What follows belongs to an exercise in optimizing a design on an open flow for small area; a production flow would make more cautious choices.
Where RTL was checked, it was by simulation tests only, not by an equivalence proof against the original.
Some runs may be left out. An edit can pass the tests and still lose a function that they never use.
Only the layout flow was run in runs 8 and 9; the RTL was not checked for function there.
The flow treats the clock pin as an ideal source, which a real chip does not have.

`design/flow/run.sh`:
```
#!/bin/bash
# synth_recipe.tcl (not shown) runs the flow's synth.tcl, then flattens the netlist and writes it again
# the make line also repeats each setting of config.mk as NAME=value (left out here)
make -C /OpenROAD-flow-scripts/flow DESIGN_CONFIG=/design/flow/config.mk WORK_HOME=/design/flow/orfs CLKGATE_MAP_FILE= SYNTH_SCRIPT=/design/flow/synth_recipe.tcl finish
```
`design/flow/config.mk`:
```
export PLATFORM = sky130hd
export DESIGN_NAME = Finale
export DESIGN_NICKNAME = Finale
export VERILOG_FILES = /design/flow/design.v
export SDC_FILE = /design/flow/constraint.sdc
export NUM_CORES = 4
export LEC_CHECK = 0
export CAP_MARGIN = 20
export CORE_MARGIN = 2
export CORE_UTILIZATION = 40
export SLEW_MARGIN = 20
```
`design/flow/constraint.sdc`:
```
create_clock -name core_clock -period 12.0 [get_ports {CLOCK_50}]
set_input_delay 2.4000 -clock core_clock [delete_from_list [all_inputs] [get_ports {CLOCK_50}]]
set_output_delay 2.4000 -clock core_clock [all_outputs]
set_load 0.01 [all_outputs]
```
`design/flow/design.v`:
```
module Finale
	(	CLOCK_50,						 
		resetn,							 
		SW_colour,						 
		ps2_key_data,					 
		ps2_key_pressed,				 
		vga_x,							 
		vga_y,
		vga_colour,
		vga_plot,
		HEX0, HEX1, HEX2, HEX3, HEX4, HEX5
	);
	input			CLOCK_50;				 
	input			resetn;
	input	[2:0]	SW_colour;
	input	[7:0]	ps2_key_data;
	input			ps2_key_pressed;
	output	[7:0]	vga_x;
	output	[6:0]	vga_y;
	output	[2:0]	vga_colour;
	output			vga_plot;
	output [6:0]HEX0, HEX1, HEX2, HEX3, HEX4, HEX5;
	reg [7:0] last_data_received;
	wire [2:0] colour, colourset;
	wire [7:0] x;
	wire [6:0] y;
	wire writeEn;
	assign colourset = SW_colour;
	assign vga_x = x;
	assign vga_y = y;
	assign vga_colour = colour;
	assign vga_plot = writeEn;
	wire [9:0] count;
	wire [13:0] clear_count;
	wire [9:0]seg_count;
	wire donebox, boxpos1, boxpos2, boxpos3, boxpos4, plot, countEn, clear_en, doneshift, shift_en, check_en, correct, colourred, donecheck, donegame, checkgame, colourgreen, seg_en, doneseg, segpos1,segpos2,segpos3,segpos4,segpos5,segpos6,segpos7, restart0, randorestart, restart1;
	wire count_en, clearred_en;
	wire timer_en;
	wire [6:0] deltax;
	wire [14:0]progress_count;
	wire doneprogress, progress_en, progresspos;
	wire [14:0]redcount;
	wire clearred;
	wire [29:0]animate_count;
	wire animate_en;
	wire increment_en;
	wire [11:0]score;
	wire [26:0]q;
	wire [11:0]counterout;
	wire enable;
	wire inputkey1, inputkey2, inputkey3, inputkey4;
	assign inputkey1 = 1'b0;
	assign inputkey2 = 1'b0;
	assign inputkey3 = 1'b0;
	assign inputkey4 = ~resetn;
	assign writeEn = plot;
	reg gamemode;
	always @(posedge CLOCK_50) begin
	if (resetn == 0) begin
		last_data_received <= 8'h00;
	end
	else if (ps2_key_pressed == 1'b1)
		last_data_received <= ps2_key_data;
	if (resetn == 0)
		gamemode<=0;
	else if (ps2_key_data == 8'h05)
		gamemode<=0;
	else if (ps2_key_data == 8'h06)
		gamemode<=1;
	end
	datapath dp(CLOCK_50, resetn, x, y, count_en, count, clear_en, clear_count, colourset, colour, donebox, boxpos1, boxpos2, boxpos3, boxpos4, shift_en, doneshift, correct, check_en, colourred, inputkey1, inputkey2, inputkey3, inputkey4, donecheck, checkgame, colourgreen, donegame, seg_en, segpos1,segpos2,segpos3,segpos4,segpos5,segpos6,segpos7, deltax, doneseg, seg_count, restart0, randorestart, last_data_received, progress_count, doneprogress, progress_en, progresspos, redcount, clearred_en, animate_count, animate_en, gamemode, increment_en, score, restart1);  
   control con(CLOCK_50, resetn, plot, count_en, count, clear_en, clear_count, inputkey1, inputkey2, inputkey3, inputkey4, donebox, boxpos1, boxpos2, boxpos3, boxpos4, shift_en, check_en, colourred, doneshift, correct, donecheck, timer_en, donegame, checkgame, colourgreen, counterout, doneseg, seg_count, seg_en, segpos1,segpos2,segpos3,segpos4,segpos5,segpos6,segpos7,deltax, restart0, randorestart, last_data_received, ps2_key_pressed, progress_count, doneprogress, progress_en, progresspos, redcount, clearred_en, animate_count, animate_en, gamemode, increment_en, restart1, score);  
	counterRateDivider dcount(CLOCK_50,resetn,q,gamemode);
	assign enable = (q == 0)?1:0;
	countern ucount(CLOCK_50, resetn, enable, counterout,~restart0, ~restart1, timer_en, gamemode, last_data_received);
	seg7 display0(counterout[3:0], HEX0);
	seg7 display1(counterout[7:4], HEX1);
	seg7 display2(counterout[11:8], HEX2);
	seg7 display3(score[3:0], HEX3);
	seg7 display4(score[7:4], HEX4);
	seg7 display5(score[11:8], HEX5);
endmodule
module counterRateDivider(clock, resetn, q, gamemode);
	input clock, resetn;
	output reg [26:0] q;
	input gamemode;
	always @(posedge clock)
		begin
			if (resetn == 0)
				q <= 0;
			else if (q == 0 && gamemode == 0)
				q <= 27'd2047;
			else if (q == 0 && gamemode == 1)
				q <= 27'd23999;
			else
				q <= q - 1;
		end
endmodule
module countern(clock, resetn, enable, q, reset0, reset1, timer_en, gamemode, key);
	parameter n=12;
	input clock, resetn, enable, reset0, reset1, timer_en, gamemode;
	input [7:0]key;
	output reg [n-1:0] q;
	always @(posedge clock)
		begin
			if (resetn == 0) begin
				q <= 0;
			end
			else begin
			if (!reset0 && gamemode == 0) begin
				q[3:0] <= 4'b1001;
				q[7:4] <= 4'b1001;
				q[11:8] <= 4'b1001;
			end
			if (key == 8'h06) begin
				q[3:0] <= 4'b0000;
				q[7:4] <= 4'b0011;
				q[11:8] <= 4'b0000;
			end
			else if (!reset1 && gamemode == 1) begin
				q[3:0] <= 4'b0000;
				q[7:4] <= 4'b0011;
				q[11:8] <= 4'b0000;
			end
			else if (enable && timer_en) begin
				q <= q - 1;
				if (q[3:0] == 4'b0) begin
					q[3:0] <=4'b1001;
					q[7:4] <= q[7:4] - 1;
					if(q[7:4]==4'b0) begin
						q[7:4]<=4'b1001;
						q[11:8]<= q[11:8] - 1;
						if(q[11:8]==4'b0) begin
							q[11:8]<=4'b0000;
							q[7:4]<=4'b0000;
							q[3:0]<=4'b0000;
						end
					end
				end
			end
			end
		end
endmodule
module datapath(
   input clk,
   input resetn,
   output reg [7:0] data_x,  
	output reg [6:0] data_y,
   input count_en,
   output reg [9:0] count,
	input clear_en,
	output reg [13:0]clear_count,
	input [2:0]colourset, 
	output reg [2:0]colour,
	output reg donebox,
	input boxpos1, boxpos2, boxpos3, boxpos4,
	input shift_en,
	output reg doneshift,
	output reg correct,
	input check_en, colourred,
	input inputkey1, inputkey2, inputkey3, inputkey4,
	output reg donecheck,
	input checkgame, colourgreen,
	output reg donegame,
	input seg_en, segpos1,segpos2,segpos3,segpos4,segpos5,segpos6,segpos7,
	input [6:0]deltax,
	output reg doneseg,
	output reg [9:0]seg_count,
	input restart, randorestart,
	input [7:0]ps2_key_data,
	output reg [14:0]progress_count, 
	output reg doneprogress,
	input progress_en, progresspos,
	output reg [14:0]redcount,
	input clearred_en,
	output reg [29:0]animate_count, 
	input animate_en,
	input gamemode,
	input increment_en,
	output reg [11:0] score,
	input restart1
   );
	reg [7:0]x;
	reg [6:0]y;
	reg [121:0] queue;
	reg [7:0] progpos;
	always @ (posedge clk)begin
		if(resetn==0 || restart1 || ps2_key_data == 8'h06 || ps2_key_data == 8'h05)begin
			score <= 0;
		end
		else if(increment_en && gamemode==1)begin
			score <= score + 1'b1;
		end
		else if (score[3:0]>4'b1001) begin
				score[3:0] <=4'b0;
				score[7:4] <= score[7:4] + 1;
				if(score[7:4]==4'b1001) begin
					score[7:4]<=4'b0;
					score[11:8]<= score[11:8] + 1;
					if(score[11:8]==4'b1001) begin
						score[11:8]<=4'b1001;
						score[7:4]<=4'b1001;
						score[3:0]<=4'b1001;
					end
				end
		end
	end
	always @ (negedge clk) begin
		if(resetn==0 || restart) begin
			queue<=122'b11010010110001011000111101001010011101001000100011010010010101100010110110000001110011010110001001001110110001000101110011;
			doneshift <= 0;
		end
		else if(shift_en == 1 && gamemode == 0) begin
			queue<= {1'b0, queue[121:1]};
			doneshift <= 1;
		end
		else if(shift_en == 1 && gamemode == 1) begin
			queue<= {queue[0], queue[121:1]};
			doneshift <= 1;
		end
		else if(randorestart) begin
			queue<= {queue[0], queue[121:1]};
		end
	end
	 always@(posedge clk) begin
		if(!resetn || restart) begin
			x<= 0;
			y<=0;
			progpos<=0;
			donebox<=1'b0;
			doneseg<=1'b0;
			doneprogress<=1'b0;
		end
		else if (boxpos1) begin
			y<=7'b1011001;
			if (queue[1:0] == 2'b00)
				x<=8'b00010010;
			else if (queue[1:0] == 2'b01)
				x<=8'b00110001;
			else if (queue[1:0] == 2'b10)
				x<=8'b01010001;
			else if (queue[1:0] == 2'b11)
				x<=8'b01110000;
			donebox<=1'b1;
		end
		else if (boxpos2) begin
			y<=7'b0111011;
			if (queue[3:2] == 2'b00)
				x<=8'b00010010;
			else if (queue[3:2] == 2'b01)
				x<=8'b00110001;
			else if (queue[3:2] == 2'b10)
				x<=8'b01010001;
			else if (queue[3:2] == 2'b11)
				x<=8'b01110000;
			donebox<=1'b1;
		end
		else if (boxpos3) begin
			y<=7'b0011101;
			if (queue[5:4] == 2'b00)
				x<=8'b00010010;
			else if (queue[5:4] == 2'b01)
				x<=8'b00110001;
			else if (queue[5:4] == 2'b10)
				x<=8'b01010001;
			else if (queue[5:4] == 2'b11)
				x<=8'b01110000;
			donebox<=1'b1;
		end
		else if (boxpos4) begin
			y<=7'b0;
			if (queue[7:6] == 2'b00)
				x<=8'b00010010;
			else if (queue[7:6] == 2'b01)
				x<=8'b00110001;
			else if (queue[7:6] == 2'b10)
				x<=8'b01010001;
			else if (queue[7:6] == 2'b11)
				x<=8'b01110000;
			donebox<=1'b1;
		end
		else if (segpos1 && seg_en==0) begin
			x<=8'd25 + deltax;
			y<=7'd30;
			doneseg<=1'b1;
		end
		else if (segpos2 && seg_en==0) begin
			x<=8'd46 + deltax;
			y<=7'd30;
			doneseg<=1'b1;
		end
		else if (segpos3 && seg_en==0) begin
			x<=8'd46 + deltax;
			y<=7'd60;
			doneseg<=1'b1;
		end
		else if (segpos4 && seg_en==0) begin
			x<=8'd25 + deltax;
			y<=7'd81;
			doneseg<=1'b1;
		end
		else if (segpos5 && seg_en==0) begin
			x<=8'd25 + deltax;
			y<=7'd60;
			doneseg<=1'b1;
		end
		else if (segpos6 && seg_en==0) begin
			x<=8'd25 + deltax;
			y<=7'd30;
			doneseg<=1'b1;
		end
		else if (segpos7 && seg_en==0) begin
			x<=8'd25 + deltax;
			y<=7'd55;
			doneseg<=1'b1;
		end
		else if (progresspos == 1) begin
			x<=0;
			y<=7'd119 - progpos;
			progpos <= progpos + 2'd2;
			doneprogress<=1'b1;
		end
		else if (clear_en) begin
			x <= 8'b00010001;
		end
	 end
	 always @(posedge clk)begin
		if(!resetn || restart) begin
			correct<= 0;
			donecheck<=0;
		end
		else if(check_en)begin
			if (queue[1:0] == 2'b00 && ps2_key_data == 8'h15) begin
				correct <= 1'b1;
				donecheck <= 1'b1;
				end
			else if (queue[1:0] == 2'b01 && ps2_key_data == 8'h1d) begin
				correct <= 1'b1;
				donecheck <= 1'b1;
				end
			else if (queue[1:0] == 2'b10 && ps2_key_data == 8'h24) begin
				correct <= 1'b1;
				donecheck <= 1'b1;
				end
			else if (queue[1:0] == 2'b11 && ps2_key_data == 8'h2d) begin
				correct <= 1'b1;
				donecheck <= 1'b1;
				end
			else begin
				correct <= 1'b0;
				donecheck <= 1'b1;
			end
		end
	 end
	 always @(posedge clk) begin
		if(count_en) begin
			count <= count + 1;
		end
		else begin
			count <=0;
		end
	end
	always @(posedge clk) begin
		if(clear_en) begin
			clear_count <= clear_count + 1;
		end
		else
			clear_count <= 0;
	end
	always @(posedge clk) begin
		if(clearred_en) begin
			redcount <= redcount + 1;
		end
		else
			redcount <= 0;
	end
	always @(posedge clk) begin
		if(seg_en) begin
			seg_count <= seg_count + 1;
		end
		else begin
			seg_count <=0;
		end
	end
	always @(posedge clk) begin
		if(progress_en) begin
			progress_count <= progress_count + 1;
		end
		else begin
			progress_count <=0;
		end
	end
	always @(posedge clk) begin
		if(animate_en) begin
			animate_count <= animate_count + 1;
		end
		else begin
			animate_count <=0;
		end
	end
	 always @(*) begin
			if(!resetn || restart) begin
				data_x<=8'b00000000;
				data_y<=7'b0000000;
			end
			else if(count_en) begin
				data_x <= x + {3'b0,count[4:0]};
				data_y <= y + {2'b0, count[9:5]};
			end
			else if(seg_en) begin
				if(segpos2 || segpos3 || segpos5 || segpos6) begin
					data_x <= x + {3'b0, seg_count[9:5]};
					data_y <= y + {2'b0, seg_count[4:0]};
				end
				else begin
					data_x <= x + {3'b0, seg_count[4:0]};
					data_y <= y + {2'b0, seg_count[9:5]};
				end
			end
			else if(progress_en)begin
				data_x <= x + progress_count[7:0];
				data_y <= y + progress_count[14:8];
			end
			else if(clear_en) begin
				data_x <= x + {1'b0, clear_count[6:0]};
				data_y <= clear_count[13:7];
			end
			else if(clearred_en) begin
				data_x <= x + redcount[7:0];
				data_y <= y + redcount[14:8];
			end
			else begin
				data_x <= 8'b0;
				data_y <= 7'b0;
			end
		end
		always @(negedge clk) begin
			if(!resetn || restart) begin
				donegame <= 1'b0;
			end
			else if(checkgame) begin
				if(queue==100'b0)
					donegame<=1'b1;
				else
					donegame<=1'b0;
			end
		end
		always @(*) begin
			if (colourgreen) 
				colour<=3'b010;
			else if(clear_en)
				colour<=3'b111;
			else if (colourred)
				colour<=3'b100;
			else if (count_en || seg_en)
				colour<=colourset;
			else
				colour<=3'b000;
		end
endmodule
module control(
    input clk,
    input resetn,
    output reg plot,
    output reg count_en,
	 input [9:0]count,
    output reg clear_en,
	 input [13:0]clear_count,
    input inputkey1, inputkey2, inputkey3, inputkey4, donebox,
	 output reg boxpos1, boxpos2, boxpos3, boxpos4,
	 output reg shift_en, check_en, colourred,
	 input doneshift, correct, donecheck,
	 output reg timer_en,
	 input donegame,
	 output reg checkgame, colourgreen,
	 input [11:0]counterout,
	 input doneseg,
	 input [9:0]seg_count,
	 output reg seg_en, segpos1,segpos2,segpos3,segpos4,segpos5,segpos6,segpos7,
	 output reg [6:0] deltax,
	 output reg restart0, randorestart,
	 input [7:0]ps2_key_data,
	 input ps2_key_pressed,
	 input [14:0]progress_count,
	 input doneprogress,
	 output reg progress_en,
	 output reg progresspos,
	 input [14:0]redcount,
	 output reg clearred_en,
	 input [29:0]animate_count,
	 output reg animate_en,
	 input gamemode,
	 output reg increment_en,
	 output reg restart1,
	 input [11:0]score
    );
    reg [6:0] current_state, next_state; 
    localparam  
					 START	= 7'd0,
					 UNSTART = 7'd1,
					 CLEAR   = 7'd2,
					 BOXPOS1	= 7'd3,
					 DRAW1   = 7'd4,
					 BOXPOS2	= 7'd5,
					 DRAW2   = 7'd6,
					 BOXPOS3	= 7'd7,
					 DRAW3   = 7'd8,
					 BOXPOS4	= 7'd9,
					 DRAW4   = 7'd10,
                WAIT    = 7'd11,
					 UNWAIT  = 7'd12,
					 CHECK	= 7'd13,
					 DONECHECK = 7'd14,
					 INCORRECTPOS = 7'd15,
					 DRAWRED	=	7'd16,
					 GAMEOVER = 7'd17,
					 GREENSCREEN = 7'd18,
					 STOP		=	7'd19,
				    UNSTOP	= 	7'd20,
					 SHIFT1  = 7'd21,
					 SHIFT2  = 7'd22,
					 SEGPOS1_1 = 7'd23,
					 SEGDRAW1_1 = 7'd24,
					 SEGPOS2_1 = 7'd25,
					 SEGDRAW2_1 = 7'd26,
					 SEGPOS3_1 = 7'd27,
					 SEGDRAW3_1 = 7'd28,
					 SEGPOS4_1 = 7'd29,
					 SEGDRAW4_1 = 7'd30,
					 SEGPOS5_1 = 7'd31,
					 SEGDRAW5_1 = 7'd32,
					 SEGPOS6_1 = 7'd33,
					 SEGDRAW6_1 = 7'd34,
					 SEGPOS7_1 = 7'd35,
					 SEGDRAW7_1 = 7'd36,
					 SEGPOS1_2 = 7'd37,
					 SEGDRAW1_2 = 7'd38,
					 SEGPOS2_2 = 7'd39,
					 SEGDRAW2_2 = 7'd40,
					 SEGPOS3_2 = 7'd41,
					 SEGDRAW3_2 = 7'd42,
					 SEGPOS4_2 = 7'd43,
					 SEGDRAW4_2 = 7'd44,
					 SEGPOS5_2 = 7'd45,
					 SEGDRAW5_2 = 7'd46,
					 SEGPOS6_2 = 7'd47,
					 SEGDRAW6_2 = 7'd48,
					 SEGPOS7_2 = 7'd49,
					 SEGDRAW7_2 = 7'd50,
					 SEGPOS1_3 = 7'd51,
					 SEGDRAW1_3 = 7'd52,
					 SEGPOS2_3 = 7'd53,
					 SEGDRAW2_3 = 7'd54,
					 SEGPOS3_3 = 7'd55,
					 SEGDRAW3_3 = 7'd56,
					 SEGPOS4_3 = 7'd57,
					 SEGDRAW4_3 = 7'd58,
					 SEGPOS5_3 = 7'd59,
					 SEGDRAW5_3 = 7'd60,
					 SEGPOS6_3 = 7'd61,
					 SEGDRAW6_3 = 7'd62,
					 SEGPOS7_3 = 7'd63,
					 SEGDRAW7_3 = 7'd64,
					 KEYWAIT = 7'd65,
					 RANDOM = 7'd66,
					 PROGRESSPOS = 7'd67,
					 PROGRESSDRAW = 7'd68,
					 CLEARRED = 7'd69,
					 ANIMATE1 = 7'd70,
					 ANIMATE2 = 7'd71,
					 ANIMATE3 = 7'd72,
					 ANIMATE4 = 7'd73, 
					 ANIMATE5 = 7'd74,
					 ANIMATE6 = 7'd75,
					 ANIMATE7 = 7'd76,
					 ANIMATE8 = 7'd77,
					 ANIMATE9 = 7'd78,
					 ANIMATE10 = 7'd79,
					 ANIMATE11 = 7'd80,
					 ANIMATE12 = 7'd81,
					 ANIMATE13 = 7'd82,
					 ANIMATE14 = 7'd83,
					 ANIMATE15 = 7'd84,
					 ANIMATE16 = 7'd85,
					 ANIMATE17 = 7'd86,
					 ANIMATE18 = 7'd87,
					 ANIMATE19 = 7'd88,
					 ANIMATE20 = 7'd89,
					 ANIMATE21 = 7'd90,
					 TIMERCHECK1 = 7'd91,
					 TIMERCHECK2 = 7'd92,
					 STOP1 = 7'd93;
    always@(*)
    begin: state_table 
            case (current_state)
				START: 
					next_state = (ps2_key_pressed==1) ? UNSTART : START;
				UNSTART: 
					next_state = (ps2_key_pressed==0) ? PROGRESSPOS : UNSTART;
				PROGRESSPOS:
					next_state = doneprogress ? PROGRESSDRAW : PROGRESSPOS;
				PROGRESSDRAW:
					next_state = (progress_count > 15'b000001010100000) ? CLEAR : PROGRESSDRAW;
				CLEAR: 
					next_state = (clear_count > 14'b11110001111111) ? BOXPOS1 : CLEAR;
				BOXPOS1:
					next_state = donebox ? DRAW1 : BOXPOS1;
				DRAW1: 
					next_state = (count > 10'b1111011110) ? BOXPOS2 : DRAW1;
				BOXPOS2:
					next_state = donebox ? DRAW2 : BOXPOS2;
				DRAW2: 
					next_state = (count > 10'b1111011110) ? BOXPOS3 : DRAW2;
				BOXPOS3:
					next_state = donebox ? DRAW3 : BOXPOS3;
				DRAW3: 
					next_state = (count > 10'b1111011110) ? BOXPOS4 : DRAW3;
				BOXPOS4:
					next_state = donebox ? DRAW4 : BOXPOS4;
				DRAW4: 
					next_state = (count > 10'b1111011110) ? WAIT : DRAW4;
				WAIT: 
					next_state = (ps2_key_pressed==1) ? UNWAIT : WAIT;
				UNWAIT:
						next_state = (ps2_key_pressed==0) ? CHECK : UNWAIT;
				CHECK: 
					next_state =  donecheck ? DONECHECK : CHECK;
				DONECHECK:
					if (gamemode==0)
						next_state = correct ? GAMEOVER : INCORRECTPOS;
					else 
						next_state = correct ? TIMERCHECK1 : INCORRECTPOS;
				GAMEOVER:
					next_state = donegame ? GREENSCREEN : KEYWAIT;
				TIMERCHECK1:
					next_state = (counterout <= 12'b0) ? GREENSCREEN : KEYWAIT;
				GREENSCREEN:
					next_state = (clear_count > 14'b11110001111111) ? ANIMATE1 : GREENSCREEN;
				ANIMATE1:
					next_state = (animate_count > 30'd255) ? SEGPOS1_1 : ANIMATE1;
				SEGPOS1_1:
					if (~doneseg)
						next_state = SEGPOS1_1;
					else if (gamemode==0&&(counterout[11:8]==4'd0 || counterout[11:8]==4'd2 || counterout[11:8]==4'd3 || counterout[11:8]==4'd5 || counterout[11:8]==4'd6 || counterout[11:8]==4'd7 || counterout[11:8]==4'd8 || counterout[11:8]==4'd9))
						next_state = SEGDRAW1_1;
                    else if (gamemode==1&&(score[11:8]==4'd0 || score[11:8]==4'd2 || score[11:8]==4'd3 || score[11:8]==4'd5 || score[11:8]==4'd6 || score[11:8]==4'd7 || score[11:8]==4'd8 || score[11:8]==4'd9))
						next_state = SEGDRAW1_1;
					else
						next_state = SEGPOS2_1;
				SEGDRAW1_1:
					next_state = (seg_count > 10'b0101011110) ? ANIMATE2 : SEGDRAW1_1;
				ANIMATE2:
					next_state = (animate_count > 30'd255) ? SEGPOS2_1 : ANIMATE2;
				SEGPOS2_1:
					if (~doneseg)
						next_state = SEGPOS2_1;
					else if (gamemode==0&&(counterout[11:8]==4'd0 || counterout[11:8]==4'd1 || counterout[11:8]==4'd2 || counterout[11:8]==4'd3 || counterout[11:8]==4'd4 || counterout[11:8]==4'd7 || counterout[11:8]==4'd8 || counterout[11:8]==4'd9))
						next_state = SEGDRAW2_1;
                    else if (gamemode==1&&(score[11:8]==4'd0 || score[11:8]==4'd1 || score[11:8]==4'd2 || score[11:8]==4'd3 || score[11:8]==4'd4 || score[11:8]==4'd7 || score[11:8]==4'd8 || score[11:8]==4'd9))
						next_state = SEGDRAW2_1;
					else
						next_state = SEGPOS3_1;				
				SEGDRAW2_1:
					next_state = (seg_count > 10'b0101011110) ? ANIMATE3 : SEGDRAW2_1;
				ANIMATE3:
					next_state = (animate_count > 30'd255) ? SEGPOS3_1 : ANIMATE3;
				SEGPOS3_1:
					if (~doneseg)
						next_state = SEGPOS3_1;
					else if (gamemode==0&&(counterout[11:8]==4'd0 || counterout[11:8]==4'd1 || counterout[11:8]==4'd3 || counterout[11:8]==4'd4 || counterout[11:8]==4'd5 || counterout[11:8]==4'd6 || counterout[11:8]==4'd7 || counterout[11:8]==4'd8 || counterout[11:8]==4'd9))
						next_state = SEGDRAW3_1;
                    else if (gamemode==1&&(score[11:8]==4'd0 || score[11:8]==4'd1 || score[11:8]==4'd3 || score[11:8]==4'd4 || score[11:8]==4'd5 || score[11:8]==4'd6 || score[11:8]==4'd7 || score[11:8]==4'd8 || score[11:8]==4'd9))
						next_state = SEGDRAW3_1;
					else
						next_state = SEGPOS4_1;				
				SEGDRAW3_1:
					next_state = (seg_count > 10'b0101011110) ? ANIMATE4 : SEGDRAW3_1;
				ANIMATE4:
					next_state = (animate_count > 30'd255) ? SEGPOS4_1 : ANIMATE4;
				SEGPOS4_1:
					if (~doneseg)
						next_state = SEGPOS4_1;
					else if (gamemode==0&&(counterout[11:8]==4'd0 || counterout[11:8]==4'd2 || counterout[11:8]==4'd3 || counterout[11:8]==4'd5 || counterout[11:8]==4'd6 || counterout[11:8]==4'd8))
						next_state = SEGDRAW4_1;
                    else if (gamemode==1&&(score[11:8]==4'd0 || score[11:8]==4'd2 || score[11:8]==4'd3 || score[11:8]==4'd5 || score[11:8]==4'd6 || score[11:8]==4'd8))
						next_state = SEGDRAW4_1;
					else
						next_state = SEGPOS5_1;
				SEGDRAW4_1:
					next_state = (seg_count > 10'b0101011110) ? ANIMATE5 : SEGDRAW4_1;
				ANIMATE5:
					next_state = (animate_count > 30'd255) ? SEGPOS5_1 : ANIMATE5;
				SEGPOS5_1:
					if (~doneseg)
						next_state = SEGPOS5_1;
					else if (gamemode==0&&(counterout[11:8]==4'd0 || counterout[11:8]==4'd2 || counterout[11:8]==4'd6 || counterout[11:8]==4'd8))
						next_state = SEGDRAW5_1;
                    else if (gamemode==1&&(score[11:8]==4'd0 || score[11:8]==4'd2 || score[11:8]==4'd6 || score[11:8]==4'd8))
						next_state = SEGDRAW5_1;
					else
						next_state = SEGPOS6_1;
				SEGDRAW5_1:
					next_state = (seg_count > 10'b0101011110) ? ANIMATE6 : SEGDRAW5_1;
				ANIMATE6:
					next_state = (animate_count > 30'd255) ? SEGPOS6_1 : ANIMATE6;
				SEGPOS6_1:
					if (~doneseg)
						next_state = SEGPOS6_1;
					else if (gamemode==0&&(counterout[11:8]==4'd0 || counterout[11:8]==4'd4 || counterout[11:8]==4'd5 || counterout[11:8]==4'd6 || counterout[11:8]==4'd8 || counterout[11:8]==4'd9))
						next_state = SEGDRAW6_1;
                    else if (gamemode==1&&(score[11:8]==4'd0 || score[11:8]==4'd4 || score[11:8]==4'd5 || score[11:8]==4'd6 || score[11:8]==4'd8 || score[11:8]==4'd9))
						next_state = SEGDRAW6_1;
					else
						next_state = SEGPOS7_1;	
				SEGDRAW6_1:
					next_state = (seg_count > 10'b0101011110) ? ANIMATE7 : SEGDRAW6_1;
				ANIMATE7:
					next_state = (animate_count > 30'd255) ? SEGPOS7_1 : ANIMATE7;
				SEGPOS7_1:
					if (~doneseg)
						next_state = SEGPOS7_1;
					else if (gamemode==0&&(counterout[11:8]==4'd2 || counterout[11:8]==4'd3 || counterout[11:8]==4'd4 || counterout[11:8]==4'd5 || counterout[11:8]==4'd6 || counterout[11:8]==4'd8 || counterout[11:8]==4'd9))
						next_state = SEGDRAW7_1;
                    else if (gamemode==1&&(score[11:8]==4'd2 || score[11:8]==4'd3 || score[11:8]==4'd4 || score[11:8]==4'd5 || score[11:8]==4'd6 || score[11:8]==4'd8 || score[11:8]==4'd9))
						next_state = SEGDRAW7_1;
					else
						next_state = ANIMATE8;	
				SEGDRAW7_1:
					next_state = (seg_count > 10'b0101011110) ? ANIMATE8 : SEGDRAW7_1;
				ANIMATE8:
					next_state = (animate_count > 30'd255) ? SEGPOS1_2 : ANIMATE8;
				SEGPOS1_2:
					if (~doneseg)
						next_state = SEGPOS1_2;
					else if (gamemode==0&&(counterout[7:4]==4'd0 || counterout[7:4]==4'd2 || counterout[7:4]==4'd3 || counterout[7:4]==4'd5 || counterout[7:4]==4'd6 || counterout[7:4]==4'd7 || counterout[7:4]==4'd8 || counterout[7:4]==4'd9))
						next_state = SEGDRAW1_2;
                    else if (gamemode==1&&(score[7:4]==4'd0 || score[7:4]==4'd2 || score[7:4]==4'd3 || score[7:4]==4'd5 || score[7:4]==4'd6 || score[7:4]==4'd7 || score[7:4]==4'd8 || score[7:4]==4'd9))
						next_state = SEGDRAW1_2;
					else
						next_state = SEGPOS2_2;				
				SEGDRAW1_2:
					next_state = (seg_count > 10'b0101011110) ? ANIMATE9 : SEGDRAW1_2;
				ANIMATE9:
					next_state = (animate_count > 30'd255) ? SEGPOS2_2 : ANIMATE9;
				SEGPOS2_2:
					if (~doneseg)
						next_state = SEGPOS2_2;
					else if (gamemode==0&&(counterout[7:4]==4'd0 || counterout[7:4]==4'd1 || counterout[7:4]==4'd2 || counterout[7:4]==4'd3 || counterout[7:4]==4'd4 || counterout[7:4]==4'd7 || counterout[7:4]==4'd8 || counterout[7:4]==4'd9))
						next_state = SEGDRAW2_2;
                    else if (gamemode==1&&(score[7:4]==4'd0 || score[7:4]==4'd1 || score[7:4]==4'd2 || score[7:4]==4'd3 || score[7:4]==4'd4 || score[7:4]==4'd7 || score[7:4]==4'd8 || score[7:4]==4'd9))
						next_state = SEGDRAW2_2;
					else
						next_state = SEGPOS3_2;				
				SEGDRAW2_2:
					next_state = (seg_count > 10'b0101011110) ? ANIMATE10 : SEGDRAW2_2;
				ANIMATE10:
					next_state = (animate_count > 30'd255) ? SEGPOS3_2 : ANIMATE10;
				SEGPOS3_2:
					if (~doneseg)
						next_state = SEGPOS3_2;
					else if (gamemode==0&&(counterout[7:4]==4'd0 || counterout[7:4]==4'd1 || counterout[7:4]==4'd3 || counterout[7:4]==4'd4 || counterout[7:4]==4'd5 || counterout[7:4]==4'd6 || counterout[7:4]==4'd7 || counterout[7:4]==4'd8 || counterout[7:4]==4'd9))
						next_state = SEGDRAW3_2;
                    else if (gamemode==1&&(score[7:4]==4'd0 || score[7:4]==4'd1 || score[7:4]==4'd3 || score[7:4]==4'd4 || score[7:4]==4'd5 || score[7:4]==4'd6 || score[7:4]==4'd7 || score[7:4]==4'd8 || score[7:4]==4'd9))
						next_state = SEGDRAW3_2;
					else
						next_state = SEGPOS4_2;				
				SEGDRAW3_2:
					next_state = (seg_count > 10'b0101011110) ? ANIMATE11 : SEGDRAW3_2;
				ANIMATE11:
					next_state = (animate_count > 30'd255) ? SEGPOS4_2 : ANIMATE11;
				SEGPOS4_2:
					if (~doneseg)
						next_state = SEGPOS4_2;
					else if (gamemode==0&&(counterout[7:4]==4'd0 || counterout[7:4]==4'd2 || counterout[7:4]==4'd3 || counterout[7:4]==4'd5 || counterout[7:4]==4'd6 || counterout[7:4]==4'd8))
						next_state = SEGDRAW4_2;
                    else if (gamemode==1&&(score[7:4]==4'd0 || score[7:4]==4'd2 || score[7:4]==4'd3 || score[7:4]==4'd5 || score[7:4]==4'd6 || score[7:4]==4'd8))
						next_state = SEGDRAW4_2;
					else
						next_state = SEGPOS5_2;
				SEGDRAW4_2:
					next_state = (seg_count > 10'b0101011110) ? ANIMATE12 : SEGDRAW4_2;
				ANIMATE12:
					next_state = (animate_count > 30'd255) ? SEGPOS5_2 : ANIMATE12;
				SEGPOS5_2:
					if (~doneseg)
						next_state = SEGPOS5_2;
					else if (gamemode==0&&(counterout[7:4]==4'd0 || counterout[7:4]==4'd2 || counterout[7:4]==4'd6 || counterout[7:4]==4'd8))
						next_state = SEGDRAW5_2;
                    else if (gamemode==1&&(score[7:4]==4'd0 || score[7:4]==4'd2 || score[7:4]==4'd6 || score[7:4]==4'd8))
						next_state = SEGDRAW5_2;
					else
						next_state = SEGPOS6_2;
				SEGDRAW5_2:
					next_state = (seg_count > 10'b0101011110) ? ANIMATE13 : SEGDRAW5_2;
				ANIMATE13:
					next_state = (animate_count > 30'd255) ? SEGPOS6_2 : ANIMATE13;
				SEGPOS6_2:
					if (~doneseg)
						next_state = SEGPOS6_2;
					else if (gamemode==0&&(counterout[7:4]==4'd0 || counterout[7:4]==4'd4 || counterout[7:4]==4'd5 || counterout[7:4]==4'd6 || counterout[7:4]==4'd8 || counterout[7:4]==4'd9))
						next_state = SEGDRAW6_2;
                    else if (gamemode==1&&(score[7:4]==4'd0 || score[7:4]==4'd4 || score[7:4]==4'd5 || score[7:4]==4'd6 || score[7:4]==4'd8 || score[7:4]==4'd9))
						next_state = SEGDRAW6_2;
					else
						next_state = SEGPOS7_2;	
				SEGDRAW6_2:
					next_state = (seg_count > 10'b0101011110) ? ANIMATE14 : SEGDRAW6_2;
				ANIMATE14:
					next_state = (animate_count > 30'd255) ? SEGPOS7_2 : ANIMATE14;
				SEGPOS7_2:
					if (~doneseg)
						next_state = SEGPOS7_2;
					else if (gamemode==0&&(counterout[7:4]==4'd2 || counterout[7:4]==4'd3 || counterout[7:4]==4'd4 || counterout[7:4]==4'd5 || counterout[7:4]==4'd6 || counterout[7:4]==4'd8 || counterout[7:4]==4'd9))
						next_state = SEGDRAW7_2;
                    else if (gamemode==1&&(score[7:4]==4'd2 || score[7:4]==4'd3 || score[7:4]==4'd4 || score[7:4]==4'd5 || score[7:4]==4'd6 || score[7:4]==4'd8 || score[7:4]==4'd9))
						next_state = SEGDRAW7_2;
					else
						next_state = ANIMATE15;	
				SEGDRAW7_2:
					next_state = (seg_count > 10'b0101011110) ? ANIMATE15 : SEGDRAW7_2;
				ANIMATE15:
					next_state = (animate_count > 30'd255) ? SEGPOS1_3 : ANIMATE15;
				SEGPOS1_3:
					if (~doneseg)
						next_state = SEGPOS1_3;
					else if (gamemode==0&&(counterout[3:0]==4'd0 || counterout[3:0]==4'd2 || counterout[3:0]==4'd3 || counterout[3:0]==4'd5 || counterout[3:0]==4'd6 || counterout[3:0]==4'd7 || counterout[3:0]==4'd8 || counterout[3:0]==4'd9))
						next_state = SEGDRAW1_3;
                    else if (gamemode==1&&(score[3:0]==4'd0 || score[3:0]==4'd2 || score[3:0]==4'd3 || score[3:0]==4'd5 || score[3:0]==4'd6 || score[3:0]==4'd7 || score[3:0]==4'd8 || score[3:0]==4'd9))
						next_state = SEGDRAW1_3;
					else
						next_state = SEGPOS2_3;	
				SEGDRAW1_3:
					next_state = (seg_count > 10'b0101011110) ? ANIMATE16 : SEGDRAW1_3;
				ANIMATE16:
					next_state = (animate_count > 30'd255) ? SEGPOS2_3 : ANIMATE16;
				SEGPOS2_3:
					if (~doneseg)
						next_state = SEGPOS2_3;
					else if (gamemode==0&&(counterout[3:0]==4'd0 || counterout[3:0]==4'd1 || counterout[3:0]==4'd2 || counterout[3:0]==4'd3 || counterout[3:0]==4'd4 || counterout[3:0]==4'd7 || counterout[3:0]==4'd8 || counterout[3:0]==4'd9))
						next_state = SEGDRAW2_3;
                    else if (gamemode==1&&(score[3:0]==4'd0 || score[3:0]==4'd1 || score[3:0]==4'd2 || score[3:0]==4'd3 || score[3:0]==4'd4 || score[3:0]==4'd7 || score[3:0]==4'd8 || score[3:0]==4'd9))
						next_state = SEGDRAW2_3;
					else
						next_state = SEGPOS3_3;				
				SEGDRAW2_3:
					next_state = (seg_count > 10'b0101011110) ? ANIMATE17 : SEGDRAW2_3;
				ANIMATE17:
					next_state = (animate_count > 30'd255) ? SEGPOS3_3 : ANIMATE17;
				SEGPOS3_3:
					if (~doneseg)
						next_state = SEGPOS3_3;
					else if (gamemode==0&&(counterout[3:0]==4'd0 || counterout[3:0]==4'd1 || counterout[3:0]==4'd3 || counterout[3:0]==4'd4 || counterout[3:0]==4'd5 || counterout[3:0]==4'd6 || counterout[3:0]==4'd7 || counterout[3:0]==4'd8 || counterout[3:0]==4'd9))
						next_state = SEGDRAW3_3;
                    else if (gamemode==1&&(score[3:0]==4'd0 || score[3:0]==4'd1 || score[3:0]==4'd3 || score[3:0]==4'd4 || score[3:0]==4'd5 || score[3:0]==4'd6 || score[3:0]==4'd7 || score[3:0]==4'd8 || score[3:0]==4'd9))
						next_state = SEGDRAW3_3;
					else
						next_state = SEGPOS4_3;				
				SEGDRAW3_3:
					next_state = (seg_count > 10'b0101011110) ? ANIMATE18 : SEGDRAW3_3;
				ANIMATE18:
					next_state = (animate_count > 30'd255) ? SEGPOS4_3 : ANIMATE18;
				SEGPOS4_3:
					if (~doneseg)
						next_state = SEGPOS4_3;
					else if (gamemode==0&&(counterout[3:0]==4'd0 || counterout[3:0]==4'd2 || counterout[3:0]==4'd3 || counterout[3:0]==4'd5 || counterout[3:0]==4'd6 || counterout[3:0]==4'd8))
						next_state = SEGDRAW4_3;
                    else if (gamemode==1&&(score[3:0]==4'd0 || score[3:0]==4'd2 || score[3:0]==4'd3 || score[3:0]==4'd5 || score[3:0]==4'd6 || score[3:0]==4'd8))
						next_state = SEGDRAW4_3;
					else
						next_state = SEGPOS5_3;
				SEGDRAW4_3:
					next_state = (seg_count > 10'b0101011110) ? ANIMATE19 : SEGDRAW4_3;
				ANIMATE19:
					next_state = (animate_count > 30'd255) ? SEGPOS5_3 : ANIMATE19;
				SEGPOS5_3:
					if (~doneseg)
						next_state = SEGPOS5_3;
					else if (gamemode==0&&(counterout[3:0]==4'd0 || counterout[3:0]==4'd2 || counterout[3:0]==4'd6 || counterout[3:0]==4'd8))
						next_state = SEGDRAW5_3;
                    else if (gamemode==1&&(score[3:0]==4'd0 || score[3:0]==4'd2 || score[3:0]==4'd6 || score[3:0]==4'd8))
						next_state = SEGDRAW5_3;
					else
						next_state = SEGPOS6_3;
				SEGDRAW5_3:
					next_state = (seg_count > 10'b0101011110) ? ANIMATE20 : SEGDRAW5_3;
				ANIMATE20:
					next_state = (animate_count > 30'd255) ? SEGPOS6_3 : ANIMATE20;
				SEGPOS6_3:
					if (~doneseg)
						next_state = SEGPOS6_3;
					else if (gamemode==0&&(counterout[3:0]==4'd0 || counterout[3:0]==4'd4 || counterout[3:0]==4'd5 || counterout[3:0]==4'd6 || counterout[3:0]==4'd8 || counterout[3:0]==4'd9))
						next_state = SEGDRAW6_3;
                    else if (gamemode==1&&(score[3:0]==4'd0 || score[3:0]==4'd4 || score[3:0]==4'd5 || score[3:0]==4'd6 || score[3:0]==4'd8 || score[3:0]==4'd9))
					    next_state = SEGDRAW6_3;
					else
						next_state = SEGPOS7_3;	
				SEGDRAW6_3:
					next_state = (seg_count > 10'b0101011110) ? ANIMATE21 : SEGDRAW6_3;
				ANIMATE21:
					next_state = (animate_count > 30'd255) ? SEGPOS7_3 : ANIMATE21;
				SEGPOS7_3:
					if (~doneseg)
						next_state = SEGPOS7_3;
					else if (gamemode==0&&(counterout[3:0]==4'd2 || counterout[3:0]==4'd3 || counterout[3:0]==4'd4 || counterout[3:0]==4'd5 || counterout[3:0]==4'd6 || counterout[3:0]==4'd8 || counterout[3:0]==4'd9))
						next_state = SEGDRAW7_3;
                    else if (gamemode==1&&(score[3:0]==4'd2 || score[3:0]==4'd3 || score[3:0]==4'd4 || score[3:0]==4'd5 || score[3:0]==4'd6 || score[3:0]==4'd8 || score[3:0]==4'd9))
						next_state = SEGDRAW7_3;
					else
						if (gamemode==0)
							next_state = STOP;
						else
							next_state = STOP1;
				SEGDRAW7_3:
					if (gamemode == 0)
						next_state = (seg_count > 10'b0101011110) ? STOP : SEGDRAW7_3;
					else 
						next_state = (seg_count > 10'b0101011110) ? STOP1 : SEGDRAW7_3;
				STOP1:
					next_state = (ps2_key_data==8'h12 || ps2_key_data==8'h05 || ps2_key_data==8'h06) ? START : STOP1;
				KEYWAIT:
					next_state =  (ps2_key_pressed==1) ? SHIFT1 : KEYWAIT;
				INCORRECTPOS:
				if (gamemode==0)
					next_state = donebox ? DRAWRED : INCORRECTPOS;
				else
					next_state = donebox ? TIMERCHECK2 : INCORRECTPOS;
				TIMERCHECK2:
					next_state = (counterout <= 12'b0) ? GREENSCREEN : DRAWRED;
				DRAWRED:
					next_state = (count > 10'b1111011110) ? STOP : DRAWRED;
				STOP: 
					next_state =  RANDOM;
				RANDOM:
					next_state = (ps2_key_data==8'h12) ? UNSTOP : RANDOM;
				UNSTOP: 
					next_state = (ps2_key_pressed==0) ? CLEARRED : UNSTOP;
				CLEARRED:
					next_state = (redcount > 15'b111100010100000) ? CLEAR : CLEARRED;
				SHIFT1:
					next_state = doneshift ? SHIFT2: SHIFT1;
				SHIFT2:
					next_state = doneshift ? START: SHIFT2;
            default:     next_state = START;
        endcase
    end 
    always @(*)
    begin: enable_signals
        count_en = 1'b0;
		  clear_en = 1'b0;
        boxpos1 = 1'b0;
		  boxpos2 = 1'b0;
		  boxpos3 = 1'b0;
		  boxpos4 = 1'b0;
		  plot = 1'b0;
		  shift_en = 1'b0;
		  check_en = 1'b0;
		  colourred = 1'b0;
		  colourgreen=1'b0;
		  checkgame=1'b0;
		  timer_en=1'b1;
		  segpos1 = 1'b0;
		  segpos2 = 1'b0;
		  segpos3 = 1'b0;
		  segpos4 = 1'b0;
		  segpos5 = 1'b0;
		  segpos6 = 1'b0;
		  segpos7 = 1'b0;
		  seg_en = 1'b0;
		  deltax = 7'b0;
		  restart0= 1'b0;
		  restart1=1'b0;
		  randorestart = 1'b0;
		  progress_en = 1'b0;
		  progresspos = 1'b0;
		  clearred_en = 1'b0;
		  animate_en = 1'b0;
		  increment_en = 1'b0;
        case (current_state)
				START: begin
					if(gamemode==0)begin
						timer_en=1'b0;
					end
				end
				UNSTART: begin
					if(gamemode==0)begin
						timer_en=1'b0;
					end
				end
				PROGRESSPOS: begin
					progresspos = 1'b1;
				end
				PROGRESSDRAW: begin
					progress_en = 1'b1;
					plot=1'b1;
					if(gamemode == 0)
						colourgreen = 1'b1;
					else
						colourred = 1'b1;
				end
            CLEAR: begin
					 clear_en = 1'b1;
					 plot = 1'b1;
            end
				BOXPOS1: begin
					 boxpos1=1'b1;
				end
				DRAW1: begin
					 count_en = 1'b1;
					 plot = 1'b1;
				end
				BOXPOS2: begin
					 boxpos2=1'b1;
				end
				DRAW2: begin
					 count_en = 1'b1;
					 plot = 1'b1;
				end
				BOXPOS3: begin
					 boxpos3=1'b1;
				end
				DRAW3: begin
					 count_en = 1'b1;
					 plot = 1'b1;
				end
				BOXPOS4: begin
					 boxpos4=1'b1;
				end
				DRAW4: begin
					 count_en = 1'b1;
					 plot = 1'b1;
				end
				WAIT: begin
				end
				CHECK: begin
					check_en = 1'b1;
				end
				DONECHECK: begin
				end
				GAMEOVER: begin
					checkgame = 1'b1;
				end
				GREENSCREEN: begin
					clear_en=1'b1;
					plot = 1'b1;
					colourgreen = 1'b1;
					timer_en=1'b0;
				end
				SEGPOS1_1: begin
					segpos1 = 1'b1;
					timer_en=1'b0;
				end
				SEGDRAW1_1: begin
					seg_en = 1'b1;
					plot = 1'b1;
					segpos1 = 1'b1;
					timer_en=1'b0;
				end
				SEGPOS2_1: begin
					segpos2 = 1'b1;
					timer_en=1'b0;
				end
				SEGDRAW2_1: begin
					seg_en = 1'b1;
					plot = 1'b1;
					segpos2 = 1'b1;
					timer_en=1'b0;
				end
				SEGPOS3_1: begin
					segpos3 = 1'b1;
					timer_en=1'b0;
				end
				SEGDRAW3_1: begin
					seg_en = 1'b1;
					plot = 1'b1;
					segpos3 = 1'b1;
					timer_en=1'b0;
				end
				SEGPOS4_1: begin
					segpos4 = 1'b1;
					timer_en=1'b0;
				end
				SEGDRAW4_1: begin
					seg_en = 1'b1;
					plot = 1'b1;
					segpos4 = 1'b1;
					timer_en=1'b0;
				end
				SEGPOS5_1: begin
					segpos5 = 1'b1;
					timer_en=1'b0;
				end
				SEGDRAW5_1: begin
					seg_en = 1'b1;
					plot = 1'b1;
					segpos5 = 1'b1;
					timer_en=1'b0;
				end
				SEGPOS6_1: begin
					segpos6 = 1'b1;
					timer_en=1'b0;
				end
				SEGDRAW6_1: begin
					seg_en = 1'b1;
					plot = 1'b1;
					segpos6 = 1'b1;
					timer_en=1'b0;
				end
				SEGPOS7_1: begin
					segpos7 = 1'b1;
					timer_en=1'b0;
				end
				SEGDRAW7_1: begin
					seg_en = 1'b1;
					plot = 1'b1;
					segpos7 = 1'b1;
					timer_en=1'b0;
				end
				SEGPOS1_2: begin
					segpos1 = 1'b1;
					deltax = 7'd40;
					timer_en=1'b0;
				end
				SEGDRAW1_2: begin
					seg_en = 1'b1;
					plot = 1'b1;
					segpos1 = 1'b1;
					timer_en=1'b0;
				end
				SEGPOS2_2: begin
					segpos2 = 1'b1;
					deltax = 7'd40;
					timer_en=1'b0;
				end
				SEGDRAW2_2: begin
					seg_en = 1'b1;
					plot = 1'b1;
					segpos2 = 1'b1;
					timer_en=1'b0;
				end
				SEGPOS3_2: begin
					segpos3 = 1'b1;
					deltax = 7'd40;
					timer_en=1'b0;
				end
				SEGDRAW3_2: begin
					seg_en = 1'b1;
					plot = 1'b1;
					segpos3 = 1'b1;
					timer_en=1'b0;
				end
				SEGPOS4_2: begin
					segpos4 = 1'b1;
					deltax = 7'd40;
					timer_en=1'b0;
				end
				SEGDRAW4_2: begin
					seg_en = 1'b1;
					plot = 1'b1;
					segpos4 = 1'b1;
					timer_en=1'b0;
				end
				SEGPOS5_2: begin
					segpos5 = 1'b1;
					deltax = 7'd40;
					timer_en=1'b0;
				end
				SEGDRAW5_2: begin
					seg_en = 1'b1;
					plot = 1'b1;
					segpos5 = 1'b1;
					timer_en=1'b0;
				end
				SEGPOS6_2: begin
					segpos6 = 1'b1;
					deltax = 7'd40;
					timer_en=1'b0;
				end
				SEGDRAW6_2: begin
					seg_en = 1'b1;
					plot = 1'b1;
					segpos6 = 1'b1;
					timer_en=1'b0;
				end
				SEGPOS7_2: begin
					segpos7 = 1'b1;
					deltax = 7'd40;
					timer_en=1'b0;
				end
				SEGDRAW7_2: begin
					seg_en = 1'b1;
					plot = 1'b1;
					segpos7 = 1'b1;
					timer_en=1'b0;
				end
				SEGPOS1_3: begin
					segpos1 = 1'b1;
					deltax = 7'd80;
					timer_en=1'b0;
				end
				SEGDRAW1_3: begin
					seg_en = 1'b1;
					plot = 1'b1;
					segpos1 = 1'b1;
					timer_en=1'b0;
				end
				SEGPOS2_3: begin
					segpos2 = 1'b1;
					deltax = 7'd80;
					timer_en=1'b0;
				end
				SEGDRAW2_3: begin
					seg_en = 1'b1;
					plot = 1'b1;
					segpos2 = 1'b1;
					timer_en=1'b0;
				end
				SEGPOS3_3: begin
					segpos3 = 1'b1;
					deltax = 7'd80;
					timer_en=1'b0;
				end
				SEGDRAW3_3: begin
					seg_en = 1'b1;
					plot = 1'b1;
					segpos3 = 1'b1;
					timer_en=1'b0;
				end
				SEGPOS4_3: begin
					segpos4 = 1'b1;
					deltax = 7'd80;
					timer_en=1'b0;
				end
				SEGDRAW4_3: begin
					seg_en = 1'b1;
					plot = 1'b1;
					segpos4 = 1'b1;
					timer_en=1'b0;
				end
				SEGPOS5_3: begin
					segpos5 = 1'b1;
					deltax = 7'd80;
					timer_en=1'b0;
				end
				SEGDRAW5_3: begin
					seg_en = 1'b1;
					plot = 1'b1;
					segpos5 = 1'b1;
					timer_en=1'b0;
				end
				SEGPOS6_3: begin
					segpos6 = 1'b1;
					deltax = 7'd80;
					timer_en=1'b0;
				end
				SEGDRAW6_3: begin
					seg_en = 1'b1;
					plot = 1'b1;
					segpos6 = 1'b1;
					timer_en=1'b0;
				end
				SEGPOS7_3: begin
					segpos7 = 1'b1;
					deltax = 7'd80;
					timer_en=1'b0;
				end
				SEGDRAW7_3: begin
					seg_en = 1'b1;
					plot = 1'b1;
					segpos7 = 1'b1;
					timer_en=1'b0;
				end
				ANIMATE1: begin
					animate_en = 1'b1;
					timer_en = 1'b0;
				end
				ANIMATE2: begin
					animate_en = 1'b1;
					timer_en = 1'b0;
				end
				ANIMATE3: begin
					animate_en = 1'b1;
					timer_en = 1'b0;
				end
				ANIMATE4: begin
					animate_en = 1'b1;
					timer_en = 1'b0;
				end
				ANIMATE5: begin
					animate_en = 1'b1;
					timer_en = 1'b0;
				end
				ANIMATE6: begin
					animate_en = 1'b1;
					timer_en = 1'b0;
				end
				ANIMATE7: begin
					animate_en = 1'b1;
					timer_en = 1'b0;
				end
				ANIMATE8: begin
					animate_en = 1'b1;
					timer_en = 1'b0;
				end
				ANIMATE9: begin
					animate_en = 1'b1;
					timer_en = 1'b0;
				end
				ANIMATE10: begin
					animate_en = 1'b1;
					timer_en = 1'b0;
				end
				ANIMATE11: begin
					animate_en = 1'b1;
					timer_en = 1'b0;
				end
				ANIMATE12: begin
					animate_en = 1'b1;
					timer_en = 1'b0;
				end
				ANIMATE13: begin
					animate_en = 1'b1;
					timer_en = 1'b0;
				end
				ANIMATE14: begin
					animate_en = 1'b1;
					timer_en = 1'b0;
				end
				ANIMATE15: begin
					animate_en = 1'b1;
					timer_en = 1'b0;
				end
				ANIMATE16: begin
					animate_en = 1'b1;
					timer_en = 1'b0;
				end
				ANIMATE17: begin
					animate_en = 1'b1;
					timer_en = 1'b0;
				end
				ANIMATE18: begin
					animate_en = 1'b1;
					timer_en = 1'b0;
				end
				ANIMATE19: begin
					animate_en = 1'b1;
					timer_en = 1'b0;
				end
				ANIMATE20: begin
					animate_en = 1'b1;
					timer_en = 1'b0;
				end
				ANIMATE21: begin
					animate_en = 1'b1;
					timer_en = 1'b0;
				end
				UNWAIT: begin
				end
				INCORRECTPOS: begin
					boxpos1=1'b1;
				end
				DRAWRED: begin
					count_en=1'b1;
					plot = 1'b1;
					colourred = 1'b1;
				end
				STOP: begin
					if(gamemode==0)begin
						restart0=1'b1;
					end
				end
				STOP1: begin
					timer_en=1'b0;
					restart1=1'b1;
				end
				CLEARRED: begin
					plot = 1'b1;
					colourred = 1'b1;
					clearred_en =1'b1;
				end
				RANDOM: begin
					if(gamemode==0)begin
						timer_en = 1'b0;
					end
					randorestart = 1'b1;
				end
				UNSTOP: begin
					timer_en = 1'b0;
					randorestart = 1'b1;
				end
				SHIFT1: begin
					shift_en = 1'b1;
				end
				SHIFT2: begin
					shift_en = 1'b1;
					increment_en = 1'b1;
				end
        endcase
    end
    always@(posedge clk)
    begin: state_FFs
        if(!resetn)
            current_state <= START;
        else
            current_state <= next_state;
    end
endmodule
module seg7(input [3:0]C, output [6:0]HEX);
	assign HEX[0] = ((~C[3] & ~C[2] & ~C[1] & C[0]) | (~C[3] & C[2] & ~C[1]  & ~C[0]) | (C[3] & ~C[2] & C[1] & C[0]) | (C[3] & C[2] & ~C[1] & C[0]));
	assign HEX[1] = ((~C[3] & C[2] & ~C[1] & C[0]) | (~C[3] & C[2] & C[1] & ~C[0]) | (C[3] & ~C[2] & C[1] & C[0]) | (C[3] & C[2] & ~C[1] & ~C[0]) | (C[3] & C[2] & C[1] & ~C[0]) | (C[3] & C[2] & C[1] & C[0]));
	assign HEX[2] = ((~C[3] & ~C[2] & C[1] & ~C[0]) | (C[3] & C[2] & ~C[1] & ~C[0]) | (C[3] & C[2] & C[1] & ~C[0]) | (C[3] & C[2] & C[1] & C[0]));
	assign HEX[3] = ((~C[3] & ~C[2] & ~C[1] & C[0]) | (~C[3] & C[2] & ~C[1] & ~C[0]) | (~C[3] & C[2] & C[1] & C[0]) | (C[3] & ~C[2] & ~C[1] & C[0]) | (C[3] & ~C[2] & C[1] & ~C[0]) | (C[3] & C[2] & C[1] & C[0]));
	assign HEX[4] = ((~C[3] & ~C[2] & ~C[1] & C[0]) | (~C[3] & ~C[2] & C[1] & C[0]) | (~C[3] & C[2] & ~C[1] & ~C[0]) | (~C[3] & C[2] & ~C[1] & C[0]) | (~C[3] & C[2] & C[1] & C[0]) | (C[3] & ~C[2] & ~C[1] & C[0]));
	assign HEX[5] = ((~C[3] & ~C[2] & ~C[1] & C[0]) | (~C[3] & ~C[2] & C[1] & ~C[0]) | (~C[3] & ~C[2] & C[1] & C[0]) | (~C[3] & C[2] & C[1] & C[0]) | (C[3] & C[2] & ~C[1] & C[0]));
	assign HEX[6] = ((~C[3] & ~C[2] & ~C[1] & ~C[0]) | (~C[3] & ~C[2] & ~C[1] & C[0]) | (~C[3] & C[2] & C[1] & C[0]) | (C[3] & C[2] & ~C[1] & ~C[0]));
endmodule
```
Fig. 1: run 1, the metal 1 layer
Scale bar: 50 um. Cells faint in the background.
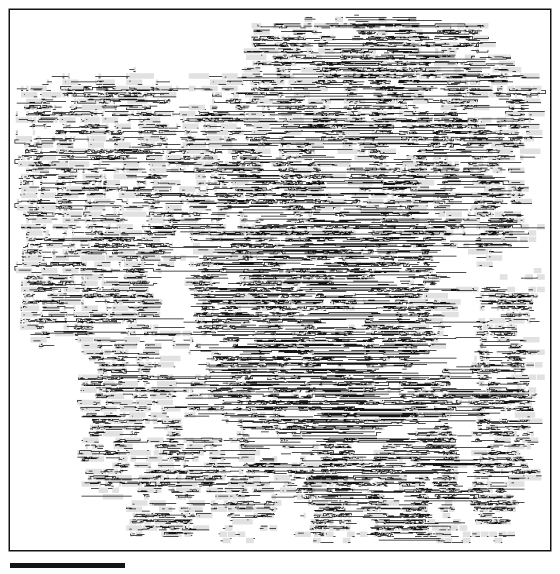
wire length on this layer: 33.8 mm
share of all routed wire: 44%
main direction: horizontal
longest straight run: 61.2 um
total number of vias: 22420
M1 GR Usage: 0.3680
final wirelength: 77360 um

Fig. 2: run 1, sequential cells colored by netlist name
Other sequential cells in the stronger gray, the rest of the logic in the fainter gray.
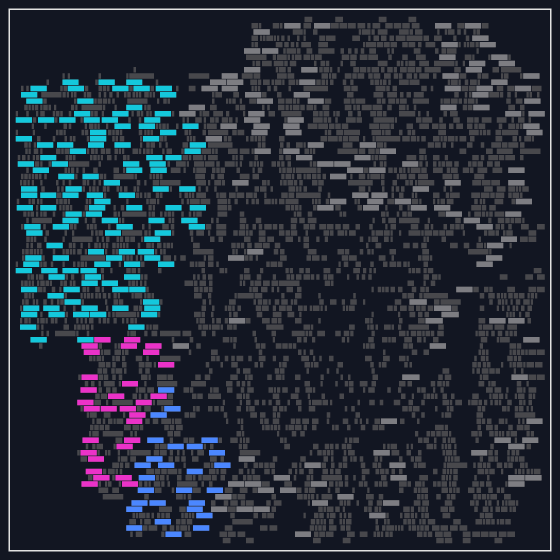
| netlist name | color | placed flops |
|---|---|---|
| dcount.q | blue | 27 |
| dp.queue | cyan | 122 |
| dp.animate_count | magenta | 30 |

==> results.py, run 1 <==
metrics = {
    "synth": {
        "synth_edf_count": 0,
        "ys_warn_count": 5,
        "synth-seq-area-share": 0.2943,
        "synth-main-ff-cell": "dfxtp_1",
        "ys_types": 93,
        "synth_area_per_cell_um2": 7.317,
        "syn-num-nets": 3006,
        "async_reset_ff_frac": 0,
        "netlist_area_um2": 21150,
        "syn_inst": 2891,
        "ys_ff_latch": 311,
    },
    "critical_path": {
        "rr_worst_depth": 9,
        "cp-endpoint": "dp.queue[17]",
        "cp.required_ps": 6490,
        "reg2reg_from": "con.current_state[4]",
        "r2r-end": "dp.queue[69]",
        "setup.worst_path.start_class": "input pin",
        "worst-setup-path-type": "input pin to register",
        "cp_max_fo": 41,
        "endpoint_kind": "register",
        "critPathLaunch": "resetn",
        "arrival_ps": 4150,
        "reg2reg_slack_ps": 2670,
    },
    "clock_network": {
        "cts_made_buffers": 38,
        "clock_sinks": 311,
        "cts.path.max_buffers": 3,
        "clock_latency_ps": 650,
        "htree_levels": 2,
        "clk_pin_slew_ps": 60,
        "cts_root_buffer": "clkbuf_16",
        "holdBufCountCts": 0,
        "post_cts_buffers": 0,
        "cts.repair.resized": 0,
        "cts_tree": "built",
    },
    "min_path": {
        "min_from": "dp.animate_count[0]",
        "hold_class": "register to register",
    },
    "drt": {
        "drc": 0,
        "routed_via_density": 6.061,
        "dr.pass1.iters": 7,
        "post_drt_wl_per_cell_um": 20.91,
        "initialDrtViolationCount": 2440,
        "ant_nets": 0,
    },
    "global_route": {
        "grt_antenna_before_repair": 1,
        "grt_pass1_wl_um": 119200,
        "grt_pass1_vias": 21040,
        "grt_max_degree": 79,
        "grt_use_total": 0.2768,
        "grt_overflow": 0,
    },
    "sta": {
        "rsz0062_at_grt": "false",
        "clock-skew-final_ps": 79.66,
        "setup_violations": 0,
        "hold_viol": 0,
        "worstMarginPinSlew_ps": 1034,
        "slew_viol_final": 0,
        "slew_headroom": 0.2932,
    },
    "layout": {
        "regArea_um2": 6232,
        "drive_gt1_frac": 0.05781,
        "mostFrequentLayoutCell": "nand2_1",
        "final_cell_area_um2": 24290,
        "fillCellCount": 5238,
        "most-common-layout-cells": "nand2_1 (445), dfxtp_1 (306), nor2_1 (300)",
        "finalNetCount": 3098,
        "area_growth_pct": 14.81,
        "multiInputGateArea_um2": 13950,
    },
    "floorplanning": {
        "die_w_um": 234.0,
        "die_h_um": 234.0,
        "initial_utilization": 0.4034,
        "die_area_um2": 54740,
        "core_area_um2": 52450,
        "rows": 84,
        "boundaryPins": 75,
    },
    "place": {
        "dp_hpwl_um": 54370,
        "place_ws_ps": 1681,
        "dpl_cell_area_um2": 22400,
        "portBuffers": 74,
        "place.gp.congestion": 1.042,
    },
    "run": {
        "maxCapViolCount": 0,
    },
    "outcome": {
        "status": "timing/DRC/antenna clean",
    },
}
Fig. 3: run 1, path with the least slack
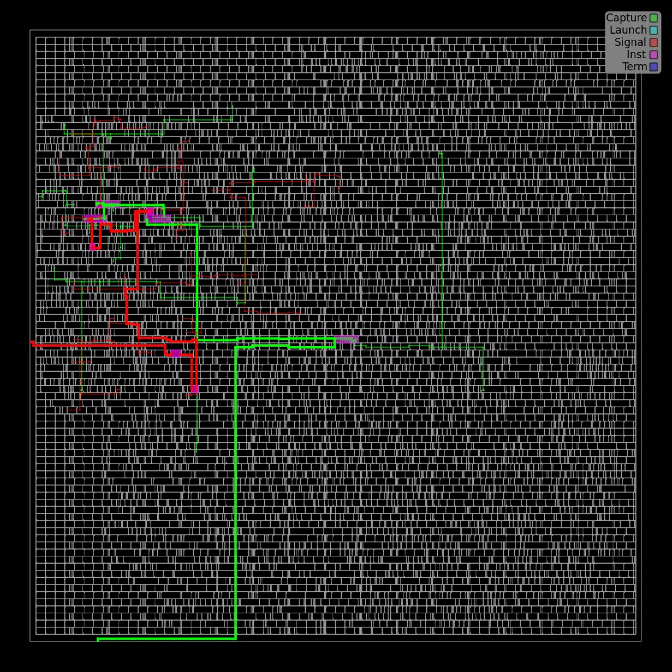
post-route insts no fill: 3699
Setup WS post-layout: 2349 ps
final setup TNS: 0 ps

==> run 1: worst min-delay path by stage <==
stage / to / cells past startpoint / slack, ps
after floorplan: dp.animate_count[0] / 1 / 420
after global placement: dp.animate_count[0] / 1 / 430
after detailed placement: dp.animate_count[0] / 1 / 450
after CTS: dp.queue[94] / 2 / 460
after global routing: dp.queue[94] / 2 / 460
final: dp.animate_count[0] / 1 / 460
==> run 1: cells in the mapped netlist, types with 9 or more instances <==
library cell	n	area [um^2]
a2111oi_0	11	96.34
a211oi_1	24	180.2
a21boi_0	14	105.1
a21o_1	28	210.2
a21oi_1	246	1231
a221oi_1	11	96.34
a22oi_1	17	127.6
a311oi_1	13	113.9
a31oi_1	41	256.5
a32oi_1	12	105.1
and2_1	15	93.84
and3_1	28	175.2
buf_1	19	71.32
buf_2	31	155.2
clkbuf_1	137	514.2
dfxtp_1	311	6226
fa_1	9	180.2
ha_1	92	1151
inv_1	57	214.0
mux2_2	9	101.4
mux2i_1	15	150.1
nand2_1	446	1674
nand2b_1	39	244.0
nand3_1	131	655.6
nand4_1	39	244.0
nor2_1	300	1126
nor2b_1	49	306.5
nor3_1	71	355.3
nor3b_1	10	75.07
nor4_1	61	381.6
o2111ai_1	11	96.34
o211ai_1	18	135.1
o21ai_0	149	745.7
o221ai_1	11	96.34
o22ai_1	40	250.2
o31ai_1	11	82.58
or2_2	11	68.82
or3_1	25	156.4
or4_1	9	67.56
xnor2_1	68	595.6
xor2_1	93	814.5
==> run 1: worst max-delay path, stage by stage <==
cell and delay [ps]:
clkdlybuf4s50_1 480, and2_2 690, buf_4 430, nand3_1 120
==> run 1: layout make-up <==
class	count	share of cell area
multi-input combinational	2321	0.5744
clock inverter	144	0.03374
sequential	311	0.2566
inverter	62	0.009582
antenna	1	0.0001030
clock buffer	47	0.04384
timing repair buffer	125	0.04626
tap	688	0.03544
==> run 1: stage by stage <==
step	util	hold slack (ps)	std cells
3_3_place_gp	0.4272	428.6	3508
5_1_grt	0.4630	463.3	3698
3_5_place_dp	0.4272	446.1	3508
4_1_cts	0.4630	456.1	3698
6_report	0.4631	455.3	3699
2_1_floorplan	-	417.6	2891
==> run 1: per-layer routing <==
| layer | vias to the layer above | global-route usage | share of wire |
|---|---|---|---|
| li1 | 10570 | - | - |
| met1 | 10600 | 0.3680 | 0.44 |
| met2 | 1028 | 0.4270 | 0.44 |
| met3 | 218 | 0.06104 | 0.084 |
| met4 | 2 | 0.1270 | 0.044 |
| met5 | - | 0 | 0.00016 |
==> run 1: registers in the layout, indices dropped and copies added (netlist names), 6 cells and up <==
register,cells
ucount.q,12
last_data_received,8
dp.clear_count,14
dp.count,10
dp.queue,122
dcount.q,27
dp.progress_count,15
dp.x,8
dp.animate_count,30
con.current_state,7
dp.progpos,6
dp.redcount,15
dp.score,12
dp.y,7
dp.seg_count,10
==> run 1: cells by family after synthesis <==
kind of cell,after synthesis,synth area share
compound gates,740,0.2218
fa+ha+maj,101,0.06293
buf+inv,259,0.04974
flops,311,0.2943
mux,24,0.01189
xor+xnor,161,0.06666
simple gates,1295,0.2927
==> run 2: a larger rewrite; changed files in full <==
==> design/flow/design.v <==
module Finale
	(	CLOCK_50,
		resetn,
		SW_colour,
		ps2_key_data,
		ps2_key_pressed,
		vga_x,
		vga_y,
		vga_colour,
		vga_plot,
		HEX0, HEX1, HEX2, HEX3, HEX4, HEX5
	);
	input			CLOCK_50;
	input			resetn;
	input	[2:0]	SW_colour;
	input	[7:0]	ps2_key_data;
	input			ps2_key_pressed;
	output	[7:0]	vga_x;
	output	[6:0]	vga_y;
	output	[2:0]	vga_colour;
	output			vga_plot;
	output [6:0]HEX0, HEX1, HEX2, HEX3, HEX4, HEX5;
	localparam [121:0] QINIT = 122'b11010010110001011000111101001010011101001000100011010010010101100010110110000001110011010110001001001110110001000101110011;
	localparam [4:0]
		S_START    = 5'd0,
		S_UNSTART  = 5'd1,
		S_PROGPOS  = 5'd2,
		S_PROGDRAW = 5'd3,
		S_CLEAR    = 5'd4,
		S_BOXPOS   = 5'd5,
		S_DRAW     = 5'd6,
		S_WAIT     = 5'd7,
		S_UNWAIT   = 5'd8,
		S_CHECK    = 5'd9,
		S_DONECHK  = 5'd10,
		S_GAMEOVER = 5'd11,
		S_TC1      = 5'd12,
		S_GREEN    = 5'd13,
		S_ANIM     = 5'd14,
		S_SEGPOS   = 5'd15,
		S_SEGDRAW  = 5'd16,
		S_STOP1    = 5'd17,
		S_KEYWAIT  = 5'd18,
		S_INCPOS   = 5'd19,
		S_TC2      = 5'd20,
		S_DRAWRED  = 5'd21,
		S_STOP     = 5'd22,
		S_RANDOM   = 5'd23,
		S_UNSTOP   = 5'd24,
		S_CLEARRED = 5'd25,
		S_SHIFT1   = 5'd26,
		S_SHIFT2   = 5'd27;
	reg [2:0] kc;
	reg gamemode;
	wire gm = gamemode;
	reg [2:0] kin;
	always @(*) begin
		case (ps2_key_data)
			8'h15: kin = 3'd0;
			8'h1d: kin = 3'd1;
			8'h24: kin = 3'd2;
			8'h2d: kin = 3'd3;
			8'h05: kin = 3'd4;
			8'h06: kin = 3'd5;
			8'h12: kin = 3'd6;
			default: kin = 3'd7;
		endcase
	end
	always @(posedge CLOCK_50) begin
		if (!resetn)
			kc <= 3'd7;
		else if (ps2_key_pressed)
			kc <= kin;
		if (!resetn)
			gamemode <= 1'b0;
		else if (kin == 3'd4)
			gamemode <= 1'b0;
		else if (kin == 3'd5)
			gamemode <= 1'b1;
	end
	wire k05 = (kc == 3'd4);
	wire k06 = (kc == 3'd5);
	wire k12 = (kc == 3'd6);
	reg [4:0] st;
	reg [4:0] sd;			 
	wire [2:0] ss = sd[2:0];
	wire [1:0] dd = sd[4:3];
	wire [1:0] bb = sd[1:0];
	reg [14:0] cnt;
	reg [121:0] queue;
	reg [11:0] tmr;
	reg [11:0] score;
	reg [14:0] divq;
	reg [7:0] xr;
	reg [6:0] yr;
	reg [5:0] pp;
	reg donebox, doneseg, doneprog, donecheck, correct;
	wire st_stop = (st == S_STOP);
	wire restart0 = st_stop & ~gm;
	wire restart1 = (st == S_STOP1);
	wire rst_r = ~resetn | restart0;
	wire c990 = &{cnt[9:6], cnt[4:0]};
	wire c350 = &{cnt[8], cnt[6], cnt[4:0]};
	wire c672 = &{cnt[9], cnt[7], cnt[5], cnt[0]};
	wire c15487 = &{cnt[13:10], cnt[7]};
	wire c30880 = &{cnt[14:11], cnt[7], cnt[5], cnt[0]};
	wire c255 = cnt[8];
	reg [3:0] dig;
	always @(*) begin
		case (dd)
			2'd0: dig = gm ? score[11:8] : tmr[11:8];
			2'd1: dig = gm ? score[7:4] : tmr[7:4];
			default: dig = gm ? score[3:0] : tmr[3:0];
		endcase
	end
	reg seg_on;
	always @(*) begin
		case (ss)
			3'd0: seg_on = (dig == 0 || dig == 2 || dig == 3 || dig == 5 || dig == 6 || dig == 7 || dig == 8 || dig == 9);
			3'd1: seg_on = (dig == 0 || dig == 1 || dig == 2 || dig == 3 || dig == 4 || dig == 7 || dig == 8 || dig == 9);
			3'd2: seg_on = (dig == 0 || dig == 1 || dig == 3 || dig == 4 || dig == 5 || dig == 6 || dig == 7 || dig == 8 || dig == 9);
			3'd3: seg_on = (dig == 0 || dig == 2 || dig == 3 || dig == 5 || dig == 6 || dig == 8);
			3'd4: seg_on = (dig == 0 || dig == 2 || dig == 6 || dig == 8);
			3'd5: seg_on = (dig == 0 || dig == 4 || dig == 5 || dig == 6 || dig == 8 || dig == 9);
			default: seg_on = (dig == 2 || dig == 3 || dig == 4 || dig == 5 || dig == 6 || dig == 8 || dig == 9);
		endcase
	end
	wire last_seg = (ss == 3'd6);
	wire last_dig = (dd == 2'd2);
	wire [4:0] sd_next = last_seg ? {dd + 2'd1, 3'd0} : {dd, ss + 3'd1};
	wire tmr_zero = (tmr == 12'd0);
	reg [4:0] nst;
	reg [4:0] nsd;
	always @(*) begin
		nst = st;
		nsd = sd;
		case (st)
			S_START:    if (ps2_key_pressed) nst = S_UNSTART;
			S_UNSTART:  if (!ps2_key_pressed) nst = S_PROGPOS;
			S_PROGPOS:  if (doneprog) nst = S_PROGDRAW;
			S_PROGDRAW: if (c672) nst = S_CLEAR;
			S_CLEAR:    if (c15487) begin nst = S_BOXPOS; nsd = 5'd0; end
			S_BOXPOS:   if (donebox) nst = S_DRAW;
			S_DRAW:     if (c990) begin
							if (bb == 2'd3) nst = S_WAIT;
							else begin nst = S_BOXPOS; nsd = {sd[4:2], bb + 2'd1}; end
						end
			S_WAIT:     if (ps2_key_pressed) nst = S_UNWAIT;
			S_UNWAIT:   if (!ps2_key_pressed) nst = S_CHECK;
			S_CHECK:    if (donecheck) nst = S_DONECHK;
			S_DONECHK:  nst = !correct ? S_INCPOS : (gm ? S_TC1 : S_GAMEOVER);
			S_GAMEOVER: nst = (queue == 122'd0) ? S_GREEN : S_KEYWAIT;
			S_TC1:      nst = tmr_zero ? S_GREEN : S_KEYWAIT;
			S_GREEN:    if (c15487) begin nst = S_ANIM; nsd = 5'd0; end
			S_ANIM:     if (c255) nst = S_SEGPOS;
			S_SEGPOS:   if (doneseg) begin
							if (seg_on) nst = S_SEGDRAW;
							else if (!last_seg) nsd = sd_next;
							else if (!last_dig) begin nst = S_ANIM; nsd = sd_next; end
							else nst = gm ? S_STOP1 : S_STOP;
						end
			S_SEGDRAW:  if (c350) begin
							if (last_seg && last_dig) nst = gm ? S_STOP1 : S_STOP;
							else begin nst = S_ANIM; nsd = sd_next; end
						end
			S_STOP1:    if (k12 || k05 || k06) nst = S_START;
			S_KEYWAIT:  if (ps2_key_pressed) nst = S_SHIFT1;
			S_INCPOS:   if (donebox) nst = gm ? S_TC2 : S_DRAWRED;
			S_TC2:      nst = tmr_zero ? S_GREEN : S_DRAWRED;
			S_DRAWRED:  if (c990) nst = S_STOP;
			S_STOP:     nst = S_RANDOM;
			S_RANDOM:   if (k12) nst = S_UNSTOP;
			S_UNSTOP:   if (!ps2_key_pressed) nst = S_CLEARRED;
			S_CLEARRED: if (c30880) nst = S_CLEAR;
			S_SHIFT1:   nst = S_SHIFT2;
			S_SHIFT2:   nst = S_START;
			default:    nst = S_START;
		endcase
	end
	always @(posedge CLOCK_50) begin
		if (!resetn)
			st <= S_START;
		else
			st <= nst;
		sd <= nsd;
		cnt <= (nst == st) ? cnt + 15'd1 : 15'd0;
	end
	wire shift_en = (st == S_SHIFT1) | (st == S_SHIFT2);
	wire rnd = (st == S_RANDOM) | (st == S_UNSTOP);
	always @(posedge CLOCK_50) begin
		if (rst_r)
			queue <= QINIT;
		else if (shift_en | rnd)
			queue <= {(gm | ~shift_en) & queue[0], queue[121:1]};
	end
	wire boxpos = (st == S_BOXPOS) | (st == S_INCPOS);
	wire [1:0] bsel = (st == S_INCPOS) ? 2'd0 : bb;
	reg [1:0] tcol;
	always @(*) begin
		case (bsel)
			2'd0: tcol = queue[1:0];
			2'd1: tcol = queue[3:2];
			2'd2: tcol = queue[5:4];
			default: tcol = queue[7:6];
		endcase
	end
	reg [7:0] tilex;
	always @(*) begin
		case (tcol)
			2'd0: tilex = 8'd18;
			2'd1: tilex = 8'd49;
			2'd2: tilex = 8'd81;
			default: tilex = 8'd112;
		endcase
	end
	reg [6:0] tiley;
	always @(*) begin
		case (bsel)
			2'd0: tiley = 7'd89;
			2'd1: tiley = 7'd59;
			2'd2: tiley = 7'd29;
			default: tiley = 7'd0;
		endcase
	end
	reg [7:0] segx;
	reg [6:0] segy;
	always @(*) begin
		case (ss)
			3'd0: begin segx = 8'd25; segy = 7'd30; end
			3'd1: begin segx = 8'd46; segy = 7'd30; end
			3'd2: begin segx = 8'd46; segy = 7'd60; end
			3'd3: begin segx = 8'd25; segy = 7'd81; end
			3'd4: begin segx = 8'd25; segy = 7'd60; end
			3'd5: begin segx = 8'd25; segy = 7'd30; end
			default: begin segx = 8'd25; segy = 7'd55; end
		endcase
		case (dd)
			2'd0: segx = segx;
			2'd1: segx = segx + 8'd40;
			default: segx = segx + 8'd80;
		endcase
	end
	always @(posedge CLOCK_50) begin
		if (rst_r) begin
			xr <= 8'd0;
			yr <= 7'd0;
			pp <= 6'd0;
			donebox <= 1'b0;
			doneseg <= 1'b0;
			doneprog <= 1'b0;
		end
		else if (boxpos) begin
			xr <= tilex;
			yr <= tiley;
			donebox <= 1'b1;
		end
		else if (st == S_SEGPOS) begin
			xr <= segx;
			yr <= segy;
			doneseg <= 1'b1;
		end
		else if (st == S_PROGPOS) begin
			xr <= 8'd0;
			yr <= 7'd119 - {pp, 1'b0};
			pp <= pp + 6'd1;
			doneprog <= 1'b1;
		end
		else if (st == S_CLEAR || st == S_GREEN)
			xr <= 8'd17;
	end
	always @(posedge CLOCK_50) begin
		if (rst_r) begin
			correct <= 1'b0;
			donecheck <= 1'b0;
		end
		else if (st == S_CHECK) begin
			correct <= ~kc[2] & (kc[1:0] == queue[1:0]);
			donecheck <= 1'b1;
		end
	end
	always @(posedge CLOCK_50) begin
		if (!resetn || restart1 || k06 || k05)
			score <= 12'd0;
		else if (st == S_SHIFT2 && gm)
			score <= score + 12'd1;
		else if (score[3:0] > 4'd9) begin
			score[3:0] <= 4'd0;
			score[7:4] <= score[7:4] + 4'd1;
			if (score[7:4] == 4'd9) begin
				score[7:4] <= 4'd0;
				score[11:8] <= score[11:8] + 4'd1;
				if (score[11:8] == 4'd9) begin
					score <= 12'h999;
				end
			end
		end
	end
	wire tick = (divq == 15'd0);
	always @(posedge CLOCK_50) begin
		if (!resetn)
			divq <= 15'd0;
		else if (tick)
			divq <= gm ? 15'd23999 : 15'd2047;
		else
			divq <= divq - 15'd1;
	end
	reg timer_en;
	always @(*) begin
		case (st)
			S_START, S_UNSTART, S_RANDOM: timer_en = gm;
			S_GREEN, S_ANIM, S_SEGPOS, S_SEGDRAW, S_STOP1, S_UNSTOP: timer_en = 1'b0;
			default: timer_en = 1'b1;
		endcase
	end
	always @(posedge CLOCK_50) begin
		if (!resetn)
			tmr <= 12'd0;
		else if (k06 || (restart1 && gm))
			tmr <= 12'h030;
		else if (tick && timer_en) begin
			if (tmr[3:0] != 4'd0)
				tmr[3:0] <= tmr[3:0] - 4'd1;
			else if (tmr[7:4] != 4'd0) begin
				tmr[3:0] <= 4'd9;
				tmr[7:4] <= tmr[7:4] - 4'd1;
			end
			else if (tmr[11:8] != 4'd0) begin
				tmr[3:0] <= 4'd9;
				tmr[7:4] <= 4'd9;
				tmr[11:8] <= tmr[11:8] - 4'd1;
			end
			else
				tmr <= 12'd0;
		end
		else if (restart0)
			tmr <= 12'h999;
	end
	wire draw_box = (st == S_DRAW) | (st == S_DRAWRED);
	wire segdraw = (st == S_SEGDRAW);
	wire vert = (ss == 3'd1) | (ss == 3'd2) | (ss == 3'd4) | (ss == 3'd5);
	wire progdraw = (st == S_PROGDRAW);
	wire clr = (st == S_CLEAR) | (st == S_GREEN);
	wire clrred = (st == S_CLEARRED);
	reg [7:0] ax;
	reg [6:0] ay;
	reg usexy;
	always @(*) begin
		ax = 8'd0; ay = 7'd0; usexy = 1'b1;
		if (draw_box || (segdraw && !vert)) begin
			ax = {3'b0, cnt[4:0]}; ay = {2'b0, cnt[9:5]};
		end
		else if (segdraw) begin
			ax = {3'b0, cnt[9:5]}; ay = {2'b0, cnt[4:0]};
		end
		else if (progdraw || clrred) begin
			ax = cnt[7:0]; ay = cnt[14:8];
		end
		else if (clr) begin
			ax = {1'b0, cnt[6:0]}; ay = cnt[13:7]; usexy = 1'b0;
		end
		else usexy = 1'b0;
	end
	wire drawing = draw_box | segdraw | progdraw | clrred | clr;
	wire [7:0] bx = (drawing && resetn) ? xr : 8'd0;
	wire [6:0] by = (usexy && resetn) ? yr : 7'd0;
	wire [7:0] ax2 = resetn ? ax : 8'd0;
	wire [6:0] ay2 = resetn ? ay : 7'd0;
	assign vga_x = bx + ax2;
	assign vga_y = by + ay2;
	assign vga_plot = drawing;
	wire cgreen = (progdraw & ~gm) | (st == S_GREEN);
	wire cred = (progdraw & gm) | (st == S_DRAWRED) | clrred;
	assign vga_colour = cgreen ? 3'b010 : clr ? 3'b111 : cred ? 3'b100 : (draw_box | segdraw) ? SW_colour : 3'b000;
	seg7 display0(tmr[3:0], HEX0);
	seg7 display1(tmr[7:4], HEX1);
	seg7 display2(tmr[11:8], HEX2);
	seg7 display3(score[3:0], HEX3);
	seg7 display4(score[7:4], HEX4);
	seg7 display5(score[11:8], HEX5);
endmodule
module seg7(input [3:0]C, output [6:0]HEX);
	assign HEX[0] = ((~C[3] & ~C[2] & ~C[1] & C[0]) | (~C[3] & C[2] & ~C[1]  & ~C[0]) | (C[3] & ~C[2] & C[1] & C[0]) | (C[3] & C[2] & ~C[1] & C[0]));
	assign HEX[1] = ((~C[3] & C[2] & ~C[1] & C[0]) | (~C[3] & C[2] & C[1] & ~C[0]) | (C[3] & ~C[2] & C[1] & C[0]) | (C[3] & C[2] & ~C[1] & ~C[0]) | (C[3] & C[2] & C[1] & ~C[0]) | (C[3] & C[2] & C[1] & C[0]));
	assign HEX[2] = ((~C[3] & ~C[2] & C[1] & ~C[0]) | (C[3] & C[2] & ~C[1] & ~C[0]) | (C[3] & C[2] & C[1] & ~C[0]) | (C[3] & C[2] & C[1] & C[0]));
	assign HEX[3] = ((~C[3] & ~C[2] & ~C[1] & C[0]) | (~C[3] & C[2] & ~C[1] & ~C[0]) | (~C[3] & C[2] & C[1] & C[0]) | (C[3] & ~C[2] & ~C[1] & C[0]) | (C[3] & ~C[2] & C[1] & ~C[0]) | (C[3] & C[2] & C[1] & C[0]));
	assign HEX[4] = ((~C[3] & ~C[2] & ~C[1] & C[0]) | (~C[3] & ~C[2] & C[1] & C[0]) | (~C[3] & C[2] & ~C[1] & ~C[0]) | (~C[3] & C[2] & ~C[1] & C[0]) | (~C[3] & C[2] & C[1] & C[0]) | (C[3] & ~C[2] & ~C[1] & C[0]));
	assign HEX[5] = ((~C[3] & ~C[2] & ~C[1] & C[0]) | (~C[3] & ~C[2] & C[1] & ~C[0]) | (~C[3] & ~C[2] & C[1] & C[0]) | (~C[3] & C[2] & C[1] & C[0]) | (C[3] & C[2] & ~C[1] & C[0]));
	assign HEX[6] = ((~C[3] & ~C[2] & ~C[1] & ~C[0]) | (~C[3] & ~C[2] & ~C[1] & C[0]) | (~C[3] & C[2] & C[1] & C[0]) | (C[3] & C[2] & ~C[1] & ~C[0]));
endmodule
==> design/flow/config.mk <==
export PLATFORM = sky130hd
export DESIGN_NAME = Finale
export DESIGN_NICKNAME = Finale
export VERILOG_FILES = /design/flow/design.v
export SDC_FILE = /design/flow/constraint.sdc
export NUM_CORES = 4
export LEC_CHECK = 0
export ABC_AREA = 1
export CAP_MARGIN = 20
export CORE_MARGIN = 2
export CORE_UTILIZATION = 40
export SLEW_MARGIN = 20
Fig. 4: run 2, wiring heat map
The die is cut into 36 by 36 equal tiles; dark blue is low, red is high, scaled to the fullest tile. Values are wire area over tile area, all layers added.
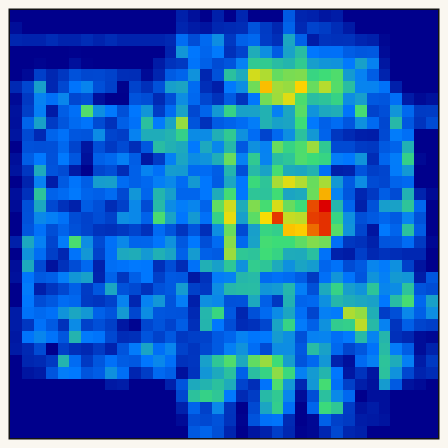
densest ninth of the die: center
nearly empty tiles: 17%
tiles over half the peak: 6.3%
fullest tile: 0.81

Fig. 5: run 2, sequential cells colored by netlist name
Other sequential cells in the stronger gray, the rest of the logic in the fainter gray.
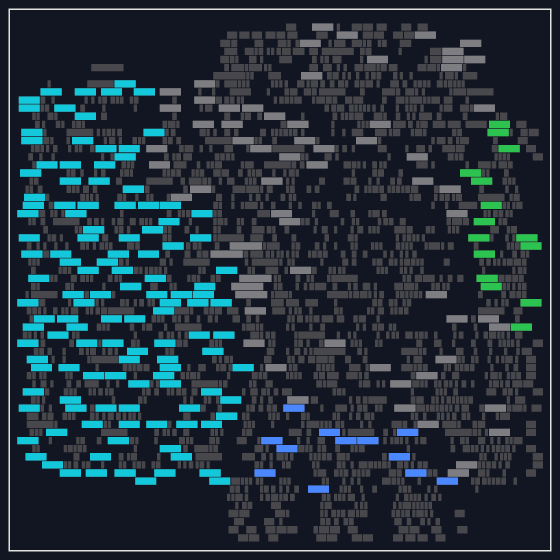
| netlist name | color | placed flops |
|---|---|---|
| divq | green | 15 |
| score | blue | 12 |
| queue | cyan | 122 |
not colored: 66

==> run 2 against run 1 <==
Against the previous run:
- flip-flop and latch count is 96 lower
- via count shrank 44%
- routed wire length decreased by 55%
- area after synthesis shrank 41%
- die area fell by 40%
- critical path depth grew 11
- sequential share of layout area up 4.4 points
- synthesized cell count is 34% lower
- design area decreased by 40%
- first-iteration DRC count down 59%
==> results.py, run 2 <==
metrics = {
    "floorplanning": {
        "core_area_um2": 30750,
        "rows": 64,
        "initial_utilization": 0.4083,
        "die_area_um2": 32820,
        "die_h_um": 181.2,
    },
    "global_route": {
        "grt_pass1_wl_um": 57180,
        "grt_overflow": 0,
        "grt_use_total": 0.2059,
        "grt_max_degree": 103,
        "grt_antenna_before_repair": 0,
    },
    "critical_path": {
        "reg2reg_from": "st[3]",
        "reg2reg_slack_ps": 8460,
        "cp.required_ps": 9600,
        "rr_worst_depth": 12,
        "endpoint_kind": "output port",
        "arrival_ps": 5770,
    },
    "min_path": {
        "min_from": "divq[0]",
        "hold_class": "register to register",
        "holdPathEnd": "divq[0]",
    },
    "layout": {
        "largest_reg_flops": 122,
        "most-common-layout-cells": "nand2_1 (385), nor2_1 (296), dfxtp_1 (210)",
        "mostFrequentLayoutCell": "nand2_1",
        "finalNetCount": 1986,
        "diodes": 0,
        "reg_top3": "queue x122, cnt x15, divq x15",
        "regMostFlops": "queue",
        "final_cell_area_um2": 14460,
        "final_cells": 2352,
    },
    "clock_network": {
        "post_cts_buffers": 0,
        "clock_latency_ps": 540,
        "cts_root_buffer": "clkbuf_16",
        "htree_levels": 1,
        "cts_made_buffers": 25,
        "cts.repair.resized": 0,
        "holdBufCountCts": 0,
        "clock_sinks": 215,
    },
    "sta": {
        "finalSetupTns_ps": 0,
        "worstMarginPinSlew_ps": 985.4,
        "timing.hold.ws_ps": 434.6,
        "setup_violations": 0,
        "hold_viol": 0,
    },
    "outcome": {
        "status": "timing/DRC/antenna clean",
    },
    "synth": {
        "yosys-top-cells-count": "nand2_1 (385), nor2_1 (298), dfxtp_1 (210), inv_1 (206), o21ai_0 (159)",
        "synth_area_leaders": "dfxtp_1 (33%), nand2_1 (12%), nor2_1 (8.9%)",
        "syn-num-nets": 1946,
        "synth-main-ff-cell": "dfxtp_1",
        "netlist_area_um2": 12560,
        "synth_top_area_share": 0.3348,
        "ys_types": 54,
        "synth-seq-area-share": 0.3468,
        "async_reset_ff_frac": 0,
        "yosys.area.top_type": "dfxtp_1",
        "syn_inst": 1897,
    },
    "place": {
        "dp.cells": 2306,
        "place.gp.congestion": 0.9526,
    },
    "drt": {
        "drc": 0,
        "ant_nets": 0,
        "wirelength_um": 34680,
        "initialDrtViolationCount": 992,
        "dr.pass1.iters": 7,
    },
    "run": {
        "maxCapViolCount": 0,
    },
}
-- run 2: cell types whose count changed in the layout (fill, tap and decap cells not counted), sizes merged, moves of 39 or more --
cell / previous run / this run
xnor2: 68 / 7
a21oi: 246 / 80
nor3: 73 / 31
dfxtp: 311 / 210
xor2: 93 / 25
buf: 51 / 7
ha: 92 / 33
nand2b: 40 / 0
nor2b: 49 / 0
nand2: 446 / 400
inv: 186 / 225
o22ai: 40 / 1
-- run 2: layout make-up --
type                    count  area (um^2)
clock buffers              33        705.7
clock inverters            13        214.0
fillers                  3174        16290
inverters                 225        845.8
multi-input cells        1389         7054
flip-flops and latches    215         4354
well taps                 396        495.5
repair buffers             81        793.3
-- run 2: metrics by stage --
step | util | setup WS, ps
6_report | 0.4703 | 3830
4_1_cts | 0.4703 | 3834
5_1_grt | 0.4703 | 3613
2_1_floorplan | - | 5280
3_3_place_gp | 0.4404 | 3891
3_5_place_dp | 0.4404 | 3859
-- run 2: worst max-delay path by stage --
stage | startpoint | to | slack (ps)
after floorplan | resetn | vga_y[6] | 5280
after global placement | resetn | vga_x[7] | 3890
after detailed placement | resetn | vga_x[7] | 3860
after CTS | resetn | vga_x[7] | 3830
after global routing | resetn | vga_x[7] | 3610
final | resetn | vga_x[7] | 3830
-- run 2: cell families (layout without fill, tap and decap cells) --
logic type,count (synthesis),after routing,synth area share
and+or+nand+nor,983,983,0.3470
AOI/OAI and AO/OA,339,339,0.1553
buffers and inverters,293,352,0.09258
DFF,215,215,0.3468
adders and majority gates,35,35,0.03607
xor gates and xnor gates,32,32,0.02232
-- run 2: worst max-delay path: stages --
cell	delay, ps
clkdlybuf4s50_1	450
buf_4	270
clkinv_1	100
buf_4	250
o32ai_1	500
ha_1	320
nand3_1	80
nand2_1	80
a21oi_1	170
o21bai_1	130
nand2_1	80
nand2_1	50
a21oi_1	150
xnor2_1	150
clkdlybuf4s50_1	580
-- run 2: routing by layer --
layer / vias to the layer above / GRT usage / wire, um
met4: 0 / 0.06049 / 913
met5: - / 0 / 0
met2: 329 / 0.3367 / 15640
li1: 6356 / - / -
met3: 62 / 0.02802 / 1843
met1: 5740 / 0.2826 / 16290
==> run 3: a larger rewrite; changed files in full <==
==> design/flow/design.v <==
module Finale
	(	CLOCK_50,
		resetn,
		SW_colour,
		ps2_key_data,
		ps2_key_pressed,
		vga_x,
		vga_y,
		vga_colour,
		vga_plot,
		HEX0, HEX1, HEX2, HEX3, HEX4, HEX5
	);
	input			CLOCK_50;
	input			resetn;
	input	[2:0]	SW_colour;
	input	[7:0]	ps2_key_data;
	input			ps2_key_pressed;
	output	[7:0]	vga_x;
	output	[6:0]	vga_y;
	output	[2:0]	vga_colour;
	output			vga_plot;
	output [6:0]HEX0, HEX1, HEX2, HEX3, HEX4, HEX5;
	localparam [121:0] QINIT = 122'b11010010110001011000111101001010011101001000100011010010010101100010110110000001110011010110001001001110110001000101110011;
	localparam [4:0]
		S_START    = 5'd0,
		S_UNSTART  = 5'd1,
		S_PROGPOS  = 5'd2,
		S_PROGDRAW = 5'd3,
		S_CLEAR    = 5'd4,
		S_BOXPOS   = 5'd5,
		S_DRAW     = 5'd6,
		S_WAIT     = 5'd7,
		S_UNWAIT   = 5'd8,
		S_CHECK    = 5'd9,
		S_DONECHK  = 5'd10,
		S_GAMEOVER = 5'd11,
		S_TC1      = 5'd12,
		S_GREEN    = 5'd13,
		S_ANIM     = 5'd14,
		S_SEGPOS   = 5'd15,
		S_SEGDRAW  = 5'd16,
		S_STOP1    = 5'd17,
		S_KEYWAIT  = 5'd18,
		S_INCPOS   = 5'd19,
		S_TC2      = 5'd20,
		S_DRAWRED  = 5'd21,
		S_STOP     = 5'd22,
		S_RANDOM   = 5'd23,
		S_UNSTOP   = 5'd24,
		S_CLEARRED = 5'd25,
		S_SHIFT1   = 5'd26,
		S_SHIFT2   = 5'd27;
	reg [2:0] kc;
	reg gamemode;
	wire gm = gamemode;
	reg [2:0] kin;
	always @(*) begin
		case (ps2_key_data)
			8'h15: kin = 3'd0;
			8'h1d: kin = 3'd1;
			8'h24: kin = 3'd2;
			8'h2d: kin = 3'd3;
			8'h05: kin = 3'd4;
			8'h06: kin = 3'd5;
			8'h12: kin = 3'd6;
			default: kin = 3'd7;
		endcase
	end
	always @(posedge CLOCK_50) begin
		if (!resetn)
			kc <= 3'd7;
		else if (ps2_key_pressed)
			kc <= kin;
		if (!resetn)
			gamemode <= 1'b0;
		else if (kin == 3'd4)
			gamemode <= 1'b0;
		else if (kin == 3'd5)
			gamemode <= 1'b1;
	end
	wire k05 = (kc == 3'd4);
	wire k06 = (kc == 3'd5);
	wire k12 = (kc == 3'd6);
	reg [4:0] st;
	reg [4:0] sd;			 
	wire [2:0] ss = sd[2:0];
	wire [1:0] dd = sd[4:3];
	wire [1:0] bb = sd[1:0];
	reg [14:0] cnt;
	reg fc;					 
	reg [11:0] tmr;
	reg [11:0] score;
	reg [5:0] ry;			 
	reg [1:0] tcol;			 
	reg [1:0] lk;			 
	reg donebox, doneseg, doneprog, donecheck, correct;
	wire st_stop = (st == S_STOP);
	wire restart0 = st_stop & ~gm;
	wire restart1 = (st == S_STOP1);
	wire rst_r = ~resetn | restart0;
	wire shift_en = (st == S_SHIFT1) | (st == S_SHIFT2);
	wire rnd = (st == S_RANDOM) | (st == S_UNSTOP);
	wire qop = shift_en | rnd;
	wire qkill = shift_en & ~gm & ~rst_r;
	reg [121:0] dead;
	reg [6:0] p8;
	reg [7:0] W;
	wire [7:0] plo;
	wire [15:0] phi;
	wire [15:0] khi;
	genvar g;
	generate
		for (g = 0; g < 8; g = g + 1) begin : glo
			assign plo[g] = (p8[2:0] == g);
		end
		for (g = 0; g < 16; g = g + 1) begin : ghi
			assign phi[g] = (p8[6:3] == g);
			assign khi[g] = phi[g] & qkill;
		end
	endgenerate
	wire [121:0] E = QINIT & ~dead;
	reg enew;
	integer j, k;
	always @(*) begin
		enew = 1'b0;
		for (j = 0; j < 122; j = j + 1)
			if (QINIT[j]) enew = enew | (E[j] & phi[j >> 3] & plo[j & 7]);
	end
	always @(posedge CLOCK_50) begin
		if (rst_r) begin
			p8 <= 7'd8;
			W <= QINIT[7:0];
		end else if (qop) begin
			p8 <= (p8 == 7'd121) ? 7'd0 : p8 + 7'd1;
			W <= {enew, W[7:1]};
		end
		for (j = 0; j < 122; j = j + 1)
			if (QINIT[j]) begin
				k = (j + 8) % 122;
				dead[j] <= (~rst_r & dead[j]) | (khi[k >> 3] & plo[k & 7]);
			end
	end
	wire qzero = (E == 122'd0);
	wire c990 = &{cnt[9:6], cnt[4:0]};
	wire c350 = &{cnt[8], cnt[6], cnt[4:0]};
	wire c672 = &{cnt[9], cnt[7], cnt[5], cnt[0]};
	wire c15487 = &{cnt[13:10], cnt[7]};
	wire c30880 = &{cnt[14:11], cnt[7], cnt[5], cnt[0]};
	wire c255 = cnt[8];
	reg [3:0] dig;
	always @(*) begin
		case (dd)
			2'd0: dig = gm ? score[11:8] : tmr[11:8];
			2'd1: dig = gm ? score[7:4] : tmr[7:4];
			default: dig = gm ? score[3:0] : tmr[3:0];
		endcase
	end
	reg seg_on;
	always @(*) begin
		case (ss)
			3'd0: seg_on = (dig == 0 || dig == 2 || dig == 3 || dig == 5 || dig == 6 || dig == 7 || dig == 8 || dig == 9);
			3'd1: seg_on = (dig == 0 || dig == 1 || dig == 2 || dig == 3 || dig == 4 || dig == 7 || dig == 8 || dig == 9);
			3'd2: seg_on = (dig == 0 || dig == 1 || dig == 3 || dig == 4 || dig == 5 || dig == 6 || dig == 7 || dig == 8 || dig == 9);
			3'd3: seg_on = (dig == 0 || dig == 2 || dig == 3 || dig == 5 || dig == 6 || dig == 8);
			3'd4: seg_on = (dig == 0 || dig == 2 || dig == 6 || dig == 8);
			3'd5: seg_on = (dig == 0 || dig == 4 || dig == 5 || dig == 6 || dig == 8 || dig == 9);
			default: seg_on = (dig == 2 || dig == 3 || dig == 4 || dig == 5 || dig == 6 || dig == 8 || dig == 9);
		endcase
	end
	wire last_seg = (ss == 3'd6);
	wire last_dig = (dd == 2'd2);
	wire [4:0] sd_next = last_seg ? {dd + 2'd1, 3'd0} : {dd, ss + 3'd1};
	reg [4:0] nst;
	reg [4:0] nsd;
	always @(*) begin
		nst = st;
		nsd = sd;
		case (st)
			S_START:    if (ps2_key_pressed) nst = S_UNSTART;
			S_UNSTART:  if (!ps2_key_pressed) nst = S_PROGPOS;
			S_PROGPOS:  if (doneprog) nst = S_PROGDRAW;
			S_PROGDRAW: if (c672) nst = S_CLEAR;
			S_CLEAR:    if (c15487) begin nst = S_BOXPOS; nsd = 5'd0; end
			S_BOXPOS:   if (donebox) nst = S_DRAW;
			S_DRAW:     if (c990) begin
							if (bb == 2'd3) nst = S_WAIT;
							else begin nst = S_BOXPOS; nsd = {sd[4:2], bb + 2'd1}; end
						end
			S_WAIT:     if (ps2_key_pressed) nst = S_UNWAIT;
			S_UNWAIT:   if (!ps2_key_pressed) nst = S_CHECK;
			S_CHECK:    if (donecheck) nst = S_DONECHK;
			S_DONECHK:  nst = !correct ? S_INCPOS : (gm ? S_TC1 : S_GAMEOVER);
			S_GAMEOVER: nst = qzero ? S_GREEN : S_KEYWAIT;
			S_TC1:      nst = tmr_zero ? S_GREEN : S_KEYWAIT;
			S_GREEN:    if (c15487) begin nst = S_ANIM; nsd = 5'd0; end
			S_ANIM:     if (c255) nst = S_SEGPOS;
			S_SEGPOS:   if (doneseg) begin
							if (seg_on) nst = S_SEGDRAW;
							else if (!last_seg) nsd = sd_next;
							else if (!last_dig) begin nst = S_ANIM; nsd = sd_next; end
							else nst = gm ? S_STOP1 : S_STOP;
						end
			S_SEGDRAW:  if (c350) begin
							if (last_seg && last_dig) nst = gm ? S_STOP1 : S_STOP;
							else begin nst = S_ANIM; nsd = sd_next; end
						end
			S_STOP1:    if (k12 || k05 || k06) nst = S_START;
			S_KEYWAIT:  if (ps2_key_pressed) nst = S_SHIFT1;
			S_INCPOS:   if (donebox) nst = gm ? S_TC2 : S_DRAWRED;
			S_TC2:      nst = tmr_zero ? S_GREEN : S_DRAWRED;
			S_DRAWRED:  if (c990) nst = S_STOP;
			S_STOP:     nst = S_RANDOM;
			S_RANDOM:   if (k12) nst = S_UNSTOP;
			S_UNSTOP:   if (!ps2_key_pressed) nst = S_CLEARRED;
			S_CLEARRED: if (c30880) nst = S_CLEAR;
			S_SHIFT1:   nst = S_SHIFT2;
			S_SHIFT2:   nst = S_START;
			default:    nst = S_START;
		endcase
	end
	wire stay = (nst == st);
	always @(posedge CLOCK_50) begin
		if (!resetn)
			st <= S_START;
		else
			st <= nst;
		sd <= nsd;
		cnt <= stay ? cnt + 15'd1 : 15'd0;
		fc <= ~stay;
	end
	wire boxpos = (st == S_BOXPOS) | (st == S_INCPOS);
	wire [1:0] bsel = (st == S_INCPOS) ? 2'd0 : bb;
	reg [1:0] wcol;
	always @(*) begin
		case (bsel)
			2'd0: wcol = W[1:0];
			2'd1: wcol = W[3:2];
			2'd2: wcol = W[5:4];
			default: wcol = W[7:6];
		endcase
	end
	always @(posedge CLOCK_50) begin
		if (rst_r) begin
			ry <= 6'd60;
			lk <= 2'd0;
			donebox <= 1'b0;
			doneseg <= 1'b0;
			doneprog <= 1'b0;
		end
		else begin
			if (boxpos) begin
				tcol <= wcol;
				donebox <= 1'b1;
			end
			if (st == S_SEGPOS)
				doneseg <= 1'b1;
			if (st == S_PROGPOS) begin
				ry <= ry - 6'd1;
				doneprog <= 1'b1;
			end
			if (st == S_PROGPOS)
				lk <= 2'd0;
			else if (st == S_DRAWRED)
				lk <= 2'd1;
			else if (st == S_SEGDRAW || st == S_SEGPOS)
				lk <= 2'd2;
		end
	end
	reg [7:0] tilex;
	always @(*) begin
		case (tcol)
			2'd0: tilex = 8'd18;
			2'd1: tilex = 8'd49;
			2'd2: tilex = 8'd81;
			default: tilex = 8'd112;
		endcase
	end
	reg [6:0] tiley;
	always @(*) begin
		case (bb)
			2'd0: tiley = 7'd89;
			2'd1: tiley = 7'd59;
			2'd2: tiley = 7'd29;
			default: tiley = 7'd0;
		endcase
	end
	reg [7:0] segx;
	reg [6:0] segy;
	always @(*) begin
		case (ss)
			3'd0: begin segx = 8'd25; segy = 7'd30; end
			3'd1: begin segx = 8'd46; segy = 7'd30; end
			3'd2: begin segx = 8'd46; segy = 7'd60; end
			3'd3: begin segx = 8'd25; segy = 7'd81; end
			3'd4: begin segx = 8'd25; segy = 7'd60; end
			3'd5: begin segx = 8'd25; segy = 7'd30; end
			default: begin segx = 8'd25; segy = 7'd55; end
		endcase
		case (dd)
			2'd0: segx = segx;
			2'd1: segx = segx + 8'd40;
			default: segx = segx + 8'd80;
		endcase
	end
	wire [7:0] lx = (lk == 2'd1) ? tilex : (lk == 2'd2) ? 8'd105 : 8'd0;
	wire [6:0] ly = (lk == 2'd1) ? 7'd89 : (lk == 2'd2) ? 7'd55 : 7'd0;
	always @(posedge CLOCK_50) begin
		if (rst_r) begin
			correct <= 1'b0;
			donecheck <= 1'b0;
		end
		else if (st == S_CHECK) begin
			correct <= ~kc[2] & (kc[1:0] == W[1:0]);
			donecheck <= 1'b1;
		end
	end
	always @(posedge CLOCK_50) begin
		if (!resetn || restart1 || k06 || k05)
			score <= 12'd0;
		else if (st == S_SHIFT2 && gm)
			score <= score + 12'd1;
		else if (score[3:0] > 4'd9) begin
			score[3:0] <= 4'd0;
			score[7:4] <= score[7:4] + 4'd1;
			if (score[7:4] == 4'd9) begin
				score[7:4] <= 4'd0;
				score[11:8] <= score[11:8] + 4'd1;
				if (score[11:8] == 4'd9) begin
					score <= 12'h999;
				end
			end
		end
	end
	localparam [14:0] LF_T = 15'h3ab4, LF_R0 = 15'h4fb0, LF_R1 = 15'h5a5a;
	reg [14:0] lf;
	wire tick = (lf == LF_T);
	always @(posedge CLOCK_50) begin
		if (!resetn)
			lf <= LF_T;
		else if (tick)
			lf <= gm ? LF_R1 : LF_R0;
		else
			lf <= {lf[13:0], lf[14] ^ lf[13]};
	end
	reg timer_en;
	always @(*) begin
		case (st)
			S_START, S_UNSTART, S_RANDOM: timer_en = gm;
			S_GREEN, S_ANIM, S_SEGPOS, S_SEGDRAW, S_STOP1, S_UNSTOP: timer_en = 1'b0;
			default: timer_en = 1'b1;
		endcase
	end
	wire [3:0] t0 = tmr[3:0], t1 = tmr[7:4], t2 = tmr[11:8];
	wire z0 = (t0 == 4'd0), z1 = (t1 == 4'd0), z2 = (t2 == 4'd0);
	wire tmr_zero = z0 & z1 & z2;
	always @(posedge CLOCK_50) begin
		if (!resetn)
			tmr <= 12'd0;
		else if (k06 || (restart1 && gm))
			tmr <= 12'h030;
		else if (tick && timer_en) begin
			if (!tmr_zero) begin
				tmr[3:0] <= z0 ? 4'd9 : t0 - 4'd1;
				if (z0) begin
					tmr[7:4] <= z1 ? 4'd9 : t1 - 4'd1;
					if (z1) tmr[11:8] <= t2 - 4'd1;
				end
			end
		end
		else if (restart0)
			tmr <= 12'h999;
	end
	wire draw_box = (st == S_DRAW);
	wire draw_red = (st == S_DRAWRED);
	wire segdraw = (st == S_SEGDRAW);
	wire vert = (ss == 3'd1) | (ss == 3'd2) | (ss == 3'd4) | (ss == 3'd5);
	wire progdraw = (st == S_PROGDRAW);
	wire clr = (st == S_CLEAR) | (st == S_GREEN);
	wire clrred = (st == S_CLEARRED);
	reg [7:0] ax;
	reg [6:0] ay;
	reg [7:0] bx;
	reg [6:0] by;
	always @(*) begin
		ax = 8'd0; ay = 7'd0; bx = 8'd0; by = 7'd0;
		if (draw_box || draw_red || (segdraw && !vert)) begin
			ax = {3'b0, cnt[4:0]}; ay = {2'b0, cnt[9:5]};
		end
		else if (segdraw) begin
			ax = {3'b0, cnt[9:5]}; ay = {2'b0, cnt[4:0]};
		end
		else if (progdraw || clrred) begin
			ax = cnt[7:0]; ay = cnt[14:8];
		end
		else if (clr) begin
			ax = {1'b0, cnt[6:0]}; ay = cnt[13:7];
		end
		if (draw_box) begin
			bx = tilex; by = tiley;
		end
		else if (draw_red) begin
			bx = tilex; by = 7'd89;
		end
		else if (segdraw) begin
			bx = segx; by = segy;
		end
		else if (progdraw) begin
			bx = 8'd0; by = {ry, 1'b1};
		end
		else if (clrred) begin
			bx = lx; by = ly;
		end
		else if (clr) begin
			bx = !fc ? 8'd17 : (st == S_GREEN) ? tilex : lx;
		end
		if (!resetn) begin
			ax = 8'd0; ay = 7'd0; bx = 8'd0; by = 7'd0;
		end
	end
	assign vga_x = bx + ax;
	assign vga_y = by + ay;
	wire drawing = draw_box | draw_red | segdraw | progdraw | clrred | clr;
	assign vga_plot = drawing;
	wire cgreen = (progdraw & ~gm) | (st == S_GREEN);
	wire cred = (progdraw & gm) | draw_red | clrred;
	assign vga_colour = cgreen ? 3'b010 : clr ? 3'b111 : cred ? 3'b100 : (draw_box | draw_red | segdraw) ? SW_colour : 3'b000;
	seg7 display0(tmr[3:0], HEX0);
	seg7 display1(tmr[7:4], HEX1);
	seg7 display2(tmr[11:8], HEX2);
	seg7 display3(score[3:0], HEX3);
	seg7 display4(score[7:4], HEX4);
	seg7 display5(score[11:8], HEX5);
endmodule
module seg7(input [3:0]C, output [6:0]HEX);
	assign HEX[0] = ((~C[3] & ~C[2] & ~C[1] & C[0]) | (~C[3] & C[2] & ~C[1]  & ~C[0]) | (C[3] & ~C[2] & C[1] & C[0]) | (C[3] & C[2] & ~C[1] & C[0]));
	assign HEX[1] = ((~C[3] & C[2] & ~C[1] & C[0]) | (~C[3] & C[2] & C[1] & ~C[0]) | (C[3] & ~C[2] & C[1] & C[0]) | (C[3] & C[2] & ~C[1] & ~C[0]) | (C[3] & C[2] & C[1] & ~C[0]) | (C[3] & C[2] & C[1] & C[0]));
	assign HEX[2] = ((~C[3] & ~C[2] & C[1] & ~C[0]) | (C[3] & C[2] & ~C[1] & ~C[0]) | (C[3] & C[2] & C[1] & ~C[0]) | (C[3] & C[2] & C[1] & C[0]));
	assign HEX[3] = ((~C[3] & ~C[2] & ~C[1] & C[0]) | (~C[3] & C[2] & ~C[1] & ~C[0]) | (~C[3] & C[2] & C[1] & C[0]) | (C[3] & ~C[2] & ~C[1] & C[0]) | (C[3] & ~C[2] & C[1] & ~C[0]) | (C[3] & C[2] & C[1] & C[0]));
	assign HEX[4] = ((~C[3] & ~C[2] & ~C[1] & C[0]) | (~C[3] & ~C[2] & C[1] & C[0]) | (~C[3] & C[2] & ~C[1] & ~C[0]) | (~C[3] & C[2] & ~C[1] & C[0]) | (~C[3] & C[2] & C[1] & C[0]) | (C[3] & ~C[2] & ~C[1] & C[0]));
	assign HEX[5] = ((~C[3] & ~C[2] & ~C[1] & C[0]) | (~C[3] & ~C[2] & C[1] & ~C[0]) | (~C[3] & ~C[2] & C[1] & C[0]) | (~C[3] & C[2] & C[1] & C[0]) | (C[3] & C[2] & ~C[1] & C[0]));
	assign HEX[6] = ((~C[3] & ~C[2] & ~C[1] & ~C[0]) | (~C[3] & ~C[2] & ~C[1] & C[0]) | (~C[3] & C[2] & C[1] & C[0]) | (C[3] & C[2] & ~C[1] & ~C[0]));
endmodule
==> design/flow/config.mk <==
export PLATFORM = sky130hd
export DESIGN_NAME = Finale
export DESIGN_NICKNAME = Finale
export VERILOG_FILES = /design/flow/design.v
export SDC_FILE = /design/flow/constraint.sdc
export NUM_CORES = 4
export LEC_CHECK = 0
export ABC_AREA = 1
export CAP_MARGIN = 0
export CORE_MARGIN = 2
export CORE_UTILIZATION = 40
export CTS_BUF_LIST = sky130_fd_sc_hd__clkbuf_8
export CTS_CLUSTER_DIAMETER = 60
export CTS_CLUSTER_SIZE = 16
export SLEW_MARGIN = 0
Fig. 6: run 3, the metal 2 layer
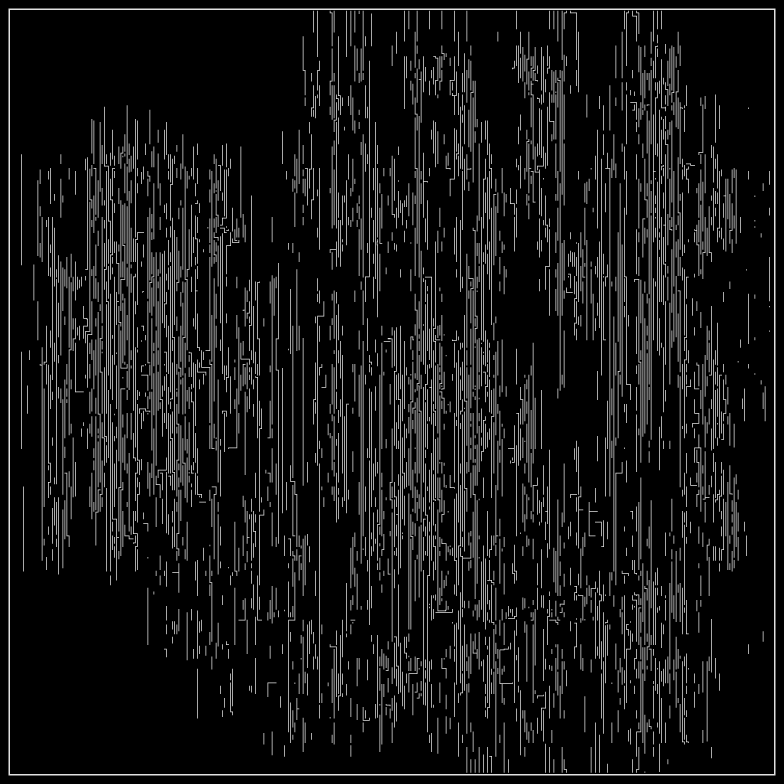
nets with wire on the layer: 1482
longest straight run: 72.8 um
final wirelength: 34990 um
met2 GRT Util: 0.3869
total number of vias: 11720

==> run 3 against run 2 <==
Against the previous run:
- non-clock buffer count fell by 2
- synthesized cell count fell by 10%
- via count fell by 6.2%
- first-iteration DRC count rose by 23%
- utilization fell by 1.1 points
- highest routed layer unchanged
==> results.py, run 3 <==
metrics = {
    "synth": {
        "netlist_area_um2": 10970,
        "ys_types": 61,
        "synth-main-ff-cell": "dfxtp_1",
        "synth_most_common_cell": "nand2_1",
        "async_reset_ff_frac": 0,
        "synth_area_leaders": "dfxtp_1 (27%), nand2_1 (12%), inv_1 (8.9%)",
        "ys_ff_latch": 156,
        "synth-seq-area-share": 0.2910,
        "yosys-top-cells-count": "nand2_1 (347), inv_1 (260), nor2_1 (203), dfxtp_1 (149), o21ai_0 (110)",
        "yosys.area.top_type": "dfxtp_1",
        "synth_area_per_cell_um2": 6.429,
        "synth_top_area_share": 0.2718,
        "syn_inst": 1707,
        "ys_warn_count": 66,
        "synth_edf_count": 7,
        "syn-num-nets": 1767,
    },
    "clock_network": {
        "cts_tree": "built",
        "holdBufCountCts": 0,
        "clock_latency_ps": 490,
        "clock_sinks": 156,
        "cts.path.max_buffers": 2,
        "cts_root_buffer": "clkbuf_8",
        "htree_levels": 4,
        "cts_made_buffers": 17,
        "clk_pin_slew_ps": 90,
        "cts.repair.resized": 0,
        "post_cts_buffers": 0,
    },
    "sta": {
        "slew_headroom": 0.2744,
        "finalSetupTns_ps": 0,
        "worstMarginPinSlew_ps": 1080,
        "period_share": 0.7103,
        "rsz0062_at_grt": "false",
        "hold_viol": 0,
        "fmax_ghz": 0.1173,
        "slew_viol_final": 0,
        "setup_violations": 0,
        "min_period_ps": 8523,
        "clock-skew-final_ps": 27.08,
    },
    "critical_path": {
        "slowest_delay_ps": 1120,
        "cp_max_fo": 30,
        "endpoint_kind": "output port",
        "worstPathCellList": "clkdlybuf4s50_1 -> inv_1 -> buf_4 -> o32ai_1 -> ha_1 -> nand3_1 -> nand2_1 -> a21oi_1 -> o21bai_1 -> nand2_1 -> nand2_1 -> a21oi_1 -> xnor2_1 -> clkdlybuf4s50_1",
        "cp_common_cell": "nand2_1",
        "cp_num_buf_inv": 4,
        "arrival_ps": 6120,
        "worst-setup-path-type": "input pin to output port",
        "cp.required_ps": 9600,
        "crit_slowest_cell": "clkdlybuf4s50_1",
        "setup.worst_path.start_class": "input pin",
        "crit_family": "buffers and inverters",
    },
    "place": {
        "portBuffers": 74,
        "dpl_cell_area_um2": 11980,
        "dp_hpwl_um": 27080,
        "dp.cells": 2090,
        "place.gp.congestion": 0.9779,
    },
    "min_path": {
        "hold_class": "register to register",
    },
    "drt": {
        "initialDrtViolationCount": 1223,
        "dr.pass1.iters": 6,
        "routed_via_density": 5.521,
        "drc": 0,
        "ant_nets": 0,
    },
    "global_route": {
        "grt_overflow": 0,
        "grt_pass1_wl_um": 56080,
        "grt_max_degree": 42,
        "grt_antenna_before_repair": 0,
        "grt_pass1_vias": 10850,
    },
    "floorplanning": {
        "die_h_um": 169.6,
        "boundaryPins": 75,
        "initial_utilization": 0.4072,
        "die_area_um2": 28780,
        "die_w_um": 169.6,
        "rows": 60,
        "core_area_um2": 26950,
    },
    "layout": {
        "most-common-layout-cells": "nand2_1 (347), inv_1 (260), nor2_1 (203)",
        "reg_top3": "dead x57, cnt x15, lf x15",
        "drive_gt1_frac": 0.05952,
        "final_cell_area_um2": 12380,
        "mostFrequentLayoutCell": "nand2_1",
        "diodes": 0,
        "area_growth_pct": 12.81,
        "largest_reg_flops": 57,
        "final_cells": 2122,
        "finalNetCount": 1828,
        "regMostFlops": "dead",
    },
    "outcome": {
        "status": "timing/DRC/antenna clean",
    },
    "run": {
        "maxCapViolCount": 0,
    },
}
Fig. 7: run 3, wiring heat map
The die is cut into 34 by 34 equal tiles; dark blue is low, red is high, scaled to the fullest tile. Values are wire area over tile area, all layers added.
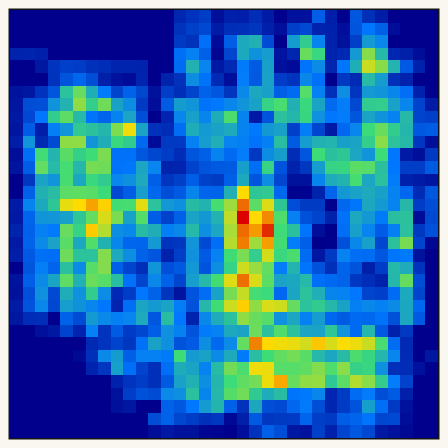
fullest tile: 0.81
nearly empty tiles: 16%
mean over tiles: 0.20
emptiest ninth of the die: south-west
Avg WL per Cell: 16.49 um
GR Util All Layers: 0.2429

run 3: per-stage QoR:
step / worst slack, ps / hold WS [ps] / util
after floorplan: 4953 / 404.3 / -
after global placement: 3623 / 439.1 / 0.4444
after detailed placement: 3533 / 437.8 / 0.4444
after CTS: 3507 / 460.4 / 0.4594
after global routing: 3208 / 485.9 / 0.4594
final: 3477 / 461.4 / 0.4594
run 3: cells by family after synthesis:
| kind of cell | after synthesis | synth area share |
|---|---|---|
| AND/OR/NAND/NOR | 795 | 0.3237 |
| buffers and inverters | 320 | 0.1152 |
| XOR/XNOR | 24 | 0.01915 |
| adder cells (fa/ha/maj) | 46 | 0.05381 |
| AO/OA/AOI/OAI | 366 | 0.1972 |
| flip-flops | 156 | 0.2910 |
run 3: routing by layer:
metal	up-vias	routed length (um)	global-route usage
met4	0	974	0.08361
met5	-	0	0
met1	5413	16160	0.3374
li1	5822	-	-
met3	71	2241	0.03335
met2	409	15610	0.3869
run 3: tightest hold or removal path, cell delays in order (launching register included):
cell and delay [ps]:
dfxtp_1 320, inv_1 60, nand2_1 60
run 3: path summary, 6_finish.rpt:
path,start,endpoint,slack [ps],cells past startpoint
setup reg to reg,gamemode,sd[0],8410,13
setup / recovery,resetn,vga_x[7],3480,14
hold reg to reg,lf[1],lf[2],460,2
hold / removal,lf[1],lf[2],460,2
run 3: final cells by class:
type	instances	area [um^2]
fill	2818	14570
clock buffer	17	234.0
multi-input combinational	1231	6518
inverter	283	1062
tap	341	426.7
sequential	156	3193
timing repair buffer	79	778.2
clock inverter	15	168.9
Fig. 8: run 3, sequential cells colored by netlist name
Other sequential cells in the stronger gray, the rest of the logic in the fainter gray.
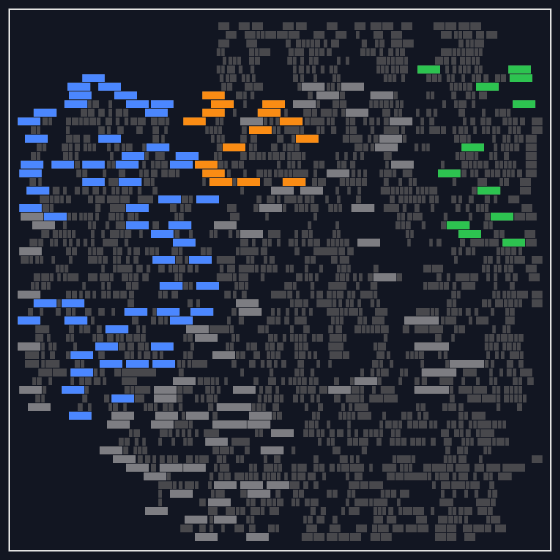

==> inputs of run 4 (changes only) <==
==> design/flow/config.mk (replaced) <==
export PLATFORM = sky130hd
export DESIGN_NAME = Finale
export DESIGN_NICKNAME = Finale
export VERILOG_FILES = /design/flow/design.v
export SDC_FILE = /design/flow/constraint.sdc
export NUM_CORES = 4
export LEC_CHECK = 0
export ABC_AREA = 1
export CAP_MARGIN = 20
export CORE_MARGIN = 2
export CORE_UTILIZATION = 40
export SLEW_MARGIN = 20
Fig. 9: run 4, sequential cells colored by netlist name
Other sequential cells in the stronger gray, the rest of the logic in the fainter gray.
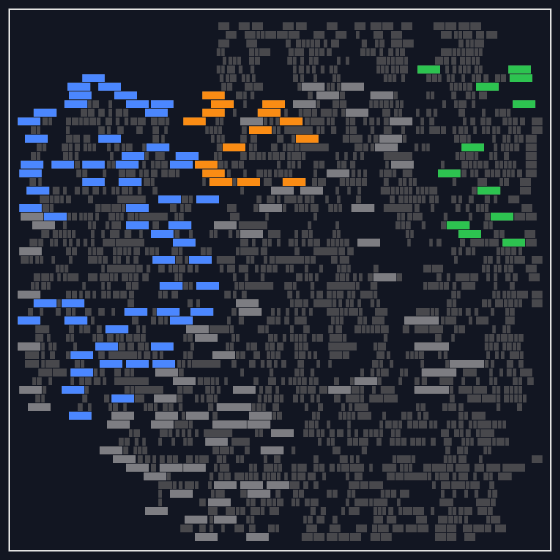
| netlist name | color | placed flops |
|---|---|---|
| dead | blue | 57 |
| score | green | 12 |
| lf | orange | 15 |
not colored: 72

==> run 4 against run 3 <==
Against the previous run:
- clock skew shrank 8.6 ps
- design area grew 1.5%
- sequential share of layout area shrank 0.39 points
- critical path depth is the same
- utilization grew 0.71 points
- via count is essentially flat
- worst hold slack lost 3.8 ps
- area after synthesis is the same
- synthesized cell count is the same
- largest cell class unchanged
==> results.py, run 4 <==
metrics = {
    "critical_path": {
        "arrival_ps": 6130,
        "crit_family": "buffers and inverters",
        "r2r-end": "sd[0]",
        "setup.worst_path.start_class": "input pin",
        "reg2reg_slack_ps": 8440,
        "worst-setup-path-type": "input pin to output port",
        "cp_num_buf_inv": 4,
        "cp_common_cell": "nand2_1",
        "slowest_delay_ps": 1130,
        "reg2reg_from": "gamemode",
        "cp.required_ps": 9600,
        "endpoint_kind": "output port",
        "crit_slowest_cell": "clkdlybuf4s50_1",
        "cp_max_fo": 30,
        "rr_worst_depth": 13,
        "worstPathCellList": "clkdlybuf4s50_1 -> inv_1 -> buf_4 -> o32ai_1 -> ha_1 -> nand3_1 -> nand2_1 -> a21oi_1 -> o21bai_1 -> nand2_1 -> nand2_1 -> a21oi_1 -> xnor2_1 -> clkdlybuf4s50_1",
    },
    "global_route": {
        "grt_use_total": 0.2434,
        "grt_pass1_wl_um": 56080,
        "grt_overflow": 0,
        "grt_antenna_before_repair": 0,
        "grt_pass1_vias": 10870,
        "grt_max_degree": 42,
    },
    "drt": {
        "drt-met1-wl_um": 16020,
        "post_drt_wl_per_cell_um": 16.51,
        "initialDrtViolationCount": 1259,
        "routed_via_density": 5.526,
        "top_layer": "met4",
        "drc": 0,
        "wl_met2_um": 15560,
        "wirelength_um": 35040,
        "vias": 11730,
        "wl_met3_um": 2427,
        "ant_nets": 0,
        "dr.pass1.iters": 6,
    },
    "floorplanning": {
        "die_area_um2": 28780,
        "die_h_um": 169.6,
        "core_area_um2": 26950,
        "boundaryPins": 75,
        "die_w_um": 169.6,
        "initial_utilization": 0.4072,
        "rows": 60,
    },
    "place": {
        "place.gp.congestion": 0.9779,
        "dp_hpwl_um": 27080,
        "dp.cells": 2090,
        "portBuffers": 74,
        "dpl_cell_area_um2": 11980,
    },
    "synth": {
        "synth_edf_count": 7,
        "yosys.area.top_type": "dfxtp_1",
        "ys_ff_latch": 156,
        "netlist_area_um2": 10970,
        "async_reset_ff_frac": 0,
        "synth-seq-area-share": 0.2910,
        "syn_inst": 1707,
        "synth_top_area_share": 0.2718,
        "synth_area_leaders": "dfxtp_1 (27%), nand2_1 (12%), inv_1 (8.9%)",
        "synth_most_common_cell": "nand2_1",
        "synth-main-ff-cell": "dfxtp_1",
        "yosys-top-cells-count": "nand2_1 (347), inv_1 (260), nor2_1 (203), dfxtp_1 (149), o21ai_0 (110)",
        "ys_warn_count": 66,
        "ys_types": 61,
        "synth_area_per_cell_um2": 6.429,
        "syn-num-nets": 1767,
    },
    "clock_network": {
        "post_cts_buffers": 0,
        "cts.repair.resized": 0,
        "cts_made_buffers": 17,
        "htree_levels": 4,
        "clk_pin_slew_ps": 70,
        "clock_latency_ps": 450,
        "cts_tree": "built",
        "cts_root_buffer": "clkbuf_16",
        "clock_sinks": 156,
        "holdBufCountCts": 0,
        "cts.path.max_buffers": 2,
    },
    "layout": {
        "regMostFlops": "dead",
        "mostFrequentLayoutCell": "nand2_1",
        "final_cell_area_um2": 12570,
        "final_cells": 2122,
        "largest_reg_flops": 57,
        "diodes": 0,
        "most-common-layout-cells": "nand2_1 (347), inv_1 (260), nor2_1 (203)",
        "finalNetCount": 1828,
        "final_core_util": 0.4665,
        "area_growth_pct": 14.56,
        "drive_gt1_frac": 0.05952,
        "reg_top3": "dead x57, cnt x15, lf x15",
    },
    "outcome": {
        "status": "timing/DRC/antenna clean",
    },
    "sta": {
        "hold_viol": 0,
        "fmax_ghz": 0.1173,
        "rsz0062_at_grt": "false",
        "period_share": 0.7107,
        "worstMarginPinSlew_ps": 1141,
        "slew_viol_final": 0,
        "clock-skew-final_ps": 18.46,
        "slew_headroom": 0.2332,
        "min_period_ps": 8528,
        "setup_violations": 0,
        "finalSetupTns_ps": 0,
    },
    "min_path": {
        "min_from": "lf[1]",
        "hold_class": "register to register",
        "holdPathEnd": "lf[2]",
        "hold_depth": 2,
    },
    "run": {
        "maxCapViolCount": 0,
    },
}
Fig. 10: run 4, the metal 1 layer
Scale bar: 50 um. Cells faint in the background.
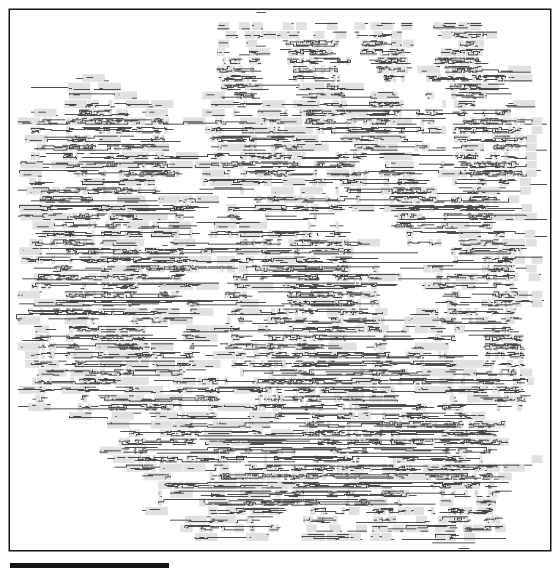
longest straight run: 52.9 um
main direction: horizontal
share of all routed wire: 46%

-- run 4: cell counts after synthesis --
No cell type changed its count.
-- run 4: cells by family (layout without fill, tap and decap cells) --
logic type / after synthesis / count (layout) / synth area share
AO/OA/AOI/OAI: 366 / 366 / 0.1972
XOR/XNOR: 24 / 24 / 0.01915
adder cells (fa/ha/maj): 46 / 46 / 0.05381
buffers and inverters: 320 / 394 / 0.1152
flip-flops: 156 / 156 / 0.2910
AND/OR/NAND/NOR: 795 / 795 / 0.3237
-- run 4: area by class of cell --
class	count	area, um^2
Fill cell	2798	14380
Multi-Input combinational cell	1231	6518
Sequential cell	156	3193
Inverter	283	1062
Timing Repair Buffer	79	778.2
Tap cell	341	426.7
Clock buffer	17	425.4
Clock inverter	15	168.9
-- run 4: per-stage QoR --
stage               setup slack (ps)  hold WS, ps
finish                          3472        457.6
global route                    3208        478.7
CTS                             3507        453.9
detailed placement              3533        437.8
global placement                3623        439.1
floorplan                       4953        404.3
-- run 4: worst register-to-register path, delay by kind of cell, from the launching register on --
family,cells,cell delay [ps]
simple gates,10,1570
flops,1,990
buf+inv,1,420
compound gates,2,270
-- run 4: routing by layer --
layer | GRT usage | vias up
li1 | - | 5822
met5 | 0 | -
met3 | 0.04268 | 71
met2 | 0.3842 | 421
met4 | 0.08919 | 0
met1 | 0.3330 | 5412
-- run 4: how the worst max path moves through the flow --
stage | startpoint | end | slack (ps) | cells past startpoint
2_1_floorplan | resetn | vga_x[6] | 4950 | 12
3_3_place_gp | resetn | vga_x[7] | 3620 | 14
3_5_place_dp | resetn | vga_x[7] | 3530 | 14
4_1_cts | resetn | vga_x[7] | 3510 | 14
5_1_grt | resetn | vga_x[7] | 3210 | 14
6_report | resetn | vga_x[7] | 3470 | 14
Fig. 11: run 4, path with the least slack
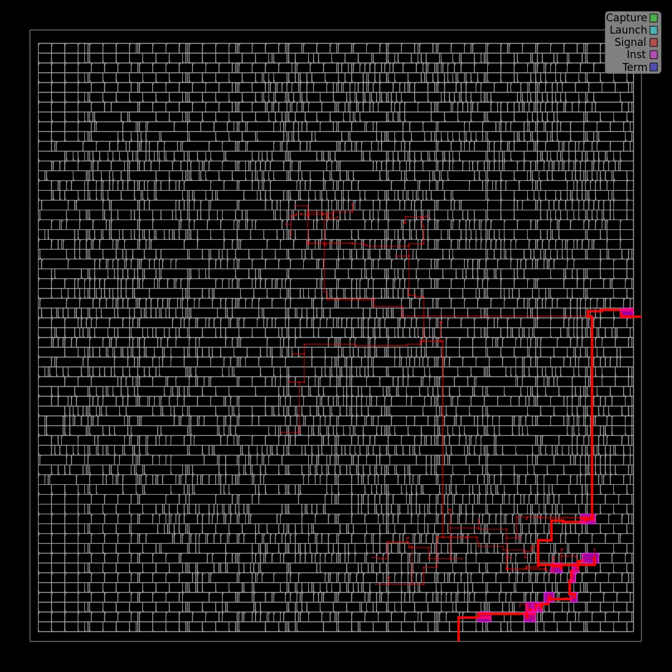

==> run 5: a larger rewrite; changed files in full <==
==> design/flow/design.v <==
module Finale
	(	CLOCK_50,
		resetn,
		SW_colour,
		ps2_key_data,
		ps2_key_pressed,
		vga_x,
		vga_y,
		vga_colour,
		vga_plot,
		HEX0, HEX1, HEX2, HEX3, HEX4, HEX5
	);
	input			CLOCK_50;
	input			resetn;
	input	[2:0]	SW_colour;
	input	[7:0]	ps2_key_data;
	input			ps2_key_pressed;
	output	[7:0]	vga_x;
	output	[6:0]	vga_y;
	output	[2:0]	vga_colour;
	output			vga_plot;
	output [6:0]HEX0, HEX1, HEX2, HEX3, HEX4, HEX5;
	localparam [121:0] QINIT = 122'b11010010110001011000111101001010011101001000100011010010010101100010110110000001110011010110001001001110110001000101110011;
	localparam [4:0]
		S_START    = 5'd0,
		S_UNSTART  = 5'd1,
		S_PROGPOS  = 5'd2,
		S_PROGDRAW = 5'd3,
		S_CLEAR    = 5'd4,
		S_BOXPOS   = 5'd5,
		S_DRAW     = 5'd6,
		S_WAIT     = 5'd7,
		S_UNWAIT   = 5'd8,
		S_CHECK    = 5'd9,
		S_DONECHK  = 5'd10,
		S_GAMEOVER = 5'd11,
		S_TC1      = 5'd12,
		S_GREEN    = 5'd13,
		S_ANIM     = 5'd14,
		S_SEGPOS   = 5'd15,
		S_SEGDRAW  = 5'd16,
		S_STOP1    = 5'd17,
		S_KEYWAIT  = 5'd18,
		S_INCPOS   = 5'd19,
		S_TC2      = 5'd20,
		S_DRAWRED  = 5'd21,
		S_STOP     = 5'd22,
		S_RANDOM   = 5'd23,
		S_UNSTOP   = 5'd24,
		S_CLEARRED = 5'd25,
		S_SHIFT1   = 5'd26,
		S_SHIFT2   = 5'd27;
	reg [2:0] kc;
	reg gamemode;
	wire gm = gamemode;
	reg [2:0] kin;
	always @(*) begin
		case (ps2_key_data)
			8'h15: kin = 3'd0;
			8'h1d: kin = 3'd1;
			8'h24: kin = 3'd2;
			8'h2d: kin = 3'd3;
			8'h05: kin = 3'd4;
			8'h06: kin = 3'd5;
			8'h12: kin = 3'd6;
			default: kin = 3'd7;
		endcase
	end
	always @(posedge CLOCK_50) begin
		if (!resetn)
			kc <= 3'd7;
		else if (ps2_key_pressed)
			kc <= kin;
		if (!resetn)
			gamemode <= 1'b0;
		else if (kin == 3'd4)
			gamemode <= 1'b0;
		else if (kin == 3'd5)
			gamemode <= 1'b1;
	end
	wire k05 = (kc == 3'd4);
	wire k06 = (kc == 3'd5);
	wire k12 = (kc == 3'd6);
	reg [4:0] st;
	reg [4:0] sd;			 
	wire [2:0] ss = sd[2:0];
	wire [1:0] dd = sd[4:3];
	wire [1:0] bb = sd[1:0];
	reg [7:0] cx;			 
	reg [6:0] cy;			 
	reg fc;					 
	reg [11:0] tmr;
	reg [11:0] score;
	reg [5:0] ry;			 
	reg [1:0] tcol;			 
	reg [1:0] lk;			 
	reg donebox, doneseg, doneprog, donecheck, correct;
	wire st_stop = (st == S_STOP);
	wire restart0 = st_stop & ~gm;
	wire restart1 = (st == S_STOP1);
	wire rst_r = ~resetn | restart0;
	wire shift_en = (st == S_SHIFT1) | (st == S_SHIFT2);
	wire rnd = (st == S_RANDOM) | (st == S_UNSTOP);
	wire qop = shift_en | rnd;
	wire qkill = shift_en & ~gm & ~rst_r;
	reg [121:0] dead;
	reg [6:0] p8;
	reg [7:0] W;
	wire [7:0] plo;
	wire [15:0] phi;
	wire [15:0] khi;
	genvar g;
	generate
		for (g = 0; g < 8; g = g + 1) begin : glo
			assign plo[g] = (p8[2:0] == g);
		end
		for (g = 0; g < 16; g = g + 1) begin : ghi
			assign phi[g] = (p8[6:3] == g);
			assign khi[g] = phi[g] & qkill;
		end
	endgenerate
	wire [121:0] E = QINIT & ~dead;
	reg enew;
	integer j, k;
	always @(*) begin
		enew = 1'b0;
		for (j = 0; j < 122; j = j + 1)
			if (QINIT[j]) enew = enew | (E[j] & phi[j >> 3] & plo[j & 7]);
	end
	always @(posedge CLOCK_50) begin
		if (rst_r) begin
			p8 <= 7'd8;
			W <= QINIT[7:0];
		end else if (qop) begin
			p8 <= (p8 == 7'd121) ? 7'd0 : p8 + 7'd1;
			W <= {enew, W[7:1]};
		end
		for (j = 0; j < 122; j = j + 1)
			if (QINIT[j]) begin
				k = (j + 8) % 122;
				dead[j] <= (~rst_r & dead[j]) | (khi[k >> 3] & plo[k & 7]);
			end
	end
	wire qzero = (E == 122'd0);
	wire c990 = &{cy[4:1], cx[4:0]};			 
	wire c350 = &{cy[3], cy[1], cx[4:0]};		 
	wire c672 = &{cy[1], cx[7], cx[5], cx[0]};	 
	wire c15487 = &{cy[6:3], cy[0]};			 
	wire c30880 = &{cy[6:3], cx[7], cx[5], cx[0]};	 
	wire c255 = cy[0];						 
	reg [3:0] dig;
	always @(*) begin
		case (dd)
			2'd0: dig = gm ? score[11:8] : tmr[11:8];
			2'd1: dig = gm ? score[7:4] : tmr[7:4];
			default: dig = gm ? score[3:0] : tmr[3:0];
		endcase
	end
	wire [6:0] dhex;
	seg7d segd(dig, dhex);
	wire seg_on = ~dhex[ss];
	wire last_seg = (ss == 3'd6);
	wire last_dig = (dd == 2'd2);
	wire [4:0] sd_next = last_seg ? {dd + 2'd1, 3'd0} : {dd, ss + 3'd1};
	reg [4:0] nst;
	reg [4:0] nsd;
	always @(*) begin
		nst = st;
		nsd = sd;
		case (st)
			S_START:    if (ps2_key_pressed) nst = S_UNSTART;
			S_UNSTART:  if (!ps2_key_pressed) nst = S_PROGPOS;
			S_PROGPOS:  if (doneprog) nst = S_PROGDRAW;
			S_PROGDRAW: if (c672) nst = S_CLEAR;
			S_CLEAR:    if (c15487) begin nst = S_BOXPOS; nsd = 5'd0; end
			S_BOXPOS:   if (donebox) nst = S_DRAW;
			S_DRAW:     if (c990) begin
							if (bb == 2'd3) nst = S_WAIT;
							else begin nst = S_BOXPOS; nsd = {sd[4:2], bb + 2'd1}; end
						end
			S_WAIT:     if (ps2_key_pressed) nst = S_UNWAIT;
			S_UNWAIT:   if (!ps2_key_pressed) nst = S_CHECK;
			S_CHECK:    if (donecheck) nst = S_DONECHK;
			S_DONECHK:  if (!correct) begin nst = S_INCPOS; nsd = 5'd0; end
						else nst = gm ? S_TC1 : S_GAMEOVER;
			S_GAMEOVER: nst = qzero ? S_GREEN : S_KEYWAIT;
			S_TC1:      nst = tmr_zero ? S_GREEN : S_KEYWAIT;
			S_GREEN:    if (c15487) begin nst = S_ANIM; nsd = 5'd0; end
			S_ANIM:     if (c255) nst = S_SEGPOS;
			S_SEGPOS:   if (doneseg) begin
							if (seg_on) nst = S_SEGDRAW;
							else if (!last_seg) nsd = sd_next;
							else if (!last_dig) begin nst = S_ANIM; nsd = sd_next; end
							else nst = gm ? S_STOP1 : S_STOP;
						end
			S_SEGDRAW:  if (c350) begin
							if (last_seg && last_dig) nst = gm ? S_STOP1 : S_STOP;
							else begin nst = S_ANIM; nsd = sd_next; end
						end
			S_STOP1:    if (k12 || k05 || k06) nst = S_START;
			S_KEYWAIT:  if (ps2_key_pressed) nst = S_SHIFT1;
			S_INCPOS:   if (donebox) nst = gm ? S_TC2 : S_DRAWRED;
			S_TC2:      nst = tmr_zero ? S_GREEN : S_DRAWRED;
			S_DRAWRED:  if (c990) nst = S_STOP;
			S_STOP:     nst = S_RANDOM;
			S_RANDOM:   if (k12) nst = S_UNSTOP;
			S_UNSTOP:   if (!ps2_key_pressed) nst = S_CLEARRED;
			S_CLEARRED: if (c30880) nst = S_CLEAR;
			S_SHIFT1:   nst = S_SHIFT2;
			S_SHIFT2:   nst = S_START;
			default:    nst = S_START;
		endcase
	end
	wire stay = (nst == st);
	wire w32 = (st == S_DRAW) | (st == S_DRAWRED) | (st == S_SEGDRAW);
	wire w128 = (st == S_CLEAR) | (st == S_GREEN);
	wire wrap = w32 ? &cx[4:0] : w128 ? &cx[6:0] : &cx[7:0];
	always @(posedge CLOCK_50) begin
		if (!resetn)
			st <= S_START;
		else
			st <= nst;
		sd <= nsd;
		if (!stay) begin
			cx <= 8'd0;
			cy <= 7'd0;
		end
		else if (wrap) begin
			cx <= 8'd0;
			cy <= cy + 7'd1;
		end
		else
			cx <= cx + 8'd1;
		fc <= ~stay;
	end
	wire boxpos = (st == S_BOXPOS) | (st == S_INCPOS);
	wire [1:0] bsel = (st == S_INCPOS) ? 2'd0 : bb;
	reg [1:0] wcol;
	always @(*) begin
		case (bsel)
			2'd0: wcol = W[1:0];
			2'd1: wcol = W[3:2];
			2'd2: wcol = W[5:4];
			default: wcol = W[7:6];
		endcase
	end
	always @(posedge CLOCK_50) begin
		if (rst_r) begin
			ry <= 6'd60;
			lk <= 2'd0;
			donebox <= 1'b0;
			doneseg <= 1'b0;
			doneprog <= 1'b0;
		end
		else begin
			if (boxpos) begin
				tcol <= wcol;
				donebox <= 1'b1;
			end
			if (st == S_SEGPOS)
				doneseg <= 1'b1;
			if (st == S_PROGPOS) begin
				ry <= ry - 6'd1;
				doneprog <= 1'b1;
			end
			if (st == S_PROGPOS)
				lk <= 2'd0;
			else if (st == S_DRAWRED)
				lk <= 2'd1;
			else if (st == S_SEGDRAW || st == S_SEGPOS)
				lk <= 2'd2;
		end
	end
	reg [7:0] tilex;
	always @(*) begin
		case (tcol)
			2'd0: tilex = 8'd18;
			2'd1: tilex = 8'd49;
			2'd2: tilex = 8'd81;
			default: tilex = 8'd112;
		endcase
	end
	reg [6:0] tiley;
	always @(*) begin
		case (bb)
			2'd0: tiley = 7'd89;
			2'd1: tiley = 7'd59;
			2'd2: tiley = 7'd29;
			default: tiley = 7'd0;
		endcase
	end
	reg [7:0] segx;
	reg [6:0] segy;
	always @(*) begin
		case (ss)
			3'd0: begin segx = 8'd25; segy = 7'd30; end
			3'd1: begin segx = 8'd46; segy = 7'd30; end
			3'd2: begin segx = 8'd46; segy = 7'd60; end
			3'd3: begin segx = 8'd25; segy = 7'd81; end
			3'd4: begin segx = 8'd25; segy = 7'd60; end
			3'd5: begin segx = 8'd25; segy = 7'd30; end
			default: begin segx = 8'd25; segy = 7'd55; end
		endcase
		case (dd)
			2'd0: segx = segx;
			2'd1: segx = segx + 8'd40;
			default: segx = segx + 8'd80;
		endcase
	end
	wire [7:0] lx = (lk == 2'd1) ? tilex : (lk == 2'd2) ? 8'd105 : 8'd0;
	wire [6:0] ly = (lk == 2'd1) ? 7'd89 : (lk == 2'd2) ? 7'd55 : 7'd0;
	always @(posedge CLOCK_50) begin
		if (rst_r) begin
			correct <= 1'b0;
			donecheck <= 1'b0;
		end
		else if (st == S_CHECK) begin
			correct <= ~kc[2] & (kc[1:0] == W[1:0]);
			donecheck <= 1'b1;
		end
	end
	always @(posedge CLOCK_50) begin
		if (!resetn || restart1 || k06 || k05)
			score <= 12'd0;
		else if (st == S_SHIFT2 && gm)
			score[3:0] <= score[3:0] + 4'd1;
		else if (score[3] & score[1]) begin
			score[3:0] <= 4'd0;
			if (score[7] & score[4]) begin
				score[7:4] <= 4'd0;
				if (score[11] & score[8])
					score <= 12'h999;
				else
					score[11:8] <= score[11:8] + 4'd1;
			end
			else
				score[7:4] <= score[7:4] + 4'd1;
		end
	end
	localparam [14:0] LF_T = 15'h3ab4, LF_R0 = 15'h4fb0, LF_R1 = 15'h5a5a;
	reg [14:0] lf;
	wire tick = (lf == LF_T);
	always @(posedge CLOCK_50) begin
		if (!resetn)
			lf <= LF_T;
		else if (tick)
			lf <= gm ? LF_R1 : LF_R0;
		else
			lf <= {lf[13:0], lf[14] ^ lf[13]};
	end
	reg timer_en;
	always @(*) begin
		case (st)
			S_START, S_UNSTART, S_RANDOM: timer_en = gm;
			S_GREEN, S_ANIM, S_SEGPOS, S_SEGDRAW, S_STOP1, S_UNSTOP: timer_en = 1'b0;
			default: timer_en = 1'b1;
		endcase
	end
	wire [3:0] t0 = tmr[3:0], t1 = tmr[7:4], t2 = tmr[11:8];
	wire z0 = (t0 == 4'd0), z1 = (t1 == 4'd0), z2 = (t2 == 4'd0);
	wire tmr_zero = z0 & z1 & z2;
	always @(posedge CLOCK_50) begin
		if (!resetn)
			tmr <= 12'd0;
		else if (k06 || (restart1 && gm))
			tmr <= 12'h030;
		else if (tick && timer_en) begin
			if (!tmr_zero) begin
				tmr[3:0] <= z0 ? 4'd9 : t0 - 4'd1;
				if (z0) begin
					tmr[7:4] <= z1 ? 4'd9 : t1 - 4'd1;
					if (z1) tmr[11:8] <= t2 - 4'd1;
				end
			end
		end
		else if (restart0)
			tmr <= 12'h999;
	end
	wire draw_box = (st == S_DRAW);
	wire draw_red = (st == S_DRAWRED);
	wire segdraw = (st == S_SEGDRAW);
	wire vert = segdraw & ((ss == 3'd1) | (ss == 3'd2) | (ss == 3'd4) | (ss == 3'd5));
	wire progdraw = (st == S_PROGDRAW);
	wire clr = (st == S_CLEAR) | (st == S_GREEN);
	wire clrred = (st == S_CLEARRED);
	wire drawing = draw_box | draw_red | segdraw | progdraw | clrred | clr;
	wire act = drawing & resetn;
	wire left = clrred | ((st == S_CLEAR) & fc);		 
	wire sel_tile = draw_box | draw_red | ((st == S_GREEN) & fc) | (left & (lk == 2'd1));
	wire sel_105 = left & (lk == 2'd2);
	wire sel_17 = clr & ~fc;
	reg [7:0] bx;
	reg [6:0] by;
	always @(*) begin
		bx = 8'd0;
		if (sel_tile) bx = tilex;
		if (segdraw) bx = segx;
		if (sel_105) bx = 8'd105;
		if (sel_17) bx = 8'd17;
		by = 7'd0;
		if (draw_box | draw_red) by = tiley;
		if (segdraw) by = segy;
		if (progdraw) by = {ry, 1'b1};
		if (clrred) by = ly;
	end
	wire [7:0] ax = vert ? {1'b0, cy} : cx;
	wire [6:0] ay = vert ? cx[6:0] : cy;
	assign vga_x = (resetn ? bx : 8'd0) + (act ? ax : 8'd0);
	assign vga_y = (resetn ? by : 7'd0) + (act ? ay : 7'd0);
	assign vga_plot = drawing;
	wire cgreen = (progdraw & ~gm) | (st == S_GREEN);
	wire cred = (progdraw & gm) | draw_red | clrred;
	assign vga_colour = cgreen ? 3'b010 : clr ? 3'b111 : cred ? 3'b100 : (draw_box | draw_red | segdraw) ? SW_colour : 3'b000;
	seg7d display0(tmr[3:0], HEX0);
	seg7d display1(tmr[7:4], HEX1);
	seg7d display2(tmr[11:8], HEX2);
	seg7a display3(score[3:0], HEX3);
	seg7d display4(score[7:4], HEX4);
	seg7d display5(score[11:8], HEX5);
endmodule
module seg7d(input [3:0]C, output [6:0]HEX);
	assign HEX[0] = (~C[3] & ~C[2] & ~C[1] & C[0]) | (C[2] & ~C[1] & ~C[0]);
	assign HEX[1] = (C[2] & ~C[1] & C[0]) | (C[2] & C[1] & ~C[0]);
	assign HEX[2] = (~C[2] & C[1] & ~C[0]);
	assign HEX[3] = (~C[2] & ~C[1] & C[0]) | (C[2] & ~C[1] & ~C[0]) | (C[2] & C[1] & C[0]);
	assign HEX[4] = (C[2] & ~C[1]) | (C[0]);
	assign HEX[5] = (~C[3] & ~C[2] & C[0]) | (~C[2] & C[1]) | (C[1] & C[0]);
	assign HEX[6] = (~C[3] & ~C[2] & ~C[1]) | (C[2] & C[1] & C[0]);
endmodule
module seg7a(input [3:0]C, output [6:0]HEX);
	assign HEX[0] = (~C[3] & ~C[2] & ~C[1] & C[0]) | (C[2] & ~C[1] & ~C[0]);
	assign HEX[1] = (C[2] & ~C[1] & C[0]) | (C[2] & C[1] & ~C[0]);
	assign HEX[2] = (~C[3] & ~C[2] & C[1] & ~C[0]);
	assign HEX[3] = (C[3] & C[1]) | (~C[2] & ~C[1] & C[0]) | (C[2] & ~C[1] & ~C[0]) | (C[2] & C[1] & C[0]);
	assign HEX[4] = (C[2] & ~C[1]) | (C[0]);
	assign HEX[5] = (~C[3] & ~C[2] & C[1]) | (~C[3] & ~C[2] & C[0]) | (C[1] & C[0]);
	assign HEX[6] = (~C[3] & ~C[2] & ~C[1]) | (C[2] & C[1] & C[0]);
endmodule
==> design/flow/config.mk <==
export PLATFORM = sky130hd
export DESIGN_NAME = Finale
export DESIGN_NICKNAME = Finale
export VERILOG_FILES = /design/flow/design.v
export SDC_FILE = /design/flow/constraint.sdc
export NUM_CORES = 4
export LEC_CHECK = 0
export ABC_AREA = 1
export CAP_MARGIN = 20
export CORE_MARGIN = 2
export CORE_UTILIZATION = 40
export CTS_BUF_LIST = sky130_fd_sc_hd__clkbuf_8
export CTS_CLUSTER_DIAMETER = 60
export CTS_CLUSTER_SIZE = 16
export SLEW_MARGIN = 20
Fig. 12: run 5, path with the least slack
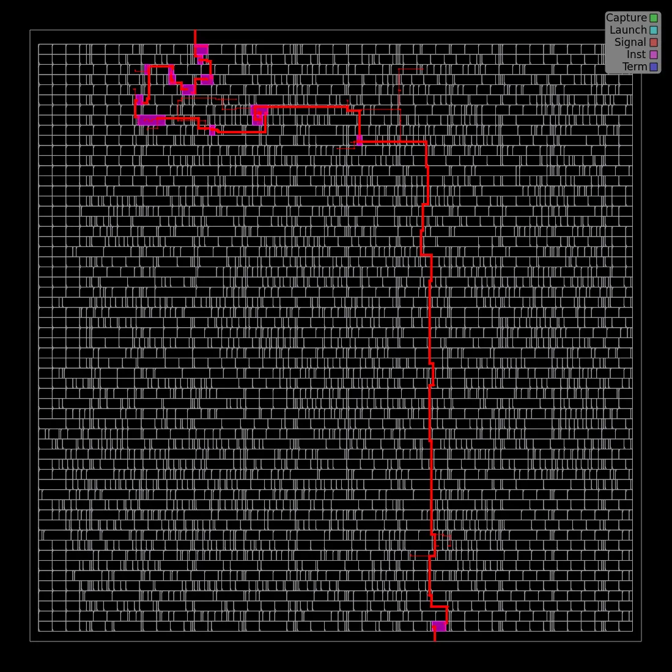
Period minus WS final: 8481 ps
Setup WS post-layout: 3519 ps
final core occ: 0.4654
post-route insts no fill: 2000

Fig. 13: run 5, the metal 1 layer
Scale bar: 50 um. Cells faint in the background.
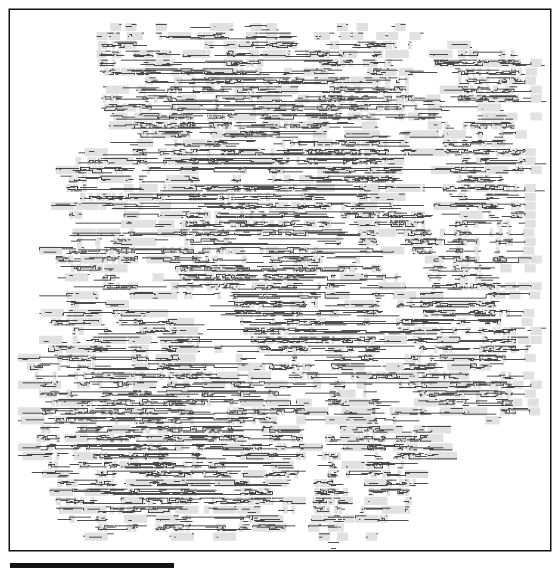
wire length on this layer: 15000 um
main direction: horizontal
longest straight run: 48.3 um
total number of vias: 10810
final wirelength: 31650 um
M1 GR Usage: 0.3329

==> run 5 against run 4 <==
Against the previous run:
- still clean on timing, DRC and antenna
- count of clock-buffer cells in the layout is the same
- register-to-register slack gained 50 ps
- worst hold slack lost 1.3 ps
- highest routed layer unchanged
==> results.py, run 5 <==
metrics = {
    "synth": {
        "synth_area_leaders": "dfxtp_1 (29%), nand2_1 (13%), inv_1 (7.9%)",
        "synth_area_per_cell_um2": 6.437,
        "yosys-top-cells-count": "nand2_1 (360), inv_1 (215), nor2_1 (196), dfxtp_1 (149), o21ai_0 (128)",
        "ys_warn_count": 66,
        "synth_top_area_share": 0.2902,
        "synth_most_common_cell": "nand2_1",
        "yosys.area.top_type": "dfxtp_1",
        "ys_types": 57,
        "ys_ff_latch": 156,
        "syn_inst": 1597,
        "synth-main-ff-cell": "dfxtp_1",
        "async_reset_ff_frac": 0,
        "synth_edf_count": 7,
        "synth-seq-area-share": 0.3106,
        "netlist_area_um2": 10280,
        "syn-num-nets": 1660,
    },
    "sta": {
        "hold_viol": 0,
        "slew_headroom": 0.4689,
        "finalSetupTns_ps": 0,
        "period_share": 0.7067,
        "rsz0062_at_grt": "false",
        "worstMarginPinSlew_ps": 789.3,
        "setup_violations": 0,
        "slew_viol_final": 0,
        "fmax_ghz": 0.1179,
        "clock-skew-final_ps": 17.91,
    },
    "global_route": {
        "grt_use_total": 0.2388,
        "grt_max_degree": 63,
        "grt_pass1_wl_um": 51390,
        "grt_antenna_before_repair": 0,
        "grt_pass1_vias": 9963,
        "grt_overflow": 0,
    },
    "critical_path": {
        "rr_worst_depth": 12,
        "endpoint_kind": "output port",
        "reg2reg_from": "st[0]",
        "arrival_ps": 6080,
        "cp.required_ps": 9600,
        "worst-setup-path-type": "input pin to output port",
        "cp-endpoint": "vga_y[6]",
        "r2r-end": "dead[96]",
        "critPathLaunch": "resetn",
        "reg2reg_slack_ps": 8490,
        "cp_max_fo": 14,
        "setup.worst_path.start_class": "input pin",
    },
    "drt": {
        "ant_nets": 0,
        "dr.pass1.iters": 6,
        "post_drt_wl_per_cell_um": 15.83,
        "routed_via_density": 5.404,
        "initialDrtViolationCount": 1018,
        "drc": 0,
    },
    "layout": {
        "reg_top3": "dead x57, lf x15",
        "mostFrequentLayoutCell": "nand2_1",
        "diodes": 0,
        "finalNetCount": 1720,
        "drive_gt1_frac": 0.05389,
        "most-common-layout-cells": "nand2_1 (360), inv_1 (215), nor2_1 (195)",
        "area_growth_pct": 14.00,
        "regMostFlops": "dead",
        "largest_reg_flops": 57,
    },
    "floorplanning": {
        "die_w_um": 164.3,
        "boundaryPins": 75,
        "die_area_um2": 27000,
        "die_h_um": 164.3,
        "core_area_um2": 25180,
        "rows": 58,
        "initial_utilization": 0.4082,
    },
    "min_path": {
        "hold_class": "register to register",
    },
    "clock_network": {
        "clock_latency_ps": 490,
        "cts_tree": "built",
        "cts.repair.resized": 0,
        "htree_levels": 4,
        "post_cts_buffers": 0,
        "cts.path.max_buffers": 2,
        "cts_made_buffers": 17,
        "holdBufCountCts": 0,
        "clock_sinks": 156,
        "cts_root_buffer": "clkbuf_8",
        "clk_pin_slew_ps": 110,
    },
    "outcome": {
        "status": "timing/DRC/antenna clean",
    },
    "place": {
        "dp_hpwl_um": 24280,
        "portBuffers": 74,
        "place.gp.congestion": 0.9882,
    },
    "run": {
        "maxCapViolCount": 0,
    },
}
## run 5: final cells by class
type                    count  area [um^2]
fillers                  2670        13460
multi-input cells        1176         6080
flip-flops and latches    156         3193
inverters                 228        855.8
repair buffers             78        770.7
well taps                 330        412.9
clock buffers              17        234.0
clock inverters            15        172.7
## run 5: cells by family (layout without fill, tap and decap cells)
family	after synthesis	in the layout	synth area share
AO/OA/AOI/OAI	322	322	0.1784
XOR/XNOR	21	21	0.01789
buffers and inverters	265	338	0.09871
flip-flops	156	156	0.3106
adder cells (fa/ha/maj)	49	49	0.06110
multiplexers	1	1	0.0009737
AND/OR/NAND/NOR	783	783	0.3323
## run 5: metrics by stage
step | hold WS [ps] | cell area [um^2] | std cells | worst slack [ps]
after detailed placement | 433.1 | 11310 | 1968 | 3509
after floorplan | 404.3 | 10280 | 1597 | 4965
after global routing | 472.7 | 11720 | 2000 | 3186
after global placement | 428.1 | 11310 | 1968 | 3618
after CTS | 455.0 | 11720 | 2000 | 3501
final | 456.3 | 11720 | 2000 | 3519
## run 5: worst max-delay path: stages
cell	delay [ps]
clkdlybuf4s50_1	820
nand2_1	460
a211oi_1	300
ha_1	210
inv_1	70
fa_1	400
o21ai_0	300
nand2_1	100
nand2_1	70
a21oi_1	70
xnor2_1	190
xor2_1	170
inv_1	50
clkdlybuf4s50_1	470
## run 5: how the worst min path moves through the flow
stage                   start         to  slack, ps  cells after the start
floorplan               lf[1]      lf[2]        400                      2
global placement        lf[1]      lf[2]        430                      2
detailed placement      lf[1]      lf[2]        430                      2
CTS                 score[10]  score[10]        460                      1
global route        score[10]  score[10]        470                      1
finish              score[10]  score[10]        460                      1
## run 5: metal layers
layer  vias up  track usage  share of wire
li1       5408            -              -
met1      5007       0.3329           0.47
met2       347       0.3769           0.44
met3        45      0.03838          0.066
met4         0      0.07536          0.020
met5         -            0              0
Fig. 14: run 5, wiring heat map
The die is cut into 33 by 33 equal tiles; dark blue is low, red is high, scaled to the fullest tile. Values are wire area over tile area, all layers added.
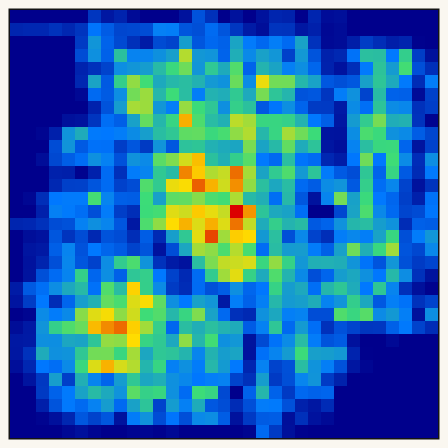

==> inputs of run 6 (changes only) <==
==> design/flow/flow/run.sh (new file) <==
#!/bin/bash
# Layout flow: the standard synthesis, then an area-oriented re-mapping of the
# combinational logic (registers kept as they are, by name and cell), a check that the
# re-mapped netlist is equivalent to the standard one, then the standard layout.
set -euo pipefail
W=$(pwd)
R=$W/orfs/results/$FLOW_PLATFORM/Finale/base
LIB=$FLOW_HOME/platforms/$FLOW_PLATFORM/lib/sky130_fd_sc_hd__tt_025C_1v80.lib
YOSYS=$(command -v yosys || echo $FLOW_HOME/../tools/install/yosys/bin/yosys)

bash standard.sh synth > $W/flow_synth.log 2>&1

cp $R/1_2_yosys.v $W/std_netlist.v
sed -e "s#@LIB@#$LIB#g" -e "s#@IN@#$W/std_netlist.v#g" -e "s#@OUT@#$W/resyn_netlist.v#g" \
    -e "s#@SCRIPT@#$W/flow/resyn.abc#g" $W/flow/resyn.ys > $W/resyn.ys
sed -e "s#@LIB@#$LIB#g" -e "s#@GOLD@#$W/std_netlist.v#g" -e "s#@GATE@#$W/resyn_netlist.v#g" \
    $W/flow/equiv.ys > $W/equiv.ys
if $YOSYS -s $W/resyn.ys > $W/flow_resyn.log 2>&1 && $YOSYS -s $W/equiv.ys > $W/flow_equiv.log 2>&1; then
    cp $W/resyn_netlist.v $R/1_2_yosys.v
    echo "using the re-mapped netlist" > $W/flow_choice.log
else
    echo "re-mapping failed or not proven equivalent: using the standard netlist" > $W/flow_choice.log
fi
rm -f $R/1_synth.odb $R/1_synth.sdc
touch $R/1_2_yosys.v $R/1_2_yosys.sdc

BUFFER_PORTS_ARGS="-buffer_cell sky130_fd_sc_hd__buf_1" bash standard.sh finish > $W/flow_layout.log 2>&1
==> design/flow/flow/equiv.ys (new file) <==
read_liberty -ignore_miss_func @LIB@
setattr -mod -set blackbox 1 sky130_fd_sc_hd__df* sky130_fd_sc_hd__edf* sky130_fd_sc_hd__sdf* sky130_fd_sc_hd__sedf* sky130_fd_sc_hd__dl*
read_verilog @GOLD@
rename Finale gold
read_verilog @GATE@
rename Finale gate
flatten gold gate
rename -hide w:_*
opt_clean
equiv_make gold gate equiv
hierarchy -top equiv
equiv_simple
equiv_status -assert
==> design/flow/flow/resyn.abc (new file) <==
strash
&get -n
&st
&dch -f
&nf -R 1000
&put
mfs2 -W 6
strash
&get -n
&dch -f
&nf -R 1000
&put
mfs2 -W 6
strash
&get -n
&dch -f
&nf -R 1000
&put
==> design/flow/flow/resyn.ys (new file) <==
read_liberty -ignore_miss_func @LIB@
setattr -mod -set blackbox 1 sky130_fd_sc_hd__df* sky130_fd_sc_hd__edf* sky130_fd_sc_hd__sdf* sky130_fd_sc_hd__sedf* sky130_fd_sc_hd__dl*
read_verilog @IN@
hierarchy -top Finale
flatten
opt_clean -purge
abc -liberty @LIB@ -dont_use sky130_fd_sc_hd__probe_p_8 -dont_use sky130_fd_sc_hd__probec_p_8 -dont_use sky130_fd_sc_hd__lpflow_* -script @SCRIPT@
opt_clean -purge
hilomap -singleton -hicell sky130_fd_sc_hd__conb_1 HI -locell sky130_fd_sc_hd__conb_1 LO
insbuf -buf sky130_fd_sc_hd__buf_4 A X
splitnets
opt_clean -purge
select -assert-none t:$lut t:$_*
stat -liberty @LIB@
write_verilog -noattr -nohex -nodec @OUT@
==> design/flow/standard.sh (new file) <==
#!/bin/bash
# synth_recipe.tcl (not shown) runs the flow's synth.tcl, then flattens the netlist and writes it again
# the make line also repeats each setting of config.mk as NAME=value (left out here)
make -C /OpenROAD-flow-scripts/flow DESIGN_CONFIG=/design/flow/config.mk WORK_HOME=/design/flow/orfs CLKGATE_MAP_FILE= SYNTH_SCRIPT=/design/flow/synth_recipe.tcl "${@:-finish}"
removed: design/flow/run.sh
Fig. 15: run 6, wiring heat map
The die is cut into 30 by 30 equal tiles; dark blue is low, red is high, scaled to the fullest tile. Values are wire area over tile area, all layers added.
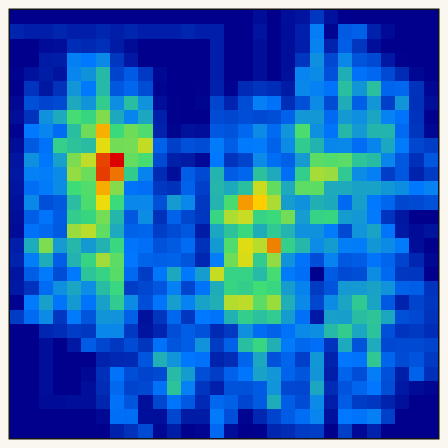
mean over tiles: 0.20
tiles over half the peak: 7.2%
nearly empty tiles: 16%
emptiest ninth of the die: north
fullest tile: 0.95

==> run 6 against run 5 <==
Against the previous run:
- sequential share of layout area grew 5.7 points
- worst hold slack lost 15 ps
- critical path depth is the same
- flip-flop and latch count is the same
==> results.py, run 6 <==
metrics = {
    "sta": {
        "rsz0062_at_grt": "false",
        "slew_headroom": 0.3634,
        "hold_viol": 0,
        "finalSetupTns_ps": 0,
        "slew_viol_final": 0,
        "setup_violations": 0,
        "min_period_ps": 7859,
        "clock-skew-final_ps": 15.34,
        "timing.hold.ws_ps": 441.7,
        "period_share": 0.6549,
        "finalWorstSetupSlack_ps": 4141,
        "fmax_ghz": 0.1272,
        "worstMarginPinSlew_ps": 951.4,
    },
    "global_route": {
        "grt_use_total": 0.2478,
        "grt_antenna_before_repair": 0,
        "grt_pass1_wl_um": 44550,
        "grt_max_degree": 66,
        "grt_overflow": 0,
        "grt_pass1_vias": 8428,
    },
    "clock_network": {
        "cts_root_buffer": "clkbuf_8",
        "cts_made_buffers": 17,
        "clock_sinks": 156,
        "cts.path.max_buffers": 2,
        "clock_latency_ps": 470,
        "post_cts_buffers": 0,
        "cts.repair.resized": 0,
        "cts_tree": "built",
        "htree_levels": 4,
        "clk_pin_slew_ps": 90,
        "holdBufCountCts": 0,
    },
    "layout": {
        "regMostFlops": "dead",
        "largest_reg_flops": 57,
        "drive_gt1_frac": 0.03331,
        "most-common-layout-cells": "nor2_1 (167), nand2_1 (161), dfxtp_1 (149)",
        "mostFrequentLayoutCell": "nor2_1",
        "finalNetCount": 1263,
        "final_cell_area_um2": 9703,
        "reg_top3": "dead x57, lf x15",
        "fillCellCount": 2222,
        "area_growth_pct": 12.75,
        "diodes": 0,
    },
    "floorplanning": {
        "rows": 53,
        "initial_utilization": 0.4081,
        "core_area_um2": 21090,
        "boundaryPins": 75,
        "die_h_um": 150.7,
        "die_area_um2": 22700,
        "die_w_um": 150.7,
    },
    "synth": {
        "syn_inst": 1147,
        "ys_warn_count": 66,
        "netlist_area_um2": 8606,
        "syn-num-nets": 1161,
        "synth_area_per_cell_um2": 7.503,
    },
    "place": {
        "dpl_cell_area_um2": 9315,
        "portBuffers": 74,
        "place.gp.congestion": 0.9852,
        "dp_hpwl_um": 20540,
        "place_ws_ps": 4133,
    },
    "critical_path": {
        "setup.worst_path.start_class": "input pin",
        "worstPathCellList": "buf_1 -> buf_4 -> nand2_1 -> nor3_1 -> xor2_1 -> nor2_1 -> o21ai_0 -> and2_0 -> nor2_1 -> a21oi_1 -> maj3_1 -> maj3_1 -> xor2_1 -> buf_1",
        "cp_max_fo": 28,
        "cp.required_ps": 9600,
        "slowest_delay_ps": 420,
        "arrival_ps": 5460,
        "endpoint_kind": "output port",
        "cp_num_buf_inv": 3,
        "worst-setup-path-type": "input pin to output port",
        "crit_family": "simple AND/OR/NAND/NOR gates",
        "crit_slowest_cell": "nor3_1",
    },
    "drt": {
        "routed_via_density": 5.917,
        "vias": 9089,
        "dr.pass1.iters": 7,
        "initialDrtViolationCount": 704,
        "post_drt_wl_per_cell_um": 18.05,
        "ant_nets": 0,
        "drc": 0,
        "wirelength_um": 27720,
    },
    "run": {
        "maxCapViolCount": 0,
    },
    "outcome": {
        "status": "timing/DRC/antenna clean",
    },
    "min_path": {
        "hold_class": "register to register",
    },
}
Fig. 16: run 6, sequential cells colored by netlist name
Other sequential cells in the stronger gray, the rest of the logic in the fainter gray.
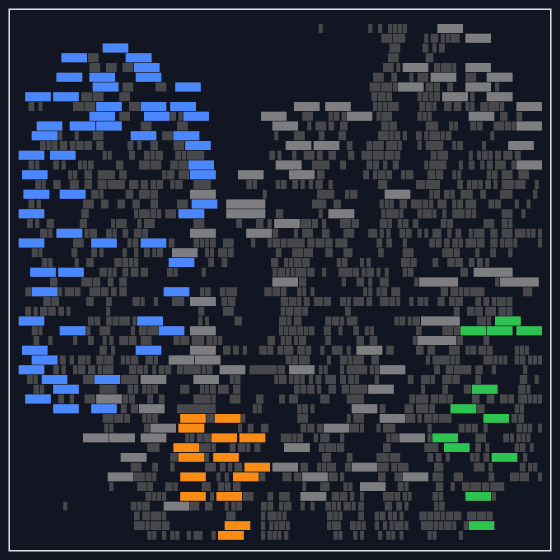
| netlist name | color | placed flops |
|---|---|---|
| lf | orange | 15 |
| dead | blue | 57 |
| score | green | 12 |
not colored: 72
Seq area share: 0.3291
FF/Latch Area: 3193 um^2
final core occ: 0.4601

[run 6: path summary, 6_finish.rpt]
| kind | startpoint | endpoint | slack (ps) | cells past startpoint |
|---|---|---|---|---|
| hold reg to reg | lf[7] | lf[8] | 440 | 2 |
| setup reg to reg | sd[4] | cx[6] | 7310 | 16 |
| setup / recovery | resetn | vga_x[7] | 4140 | 14 |
| hold / removal | lf[7] | lf[8] | 440 | 2 |
[run 6: through the flow]
stage               std cells
CTS                      1536
detailed placement       1505
global placement         1505
floorplan                1147
global route             1536
finish                   1536
[run 6: area by class of cell]
| type | count | area [um^2] | share of cell area |
|---|---|---|---|
| Clock buffer | 17 | 234.0 | 0.02411 |
| Clock inverter | 14 | 153.9 | 0.01586 |
| Inverter | 19 | 71.32 | 0.007350 |
| Multi-Input combinational cell | 972 | 5361 | 0.5525 |
| Sequential cell | 156 | 3193 | 0.3291 |
| Tap cell | 275 | 344.1 | 0.03546 |
| Timing Repair Buffer | 83 | 345.3 | 0.03559 |
[run 6: worst reg2reg max path, cell delays in order (launching register included)]
cell	delay, ps
edfxtp_1	570
nor2_1	440
a21oi_1	160
o21ai_0	590
xor2_1	190
or3_1	330
nand3_1	90
a21oi_1	80
a31oi_1	310
and3_1	270
a21boi_0	280
nor4_1	130
xnor2_1	150
or3_1	540
clkinv_1	90
nand2_1	180
nor3b_1	240
[run 6: layer usage]
layer | wire length [um] | track usage | share of wire | vias to the layer above
met1 | 11850 | 0.3160 | 0.43 | 4182
met3 | 1890 | 0.04818 | 0.068 | 82
met2 | 12860 | 0.4066 | 0.46 | 385
met5 | 0 | 0 | 0 | -
li1 | - | - | - | 4440
met4 | 1125 | 0.1103 | 0.041 | 0
==> inputs of run 7 (changes only) <==
--- a/design/flow/design.v
+++ b/design/flow/design.v
@@ -307,8 +307,6 @@
 			default: segx = segx + 8'd80;
 		endcase
 	end
-	wire [7:0] lx = (lk == 2'd1) ? tilex : (lk == 2'd2) ? 8'd105 : 8'd0;
-	wire [6:0] ly = (lk == 2'd1) ? 7'd89 : (lk == 2'd2) ? 7'd55 : 7'd0;
 	always @(posedge CLOCK_50) begin
 		if (rst_r) begin
 			correct <= 1'b0;
@@ -387,26 +385,26 @@
 	wire act = drawing & resetn;
 	wire left = clrred | ((st == S_CLEAR) & fc);		 
 	wire sel_tile = draw_box | draw_red | ((st == S_GREEN) & fc) | (left & (lk == 2'd1));
-	wire sel_105 = left & (lk == 2'd2);
+	wire sel_seg = segdraw | (left & (lk == 2'd2));
 	wire sel_17 = clr & ~fc;
 	reg [7:0] bx;
 	reg [6:0] by;
 	always @(*) begin
 		bx = 8'd0;
 		if (sel_tile) bx = tilex;
-		if (segdraw) bx = segx;
-		if (sel_105) bx = 8'd105;
+		if (sel_seg) bx = segx;
 		if (sel_17) bx = 8'd17;
 		by = 7'd0;
-		if (draw_box | draw_red) by = tiley;
-		if (segdraw) by = segy;
+		if (draw_box | draw_red | (clrred & (lk == 2'd1))) by = tiley;
+		if (segdraw | (clrred & (lk == 2'd2))) by = segy;
 		if (progdraw) by = {ry, 1'b1};
-		if (clrred) by = ly;
 	end
 	wire [7:0] ax = vert ? {1'b0, cy} : cx;
 	wire [6:0] ay = vert ? cx[6:0] : cy;
-	assign vga_x = (resetn ? bx : 8'd0) + (act ? ax : 8'd0);
-	assign vga_y = (resetn ? by : 7'd0) + (act ? ay : 7'd0);
+	wire [7:0] sx = bx + ax;
+	wire [6:0] sy = by + ay;
+	assign vga_x = act ? sx : 8'd0;
+	assign vga_y = act ? sy : 7'd0;
 	assign vga_plot = drawing;
 	wire cgreen = (progdraw & ~gm) | (st == S_GREEN);
 	wire cred = (progdraw & gm) | draw_red | clrred;
Fig. 17: run 7, path with the least slack
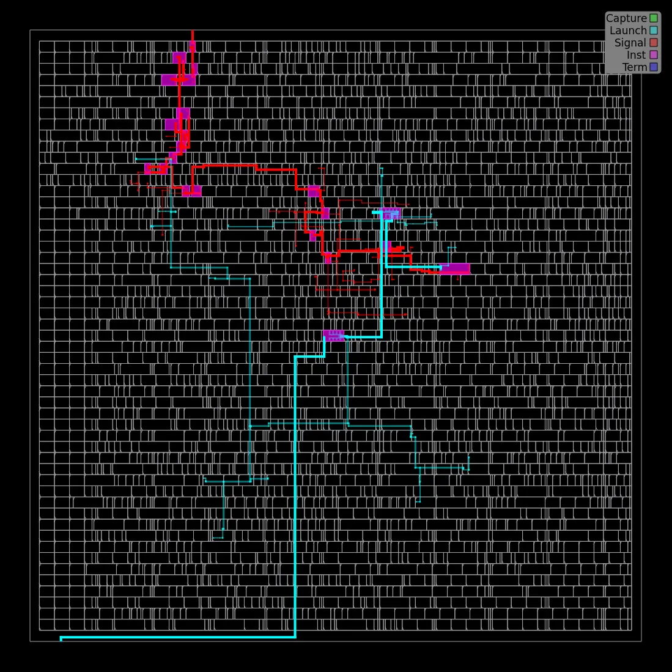
Period minus WS final: 7799 ps
final core occ: 0.4588
post-route insts no fill: 1531

==> run 7 against run 6 <==
Against the previous run:
- sequential share of layout area rose by 0.41 points
- via count down 1.3%
- final cell count is 0.33% lower
- setup slack improved by 60 ps
- utilization shrank 0.14 points
- register-to-register slack worse by 570 ps
- count of clock-buffer cells in the layout grew 1
- non-clock buffer count did not move
- critical endpoint is now vga_y[6]
- flip-flop and latch count unchanged
- design area fell by 1.2%
- worst hold slack improved by 8.3 ps
==> results.py, run 7 <==
metrics = {
    "outcome": {
        "status": "timing/DRC/antenna clean",
    },
    "sta": {
        "slew_headroom": 0.3105,
        "rsz0062_at_grt": "false",
        "finalSetupTns_ps": 0,
        "hold_viol": 0,
        "clock-skew-final_ps": 18.59,
        "period_share": 0.6499,
        "worstMarginPinSlew_ps": 1008,
        "slew_viol_final": 0,
        "fmax_ghz": 0.1282,
        "setup_violations": 0,
    },
    "layout": {
        "most-common-layout-cells": "nand2_1 (173), nor2_1 (168), dfxtp_1 (149)",
        "area_growth_pct": 13.00,
        "finalNetCount": 1257,
        "fillCellCount": 2241,
        "largest_reg_flops": 57,
        "mostFrequentLayoutCell": "nand2_1",
        "drive_gt1_frac": 0.03264,
        "diodes": 0,
        "reg_top3": "dead x57, lf x15",
        "final_cell_area_um2": 9583,
        "regMostFlops": "dead",
    },
    "floorplanning": {
        "die_w_um": 149.6,
        "boundaryPins": 75,
        "die_area_um2": 22380,
        "die_h_um": 149.6,
        "core_area_um2": 20890,
        "initial_utilization": 0.4060,
        "rows": 53,
    },
    "synth": {
        "ys_warn_count": 66,
        "synth_area_per_cell_um2": 7.433,
        "syn_inst": 1141,
        "syn-num-nets": 1155,
        "netlist_area_um2": 8481,
    },
    "clock_network": {
        "cts_made_buffers": 17,
        "holdBufCountCts": 0,
        "clock_sinks": 156,
        "post_cts_buffers": 0,
        "cts_tree": "built",
        "cts.repair.resized": 0,
        "clk_pin_slew_ps": 90,
        "clock_latency_ps": 470,
        "htree_levels": 4,
        "cts_root_buffer": "clkbuf_8",
        "cts.path.max_buffers": 2,
    },
    "drt": {
        "post_drt_wl_per_cell_um": 17.99,
        "ant_nets": 0,
        "dr.pass1.iters": 6,
        "initialDrtViolationCount": 864,
        "vias": 8974,
        "drc": 0,
        "routed_via_density": 5.862,
        "wirelength_um": 27540,
    },
    "place": {
        "dp_hpwl_um": 20300,
        "portBuffers": 74,
        "dpl_cell_area_um2": 9171,
        "place.gp.congestion": 0.9676,
    },
    "critical_path": {
        "endpoint_kind": "output port",
        "crit_slowest_cell": "nor2b_1",
        "worst-setup-path-type": "register to output port",
        "slowest_delay_ps": 590,
        "setup.worst_path.start_class": "register",
        "cp.required_ps": 9600,
        "worstPathCellList": "nor2b_1 -> nand2_1 -> nor2_1 -> a21oi_1 -> o31ai_1 -> and2_0 -> nor3_1 -> nor2_1 -> o21ai_0 -> o21ai_0 -> xnor2_1 -> nand2b_1 -> o21ai_0 -> maj3_1 -> xnor2_1 -> maj3_1 -> xnor2_1 -> nor2_1 -> buf_1",
        "arrival_ps": 5400,
        "cp_max_fo": 12,
    },
    "global_route": {
        "grt_overflow": 0,
        "grt_antenna_before_repair": 0,
        "grt_pass1_vias": 7862,
        "grt_max_degree": 67,
        "grt_pass1_wl_um": 43190,
        "grt_use_total": 0.2444,
    },
    "min_path": {
        "hold_class": "register to register",
    },
    "run": {
        "maxCapViolCount": 0,
    },
}
Fig. 18: run 7, wiring heat map
The die is cut into 30 by 30 equal tiles; dark blue is low, red is high, scaled to the fullest tile. Values are wire area over tile area, all layers added.
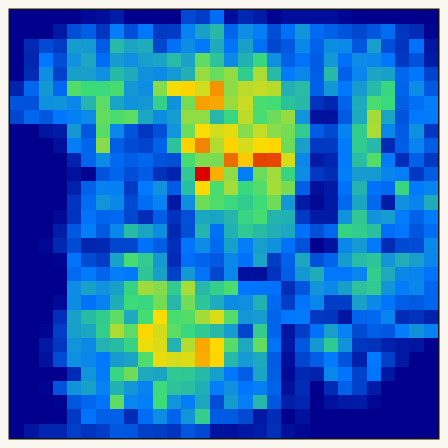
tiles over half the peak: 13%
fullest tile: 0.77
mean over tiles: 0.20
emptiest ninth of the die: south-east

## run 7: critical path: cells and delay by family (launching register included)
kind / cells / cell delay (ps)
and+or+nand+nor: 8 / 2070
xor gates and xnor gates: 3 / 450
buffers and inverters: 1 / 160
AOI/OAI and AO/OA: 5 / 900
DFF: 1 / 570
adders and majority gates: 2 / 780
## run 7: routing by layer
layer  vias to the layer above  wire, um  global-route usage
li1                       4402         -                   -
met4                         0       532             0.08524
met3                        42      2082             0.03750
met1                      4173     12990              0.3505
met2                       357     11930              0.3727
met5                         -         0                   0
## run 7: stage by stage
| stage | hold slack (ps) | instances | setup slack (ps) |
|---|---|---|---|
| after global placement | 426.0 | 1499 | 5002 |
| final | 450.0 | 1531 | 4201 |
| after detailed placement | 434.1 | 1499 | 4867 |
| after CTS | 453.0 | 1531 | 4332 |
| after floorplan | 412.0 | 1141 | 4953 |
| after global routing | 466.0 | 1531 | 3816 |
## run 7: area by class of cell
class | count | area [um^2] | area share
inverters | 19 | 71.32 | 0.007442
repair buffers | 83 | 345.3 | 0.03604
clock inverters | 14 | 163.9 | 0.01710
multi-input cells | 966 | 5218 | 0.5445
well taps | 275 | 344.1 | 0.03591
clock buffers | 18 | 247.7 | 0.02585
flip-flops and latches | 156 | 3193 | 0.3332
## run 7: worst paths after layout
check	start	to	slack, ps	depth (start not counted)
max	st[2]	vga_y[6]	4200	19
min	lf[6]	lf[7]	450	1
max reg2reg	sd[4]	cx[6]	6740	16
min reg2reg	lf[6]	lf[7]	450	1
==> inputs of run 8 (changes only) <==
--- a/design/flow/design.v
+++ b/design/flow/design.v
@@ -86,6 +86,7 @@
 	wire [2:0] ss = sd[2:0];
 	wire [1:0] dd = sd[4:3];
 	wire [1:0] bb = sd[1:0];
+	wire vseg = (ss == 3'd1) | (ss == 3'd2) | (ss == 3'd4) | (ss == 3'd5);
 	reg [7:0] cx;			 
 	reg [6:0] cy;			 
 	reg fc;					 
@@ -143,7 +144,7 @@
 	end
 	wire qzero = (E == 122'd0);
 	wire c990 = &{cy[4:1], cx[4:0]};			 
-	wire c350 = &{cy[3], cy[1], cx[4:0]};		 
+	wire c350 = vseg ? &{cx[3], cx[1], cy[4:0]} : &{cy[3], cy[1], cx[4:0]};	 
 	wire c672 = &{cy[1], cx[7], cx[5], cx[0]};	 
 	wire c15487 = &{cy[6:3], cy[0]};			 
 	wire c30880 = &{cy[6:3], cx[7], cx[5], cx[0]};	 
@@ -215,6 +216,8 @@
 	wire w32 = (st == S_DRAW) | (st == S_DRAWRED) | (st == S_SEGDRAW);
 	wire w128 = (st == S_CLEAR) | (st == S_GREEN);
 	wire wrap = w32 ? &cx[4:0] : w128 ? &cx[6:0] : &cx[7:0];
+	wire vmode = (st == S_SEGDRAW) & vseg;
+	wire wrapy = &cy[4:0];
 	always @(posedge CLOCK_50) begin
 		if (!resetn)
 			st <= S_START;
@@ -225,6 +228,14 @@
 			cx <= 8'd0;
 			cy <= 7'd0;
 		end
+		else if (vmode) begin
+			if (wrapy) begin
+				cy <= 7'd0;
+				cx <= cx + 8'd1;
+			end
+			else
+				cy <= cy + 7'd1;
+		end
 		else if (wrap) begin
 			cx <= 8'd0;
 			cy <= cy + 7'd1;
@@ -335,7 +346,7 @@
 				score[7:4] <= score[7:4] + 4'd1;
 		end
 	end
-	localparam [14:0] LF_T = 15'h3ab4, LF_R0 = 15'h4fb0, LF_R1 = 15'h5a5a;
+	localparam [14:0] LF_T = 15'h6e58, LF_R0 = 15'h6ada, LF_R1 = 15'h6a5b;
 	reg [14:0] lf;
 	wire tick = (lf == LF_T);
 	always @(posedge CLOCK_50) begin
@@ -377,7 +388,6 @@
 	wire draw_box = (st == S_DRAW);
 	wire draw_red = (st == S_DRAWRED);
 	wire segdraw = (st == S_SEGDRAW);
-	wire vert = segdraw & ((ss == 3'd1) | (ss == 3'd2) | (ss == 3'd4) | (ss == 3'd5));
 	wire progdraw = (st == S_PROGDRAW);
 	wire clr = (st == S_CLEAR) | (st == S_GREEN);
 	wire clrred = (st == S_CLEARRED);
@@ -399,8 +409,8 @@
 		if (segdraw | (clrred & (lk == 2'd2))) by = segy;
 		if (progdraw) by = {ry, 1'b1};
 	end
-	wire [7:0] ax = vert ? {1'b0, cy} : cx;
-	wire [6:0] ay = vert ? cx[6:0] : cy;
+	wire [7:0] ax = cx;
+	wire [6:0] ay = cy;
 	wire [7:0] sx = bx + ax;
 	wire [6:0] sy = by + ay;
 	assign vga_x = act ? sx : 8'd0;
--- a/design/flow/config.mk
+++ b/design/flow/config.mk
@@ -10,6 +10,6 @@
 export CORE_MARGIN = 2
 export CORE_UTILIZATION = 40
 export CTS_BUF_LIST = sky130_fd_sc_hd__clkbuf_8
-export CTS_CLUSTER_DIAMETER = 60
-export CTS_CLUSTER_SIZE = 16
+export CTS_CLUSTER_DIAMETER = 100
+export CTS_CLUSTER_SIZE = 30
 export SLEW_MARGIN = 20
Fig. 19: run 8, wiring heat map
The die is cut into 30 by 30 equal tiles; dark blue is low, red is high, scaled to the fullest tile. Values are wire area over tile area, all layers added.
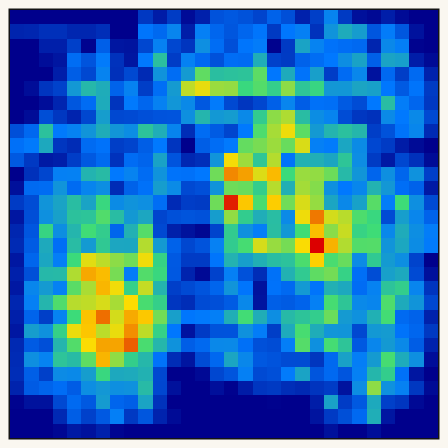
nearly empty tiles: 11%
mean over tiles: 0.21
tiles over half the peak: 14%
densest ninth of the die: east
fullest tile: 0.76

Fig. 20: run 8, path with the least slack
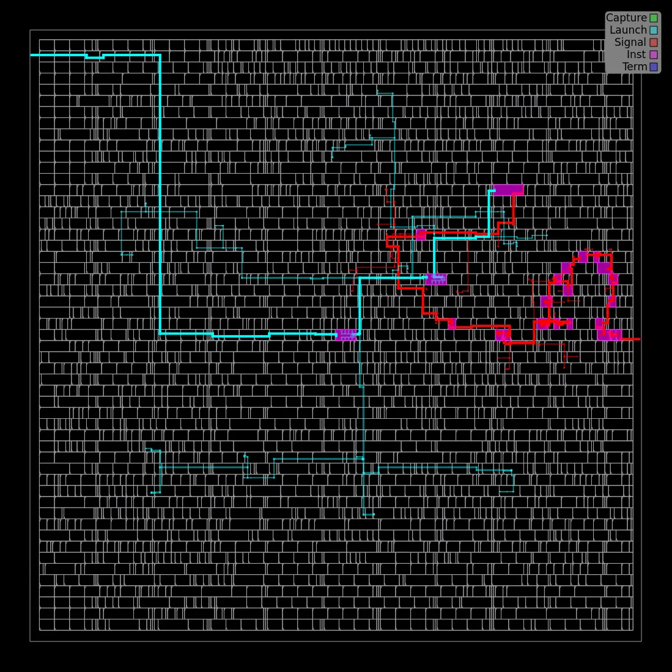
Setup WS post-layout: 4385 ps
Period minus WS final: 7615 ps

==> run 8 against run 7 <==
Against the previous run:
- flip-flop and latch count stayed put
- still clean on timing, DRC and antenna
- highest routed layer unchanged
- area after synthesis is 0.49% lower
==> results.py, run 8 <==
metrics = {
    "critical_path": {
        "cp.required_ps": 9600,
        "cp_common_cell": "a21oi_1",
        "setup.worst_path.start_class": "register",
        "slowest_delay_ps": 640,
        "cp_max_fo": 12,
        "worst-setup-path-type": "register to output port",
        "endpoint_kind": "output port",
        "crit_slowest_cell": "nor3_1",
        "arrival_ps": 5210,
        "worstPathCellList": "or2_0 -> nor3_1 -> a21oi_1 -> o21ai_0 -> clkinv_1 -> nor2_1 -> a211oi_1 -> nand3b_1 -> nand3_1 -> and3_1 -> a31oi_1 -> or2_0 -> nand2_1 -> maj3_1 -> and2_0 -> a21oi_1 -> a21oi_1 -> xnor2_1 -> nor2_1 -> buf_1",
    },
    "global_route": {
        "grt-busiest-layer": "met2",
        "grt_pass1_wl_um": 43950,
        "grt_overflow": 0,
        "grt_use_met1": 0.3440,
        "grt_max_degree": 67,
        "grt_antenna_before_repair": 0,
        "grtUsageMet3": 0.04801,
        "met2_usage": 0.4025,
        "grt_pass1_vias": 7760,
        "grt_use_total": 0.2536,
    },
    "sta": {
        "fmax_ghz": 0.1313,
        "setup_violations": 0,
        "hold_viol": 0,
        "rsz0062_at_grt": "false",
        "finalSetupTns_ps": 0,
        "worstMarginPinSlew_ps": 920.9,
        "clock-skew-final_ps": 17.40,
        "slew_headroom": 0.3796,
        "period_share": 0.6346,
        "slew_viol_final": 0,
    },
    "layout": {
        "reg_top3": "dead x57, lf x15",
        "regMostFlops": "dead",
        "area_growth_pct": 12.36,
        "mostFrequentLayoutCell": "nor2_1",
        "final_cells": 1528,
        "diodes": 0,
        "most-common-layout-cells": "nor2_1 (169), nand2_1 (160), dfxtp_1 (149)",
        "largest_reg_flops": 57,
        "finalNetCount": 1254,
        "drive_gt1_frac": 0.03192,
    },
    "clock_network": {
        "cts_tree": "built",
        "clk_pin_slew_ps": 100,
        "clock_latency_ps": 470,
        "htree_levels": 4,
        "clock_sinks": 156,
        "cts.repair.resized": 0,
        "cts_made_buffers": 17,
        "holdBufCountCts": 0,
        "cts_root_buffer": "clkbuf_8",
        "post_cts_buffers": 0,
        "cts.path.max_buffers": 2,
    },
    "synth": {
        "syn_inst": 1138,
        "netlist_area_um2": 8439,
        "synth_area_per_cell_um2": 7.416,
        "syn-num-nets": 1152,
        "ys_warn_count": 66,
    },
    "place": {
        "portBuffers": 74,
        "dp_hpwl_um": 21310,
        "place.gp.congestion": 0.9800,
        "dp.cells": 1496,
    },
    "drt": {
        "initialDrtViolationCount": 735,
        "dr.pass1.iters": 6,
        "post_drt_wl_per_cell_um": 18.57,
        "routed_via_density": 5.894,
        "vias": 9006,
        "drc": 0,
        "wirelength_um": 28380,
        "ant_nets": 0,
    },
    "floorplanning": {
        "die_area_um2": 22280,
        "initial_utilization": 0.4040,
        "die_w_um": 149.3,
        "core_area_um2": 20890,
        "boundaryPins": 75,
        "die_h_um": 149.3,
        "rows": 53,
    },
    "run": {
        "maxCapViolCount": 0,
    },
    "outcome": {
        "status": "timing/DRC/antenna clean",
    },
    "min_path": {
        "hold_class": "register to register",
    },
}
-- run 8: cell type report --
class	instances	area, um^2
clock buffers	17	234.0
clock inverters	15	118.9
flip-flops and latches	156	3193
repair buffers	83	345.3
well taps	275	344.1
fillers	2192	11410
multi-input cells	959	5161
inverters	23	86.33
-- run 8: worst max-delay path: cells and delay by family (launching register included) --
family	cells	cell delay, ps
simple gates	10	2220
compound gates	6	1250
flops	1	460
fa+ha+maj	1	370
buf+inv	2	330
xor+xnor	1	120
-- run 8: path summary, 6_finish.rpt --
path	startpoint	endpoint	slack, ps	cells after the start
min	lf[11]	lf[12]	430	2
max	st[0]	vga_x[7]	4390	20
min reg2reg	lf[11]	lf[12]	430	2
max reg2reg	sd[4]	cx[6]	7020	15
-- run 8: metrics by stage --
step | setup slack [ps] | area [um^2] | util | hold WS (ps)
2_1_floorplan | 5770 | 8439 | - | 402.0
3_3_place_gp | 5103 | 9130 | 0.4371 | 413.5
3_5_place_dp | 4987 | 9130 | 0.4371 | 422.1
4_1_cts | 4456 | 9483 | 0.4540 | 434.6
5_1_grt | 3879 | 9483 | 0.4540 | 455.3
6_report | 4385 | 9483 | 0.4540 | 429.0
-- run 8: metal layers --
layer / wire, um / up-vias
li1: - / 4382
met1: 12830 / 4243
met2: 12960 / 320
met3: 1705 / 61
met4: 881 / 0
met5: 0 / -
Fig. 21: run 8, the metal 1 layer
Scale bar: 50 um. Cells faint in the background.
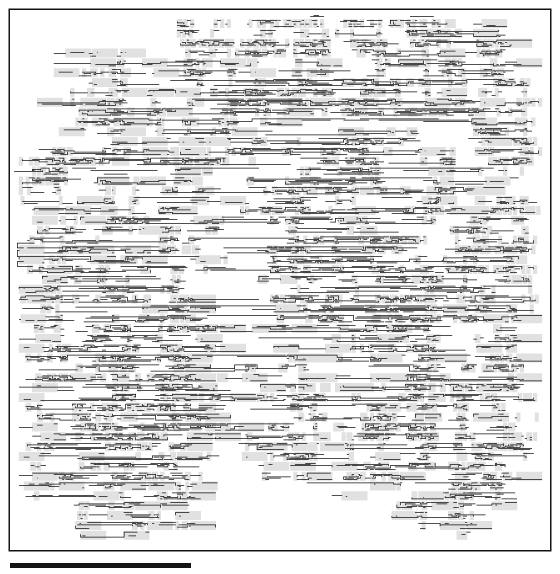

==> inputs of run 9 (changes only) <==
--- a/design/flow/flow/run.sh
+++ b/design/flow/flow/run.sh
@@ -24,4 +24,7 @@
 rm -f $R/1_synth.odb $R/1_synth.sdc
 touch $R/1_2_yosys.v $R/1_2_yosys.sdc
 
+# clock tree options (without dummy loads), read from flow/cts_args.txt
+CTS_ARGS=$(cat $W/flow/cts_args.txt)
+export CTS_ARGS
 BUFFER_PORTS_ARGS="-buffer_cell sky130_fd_sc_hd__buf_1" bash standard.sh finish > $W/flow_layout.log 2>&1
==> design/flow/flow/cts_args.txt (new file) <==
-sink_clustering_enable -repair_clock_nets -sink_clustering_size 16 -sink_clustering_max_diameter 60 -buf_list sky130_fd_sc_hd__clkbuf_8 -dont_use_dummy_load
--- a/design/flow/flow/resyn.ys
+++ b/design/flow/flow/resyn.ys
@@ -3,6 +3,7 @@
 read_verilog @IN@
 hierarchy -top Finale
 flatten
+rename -hide w:*.*
 opt_clean -purge
 abc -liberty @LIB@ -dont_use sky130_fd_sc_hd__probe_p_8 -dont_use sky130_fd_sc_hd__probec_p_8 -dont_use sky130_fd_sc_hd__lpflow_* -script @SCRIPT@
 opt_clean -purge
Fig. 22: run 9, the metal 1 layer
Scale bar: 50 um. Cells faint in the background.
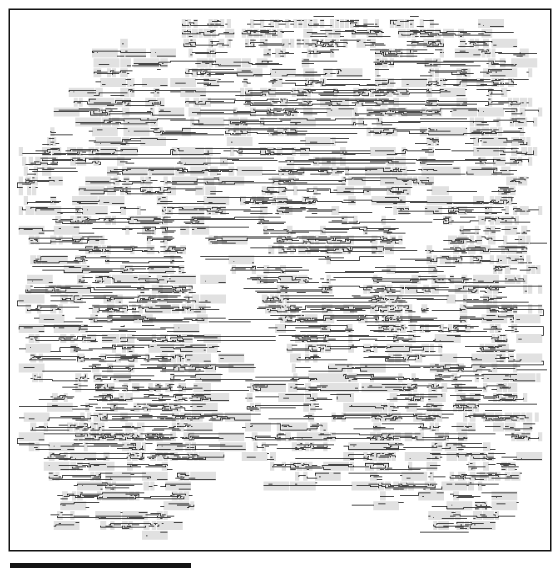
share of all routed wire: 44%
longest straight run: 58.9 um
M1 GR Usage: 0.3354
total number of vias: 8923
final wirelength: 28430 um

Fig. 23: run 9, wiring heat map
The die is cut into 30 by 30 equal tiles; dark blue is low, red is high, scaled to the fullest tile. Values are wire area over tile area, all layers added.
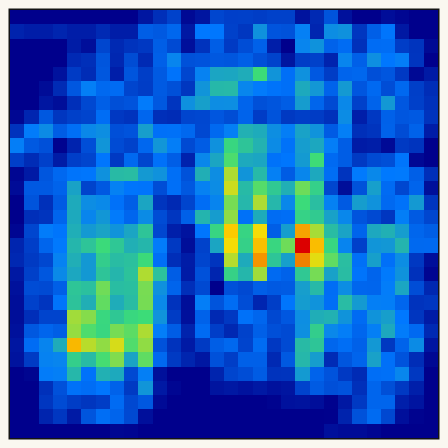
nearly empty tiles: 13%
fullest tile: 1.0
mean over tiles: 0.21

==> run 9 against run 8 <==
Against the previous run:
- first-iteration DRC count down 7.6%
- area after synthesis unchanged
- count of clock-buffer cells in the layout unchanged
- critical path type unchanged
- critical path depth unchanged
- clock skew up 18 ps
==> results.py, run 9 <==
metrics = {
    "outcome": {
        "status": "timing/DRC/antenna clean",
    },
    "global_route": {
        "grt_max_degree": 66,
        "grt_pass1_vias": 7982,
        "grt_antenna_before_repair": 0,
        "grt_pass1_wl_um": 44440,
        "grt_use_total": 0.2555,
        "grt_overflow": 0,
    },
    "sta": {
        "finalSetupTns_ps": 0,
        "clock-skew-final_ps": 35.29,
        "fmax_ghz": 0.1319,
        "slew_viol_final": 0,
        "rsz0062_at_grt": "false",
        "period_share": 0.6319,
        "setup_violations": 0,
        "worstMarginPinSlew_ps": 985.2,
        "hold_viol": 0,
        "slew_headroom": 0.3403,
        "min_period_ps": 7582,
    },
    "clock_network": {
        "clock_latency_ps": 470,
        "post_cts_buffers": 0,
        "cts.repair.resized": 0,
        "cts_tree": "built",
        "clk_pin_slew_ps": 90,
        "cts_made_buffers": 17,
        "holdBufCountCts": 0,
        "clock_sinks": 156,
        "cts.path.max_buffers": 2,
        "cts_root_buffer": "clkbuf_8",
        "htree_levels": 4,
    },
    "layout": {
        "most-common-layout-cells": "nor2_1 (169), nand2_1 (160), dfxtp_1 (149)",
        "drive_gt1_frac": 0.02262,
        "regMostFlops": "dead",
        "reg_top3": "dead x57, lf x15",
        "mostFrequentLayoutCell": "nor2_1",
        "finalNetCount": 1254,
        "largest_reg_flops": 57,
        "area_growth_pct": 11.00,
        "diodes": 0,
    },
    "critical_path": {
        "worst-setup-path-type": "register to output port",
        "cp_max_fo": 12,
        "cp.required_ps": 9600,
        "endpoint_kind": "output port",
        "setup.worst_path.start_class": "register",
        "arrival_ps": 5180,
    },
    "run": {
        "maxCapViolCount": 0,
    },
    "min_path": {
        "hold_class": "register to register",
    },
    "floorplanning": {
        "die_w_um": 149.3,
        "rows": 53,
        "die_h_um": 149.3,
        "boundaryPins": 75,
        "die_area_um2": 22280,
        "initial_utilization": 0.4040,
        "core_area_um2": 20890,
    },
    "drt": {
        "initialDrtViolationCount": 679,
        "ant_nets": 0,
        "dr.pass1.iters": 7,
        "routed_via_density": 5.898,
        "drc": 0,
        "post_drt_wl_per_cell_um": 18.79,
    },
    "synth": {
        "netlist_area_um2": 8439,
        "ys_warn_count": 66,
        "syn-num-nets": 1152,
        "synth_area_per_cell_um2": 7.416,
        "syn_inst": 1138,
    },
    "place": {
        "dp_hpwl_um": 21360,
        "place.gp.congestion": 0.9929,
        "portBuffers": 74,
    },
}
[run 9: worst paths after layout]
path         start        to  slack [ps]  depth (start not counted)
max          st[0]  vga_x[7]        4420                         20
min          lf[4]     lf[5]         430                          2
max reg2reg  sd[4]     cx[6]        6940                         15
min reg2reg  lf[4]     lf[5]         430                          2
[run 9: layout make-up]
class / instances / area [um^2]
Fill cell: 2230 / 11520
Multi-Input combinational cell: 959 / 5165
Sequential cell: 156 / 3193
Timing Repair Buffer: 83 / 345.3
Tap cell: 275 / 344.1
Clock buffer: 17 / 234.0
Inverter: 23 / 86.33
[run 9: critical path: stages (launching register included)]
cell      delay, ps
dfxtp_1         440
or2_0           400
nor3_1          680
a21oi_1         180
o21ai_0         450
clkinv_1        170
nor2_1          180
a211oi_1        100
nand3b_1        120
nand3_1         110
and3_1          200
a31oi_1         170
or2_0           200
nand2_1         110
maj3_1          380
and2_0          180
a21oi_1         200
a21oi_1         110
xnor2_1         120
nor2_1           80
buf_1           160
[run 9: routing by layer]
metal	GRT usage	vias to the layer above	share of wire
li1	-	4362	-
met1	0.3354	4131	0.44
met4	0.1014	0	0.035
met2	0.4154	352	0.47
met5	0	-	0
met3	0.04801	78	0.058
[run 9: through the flow]
step | cell area [um^2] | util | cells | hold slack (ps) | setup slack [ps]
4_1_cts | 9364 | 0.4483 | 1513 | 427.2 | 4463
5_1_grt | 9368 | 0.4485 | 1513 | 448.8 | 3890
2_1_floorplan | 8439 | - | 1138 | 402.0 | 5770
6_report | 9368 | 0.4485 | 1513 | 426.0 | 4418
3_5_place_dp | 9130 | 0.4371 | 1496 | 413.4 | 4930
3_3_place_gp | 9130 | 0.4371 | 1496 | 412.2 | 5054
==> inputs of run 10 (changes only) <==
--- a/design/flow/design.v
+++ b/design/flow/design.v
@@ -106,6 +106,17 @@
 	wire qkill = shift_en & ~gm & ~rst_r;
 	reg [121:0] dead;
 	reg [6:0] p8;
+	function [6:0] lfs(input integer n);
+		integer i;
+		reg [6:0] v;
+		begin
+			v = 7'd1;
+			for (i = 0; i < n; i = i + 1)
+				v = {v[5:0], v[6] ^ v[5]};
+			lfs = v;
+		end
+	endfunction
+	localparam [6:0] P8_0 = lfs(0), P8_8 = lfs(8), P8_LAST = lfs(121);
 	reg [7:0] W;
 	wire [7:0] plo;
 	wire [15:0] phi;
@@ -126,19 +137,22 @@
 	always @(*) begin
 		enew = 1'b0;
 		for (j = 0; j < 122; j = j + 1)
-			if (QINIT[j]) enew = enew | (E[j] & phi[j >> 3] & plo[j & 7]);
+			if (QINIT[j]) begin
+				k = lfs(j);
+				enew = enew | (E[j] & phi[k >> 3] & plo[k & 7]);
+			end
 	end
 	always @(posedge CLOCK_50) begin
 		if (rst_r) begin
-			p8 <= 7'd8;
+			p8 <= P8_8;
 			W <= QINIT[7:0];
 		end else if (qop) begin
-			p8 <= (p8 == 7'd121) ? 7'd0 : p8 + 7'd1;
+			p8 <= (p8 == P8_LAST) ? P8_0 : {p8[5:0], p8[6] ^ p8[5]};
 			W <= {enew, W[7:1]};
 		end
 		for (j = 0; j < 122; j = j + 1)
 			if (QINIT[j]) begin
-				k = (j + 8) % 122;
+				k = lfs((j + 8) % 122);
 				dead[j] <= (~rst_r & dead[j]) | (khi[k >> 3] & plo[k & 7]);
 			end
 	end
==> design/flow/flow/cts_args.txt (replaced) <==
-sink_clustering_enable -repair_clock_nets -sink_clustering_size 40 -sink_clustering_max_diameter 150 -buf_list sky130_fd_sc_hd__clkbuf_16 -dont_use_dummy_load
Fig. 24: run 10, wiring heat map
The die is cut into 30 by 30 equal tiles; dark blue is low, red is high, scaled to the fullest tile. Values are wire area over tile area, all layers added.
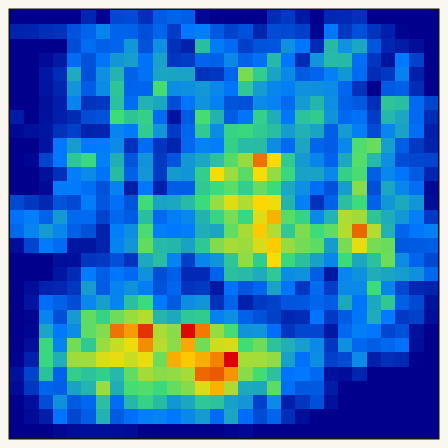
fullest tile: 0.80
tiles over half the peak: 13%
mean over tiles: 0.21

==> run 10 against run 9 <==
Against the previous run:
- still clean on timing, DRC and antenna
- setup slack better by 65 ps
- area after synthesis is 0.93% lower
- register-to-register slack lost 350 ps
- clock skew is essentially flat
- flip-flop and latch count did not move
- global-route usage grew 0.42 points
- count of clock-buffer cells in the layout did not move
==> results.py, run 10 <==
metrics = {
    "critical_path": {
        "endpoint_kind": "output port",
        "crit_slowest_cell": "dfxtp_1",
        "critPathLaunch": "st[1]",
        "cp.required_ps": 9600,
        "rr_worst_depth": 18,
        "reg2reg_from": "sd[4]",
        "cp_max_fo": 14,
        "slowest_delay_ps": 570,
        "arrival_ps": 5120,
        "worstPathCellList": "or2_0 -> nor2_1 -> a21oi_1 -> nor3b_1 -> a211oi_1 -> clkinv_1 -> a211oi_1 -> o21a_1 -> o22ai_1 -> and3_1 -> a21oi_1 -> nor2_1 -> a31o_1 -> maj3_1 -> and2_0 -> a21oi_1 -> maj3_1 -> xor2_1 -> nor2_1 -> buf_1",
        "worst-setup-path-type": "register to output port",
        "setup.worst_path.start_class": "register",
    },
    "drt": {
        "drc": 0,
        "dr.pass1.iters": 8,
        "wirelength_um": 28630,
        "initialDrtViolationCount": 764,
        "routed_via_density": 6.031,
        "vias": 8793,
        "ant_nets": 0,
        "post_drt_wl_per_cell_um": 19.63,
    },
    "clock_network": {
        "cts_tree": "built",
        "cts_root_buffer": "clkbuf_16",
        "post_cts_buffers": 0,
        "clk_pin_slew_ps": 60,
        "cts.path.max_buffers": 2,
        "cts_made_buffers": 17,
        "clock_sinks": 156,
        "holdBufCountCts": 0,
        "cts.repair.resized": 0,
        "htree_levels": 4,
        "clock_latency_ps": 440,
    },
    "layout": {
        "final_cell_area_um2": 9468,
        "reg_top3": "dead x57, lf x15",
        "regMostFlops": "dead",
        "mostFrequentLayoutCell": "nor2_1",
        "area_growth_pct": 13.24,
        "regArea_um2": 3193,
        "largest_reg_flops": 57,
        "multiInputGateArea_um2": 5091,
        "fillCellCount": 2095,
        "drive_gt1_frac": 0.02273,
        "most-common-layout-cells": "nor2_1 (160), dfxtp_1 (149), nand2_1 (132)",
        "diodes": 0,
        "finalNetCount": 1204,
    },
    "outcome": {
        "status": "timing/DRC/antenna clean",
    },
    "sta": {
        "setup_violations": 0,
        "worstMarginPinSlew_ps": 988.2,
        "rsz0062_at_grt": "false",
        "fmax_ghz": 0.1330,
        "period_share": 0.6264,
        "timing.hold.ws_ps": 439.0,
        "hold_viol": 0,
        "min_period_ps": 7517,
        "clock-skew-final_ps": 35.36,
        "slew_headroom": 0.3351,
        "slew_viol_final": 0,
        "finalSetupTns_ps": 0,
    },
    "floorplanning": {
        "core_area_um2": 20360,
        "die_h_um": 148.6,
        "initial_utilization": 0.4105,
        "boundaryPins": 75,
        "die_w_um": 148.6,
        "die_area_um2": 22070,
        "rows": 52,
    },
    "global_route": {
        "grt_overflow": 0,
        "grt_pass1_vias": 8075,
        "grt_use_total": 0.2598,
        "grt_antenna_before_repair": 0,
        "grt_max_degree": 65,
        "grt_pass1_wl_um": 44750,
    },
    "place": {
        "portBuffers": 74,
        "place.gp.congestion": 1.047,
        "dpl_cell_area_um2": 9042,
        "dp_hpwl_um": 21600,
    },
    "synth": {
        "ys_warn_count": 66,
        "synth_area_per_cell_um2": 7.677,
        "syn_inst": 1089,
        "netlist_area_um2": 8361,
        "syn-num-nets": 1103,
    },
    "min_path": {
        "hold_class": "register to register",
        "hold_depth": 1,
        "min_from": "lf[8]",
    },
    "run": {
        "maxCapViolCount": 0,
    },
}
Fig. 25: run 10, the metal 2 layer
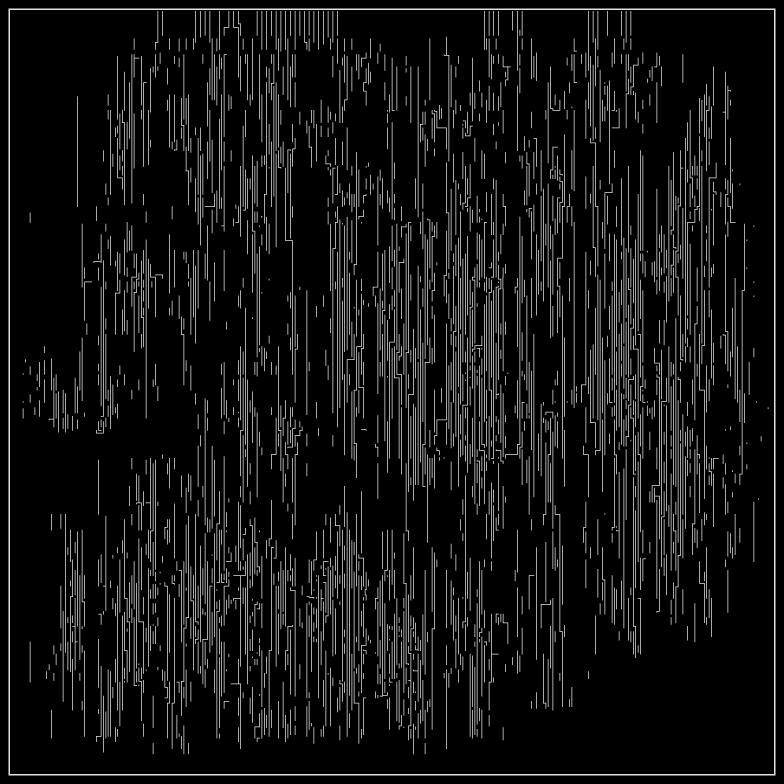
share of all routed wire: 43%
nets with wire on the layer: 1002
wire length on this layer: 12200 um

==> run 10: cell types whose count changed in the layout (fill, tap and decap cells not counted), moves of 7 or more <==
cell	before	now
and3_1	13	20
nand2_1	160	132
o21ai_0	95	70
o31ai_1	3	13
nand3_1	44	34
or3_1	12	20
clkbuf_16	0	17
a22o_1	18	42
nor2_1	169	160
clkbuf_8	17	0
==> run 10: critical path: cells and delay by family (launching register included) <==
| family | cells | cell delay, ps |
|---|---|---|
| xor+xnor | 1 | 140 |
| fa+ha+maj | 2 | 590 |
| simple gates | 7 | 1220 |
| flops | 1 | 570 |
| buf+inv | 2 | 340 |
| compound gates | 8 | 1830 |
==> run 10: worst paths after layout <==
path / slack [ps] / to
setup reg to reg: 6590 / cx[6]
setup / recovery: 4480 / vga_x[7]
hold reg to reg: 440 / lf[9]
hold / removal: 440 / lf[9]
==> run 10: layer usage <==
| layer | part of all wire | GRT usage | up-vias |
|---|---|---|---|
| met5 | 0 | 0 | - |
| met4 | 0.024 | 0.08905 | 0 |
| met3 | 0.079 | 0.06442 | 55 |
| met2 | 0.43 | 0.3826 | 332 |
| met1 | 0.47 | 0.3703 | 4146 |
| li1 | - | - | 4260 |
==> run 10: cell type report <==
type / count / area share
multi-input combinational: 911 / 0.5377
timing repair buffer: 82 / 0.03568
clock buffer: 17 / 0.04493
sequential: 156 / 0.3373
tap: 270 / 0.03568
inverter: 22 / 0.008722
==> run 10: stage by stage <==
step | std cells | util | setup slack [ps]
after floorplan | 1089 | - | 5655
after global placement | 1441 | 0.4440 | 5076
after detailed placement | 1441 | 0.4440 | 5007
after CTS | 1458 | 0.4649 | 4535
after global routing | 1458 | 0.4649 | 4038
final | 1458 | 0.4649 | 4483
Fig. 26: run 10, path with the least slack
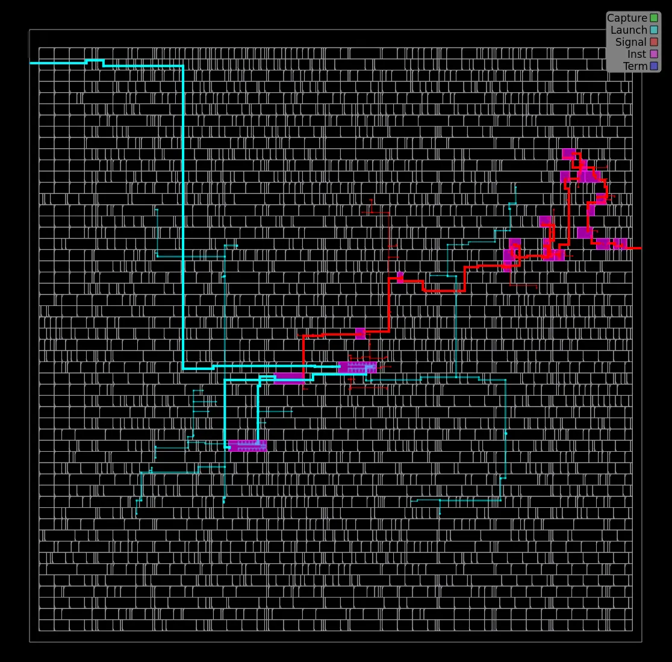

==> inputs of run 11 (changes only) <==
==> design/flow/flow/cts_args.txt (replaced) <==
-repair_clock_nets -buf_list sky130_fd_sc_hd__clkbuf_8 -dont_use_dummy_load
Fig. 27: run 11, path with the least slack
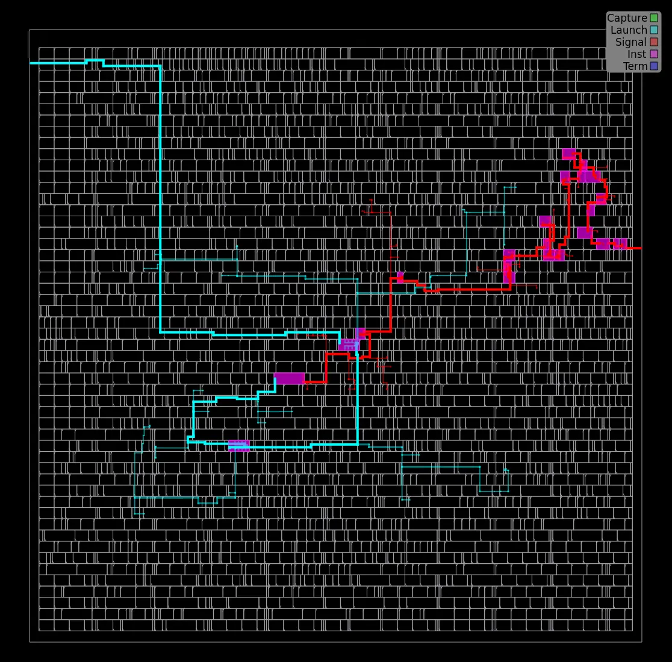
Period minus WS final: 7548 ps
final core occ: 0.4555
Setup WS post-layout: 4452 ps
post-route insts no fill: 1458

Fig. 28: run 11, the metal 2 layer
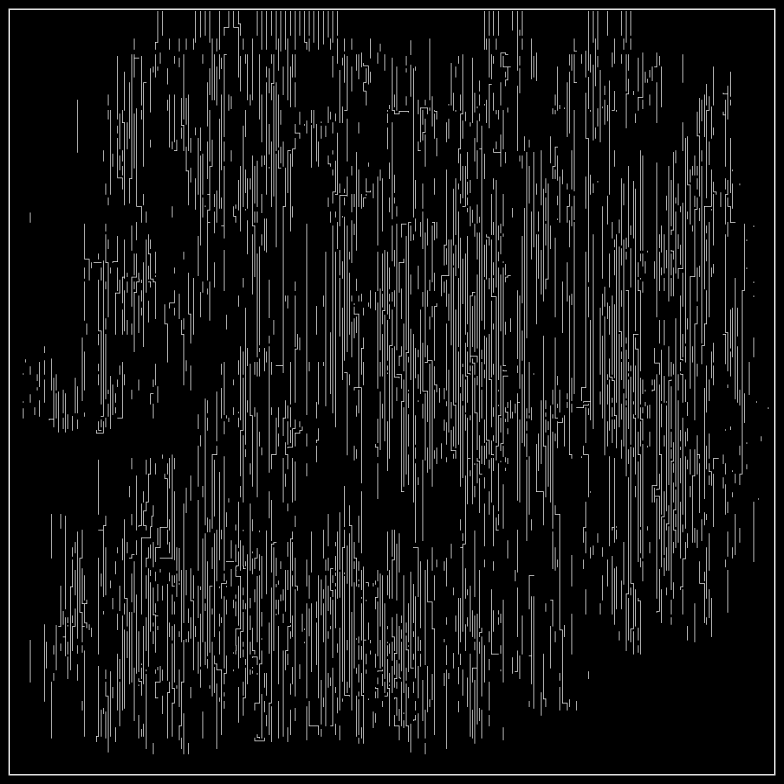
main direction: vertical
nets with wire on the layer: 1008
wire length on this layer: 12100 um
share of all routed wire: 43%
longest straight run: 46.2 um
total number of vias: 8800
met2 GRT Util: 0.3775

==> run 11 against run 10 <==
Against the previous run:
- fmax is 0.40% lower
- non-clock buffer count stayed put
- clock skew up 22 ps
- global-route usage fell by 0.22 points
- count of clock-buffer cells in the layout is the same
- sequential share of layout area increased by 0.70 points
- critical path type unchanged
==> results.py, run 11 <==
metrics = {
    "outcome": {
        "status": "timing/DRC/antenna clean",
    },
    "global_route": {
        "grt_use_total": 0.2575,
        "grt_antenna_before_repair": 0,
        "grt_pass1_vias": 8059,
        "grt_overflow": 0,
        "grt_max_degree": 65,
        "grt_pass1_wl_um": 44440,
    },
    "clock_network": {
        "post_cts_buffers": 0,
        "htree_levels": 4,
        "cts_root_buffer": "clkbuf_8",
        "cts.path.max_buffers": 2,
        "clock_latency_ps": 470,
        "holdBufCountCts": 0,
        "cts_made_buffers": 17,
        "cts_tree": "built",
        "cts.repair.resized": 0,
        "clk_pin_slew_ps": 70,
    },
    "synth": {
        "syn-num-nets": 1103,
        "netlist_area_um2": 8361,
        "ys_warn_count": 66,
        "syn_inst": 1089,
    },
    "layout": {
        "regMostFlops": "dead",
        "most-common-layout-cells": "nor2_1 (160), dfxtp_1 (149), nand2_1 (132)",
        "finalNetCount": 1204,
        "mostFrequentLayoutCell": "nor2_1",
        "reg_top3": "dead x57, lf x15",
        "area_growth_pct": 10.95,
        "largest_reg_flops": 57,
        "drive_gt1_frac": 0.02273,
        "diodes": 0,
        "fillCellCount": 2126,
    },
    "min_path": {
        "hold_class": "register to register",
        "holdPathEnd": "lf[9]",
        "min_from": "lf[8]",
    },
    "critical_path": {
        "endpoint_kind": "output port",
        "rr_worst_depth": 18,
        "cp.required_ps": 9600,
        "worst-setup-path-type": "register to output port",
        "setup.worst_path.start_class": "register",
        "reg2reg_from": "sd[4]",
        "cp_max_fo": 14,
    },
    "sta": {
        "fmax_ghz": 0.1325,
        "slew_headroom": 0.3442,
        "hold_viol": 0,
        "period_share": 0.6290,
        "setup_violations": 0,
        "finalSetupTns_ps": 0,
        "clock-skew-final_ps": 57.59,
        "slew_viol_final": 0,
        "rsz0062_at_grt": "false",
        "worstMarginPinSlew_ps": 974.8,
    },
    "floorplanning": {
        "rows": 52,
        "die_w_um": 148.6,
        "die_h_um": 148.6,
        "die_area_um2": 22070,
        "initial_utilization": 0.4105,
        "core_area_um2": 20360,
    },
    "drt": {
        "dr.pass1.iters": 5,
        "routed_via_density": 6.036,
        "post_drt_wl_per_cell_um": 19.53,
    },
    "place": {
        "dp_hpwl_um": 21600,
        "place.gp.congestion": 1.047,
        "place_ws_ps": 5007,
    },
    "run": {
        "maxCapViolCount": 0,
    },
}
run 11: through the flow:
stage	cell area, um^2	hold WS [ps]	instances
2_1_floorplan	8361	404.8	1089
3_3_place_gp	9042	414.6	1441
3_5_place_dp	9042	421.4	1441
4_1_cts	9276	441.2	1458
5_1_grt	9276	460.7	1458
6_report	9276	439.6	1458
run 11: cell type report:
class                   count  area (um^2)  area share
clock buffers              17        234.0     0.02522
inverters                  22        82.58    0.008902
well taps                 270        337.8     0.03642
multi-input cells         911         5091      0.5488
flip-flops and latches    156         3193      0.3442
repair buffers             82        337.8     0.03642
run 11: worst max path at each step:
stage / start / to / slack [ps] / cells past startpoint
6_report: st[1] / vga_x[7] / 4450 / 20
5_1_grt: st[1] / vga_x[7] / 3980 / 20
4_1_cts: st[1] / vga_x[7] / 4490 / 20
3_5_place_dp: st[1] / vga_x[7] / 5010 / 20
3_3_place_gp: st[1] / vga_x[7] / 5080 / 20
2_1_floorplan: st[1] / vga_x[7] / 5660 / 19
run 11: routing by layer:
layer,GRT usage,vias to the layer above,routed length [um]
met3,0.06288,52,2350
met2,0.3775,349,12110
met4,0.08667,0,662
met5,0,-,0
li1,-,4256,-
met1,0.3698,4143,13360
run 11: critical path: stages, from the launching register on:
cell	delay [ps]
dfxtp_1	580
or2_0	430
nor2_1	200
a21oi_1	260
nor3b_1	80
a211oi_1	280
clkinv_1	200
a211oi_1	430
o21a_1	190
o22ai_1	100
and3_1	220
a21oi_1	150
nor2_1	70
a31o_1	220
maj3_1	370
and2_0	170
a21oi_1	200
maj3_1	230
xor2_1	140
nor2_1	50
buf_1	140
==> inputs of run 12 (changes only) <==
==> design/flow/flow/cts_args.txt (replaced) <==
-sink_clustering_enable -repair_clock_nets -sink_clustering_size 40 -sink_clustering_max_diameter 150 -sink_buffer_max_cap_derate 1.0 -buf_list sky130_fd_sc_hd__clkbuf_16 -dont_use_dummy_load
Fig. 29: run 12, sequential cells colored by netlist name
Other sequential cells in the stronger gray, the rest of the logic in the fainter gray.
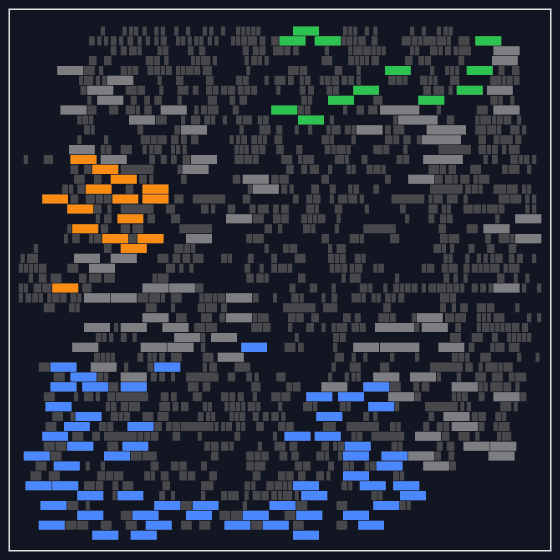
| netlist name | color | placed flops |
|---|---|---|
| score | green | 12 |
| lf | orange | 15 |
| dead | blue | 57 |
not colored: 72

Fig. 30: run 12, the metal 1 layer
Scale bar: 50 um. Cells faint in the background.
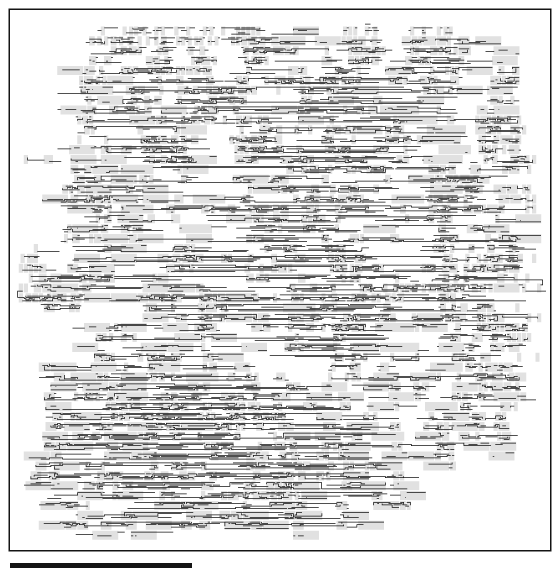
main direction: horizontal
wire length on this layer: 13500 um

==> run 12 against run 11 <==
Against the previous run:
- die area stayed put
- first-iteration DRC count is 9.0% lower
- non-clock buffer count stayed put
- routed wire length is 0.52% higher
- final cell count stayed put
- global-route usage is 0.22 points higher
==> results.py, run 12 <==
metrics = {
    "outcome": {
        "status": "timing/DRC/antenna clean",
    },
    "layout": {
        "finalNetCount": 1204,
        "mostFrequentLayoutCell": "nor2_1",
        "diodes": 0,
        "final_cells": 1458,
        "regMostFlops": "dead",
        "reg_top3": "dead x57, lf x15",
        "drive_gt1_frac": 0.02273,
        "fillCellCount": 2095,
    },
    "floorplanning": {
        "rows": 52,
        "die_w_um": 148.6,
        "die_area_um2": 22070,
        "boundaryPins": 75,
        "initial_utilization": 0.4105,
        "die_h_um": 148.6,
        "core_area_um2": 20360,
    },
    "sta": {
        "slew_viol_final": 0,
        "fmax_ghz": 0.1330,
        "clock-skew-final_ps": 35.36,
        "setup_violations": 0,
        "rsz0062_at_grt": "false",
        "min_period_ps": 7517,
        "worstMarginPinSlew_ps": 988.2,
        "period_share": 0.6264,
        "slew_headroom": 0.3351,
        "hold_viol": 0,
    },
    "clock_network": {
        "clock_latency_ps": 440,
        "clk_pin_slew_ps": 60,
        "cts.repair.resized": 0,
        "cts_made_buffers": 17,
        "cts.path.max_buffers": 2,
        "cts_root_buffer": "clkbuf_16",
        "post_cts_buffers": 0,
        "holdBufCountCts": 0,
        "clock_sinks": 156,
        "cts_tree": "built",
        "htree_levels": 4,
    },
    "critical_path": {
        "slowest_delay_ps": 570,
        "worstPathCellList": "or2_0 -> nor2_1 -> a21oi_1 -> nor3b_1 -> a211oi_1 -> clkinv_1 -> a211oi_1 -> o21a_1 -> o22ai_1 -> and3_1 -> a21oi_1 -> nor2_1 -> a31o_1 -> maj3_1 -> and2_0 -> a21oi_1 -> maj3_1 -> xor2_1 -> nor2_1 -> buf_1",
        "cp_max_fo": 14,
        "cp.required_ps": 9600,
        "crit_slowest_cell": "dfxtp_1",
        "cp_num_buf_inv": 2,
        "endpoint_kind": "output port",
    },
    "place": {
        "dp.cells": 1441,
        "portBuffers": 74,
        "dp_hpwl_um": 21600,
    },
    "drt": {
        "routed_via_density": 6.031,
        "ant_nets": 0,
        "wirelength_um": 28630,
        "vias": 8793,
        "dr.pass1.iters": 8,
        "drc": 0,
    },
    "global_route": {
        "grt_overflow": 0,
        "met2_usage": 0.3826,
        "grt_max_degree": 65,
        "grtUsageMet3": 0.06442,
        "grt_pass1_wl_um": 44750,
        "grt-busiest-layer": "met2",
        "grt_pass1_vias": 8075,
    },
    "run": {
        "maxCapViolCount": 0,
    },
    "synth": {
        "syn_inst": 1089,
        "netlist_area_um2": 8361,
        "syn-num-nets": 1103,
        "synth_area_per_cell_um2": 7.677,
    },
    "min_path": {
        "hold_class": "register to register",
    },
}
-- run 12: per-stage QoR --
stage | setup WS (ps) | utilization | instance area [um^2] | hold slack [ps]
2_1_floorplan | 5655 | - | 8361 | 404.8
3_3_place_gp | 5076 | 0.4440 | 9042 | 414.6
3_5_place_dp | 5007 | 0.4440 | 9042 | 421.4
4_1_cts | 4535 | 0.4649 | 9468 | 437.1
5_1_grt | 4038 | 0.4649 | 9468 | 456.3
6_report | 4483 | 0.4649 | 9468 | 439.0
-- run 12: area by class of cell --
cell class / count / area (um^2) / share of cell area
clock buffers: 17 / 425.4 / 0.04493
inverters: 22 / 82.58 / 0.008722
multi-input cells: 911 / 5091 / 0.5377
flip-flops and latches: 156 / 3193 / 0.3373
well taps: 270 / 337.8 / 0.03568
repair buffers: 82 / 337.8 / 0.03568
-- run 12: routing by layer --
metal  part of all wire  wire length, um  vias to the layer above
met5                  0                0                        -
met3              0.079             2273                       55
li1                   -                -                     4260
met4              0.024              692                        0
met2               0.43            12200                      332
met1               0.47            13460                     4146
-- run 12: final timing paths --
check,cells past startpoint,slack [ps],endpoint,from
setup reg to reg,18,6590,cx[6],sd[4]
setup / recovery,20,4480,vga_x[7],st[1]
hold / removal,1,440,lf[9],lf[8]
hold reg to reg,1,440,lf[9],lf[8]
==> inputs of run 13 (changes only) <==
==> design/flow/flow/cts_args.txt (replaced) <==
-sink_clustering_enable -sink_clustering_levels 1 -sink_clustering_size 30 -sink_clustering_max_diameter 200 -repair_clock_nets -buf_list sky130_fd_sc_hd__clkbuf_8 -dont_use_dummy_load
Fig. 31: run 13, the metal 1 layer
Scale bar: 50 um. Cells faint in the background.
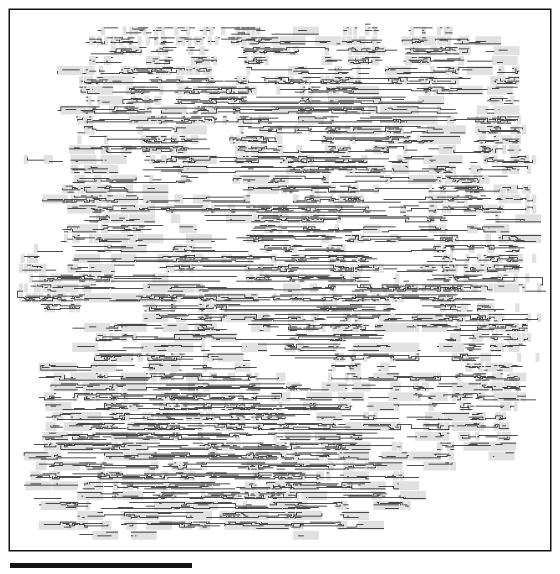
nets with wire on the layer: 1122
share of all routed wire: 47%
main direction: horizontal
final wirelength: 28480 um
M1 GR Usage: 0.3698

Fig. 32: run 13, wiring heat map
The die is cut into 30 by 30 equal tiles; dark blue is low, red is high, scaled to the fullest tile. Values are wire area over tile area, all layers added.
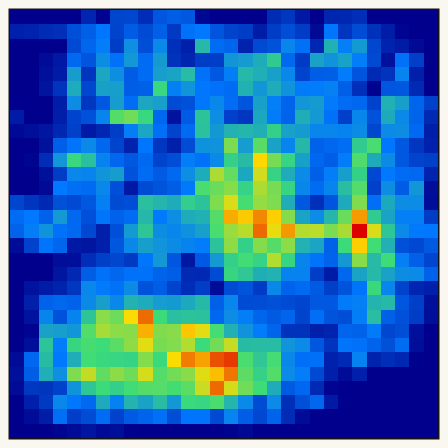
nearly empty tiles: 14%
tiles over half the peak: 12%
emptiest ninth of the die: south-east
mean over tiles: 0.21
fullest tile: 0.85

==> run 13 against run 12 <==
Against the previous run:
- die area did not move
- clock skew up 22 ps
- routed wire length fell by 0.51%
- first-iteration DRC count grew 9.9%
- critical path depth stayed put
- final cell count is the same
- synthesized cell count did not move
- flip-flop and latch count unchanged
- non-clock buffer count did not move
==> results.py, run 13 <==
metrics = {
    "layout": {
        "finalNetCount": 1204,
        "largest_reg_flops": 57,
        "final_core_util": 0.4555,
        "area_growth_pct": 10.95,
        "regMostFlops": "dead",
        "most-common-layout-cells": "nor2_1 (160), dfxtp_1 (149), nand2_1 (132)",
        "drive_gt1_frac": 0.02273,
        "reg_top3": "dead x57, lf x15",
        "diodes": 0,
        "mostFrequentLayoutCell": "nor2_1",
    },
    "critical_path": {
        "worst-setup-path-type": "register to output port",
        "cp.required_ps": 9600,
        "reg2reg_slack_ps": 6580,
        "cp_max_fo": 14,
        "rr_worst_depth": 18,
        "setup.worst_path.start_class": "register",
        "critPathLaunch": "st[1]",
        "cp-endpoint": "vga_x[7]",
        "endpoint_kind": "output port",
        "cp_num_buf_inv": 2,
        "crit_family": "compound AO/OA/AOI/OAI gates",
        "arrival_ps": 5150,
        "worstPathCellList": "or2_0 -> nor2_1 -> a21oi_1 -> nor3b_1 -> a211oi_1 -> clkinv_1 -> a211oi_1 -> o21a_1 -> o22ai_1 -> and3_1 -> a21oi_1 -> nor2_1 -> a31o_1 -> maj3_1 -> and2_0 -> a21oi_1 -> maj3_1 -> xor2_1 -> nor2_1 -> buf_1",
        "slowest_delay_ps": 580,
        "r2r-end": "cx[6]",
        "crit_slowest_cell": "dfxtp_1",
        "reg2reg_from": "sd[4]",
        "crit_cells": 20,
    },
    "clock_network": {
        "cts.repair.resized": 0,
        "cts_made_buffers": 17,
        "cts.path.max_buffers": 2,
        "post_cts_buffers": 0,
        "htree_levels": 4,
        "cts_tree": "built",
        "clock_latency_ps": 470,
        "clk_pin_slew_ps": 70,
        "holdBufCountCts": 0,
        "clock_sinks": 156,
        "cts_root_buffer": "clkbuf_8",
    },
    "sta": {
        "period_share": 0.6290,
        "hold_viol": 0,
        "slew_headroom": 0.3442,
        "fmax_ghz": 0.1325,
        "rsz0062_at_grt": "false",
        "setup_violations": 0,
        "clock-skew-final_ps": 57.59,
        "worstMarginPinSlew_ps": 974.8,
        "slew_viol_final": 0,
        "finalWorstSetupSlack_ps": 4452,
        "min_period_ps": 7548,
        "finalSetupTns_ps": 0,
        "timing.hold.ws_ps": 439.6,
    },
    "run": {
        "maxCapViolCount": 0,
    },
    "synth": {
        "netlist_area_um2": 8361,
        "syn-num-nets": 1103,
        "synth_area_per_cell_um2": 7.677,
        "syn_inst": 1089,
        "ys_warn_count": 66,
    },
    "floorplanning": {
        "die_w_um": 148.6,
        "core_area_um2": 20360,
        "die_h_um": 148.6,
        "initial_utilization": 0.4105,
        "rows": 52,
        "die_area_um2": 22070,
        "boundaryPins": 75,
    },
    "drt": {
        "routed_via_density": 6.036,
        "initialDrtViolationCount": 840,
        "post_drt_wl_per_cell_um": 19.53,
        "dr.pass1.iters": 5,
        "ant_nets": 0,
        "drc": 0,
        "vias": 8800,
    },
    "place": {
        "place.gp.congestion": 1.047,
        "dp_hpwl_um": 21600,
        "portBuffers": 74,
        "place_ws_ps": 5007,
    },
    "global_route": {
        "grt_pass1_wl_um": 44440,
        "grt_antenna_before_repair": 0,
        "grtUsageMet3": 0.06288,
        "grt_max_degree": 65,
        "grt_overflow": 0,
        "grt-busiest-layer": "met2",
        "met2_usage": 0.3775,
        "grt_pass1_vias": 8059,
        "grt_use_total": 0.2575,
    },
    "outcome": {
        "status": "timing/DRC/antenna clean",
    },
    "min_path": {
        "hold_class": "register to register",
    },
}
## run 13: how the worst min path moves through the flow
stage	start	to	slack, ps	depth (start not counted)
after CTS	lf[8]	lf[9]	440	1
final	lf[8]	lf[9]	440	1
after floorplan	lf[8]	lf[9]	400	1
after detailed placement	lf[8]	lf[9]	420	1
after global placement	lf[10]	lf[11]	410	1
after global routing	lf[10]	lf[11]	460	1
## run 13: through the flow
step / instance area [um^2] / std cells
floorplan: 8361 / 1089
global route: 9276 / 1458
detailed placement: 9042 / 1441
global placement: 9042 / 1441
finish: 9276 / 1458
CTS: 9276 / 1458
## run 13: routing by layer
metal  wire, um  vias to the layer above
met5          0                        -
met4        662                        0
met3       2350                       52
met2      12110                      349
met1      13360                     4143
li1           -                     4256
## run 13: worst reg2reg max path, cell delays in order (launching register included)
cell      delay (ps)
edfxtp_1         600
nor2_1           630
nor2_1           210
a31oi_1          200
o21ai_0          100
a31oi_1          410
o21ai_0          240
o21ai_0          120
nor2_1            50
a211oi_1         270
a31oi_1           60
o21ai_0          300
nand3b_1         210
a21oi_1          100
or3_1            430
xor2_1           180
or3_1            660
or2_0            380
nor3_1           210
## run 13: layout make-up
type	count	area [um^2]
flip-flops and latches	156	3193
fillers	2126	11090
well taps	270	337.8
multi-input cells	911	5091
repair buffers	82	337.8
inverters	22	82.58
clock buffers	17	234.0
==> inputs of run 14 (changes only) <==
==> design/flow/flow/cts_args.txt (replaced) <==
-sink_clustering_enable -repair_clock_nets -sink_clustering_size 16 -sink_clustering_max_diameter 60 -buf_list sky130_fd_sc_hd__clkbuf_8 -dont_use_dummy_load
==> run 14 against run 13 <==
Against the previous run:
- count of clock-buffer cells in the layout is the same
- sequential share of layout area stayed put
- die area did not move
- first-iteration DRC count unchanged
- critical path depth stayed put
- non-clock buffer count is the same
- largest cell class unchanged
- design area did not move
- global-route usage unchanged
- utilization stayed put
- highest routed layer unchanged
==> results.py, run 14 <==
metrics = {
    "outcome": {
        "status": "timing/DRC/antenna clean",
    },
    "synth": {
        "synth_area_per_cell_um2": 7.677,
        "ys_warn_count": 66,
        "syn_inst": 1089,
        "netlist_area_um2": 8361,
        "syn-num-nets": 1103,
    },
    "clock_network": {
        "cts_made_buffers": 17,
        "cts.repair.resized": 0,
        "cts.path.max_buffers": 2,
        "cts_root_buffer": "clkbuf_8",
        "cts_tree": "built",
        "clock_latency_ps": 470,
        "holdBufCountCts": 0,
        "post_cts_buffers": 0,
        "clock_sinks": 156,
        "clk_pin_slew_ps": 70,
        "htree_levels": 4,
    },
    "global_route": {
        "grt_pass1_wl_um": 44440,
        "grt_antenna_before_repair": 0,
        "grt_max_degree": 65,
        "grt_overflow": 0,
        "grt_pass1_vias": 8059,
        "grt_use_total": 0.2575,
    },
    "critical_path": {
        "slowest_delay_ps": 580,
        "arrival_ps": 5150,
        "reg2reg_slack_ps": 6580,
        "worstPathCellList": "or2_0 -> nor2_1 -> a21oi_1 -> nor3b_1 -> a211oi_1 -> clkinv_1 -> a211oi_1 -> o21a_1 -> o22ai_1 -> and3_1 -> a21oi_1 -> nor2_1 -> a31o_1 -> maj3_1 -> and2_0 -> a21oi_1 -> maj3_1 -> xor2_1 -> nor2_1 -> buf_1",
        "crit_slowest_cell": "dfxtp_1",
        "cp_max_fo": 14,
        "endpoint_kind": "output port",
        "setup.worst_path.start_class": "register",
        "cp.required_ps": 9600,
        "worst-setup-path-type": "register to output port",
    },
    "layout": {
        "most-common-layout-cells": "nor2_1 (160), dfxtp_1 (149), nand2_1 (132)",
        "regMostFlops": "dead",
        "largest_reg_flops": 57,
        "final_cells": 1458,
        "mostFrequentLayoutCell": "nor2_1",
        "drive_gt1_frac": 0.02273,
        "fillCellCount": 2126,
        "reg_top3": "dead x57, lf x15",
        "diodes": 0,
        "finalNetCount": 1204,
        "area_growth_pct": 10.95,
    },
    "floorplanning": {
        "die_h_um": 148.6,
        "rows": 52,
        "core_area_um2": 20360,
        "boundaryPins": 75,
        "initial_utilization": 0.4105,
        "die_area_um2": 22070,
        "die_w_um": 148.6,
    },
    "min_path": {
        "hold_class": "register to register",
    },
    "place": {
        "place.gp.congestion": 1.047,
        "portBuffers": 74,
        "dp.cells": 1441,
        "dp_hpwl_um": 21600,
        "place_ws_ps": 5007,
    },
    "drt": {
        "routed_via_density": 6.036,
        "ant_nets": 0,
        "post_drt_wl_per_cell_um": 19.53,
        "initialDrtViolationCount": 840,
        "drc": 0,
        "vias": 8800,
        "wirelength_um": 28480,
        "dr.pass1.iters": 5,
    },
    "sta": {
        "setup_violations": 0,
        "finalWorstSetupSlack_ps": 4452,
        "fmax_ghz": 0.1325,
        "rsz0062_at_grt": "false",
        "finalSetupTns_ps": 0,
        "min_period_ps": 7548,
        "clock-skew-final_ps": 57.59,
        "slew_headroom": 0.3442,
        "period_share": 0.6290,
        "slew_viol_final": 0,
        "hold_viol": 0,
        "worstMarginPinSlew_ps": 974.8,
    },
    "run": {
        "maxCapViolCount": 0,
    },
}
==> run 14: critical path: cells and delay by family, from the launching register on <==
family,cells,cell delay (ps)
AO/OA/AOI/OAI,8,1830
flip-flops,1,580
XOR/XNOR,1,140
AND/OR/NAND/NOR,7,1220
adder cells (fa/ha/maj),2,600
buffers and inverters,2,340
==> run 14: path summary, 6_finish.rpt <==
kind              end  cells past startpoint  start
min             lf[9]                      1  lf[8]
max reg2reg     cx[6]                     18  sd[4]
min reg2reg     lf[9]                      1  lf[8]
max          vga_x[7]                     20  st[1]
==> run 14: layout make-up <==
cell class | count | area [um^2] | area share
multi-input combinational | 911 | 5091 | 0.5488
sequential | 156 | 3193 | 0.3442
timing repair buffer | 82 | 337.8 | 0.03642
tap | 270 | 337.8 | 0.03642
clock buffer | 17 | 234.0 | 0.02522
inverter | 22 | 82.58 | 0.008902
==> run 14: routing by layer <==
layer  vias up  part of all wire  GRT usage  wire, um
li1       4256                 -          -         -
met1      4143              0.47     0.3698     13360
met2       349              0.43     0.3775     12110
met3        52             0.083    0.06288      2350
met4         0             0.023    0.08667       662
met5         -                 0          0         0
==> run 14: metrics by stage <==
stage                     hold WS, ps  utilization  area [um^2]
after floorplan                 404.8            -         8361
after global routing            460.7       0.4555         9276
after global placement          414.6       0.4440         9042
after CTS                       441.2       0.4555         9276
after detailed placement        421.4       0.4440         9042
final                           439.6       0.4555         9276
Fig. 33: run 14, sequential cells colored by netlist name
Other sequential cells in the stronger gray, the rest of the logic in the fainter gray.
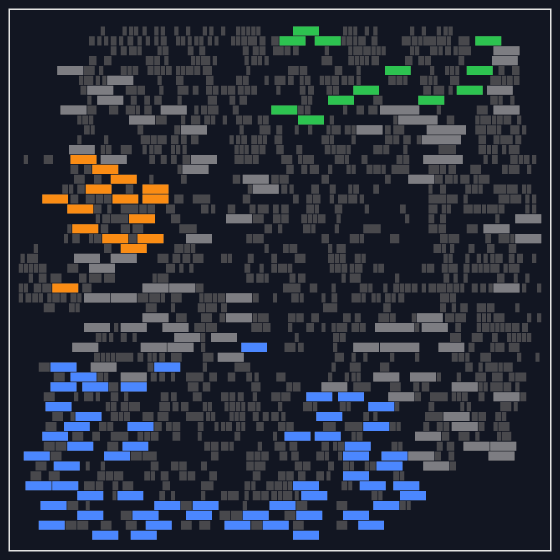
| netlist name | color | placed flops |
|---|---|---|
| lf | orange | 15 |
| dead | blue | 57 |
| score | green | 12 |
not colored: 72
Seq area share: 0.3442

==> inputs of run 15 (changes only) <==
==> design/flow/flow/resyn.abc (replaced) <==
strash
&get -n
&deepsyn -T 120
&put
strash
&get -n
&dch -f
&nf -R 1000
&put
mfs2 -W 6
strash
&get -n
&dch -f
&nf -R 1000
&put
==> run 15 against run 14 <==
Against the previous run:
- non-clock buffer count fell by 4
- routed wire length decreased by 9.7%
- utilization fell by 0.46 points
- area after synthesis is 1.5% lower
- highest routed layer unchanged
==> results.py, run 15 <==
metrics = {
    "floorplanning": {
        "die_area_um2": 21750,
        "rows": 52,
        "core_area_um2": 20230,
        "initial_utilization": 0.4071,
        "boundaryPins": 75,
        "die_h_um": 147.5,
        "die_w_um": 147.5,
    },
    "layout": {
        "final_cell_area_um2": 9124,
        "mostFrequentLayoutCell": "nand2_1",
        "reg_top3": "dead x57, lf x15",
        "regMostFlops": "dead",
        "drive_gt1_frac": 0.02218,
        "largest_reg_flops": 57,
        "area_growth_pct": 10.77,
        "diodes": 0,
        "finalNetCount": 1188,
        "most-common-layout-cells": "nand2_1 (162), dfxtp_1 (149), nor2_1 (132)",
    },
    "critical_path": {
        "arrival_ps": 5660,
        "worst-setup-path-type": "register to output port",
        "rr_worst_depth": 17,
        "critPathLaunch": "st[1]",
        "reg2reg_slack_ps": 7400,
        "r2r-end": "cx[5]",
        "cp_max_fo": 19,
        "crit_slowest_cell": "dfxtp_1",
        "slowest_delay_ps": 730,
        "cp_common_cell": "nand2_1",
        "endpoint_kind": "output port",
        "reg2reg_from": "sd[4]",
        "cp.required_ps": 9600,
        "worstPathCellList": "clkinv_1 -> nor2_1 -> nand2_1 -> nand2_1 -> or2_0 -> nor2_1 -> nor2_1 -> a21oi_1 -> o21ai_0 -> nand3_1 -> and2_0 -> maj3_1 -> and2_0 -> a21o_1 -> maj3_1 -> nand2_1 -> nand2_1 -> maj3_1 -> o21bai_1 -> a21oi_1 -> buf_1",
        "setup.worst_path.start_class": "register",
    },
    "sta": {
        "slew_headroom": 0.4392,
        "setup_violations": 0,
        "period_share": 0.6714,
        "slew_viol_final": 0,
        "timing.hold.ws_ps": 443.8,
        "fmax_ghz": 0.1241,
        "worstMarginPinSlew_ps": 832.5,
        "rsz0062_at_grt": "false",
        "finalSetupTns_ps": 0,
        "finalWorstSetupSlack_ps": 3944,
        "clock-skew-final_ps": 40.63,
        "min_period_ps": 8056,
        "hold_viol": 0,
    },
    "global_route": {
        "grt_pass1_wl_um": 40880,
        "grt_pass1_vias": 7565,
        "grt_antenna_before_repair": 0,
        "grt_use_total": 0.2349,
        "grt_overflow": 0,
        "grt_max_degree": 66,
    },
    "min_path": {
        "hold_class": "register to register",
        "holdPathEnd": "lf[11]",
        "min_from": "lf[10]",
        "hold_depth": 1,
    },
    "synth": {
        "netlist_area_um2": 8237,
        "syn-num-nets": 1091,
        "ys_warn_count": 66,
        "syn_inst": 1077,
        "synth_area_per_cell_um2": 7.648,
    },
    "place": {
        "place_ws_ps": 4538,
        "dpl_cell_area_um2": 8884,
        "portBuffers": 74,
        "dp_hpwl_um": 18910,
        "place.gp.congestion": 0.9860,
    },
    "outcome": {
        "status": "timing/DRC/antenna clean",
    },
    "clock_network": {
        "cts.repair.resized": 0,
        "holdBufCountCts": 0,
        "cts_made_buffers": 17,
        "clock_sinks": 156,
        "clock_latency_ps": 470,
        "htree_levels": 4,
        "cts.path.max_buffers": 2,
        "cts_tree": "built",
        "clk_pin_slew_ps": 80,
        "post_cts_buffers": 0,
        "cts_root_buffer": "clkbuf_8",
    },
    "drt": {
        "ant_nets": 0,
        "dr.pass1.iters": 6,
        "initialDrtViolationCount": 818,
        "drc": 0,
        "routed_via_density": 5.859,
    },
    "run": {
        "maxCapViolCount": 0,
    },
}
==> run 15: cell type report <==
class,count,area (um^2)
clock buffer,17,234.0
timing repair buffer,78,307.8
tap,270,337.8
inverter,20,75.07
multi-input combinational,901,4976
sequential,156,3193
fill,2116,11110
==> run 15: how the worst max path moves through the flow <==
stage / endpoint / depth (start not counted)
final: vga_x[7] / 21
after global routing: vga_x[7] / 21
after CTS: vga_x[7] / 21
after detailed placement: vga_x[7] / 21
after global placement: vga_x[7] / 21
after floorplan: vga_x[7] / 19
==> run 15: per-stage QoR <==
step | instances | utilization
global placement | 1425 | 0.4390
global route | 1442 | 0.4509
finish | 1442 | 0.4509
floorplan | 1077 | -
CTS | 1442 | 0.4506
detailed placement | 1425 | 0.4390
==> run 15: worst max-delay path, delay by kind of cell (launching register included) <==
family | cells | cell delay [ps]
AO/OA/AOI/OAI | 5 | 540
AND/OR/NAND/NOR | 11 | 2360
flip-flops | 1 | 730
adder cells (fa/ha/maj) | 3 | 1130
buffers and inverters | 2 | 450
==> run 15: metal layers <==
| layer | share of wire | track usage |
|---|---|---|
| met4 | 0.023 | 0.08750 |
| met1 | 0.47 | 0.3364 |
| met3 | 0.086 | 0.05401 |
| met2 | 0.42 | 0.3449 |
| met5 | 0 | 0 |
Fig. 34: run 15, the metal 2 layer
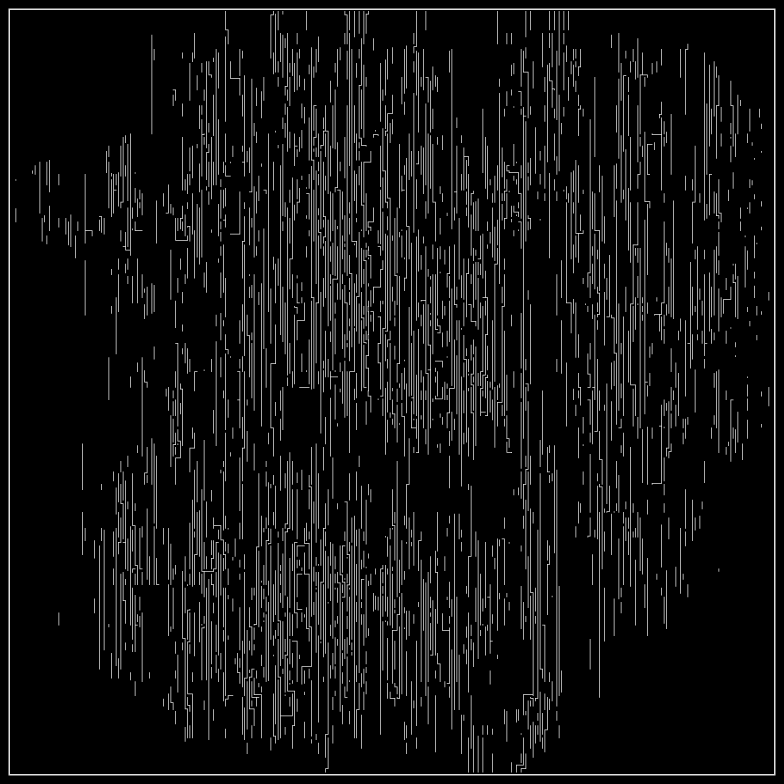
main direction: vertical
share of all routed wire: 42%
wire length on this layer: 10800 um
longest straight run: 63.9 um

Fig. 35: run 15, wiring heat map
The die is cut into 29 by 29 equal tiles; dark blue is low, red is high, scaled to the fullest tile. Values are wire area over tile area, all layers added.
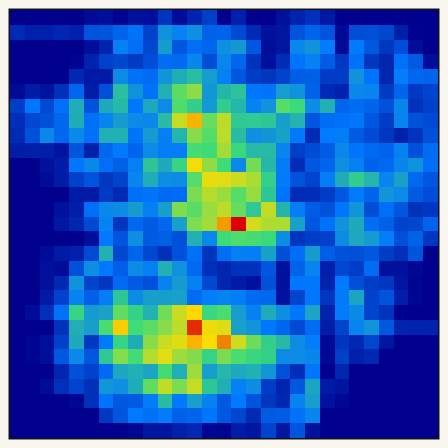
nearly empty tiles: 18%
emptiest ninth of the die: south-east
tiles over half the peak: 9.4%
mean over tiles: 0.20
final wirelength: 25710 um
total number of vias: 8448
Avg WL per Cell: 17.83 um

==> inputs of run 16 (changes only) <==
--- a/design/flow/flow/run.sh
+++ b/design/flow/flow/run.sh
@@ -27,4 +27,5 @@
 # clock tree options (without dummy loads), read from flow/cts_args.txt
 CTS_ARGS=$(cat $W/flow/cts_args.txt)
 export CTS_ARGS
+export PRE_CTS_TCL=$W/flow/pre_cts.tcl
 BUFFER_PORTS_ARGS="-buffer_cell sky130_fd_sc_hd__buf_1" bash standard.sh finish > $W/flow_layout.log 2>&1
==> design/flow/flow/pre_cts.tcl (new file) <==
set_max_fanout 40 [current_design]
Fig. 36: run 16, the metal 2 layer
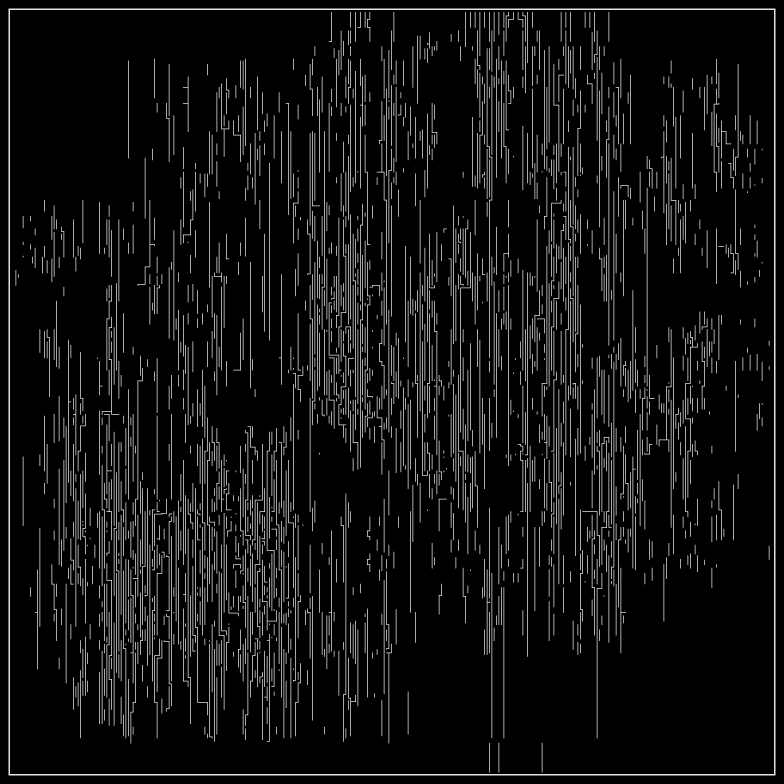
longest straight run: 39.4 um
main direction: vertical
share of all routed wire: 43%
nets with wire on the layer: 962
wire length on this layer: 10900 um

Fig. 37: run 16, wiring heat map
The die is cut into 29 by 29 equal tiles; dark blue is low, red is high, scaled to the fullest tile. Values are wire area over tile area, all layers added.
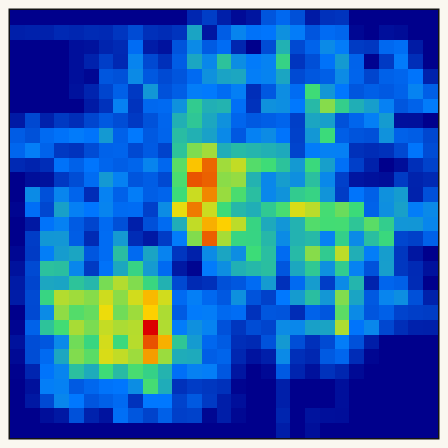
nearly empty tiles: 17%
mean over tiles: 0.20
fullest tile: 0.86
tiles over half the peak: 10%
densest ninth of the die: center
GR Util All Layers: 0.2342
total number of vias: 8496

==> run 16 against run 15 <==
Against the previous run:
- still clean on timing, DRC and antenna
- global-route usage is 0.076 points lower
- worst hold slack worse by 17 ps
- setup slack improved by 600 ps
- die area shrank 0.70%
- count of clock-buffer cells in the layout unchanged
- flip-flop and latch count stayed put
- synthesized cell count rose by 0.28%
- design area is essentially flat
- fmax rose by 8.0%
- critical path depth down 1
- non-clock buffer count is 4 higher
- sequential share of layout area is essentially flat
==> results.py, run 16 <==
metrics = {
    "outcome": {
        "status": "timing/DRC/antenna clean",
    },
    "layout": {
        "most-common-layout-cells": "nand2_1 (166), dfxtp_1 (149), nor2_1 (140)",
        "final_cells": 1449,
        "reg_top3": "dead x57, lf x15",
        "regArea_um2": 3193,
        "fillCellCount": 2100,
        "drive_gt1_frac": 0.02036,
        "multiInputGateArea_um2": 4908,
        "area_growth_pct": 11.61,
        "mostFrequentLayoutCell": "nand2_1",
        "largest_reg_flops": 57,
    },
    "clock_network": {
        "cts_made_buffers": 17,
        "clock_sinks": 156,
        "holdBufCountCts": 0,
        "post_cts_buffers": 0,
        "cts.repair.resized": 0,
        "clk_pin_slew_ps": 80,
        "cts_tree": "built",
    },
    "synth": {
        "syn_inst": 1080,
        "syn-num-nets": 1094,
        "ys_warn_count": 66,
        "netlist_area_um2": 8177,
        "synth_area_per_cell_um2": 7.571,
    },
    "sta": {
        "setup_violations": 0,
        "slew_headroom": 0.3613,
        "worstMarginPinSlew_ps": 955.0,
        "slew_viol_final": 0,
        "hold_viol": 0,
        "min_period_ps": 7459,
    },
    "critical_path": {
        "arrival_ps": 5060,
        "cp_common_cell": "a21oi_1",
        "cp_max_fo": 22,
        "worstPathCellList": "nor3_1 -> and2_0 -> or4_1 -> nand2_1 -> nor2_1 -> a21oi_1 -> clkinv_1 -> a21oi_1 -> o21ai_0 -> nand2_1 -> a21oi_1 -> nor2b_1 -> a31o_1 -> maj3_1 -> nand2_1 -> a21oi_1 -> a31o_1 -> a21oi_1 -> o21a_1 -> buf_1",
        "reg2reg_from": "gamemode",
        "slowest_delay_ps": 760,
        "crit_slowest_cell": "dfxtp_1",
        "reg2reg_slack_ps": 6170,
        "worst-setup-path-type": "register to output port",
        "endpoint_kind": "output port",
        "setup.worst_path.start_class": "register",
    },
    "min_path": {
        "hold_class": "register to register",
        "hold_depth": 1,
        "holdPathEnd": "lf[11]",
    },
    "drt": {
        "top_layer": "met4",
        "drc": 0,
        "wirelength_um": 25580,
        "ant_nets": 0,
        "wl_met3_um": 2061,
        "initialDrtViolationCount": 778,
        "post_drt_wl_per_cell_um": 17.66,
        "wl_met2_um": 10950,
        "routed_via_density": 5.863,
    },
    "global_route": {
        "grt_overflow": 0,
        "grt_pass1_wl_um": 40540,
        "grt_pass1_vias": 7657,
        "grt_antenna_before_repair": 0,
    },
    "place": {
        "dp.cells": 1429,
    },
    "floorplanning": {
        "die_area_um2": 21600,
        "core_area_um2": 20170,
    },
}
## run 16: worst max-delay path by stage
| stage | from | to | cells after the start |
|---|---|---|---|
| after CTS | st[4] | vga_x[7] | 20 |
| after global routing | st[4] | vga_x[7] | 20 |
| final | st[4] | vga_x[7] | 20 |
| after detailed placement | st[4] | vga_x[7] | 20 |
| after global placement | st[4] | vga_x[7] | 20 |
| after floorplan | resetn | dead[4] | 8 |
## run 16: final cells by class
cell class,count,share of cell area
well taps,270,0.03702
multi-input cells,900,0.5378
flip-flops and latches,156,0.3499
clock buffers,17,0.02564
inverters,24,0.009871
repair buffers,82,0.03976
## run 16: through the flow
| stage | worst slack (ps) | hold slack, ps | area [um^2] | util |
|---|---|---|---|---|
| after floorplan | 5151 | 411.3 | 8177 | - |
| after global placement | 5138 | 424.4 | 8845 | 0.4385 |
| after detailed placement | 5030 | 434.5 | 8845 | 0.4385 |
| after CTS | 4542 | 434.8 | 9079 | 0.4501 |
| after global routing | 4109 | 442.0 | 9126 | 0.4525 |
| final | 4541 | 426.5 | 9126 | 0.4525 |
## run 16: critical path: cells and delay by family, from the launching register on
family	cells	cell delay [ps]
compound gates	9	1370
simple gates	8	1820
buf+inv	2	270
flops	1	760
fa+ha+maj	1	380
## run 16: per-layer routing
| layer | GRT usage | vias up |
|---|---|---|
| met5 | 0 | - |
| met2 | 0.3434 | 357 |
| met1 | 0.3331 | 3924 |
| li1 | - | 4144 |
| met4 | 0.08894 | 0 |
| met3 | 0.05714 | 71 |
Fig. 38: run 16, sequential cells colored by netlist name
Other sequential cells in the stronger gray, the rest of the logic in the fainter gray.
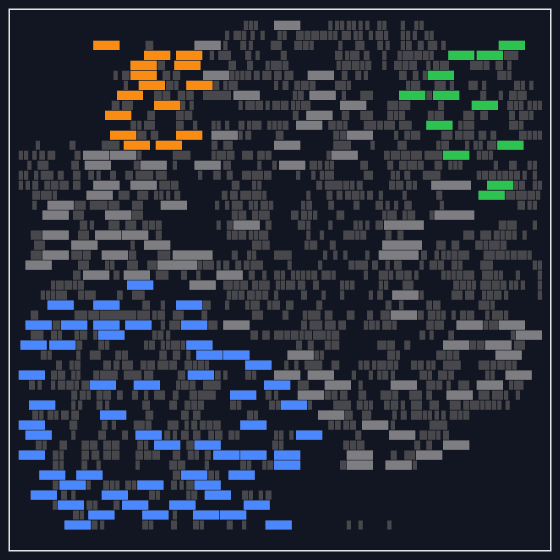

==> inputs of run 17 (changes only) <==
--- a/design/flow/flow/run.sh
+++ b/design/flow/flow/run.sh
@@ -27,5 +27,4 @@
 # clock tree options (without dummy loads), read from flow/cts_args.txt
 CTS_ARGS=$(cat $W/flow/cts_args.txt)
 export CTS_ARGS
-export PRE_CTS_TCL=$W/flow/pre_cts.tcl
 BUFFER_PORTS_ARGS="-buffer_cell sky130_fd_sc_hd__buf_1" bash standard.sh finish > $W/flow_layout.log 2>&1
==> design/flow/flow/resyn.abc (replaced) <==
strash
&get -n
&st
&dch -f
&nf -R 1000
&put
mfs2 -W 6
strash
&get -n
&dch -f
&nf -R 1000
&put
mfs2 -W 6
strash
&get -n
&dch -f
&nf -R 1000
&put
--- a/design/flow/config.mk
+++ b/design/flow/config.mk
@@ -8,8 +8,8 @@
 export ABC_AREA = 1
 export CAP_MARGIN = 20
 export CORE_MARGIN = 2
-export CORE_UTILIZATION = 40
+export CORE_UTILIZATION = 65
 export CTS_BUF_LIST = sky130_fd_sc_hd__clkbuf_8
-export CTS_CLUSTER_DIAMETER = 100
-export CTS_CLUSTER_SIZE = 30
+export CTS_CLUSTER_DIAMETER = 60
+export CTS_CLUSTER_SIZE = 16
 export SLEW_MARGIN = 20
removed: design/flow/flow/pre_cts.tcl
Fig. 39: run 17, sequential cells colored by netlist name
Other sequential cells in the stronger gray, the rest of the logic in the fainter gray.
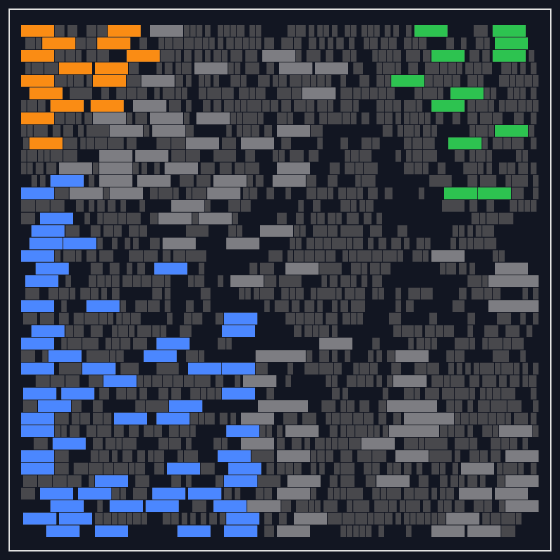
| netlist name | color | placed flops |
|---|---|---|
| lf | orange | 15 |
| score | green | 12 |
| dead | blue | 57 |
not colored: 72

==> run 17 against run 16 <==
Against the previous run:
- utilization increased by 28 points
- worst hold slack improved by 39 ps
- area after synthesis increased by 2.2%
- critical endpoint unchanged
- non-clock buffer count decreased by 1
- synthesized cell count increased by 0.83%
==> results.py, run 17 <==
metrics = {
    "outcome": {
        "status": "timing/DRC/antenna clean",
    },
    "clock_network": {
        "cts_made_buffers": 17,
        "htree_levels": 4,
        "clock_latency_ps": 480,
        "post_cts_buffers": 0,
        "clock_sinks": 156,
        "holdBufCountCts": 0,
        "cts.repair.resized": 0,
        "cts.path.max_buffers": 2,
        "cts_root_buffer": "clkbuf_8",
        "cts_tree": "built",
        "clk_pin_slew_ps": 110,
    },
    "drt": {
        "wirelength_um": 26570,
        "dr.pass1.iters": 6,
        "post_drt_wl_per_cell_um": 19.55,
        "drt-met1-wl_um": 10600,
        "ant_nets": 0,
        "wl_met3_um": 2745,
        "initialDrtViolationCount": 1055,
        "drc": 0,
        "wl_met2_um": 11970,
        "routed_via_density": 6.756,
        "top_layer": "met4",
        "vias": 9181,
    },
    "layout": {
        "diodes": 0,
        "reg_top3": "dead x57, lf x15",
        "final_core_util": 0.7277,
        "area_growth_pct": 9.398,
        "mostFrequentLayoutCell": "nor2_1",
        "regMostFlops": "dead",
        "most-common-layout-cells": "nor2_1 (160), dfxtp_1 (149), nand2_1 (132)",
        "multiInputGateArea_um2": 5091,
        "regArea_um2": 3193,
        "drive_gt1_frac": 0.02190,
        "finalNetCount": 1203,
        "fillCellCount": 998,
        "largest_reg_flops": 57,
    },
    "floorplanning": {
        "core_area_um2": 12570,
        "die_area_um2": 13790,
        "die_h_um": 117.4,
        "initial_utilization": 0.6652,
        "rows": 41,
        "die_w_um": 117.4,
        "boundaryPins": 75,
    },
    "sta": {
        "slew_headroom": 0.2724,
        "min_period_ps": 7623,
        "clock-skew-final_ps": 47.49,
        "period_share": 0.6352,
        "finalWorstSetupSlack_ps": 4377,
        "slew_viol_final": 0,
        "hold_viol": 0,
        "setup_violations": 0,
        "worstMarginPinSlew_ps": 1081,
        "fmax_ghz": 0.1312,
        "finalSetupTns_ps": 0,
        "timing.hold.ws_ps": 465.5,
        "rsz0062_at_grt": "false",
    },
    "synth": {
        "netlist_area_um2": 8361,
        "syn-num-nets": 1103,
        "synth_area_per_cell_um2": 7.677,
        "ys_warn_count": 66,
        "syn_inst": 1089,
    },
    "global_route": {
        "grt_pass1_vias": 8325,
        "grt_max_degree": 65,
        "grt_pass1_wl_um": 42260,
        "grt_antenna_before_repair": 0,
        "grt_use_total": 0.3772,
        "grt_overflow": 0,
    },
    "critical_path": {
        "arrival_ps": 5220,
        "cp_max_fo": 14,
        "worst-setup-path-type": "register to output port",
        "cp.required_ps": 9600,
        "endpoint_kind": "output port",
        "setup.worst_path.start_class": "register",
    },
    "place": {
        "place.gp.congestion": 1.168,
        "dp_hpwl_um": 19310,
        "place_ws_ps": 4995,
        "portBuffers": 74,
    },
    "run": {
        "maxCapViolCount": 0,
    },
    "min_path": {
        "hold_class": "register to register",
    },
}
Fig. 40: run 17, the metal 1 layer
Scale bar: 20 um. Cells faint in the background.
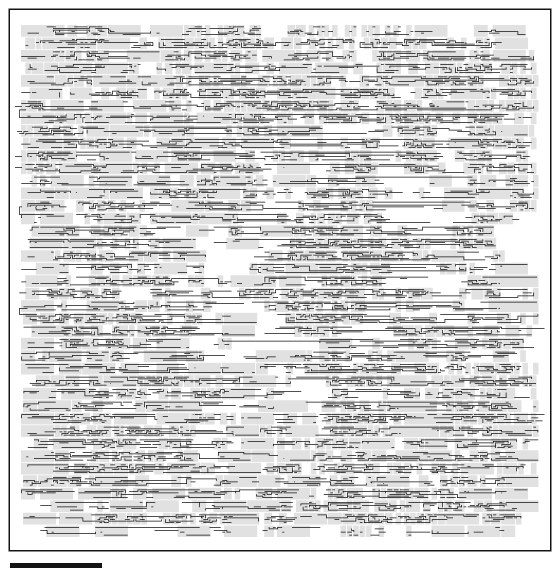
longest straight run: 40.0 um
wire length on this layer: 10600 um
main direction: horizontal
nets with wire on the layer: 1126

-- run 17: cell types whose count changed in the layout (fill, tap and decap cells not counted), moves of 7 or more --
cell and change:
nand2_1 -34, a22o_1 +25, nor2_1 +20, o21ai_0 -19, nor3_1 +15, or3_1 +12
nand2b_1 -11, nand3_1 -10, o31ai_1 +9, xor2_1 +9, and3_1 +7
-- run 17: critical path, stage by stage, from the launching register on --
cell      delay [ps]
dfxtp_1          550
nand2b_1         430
nor2_1           220
a21oi_1          260
nor3b_1           80
a211oi_1         260
clkinv_1         180
a211oi_1         430
o21a_1           200
o22ai_1           90
and3_1           220
a21oi_1          170
nor2_1            90
a31o_1           220
maj3_1           370
and2_0           170
a21oi_1          220
maj3_1           230
xor2_1           170
nor2_1            60
buf_1            150
-- run 17: through the flow --
stage	instance area [um^2]	instances
after detailed placement	8912	1342
after global placement	8912	1342
after CTS	9146	1359
after global routing	9146	1359
final	9146	1359
after floorplan	8361	1089
-- run 17: metal layers --
layer / track usage / vias to the layer above
li1: - / 4257
met1: 0.4747 / 4212
met2: 0.6064 / 586
met3: 0.09387 / 126
met4: 0.1830 / 0
met5: 0 / -
-- run 17: worst paths after layout --
check	from	endpoint	slack [ps]	cells after the start
setup / recovery	st[1]	vga_x[7]	4380	20
hold / removal	lf[10]	lf[11]	470	1
setup reg to reg	sd[4]	cx[6]	6840	19
hold reg to reg	lf[10]	lf[11]	470	1
-- run 17: area by class of cell --
class | count | share of cell area
timing repair buffer | 81 | 0.03611
clock buffer | 17 | 0.02558
inverter | 22 | 0.009029
multi-input combinational | 911 | 0.5566
tap | 172 | 0.02353
sequential | 156 | 0.3491

==> notes/layouts.md <==
Pictures saved along the way, in no particular order.

Wiring heat map.
picture 1
The die is cut into 23 by 23 equal tiles; dark blue is low, red is high, scaled to the fullest tile. Values are wire area over tile area, all layers added.
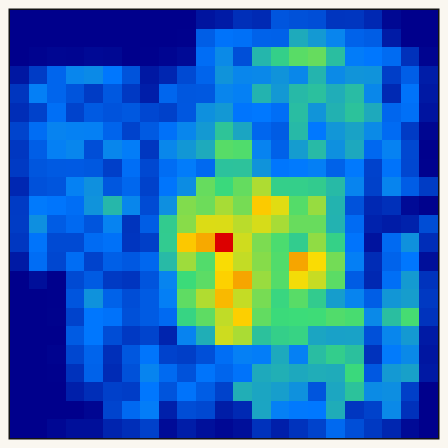
picture 2
The die is cut into 34 by 34 equal tiles; dark blue is low, red is high, scaled to the fullest tile. Values are wire area over tile area, all layers added.
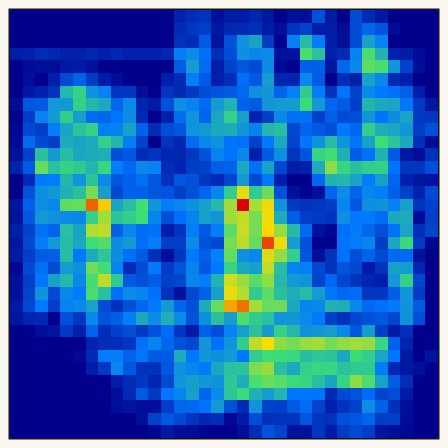
picture 3
The die is cut into 23 by 23 equal tiles; dark blue is low, red is high, scaled to the fullest tile. Values are wire area over tile area, all layers added.
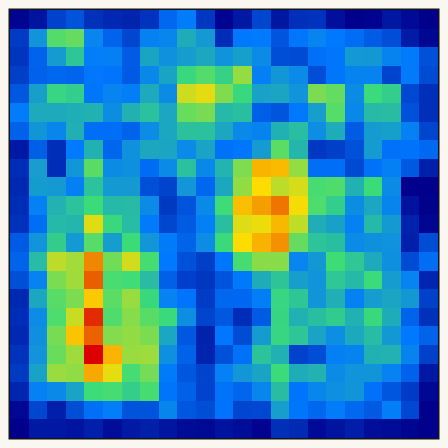
- run 1 = picture 1
- run 17 = picture 3
- run 4 = picture 2


==> gallery <==
Path with the least slack.
(a)
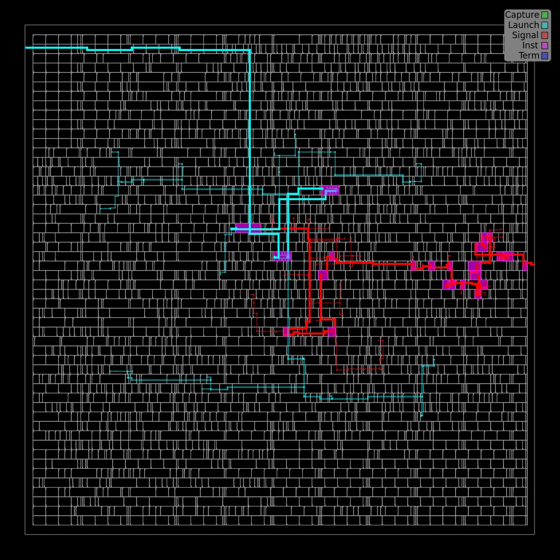
(b)
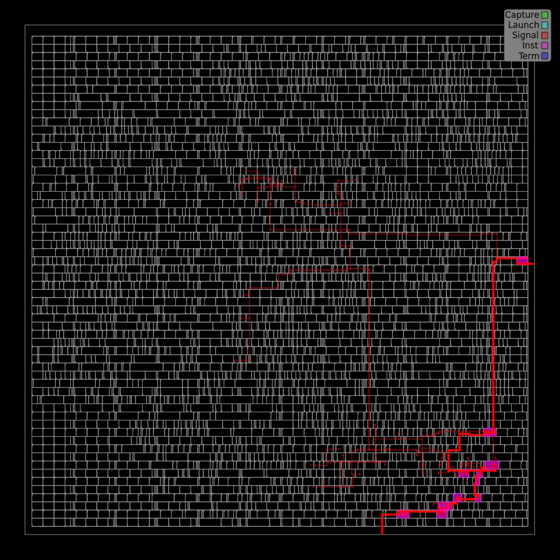
run 16 -> (a)
run 3 -> (b)
Of these, most cells: (b)

static timing again, ports no longer ideal:
The results above use ideal ports. As a check the final layouts listed here were re-extracted and re-timed, cells and wires unchanged.
Step 1: set_driving_cell puts a clkbuf_16 on CLOCK_50 and a buf_2 on each other input, an assumption about the parent block.
Step 2 moves the port delays by t, midway between the first and last clock arrival at a register: inputs arrive t later, outputs are due t later. That takes back most of the time a late clock gives input paths.
Three values: no drivers, after step 1, after step 2; two values: the first two.
| run | t (ns) | setup WS [ns] | worst setup path after step 2 | worst slew at a driven data input, ns | pins driven straight from the clock port |
|---|---|---|---|---|---|
| run 2 | 0.580 | 3.830 / 3.804 / 3.804 | input to output | 0.06 | 1 |
| run 3 | 0.518 | 3.477 / 3.452 / 3.452 | input to output | 0.03 | 1 |
| run 4 | 0.482 | 3.472 / 3.447 / 3.447 | input to output | 0.03 | 1 |
| run 5 | 0.521 | 3.519 / 3.498 / 3.498 | input to output | 0.05 | 1 |
| run 6 | 0.498 | 4.141 / 4.119 / 4.119 | input to output | 0.06 | 1 |
| run 7 | 0.496 | 4.201 / 4.162 / 4.658 | register to output | 0.06 | 1 |
| run 8 | 0.504 | 4.385 / 4.343 / 4.847 | register to output | 0.03 | 1 |
| run 9 | 0.494 | 4.418 / 4.378 / 4.872 | register to output | 0.03 | 1 |
| run 10 | 0.467 | 4.483 / 4.434 / 4.900 | register to output | 0.04 | 1 |
| run 11 | 0.489 | 4.452 / 4.409 / 4.898 | register to output | 0.04 | 1 |
| run 12 | 0.467 | 4.483 / 4.434 / 4.900 | register to output | 0.04 | 1 |
| run 13 | 0.489 | 4.452 / 4.409 / 4.898 | register to output | 0.04 | 1 |
| run 14 | 0.489 | 4.452 / 4.409 / 4.898 | register to output | 0.04 | 1 |
| run 15 | 0.493 | 3.944 / 3.901 / 4.395 | register to output | 0.03 | 1 |
| run 16 | 0.490 | 4.541 / 4.500 / 4.391 | input to register | 0.03 | 1 |
| run 17 | 0.495 | 4.377 / 4.337 / 4.832 | register to output | 0.05 | 1 |
After both steps setup and hold are still met in every run listed. For run 16, which loses most, drivers alone change the setup slack by -0.041 ns; drivers and shift together by -0.150 ns.
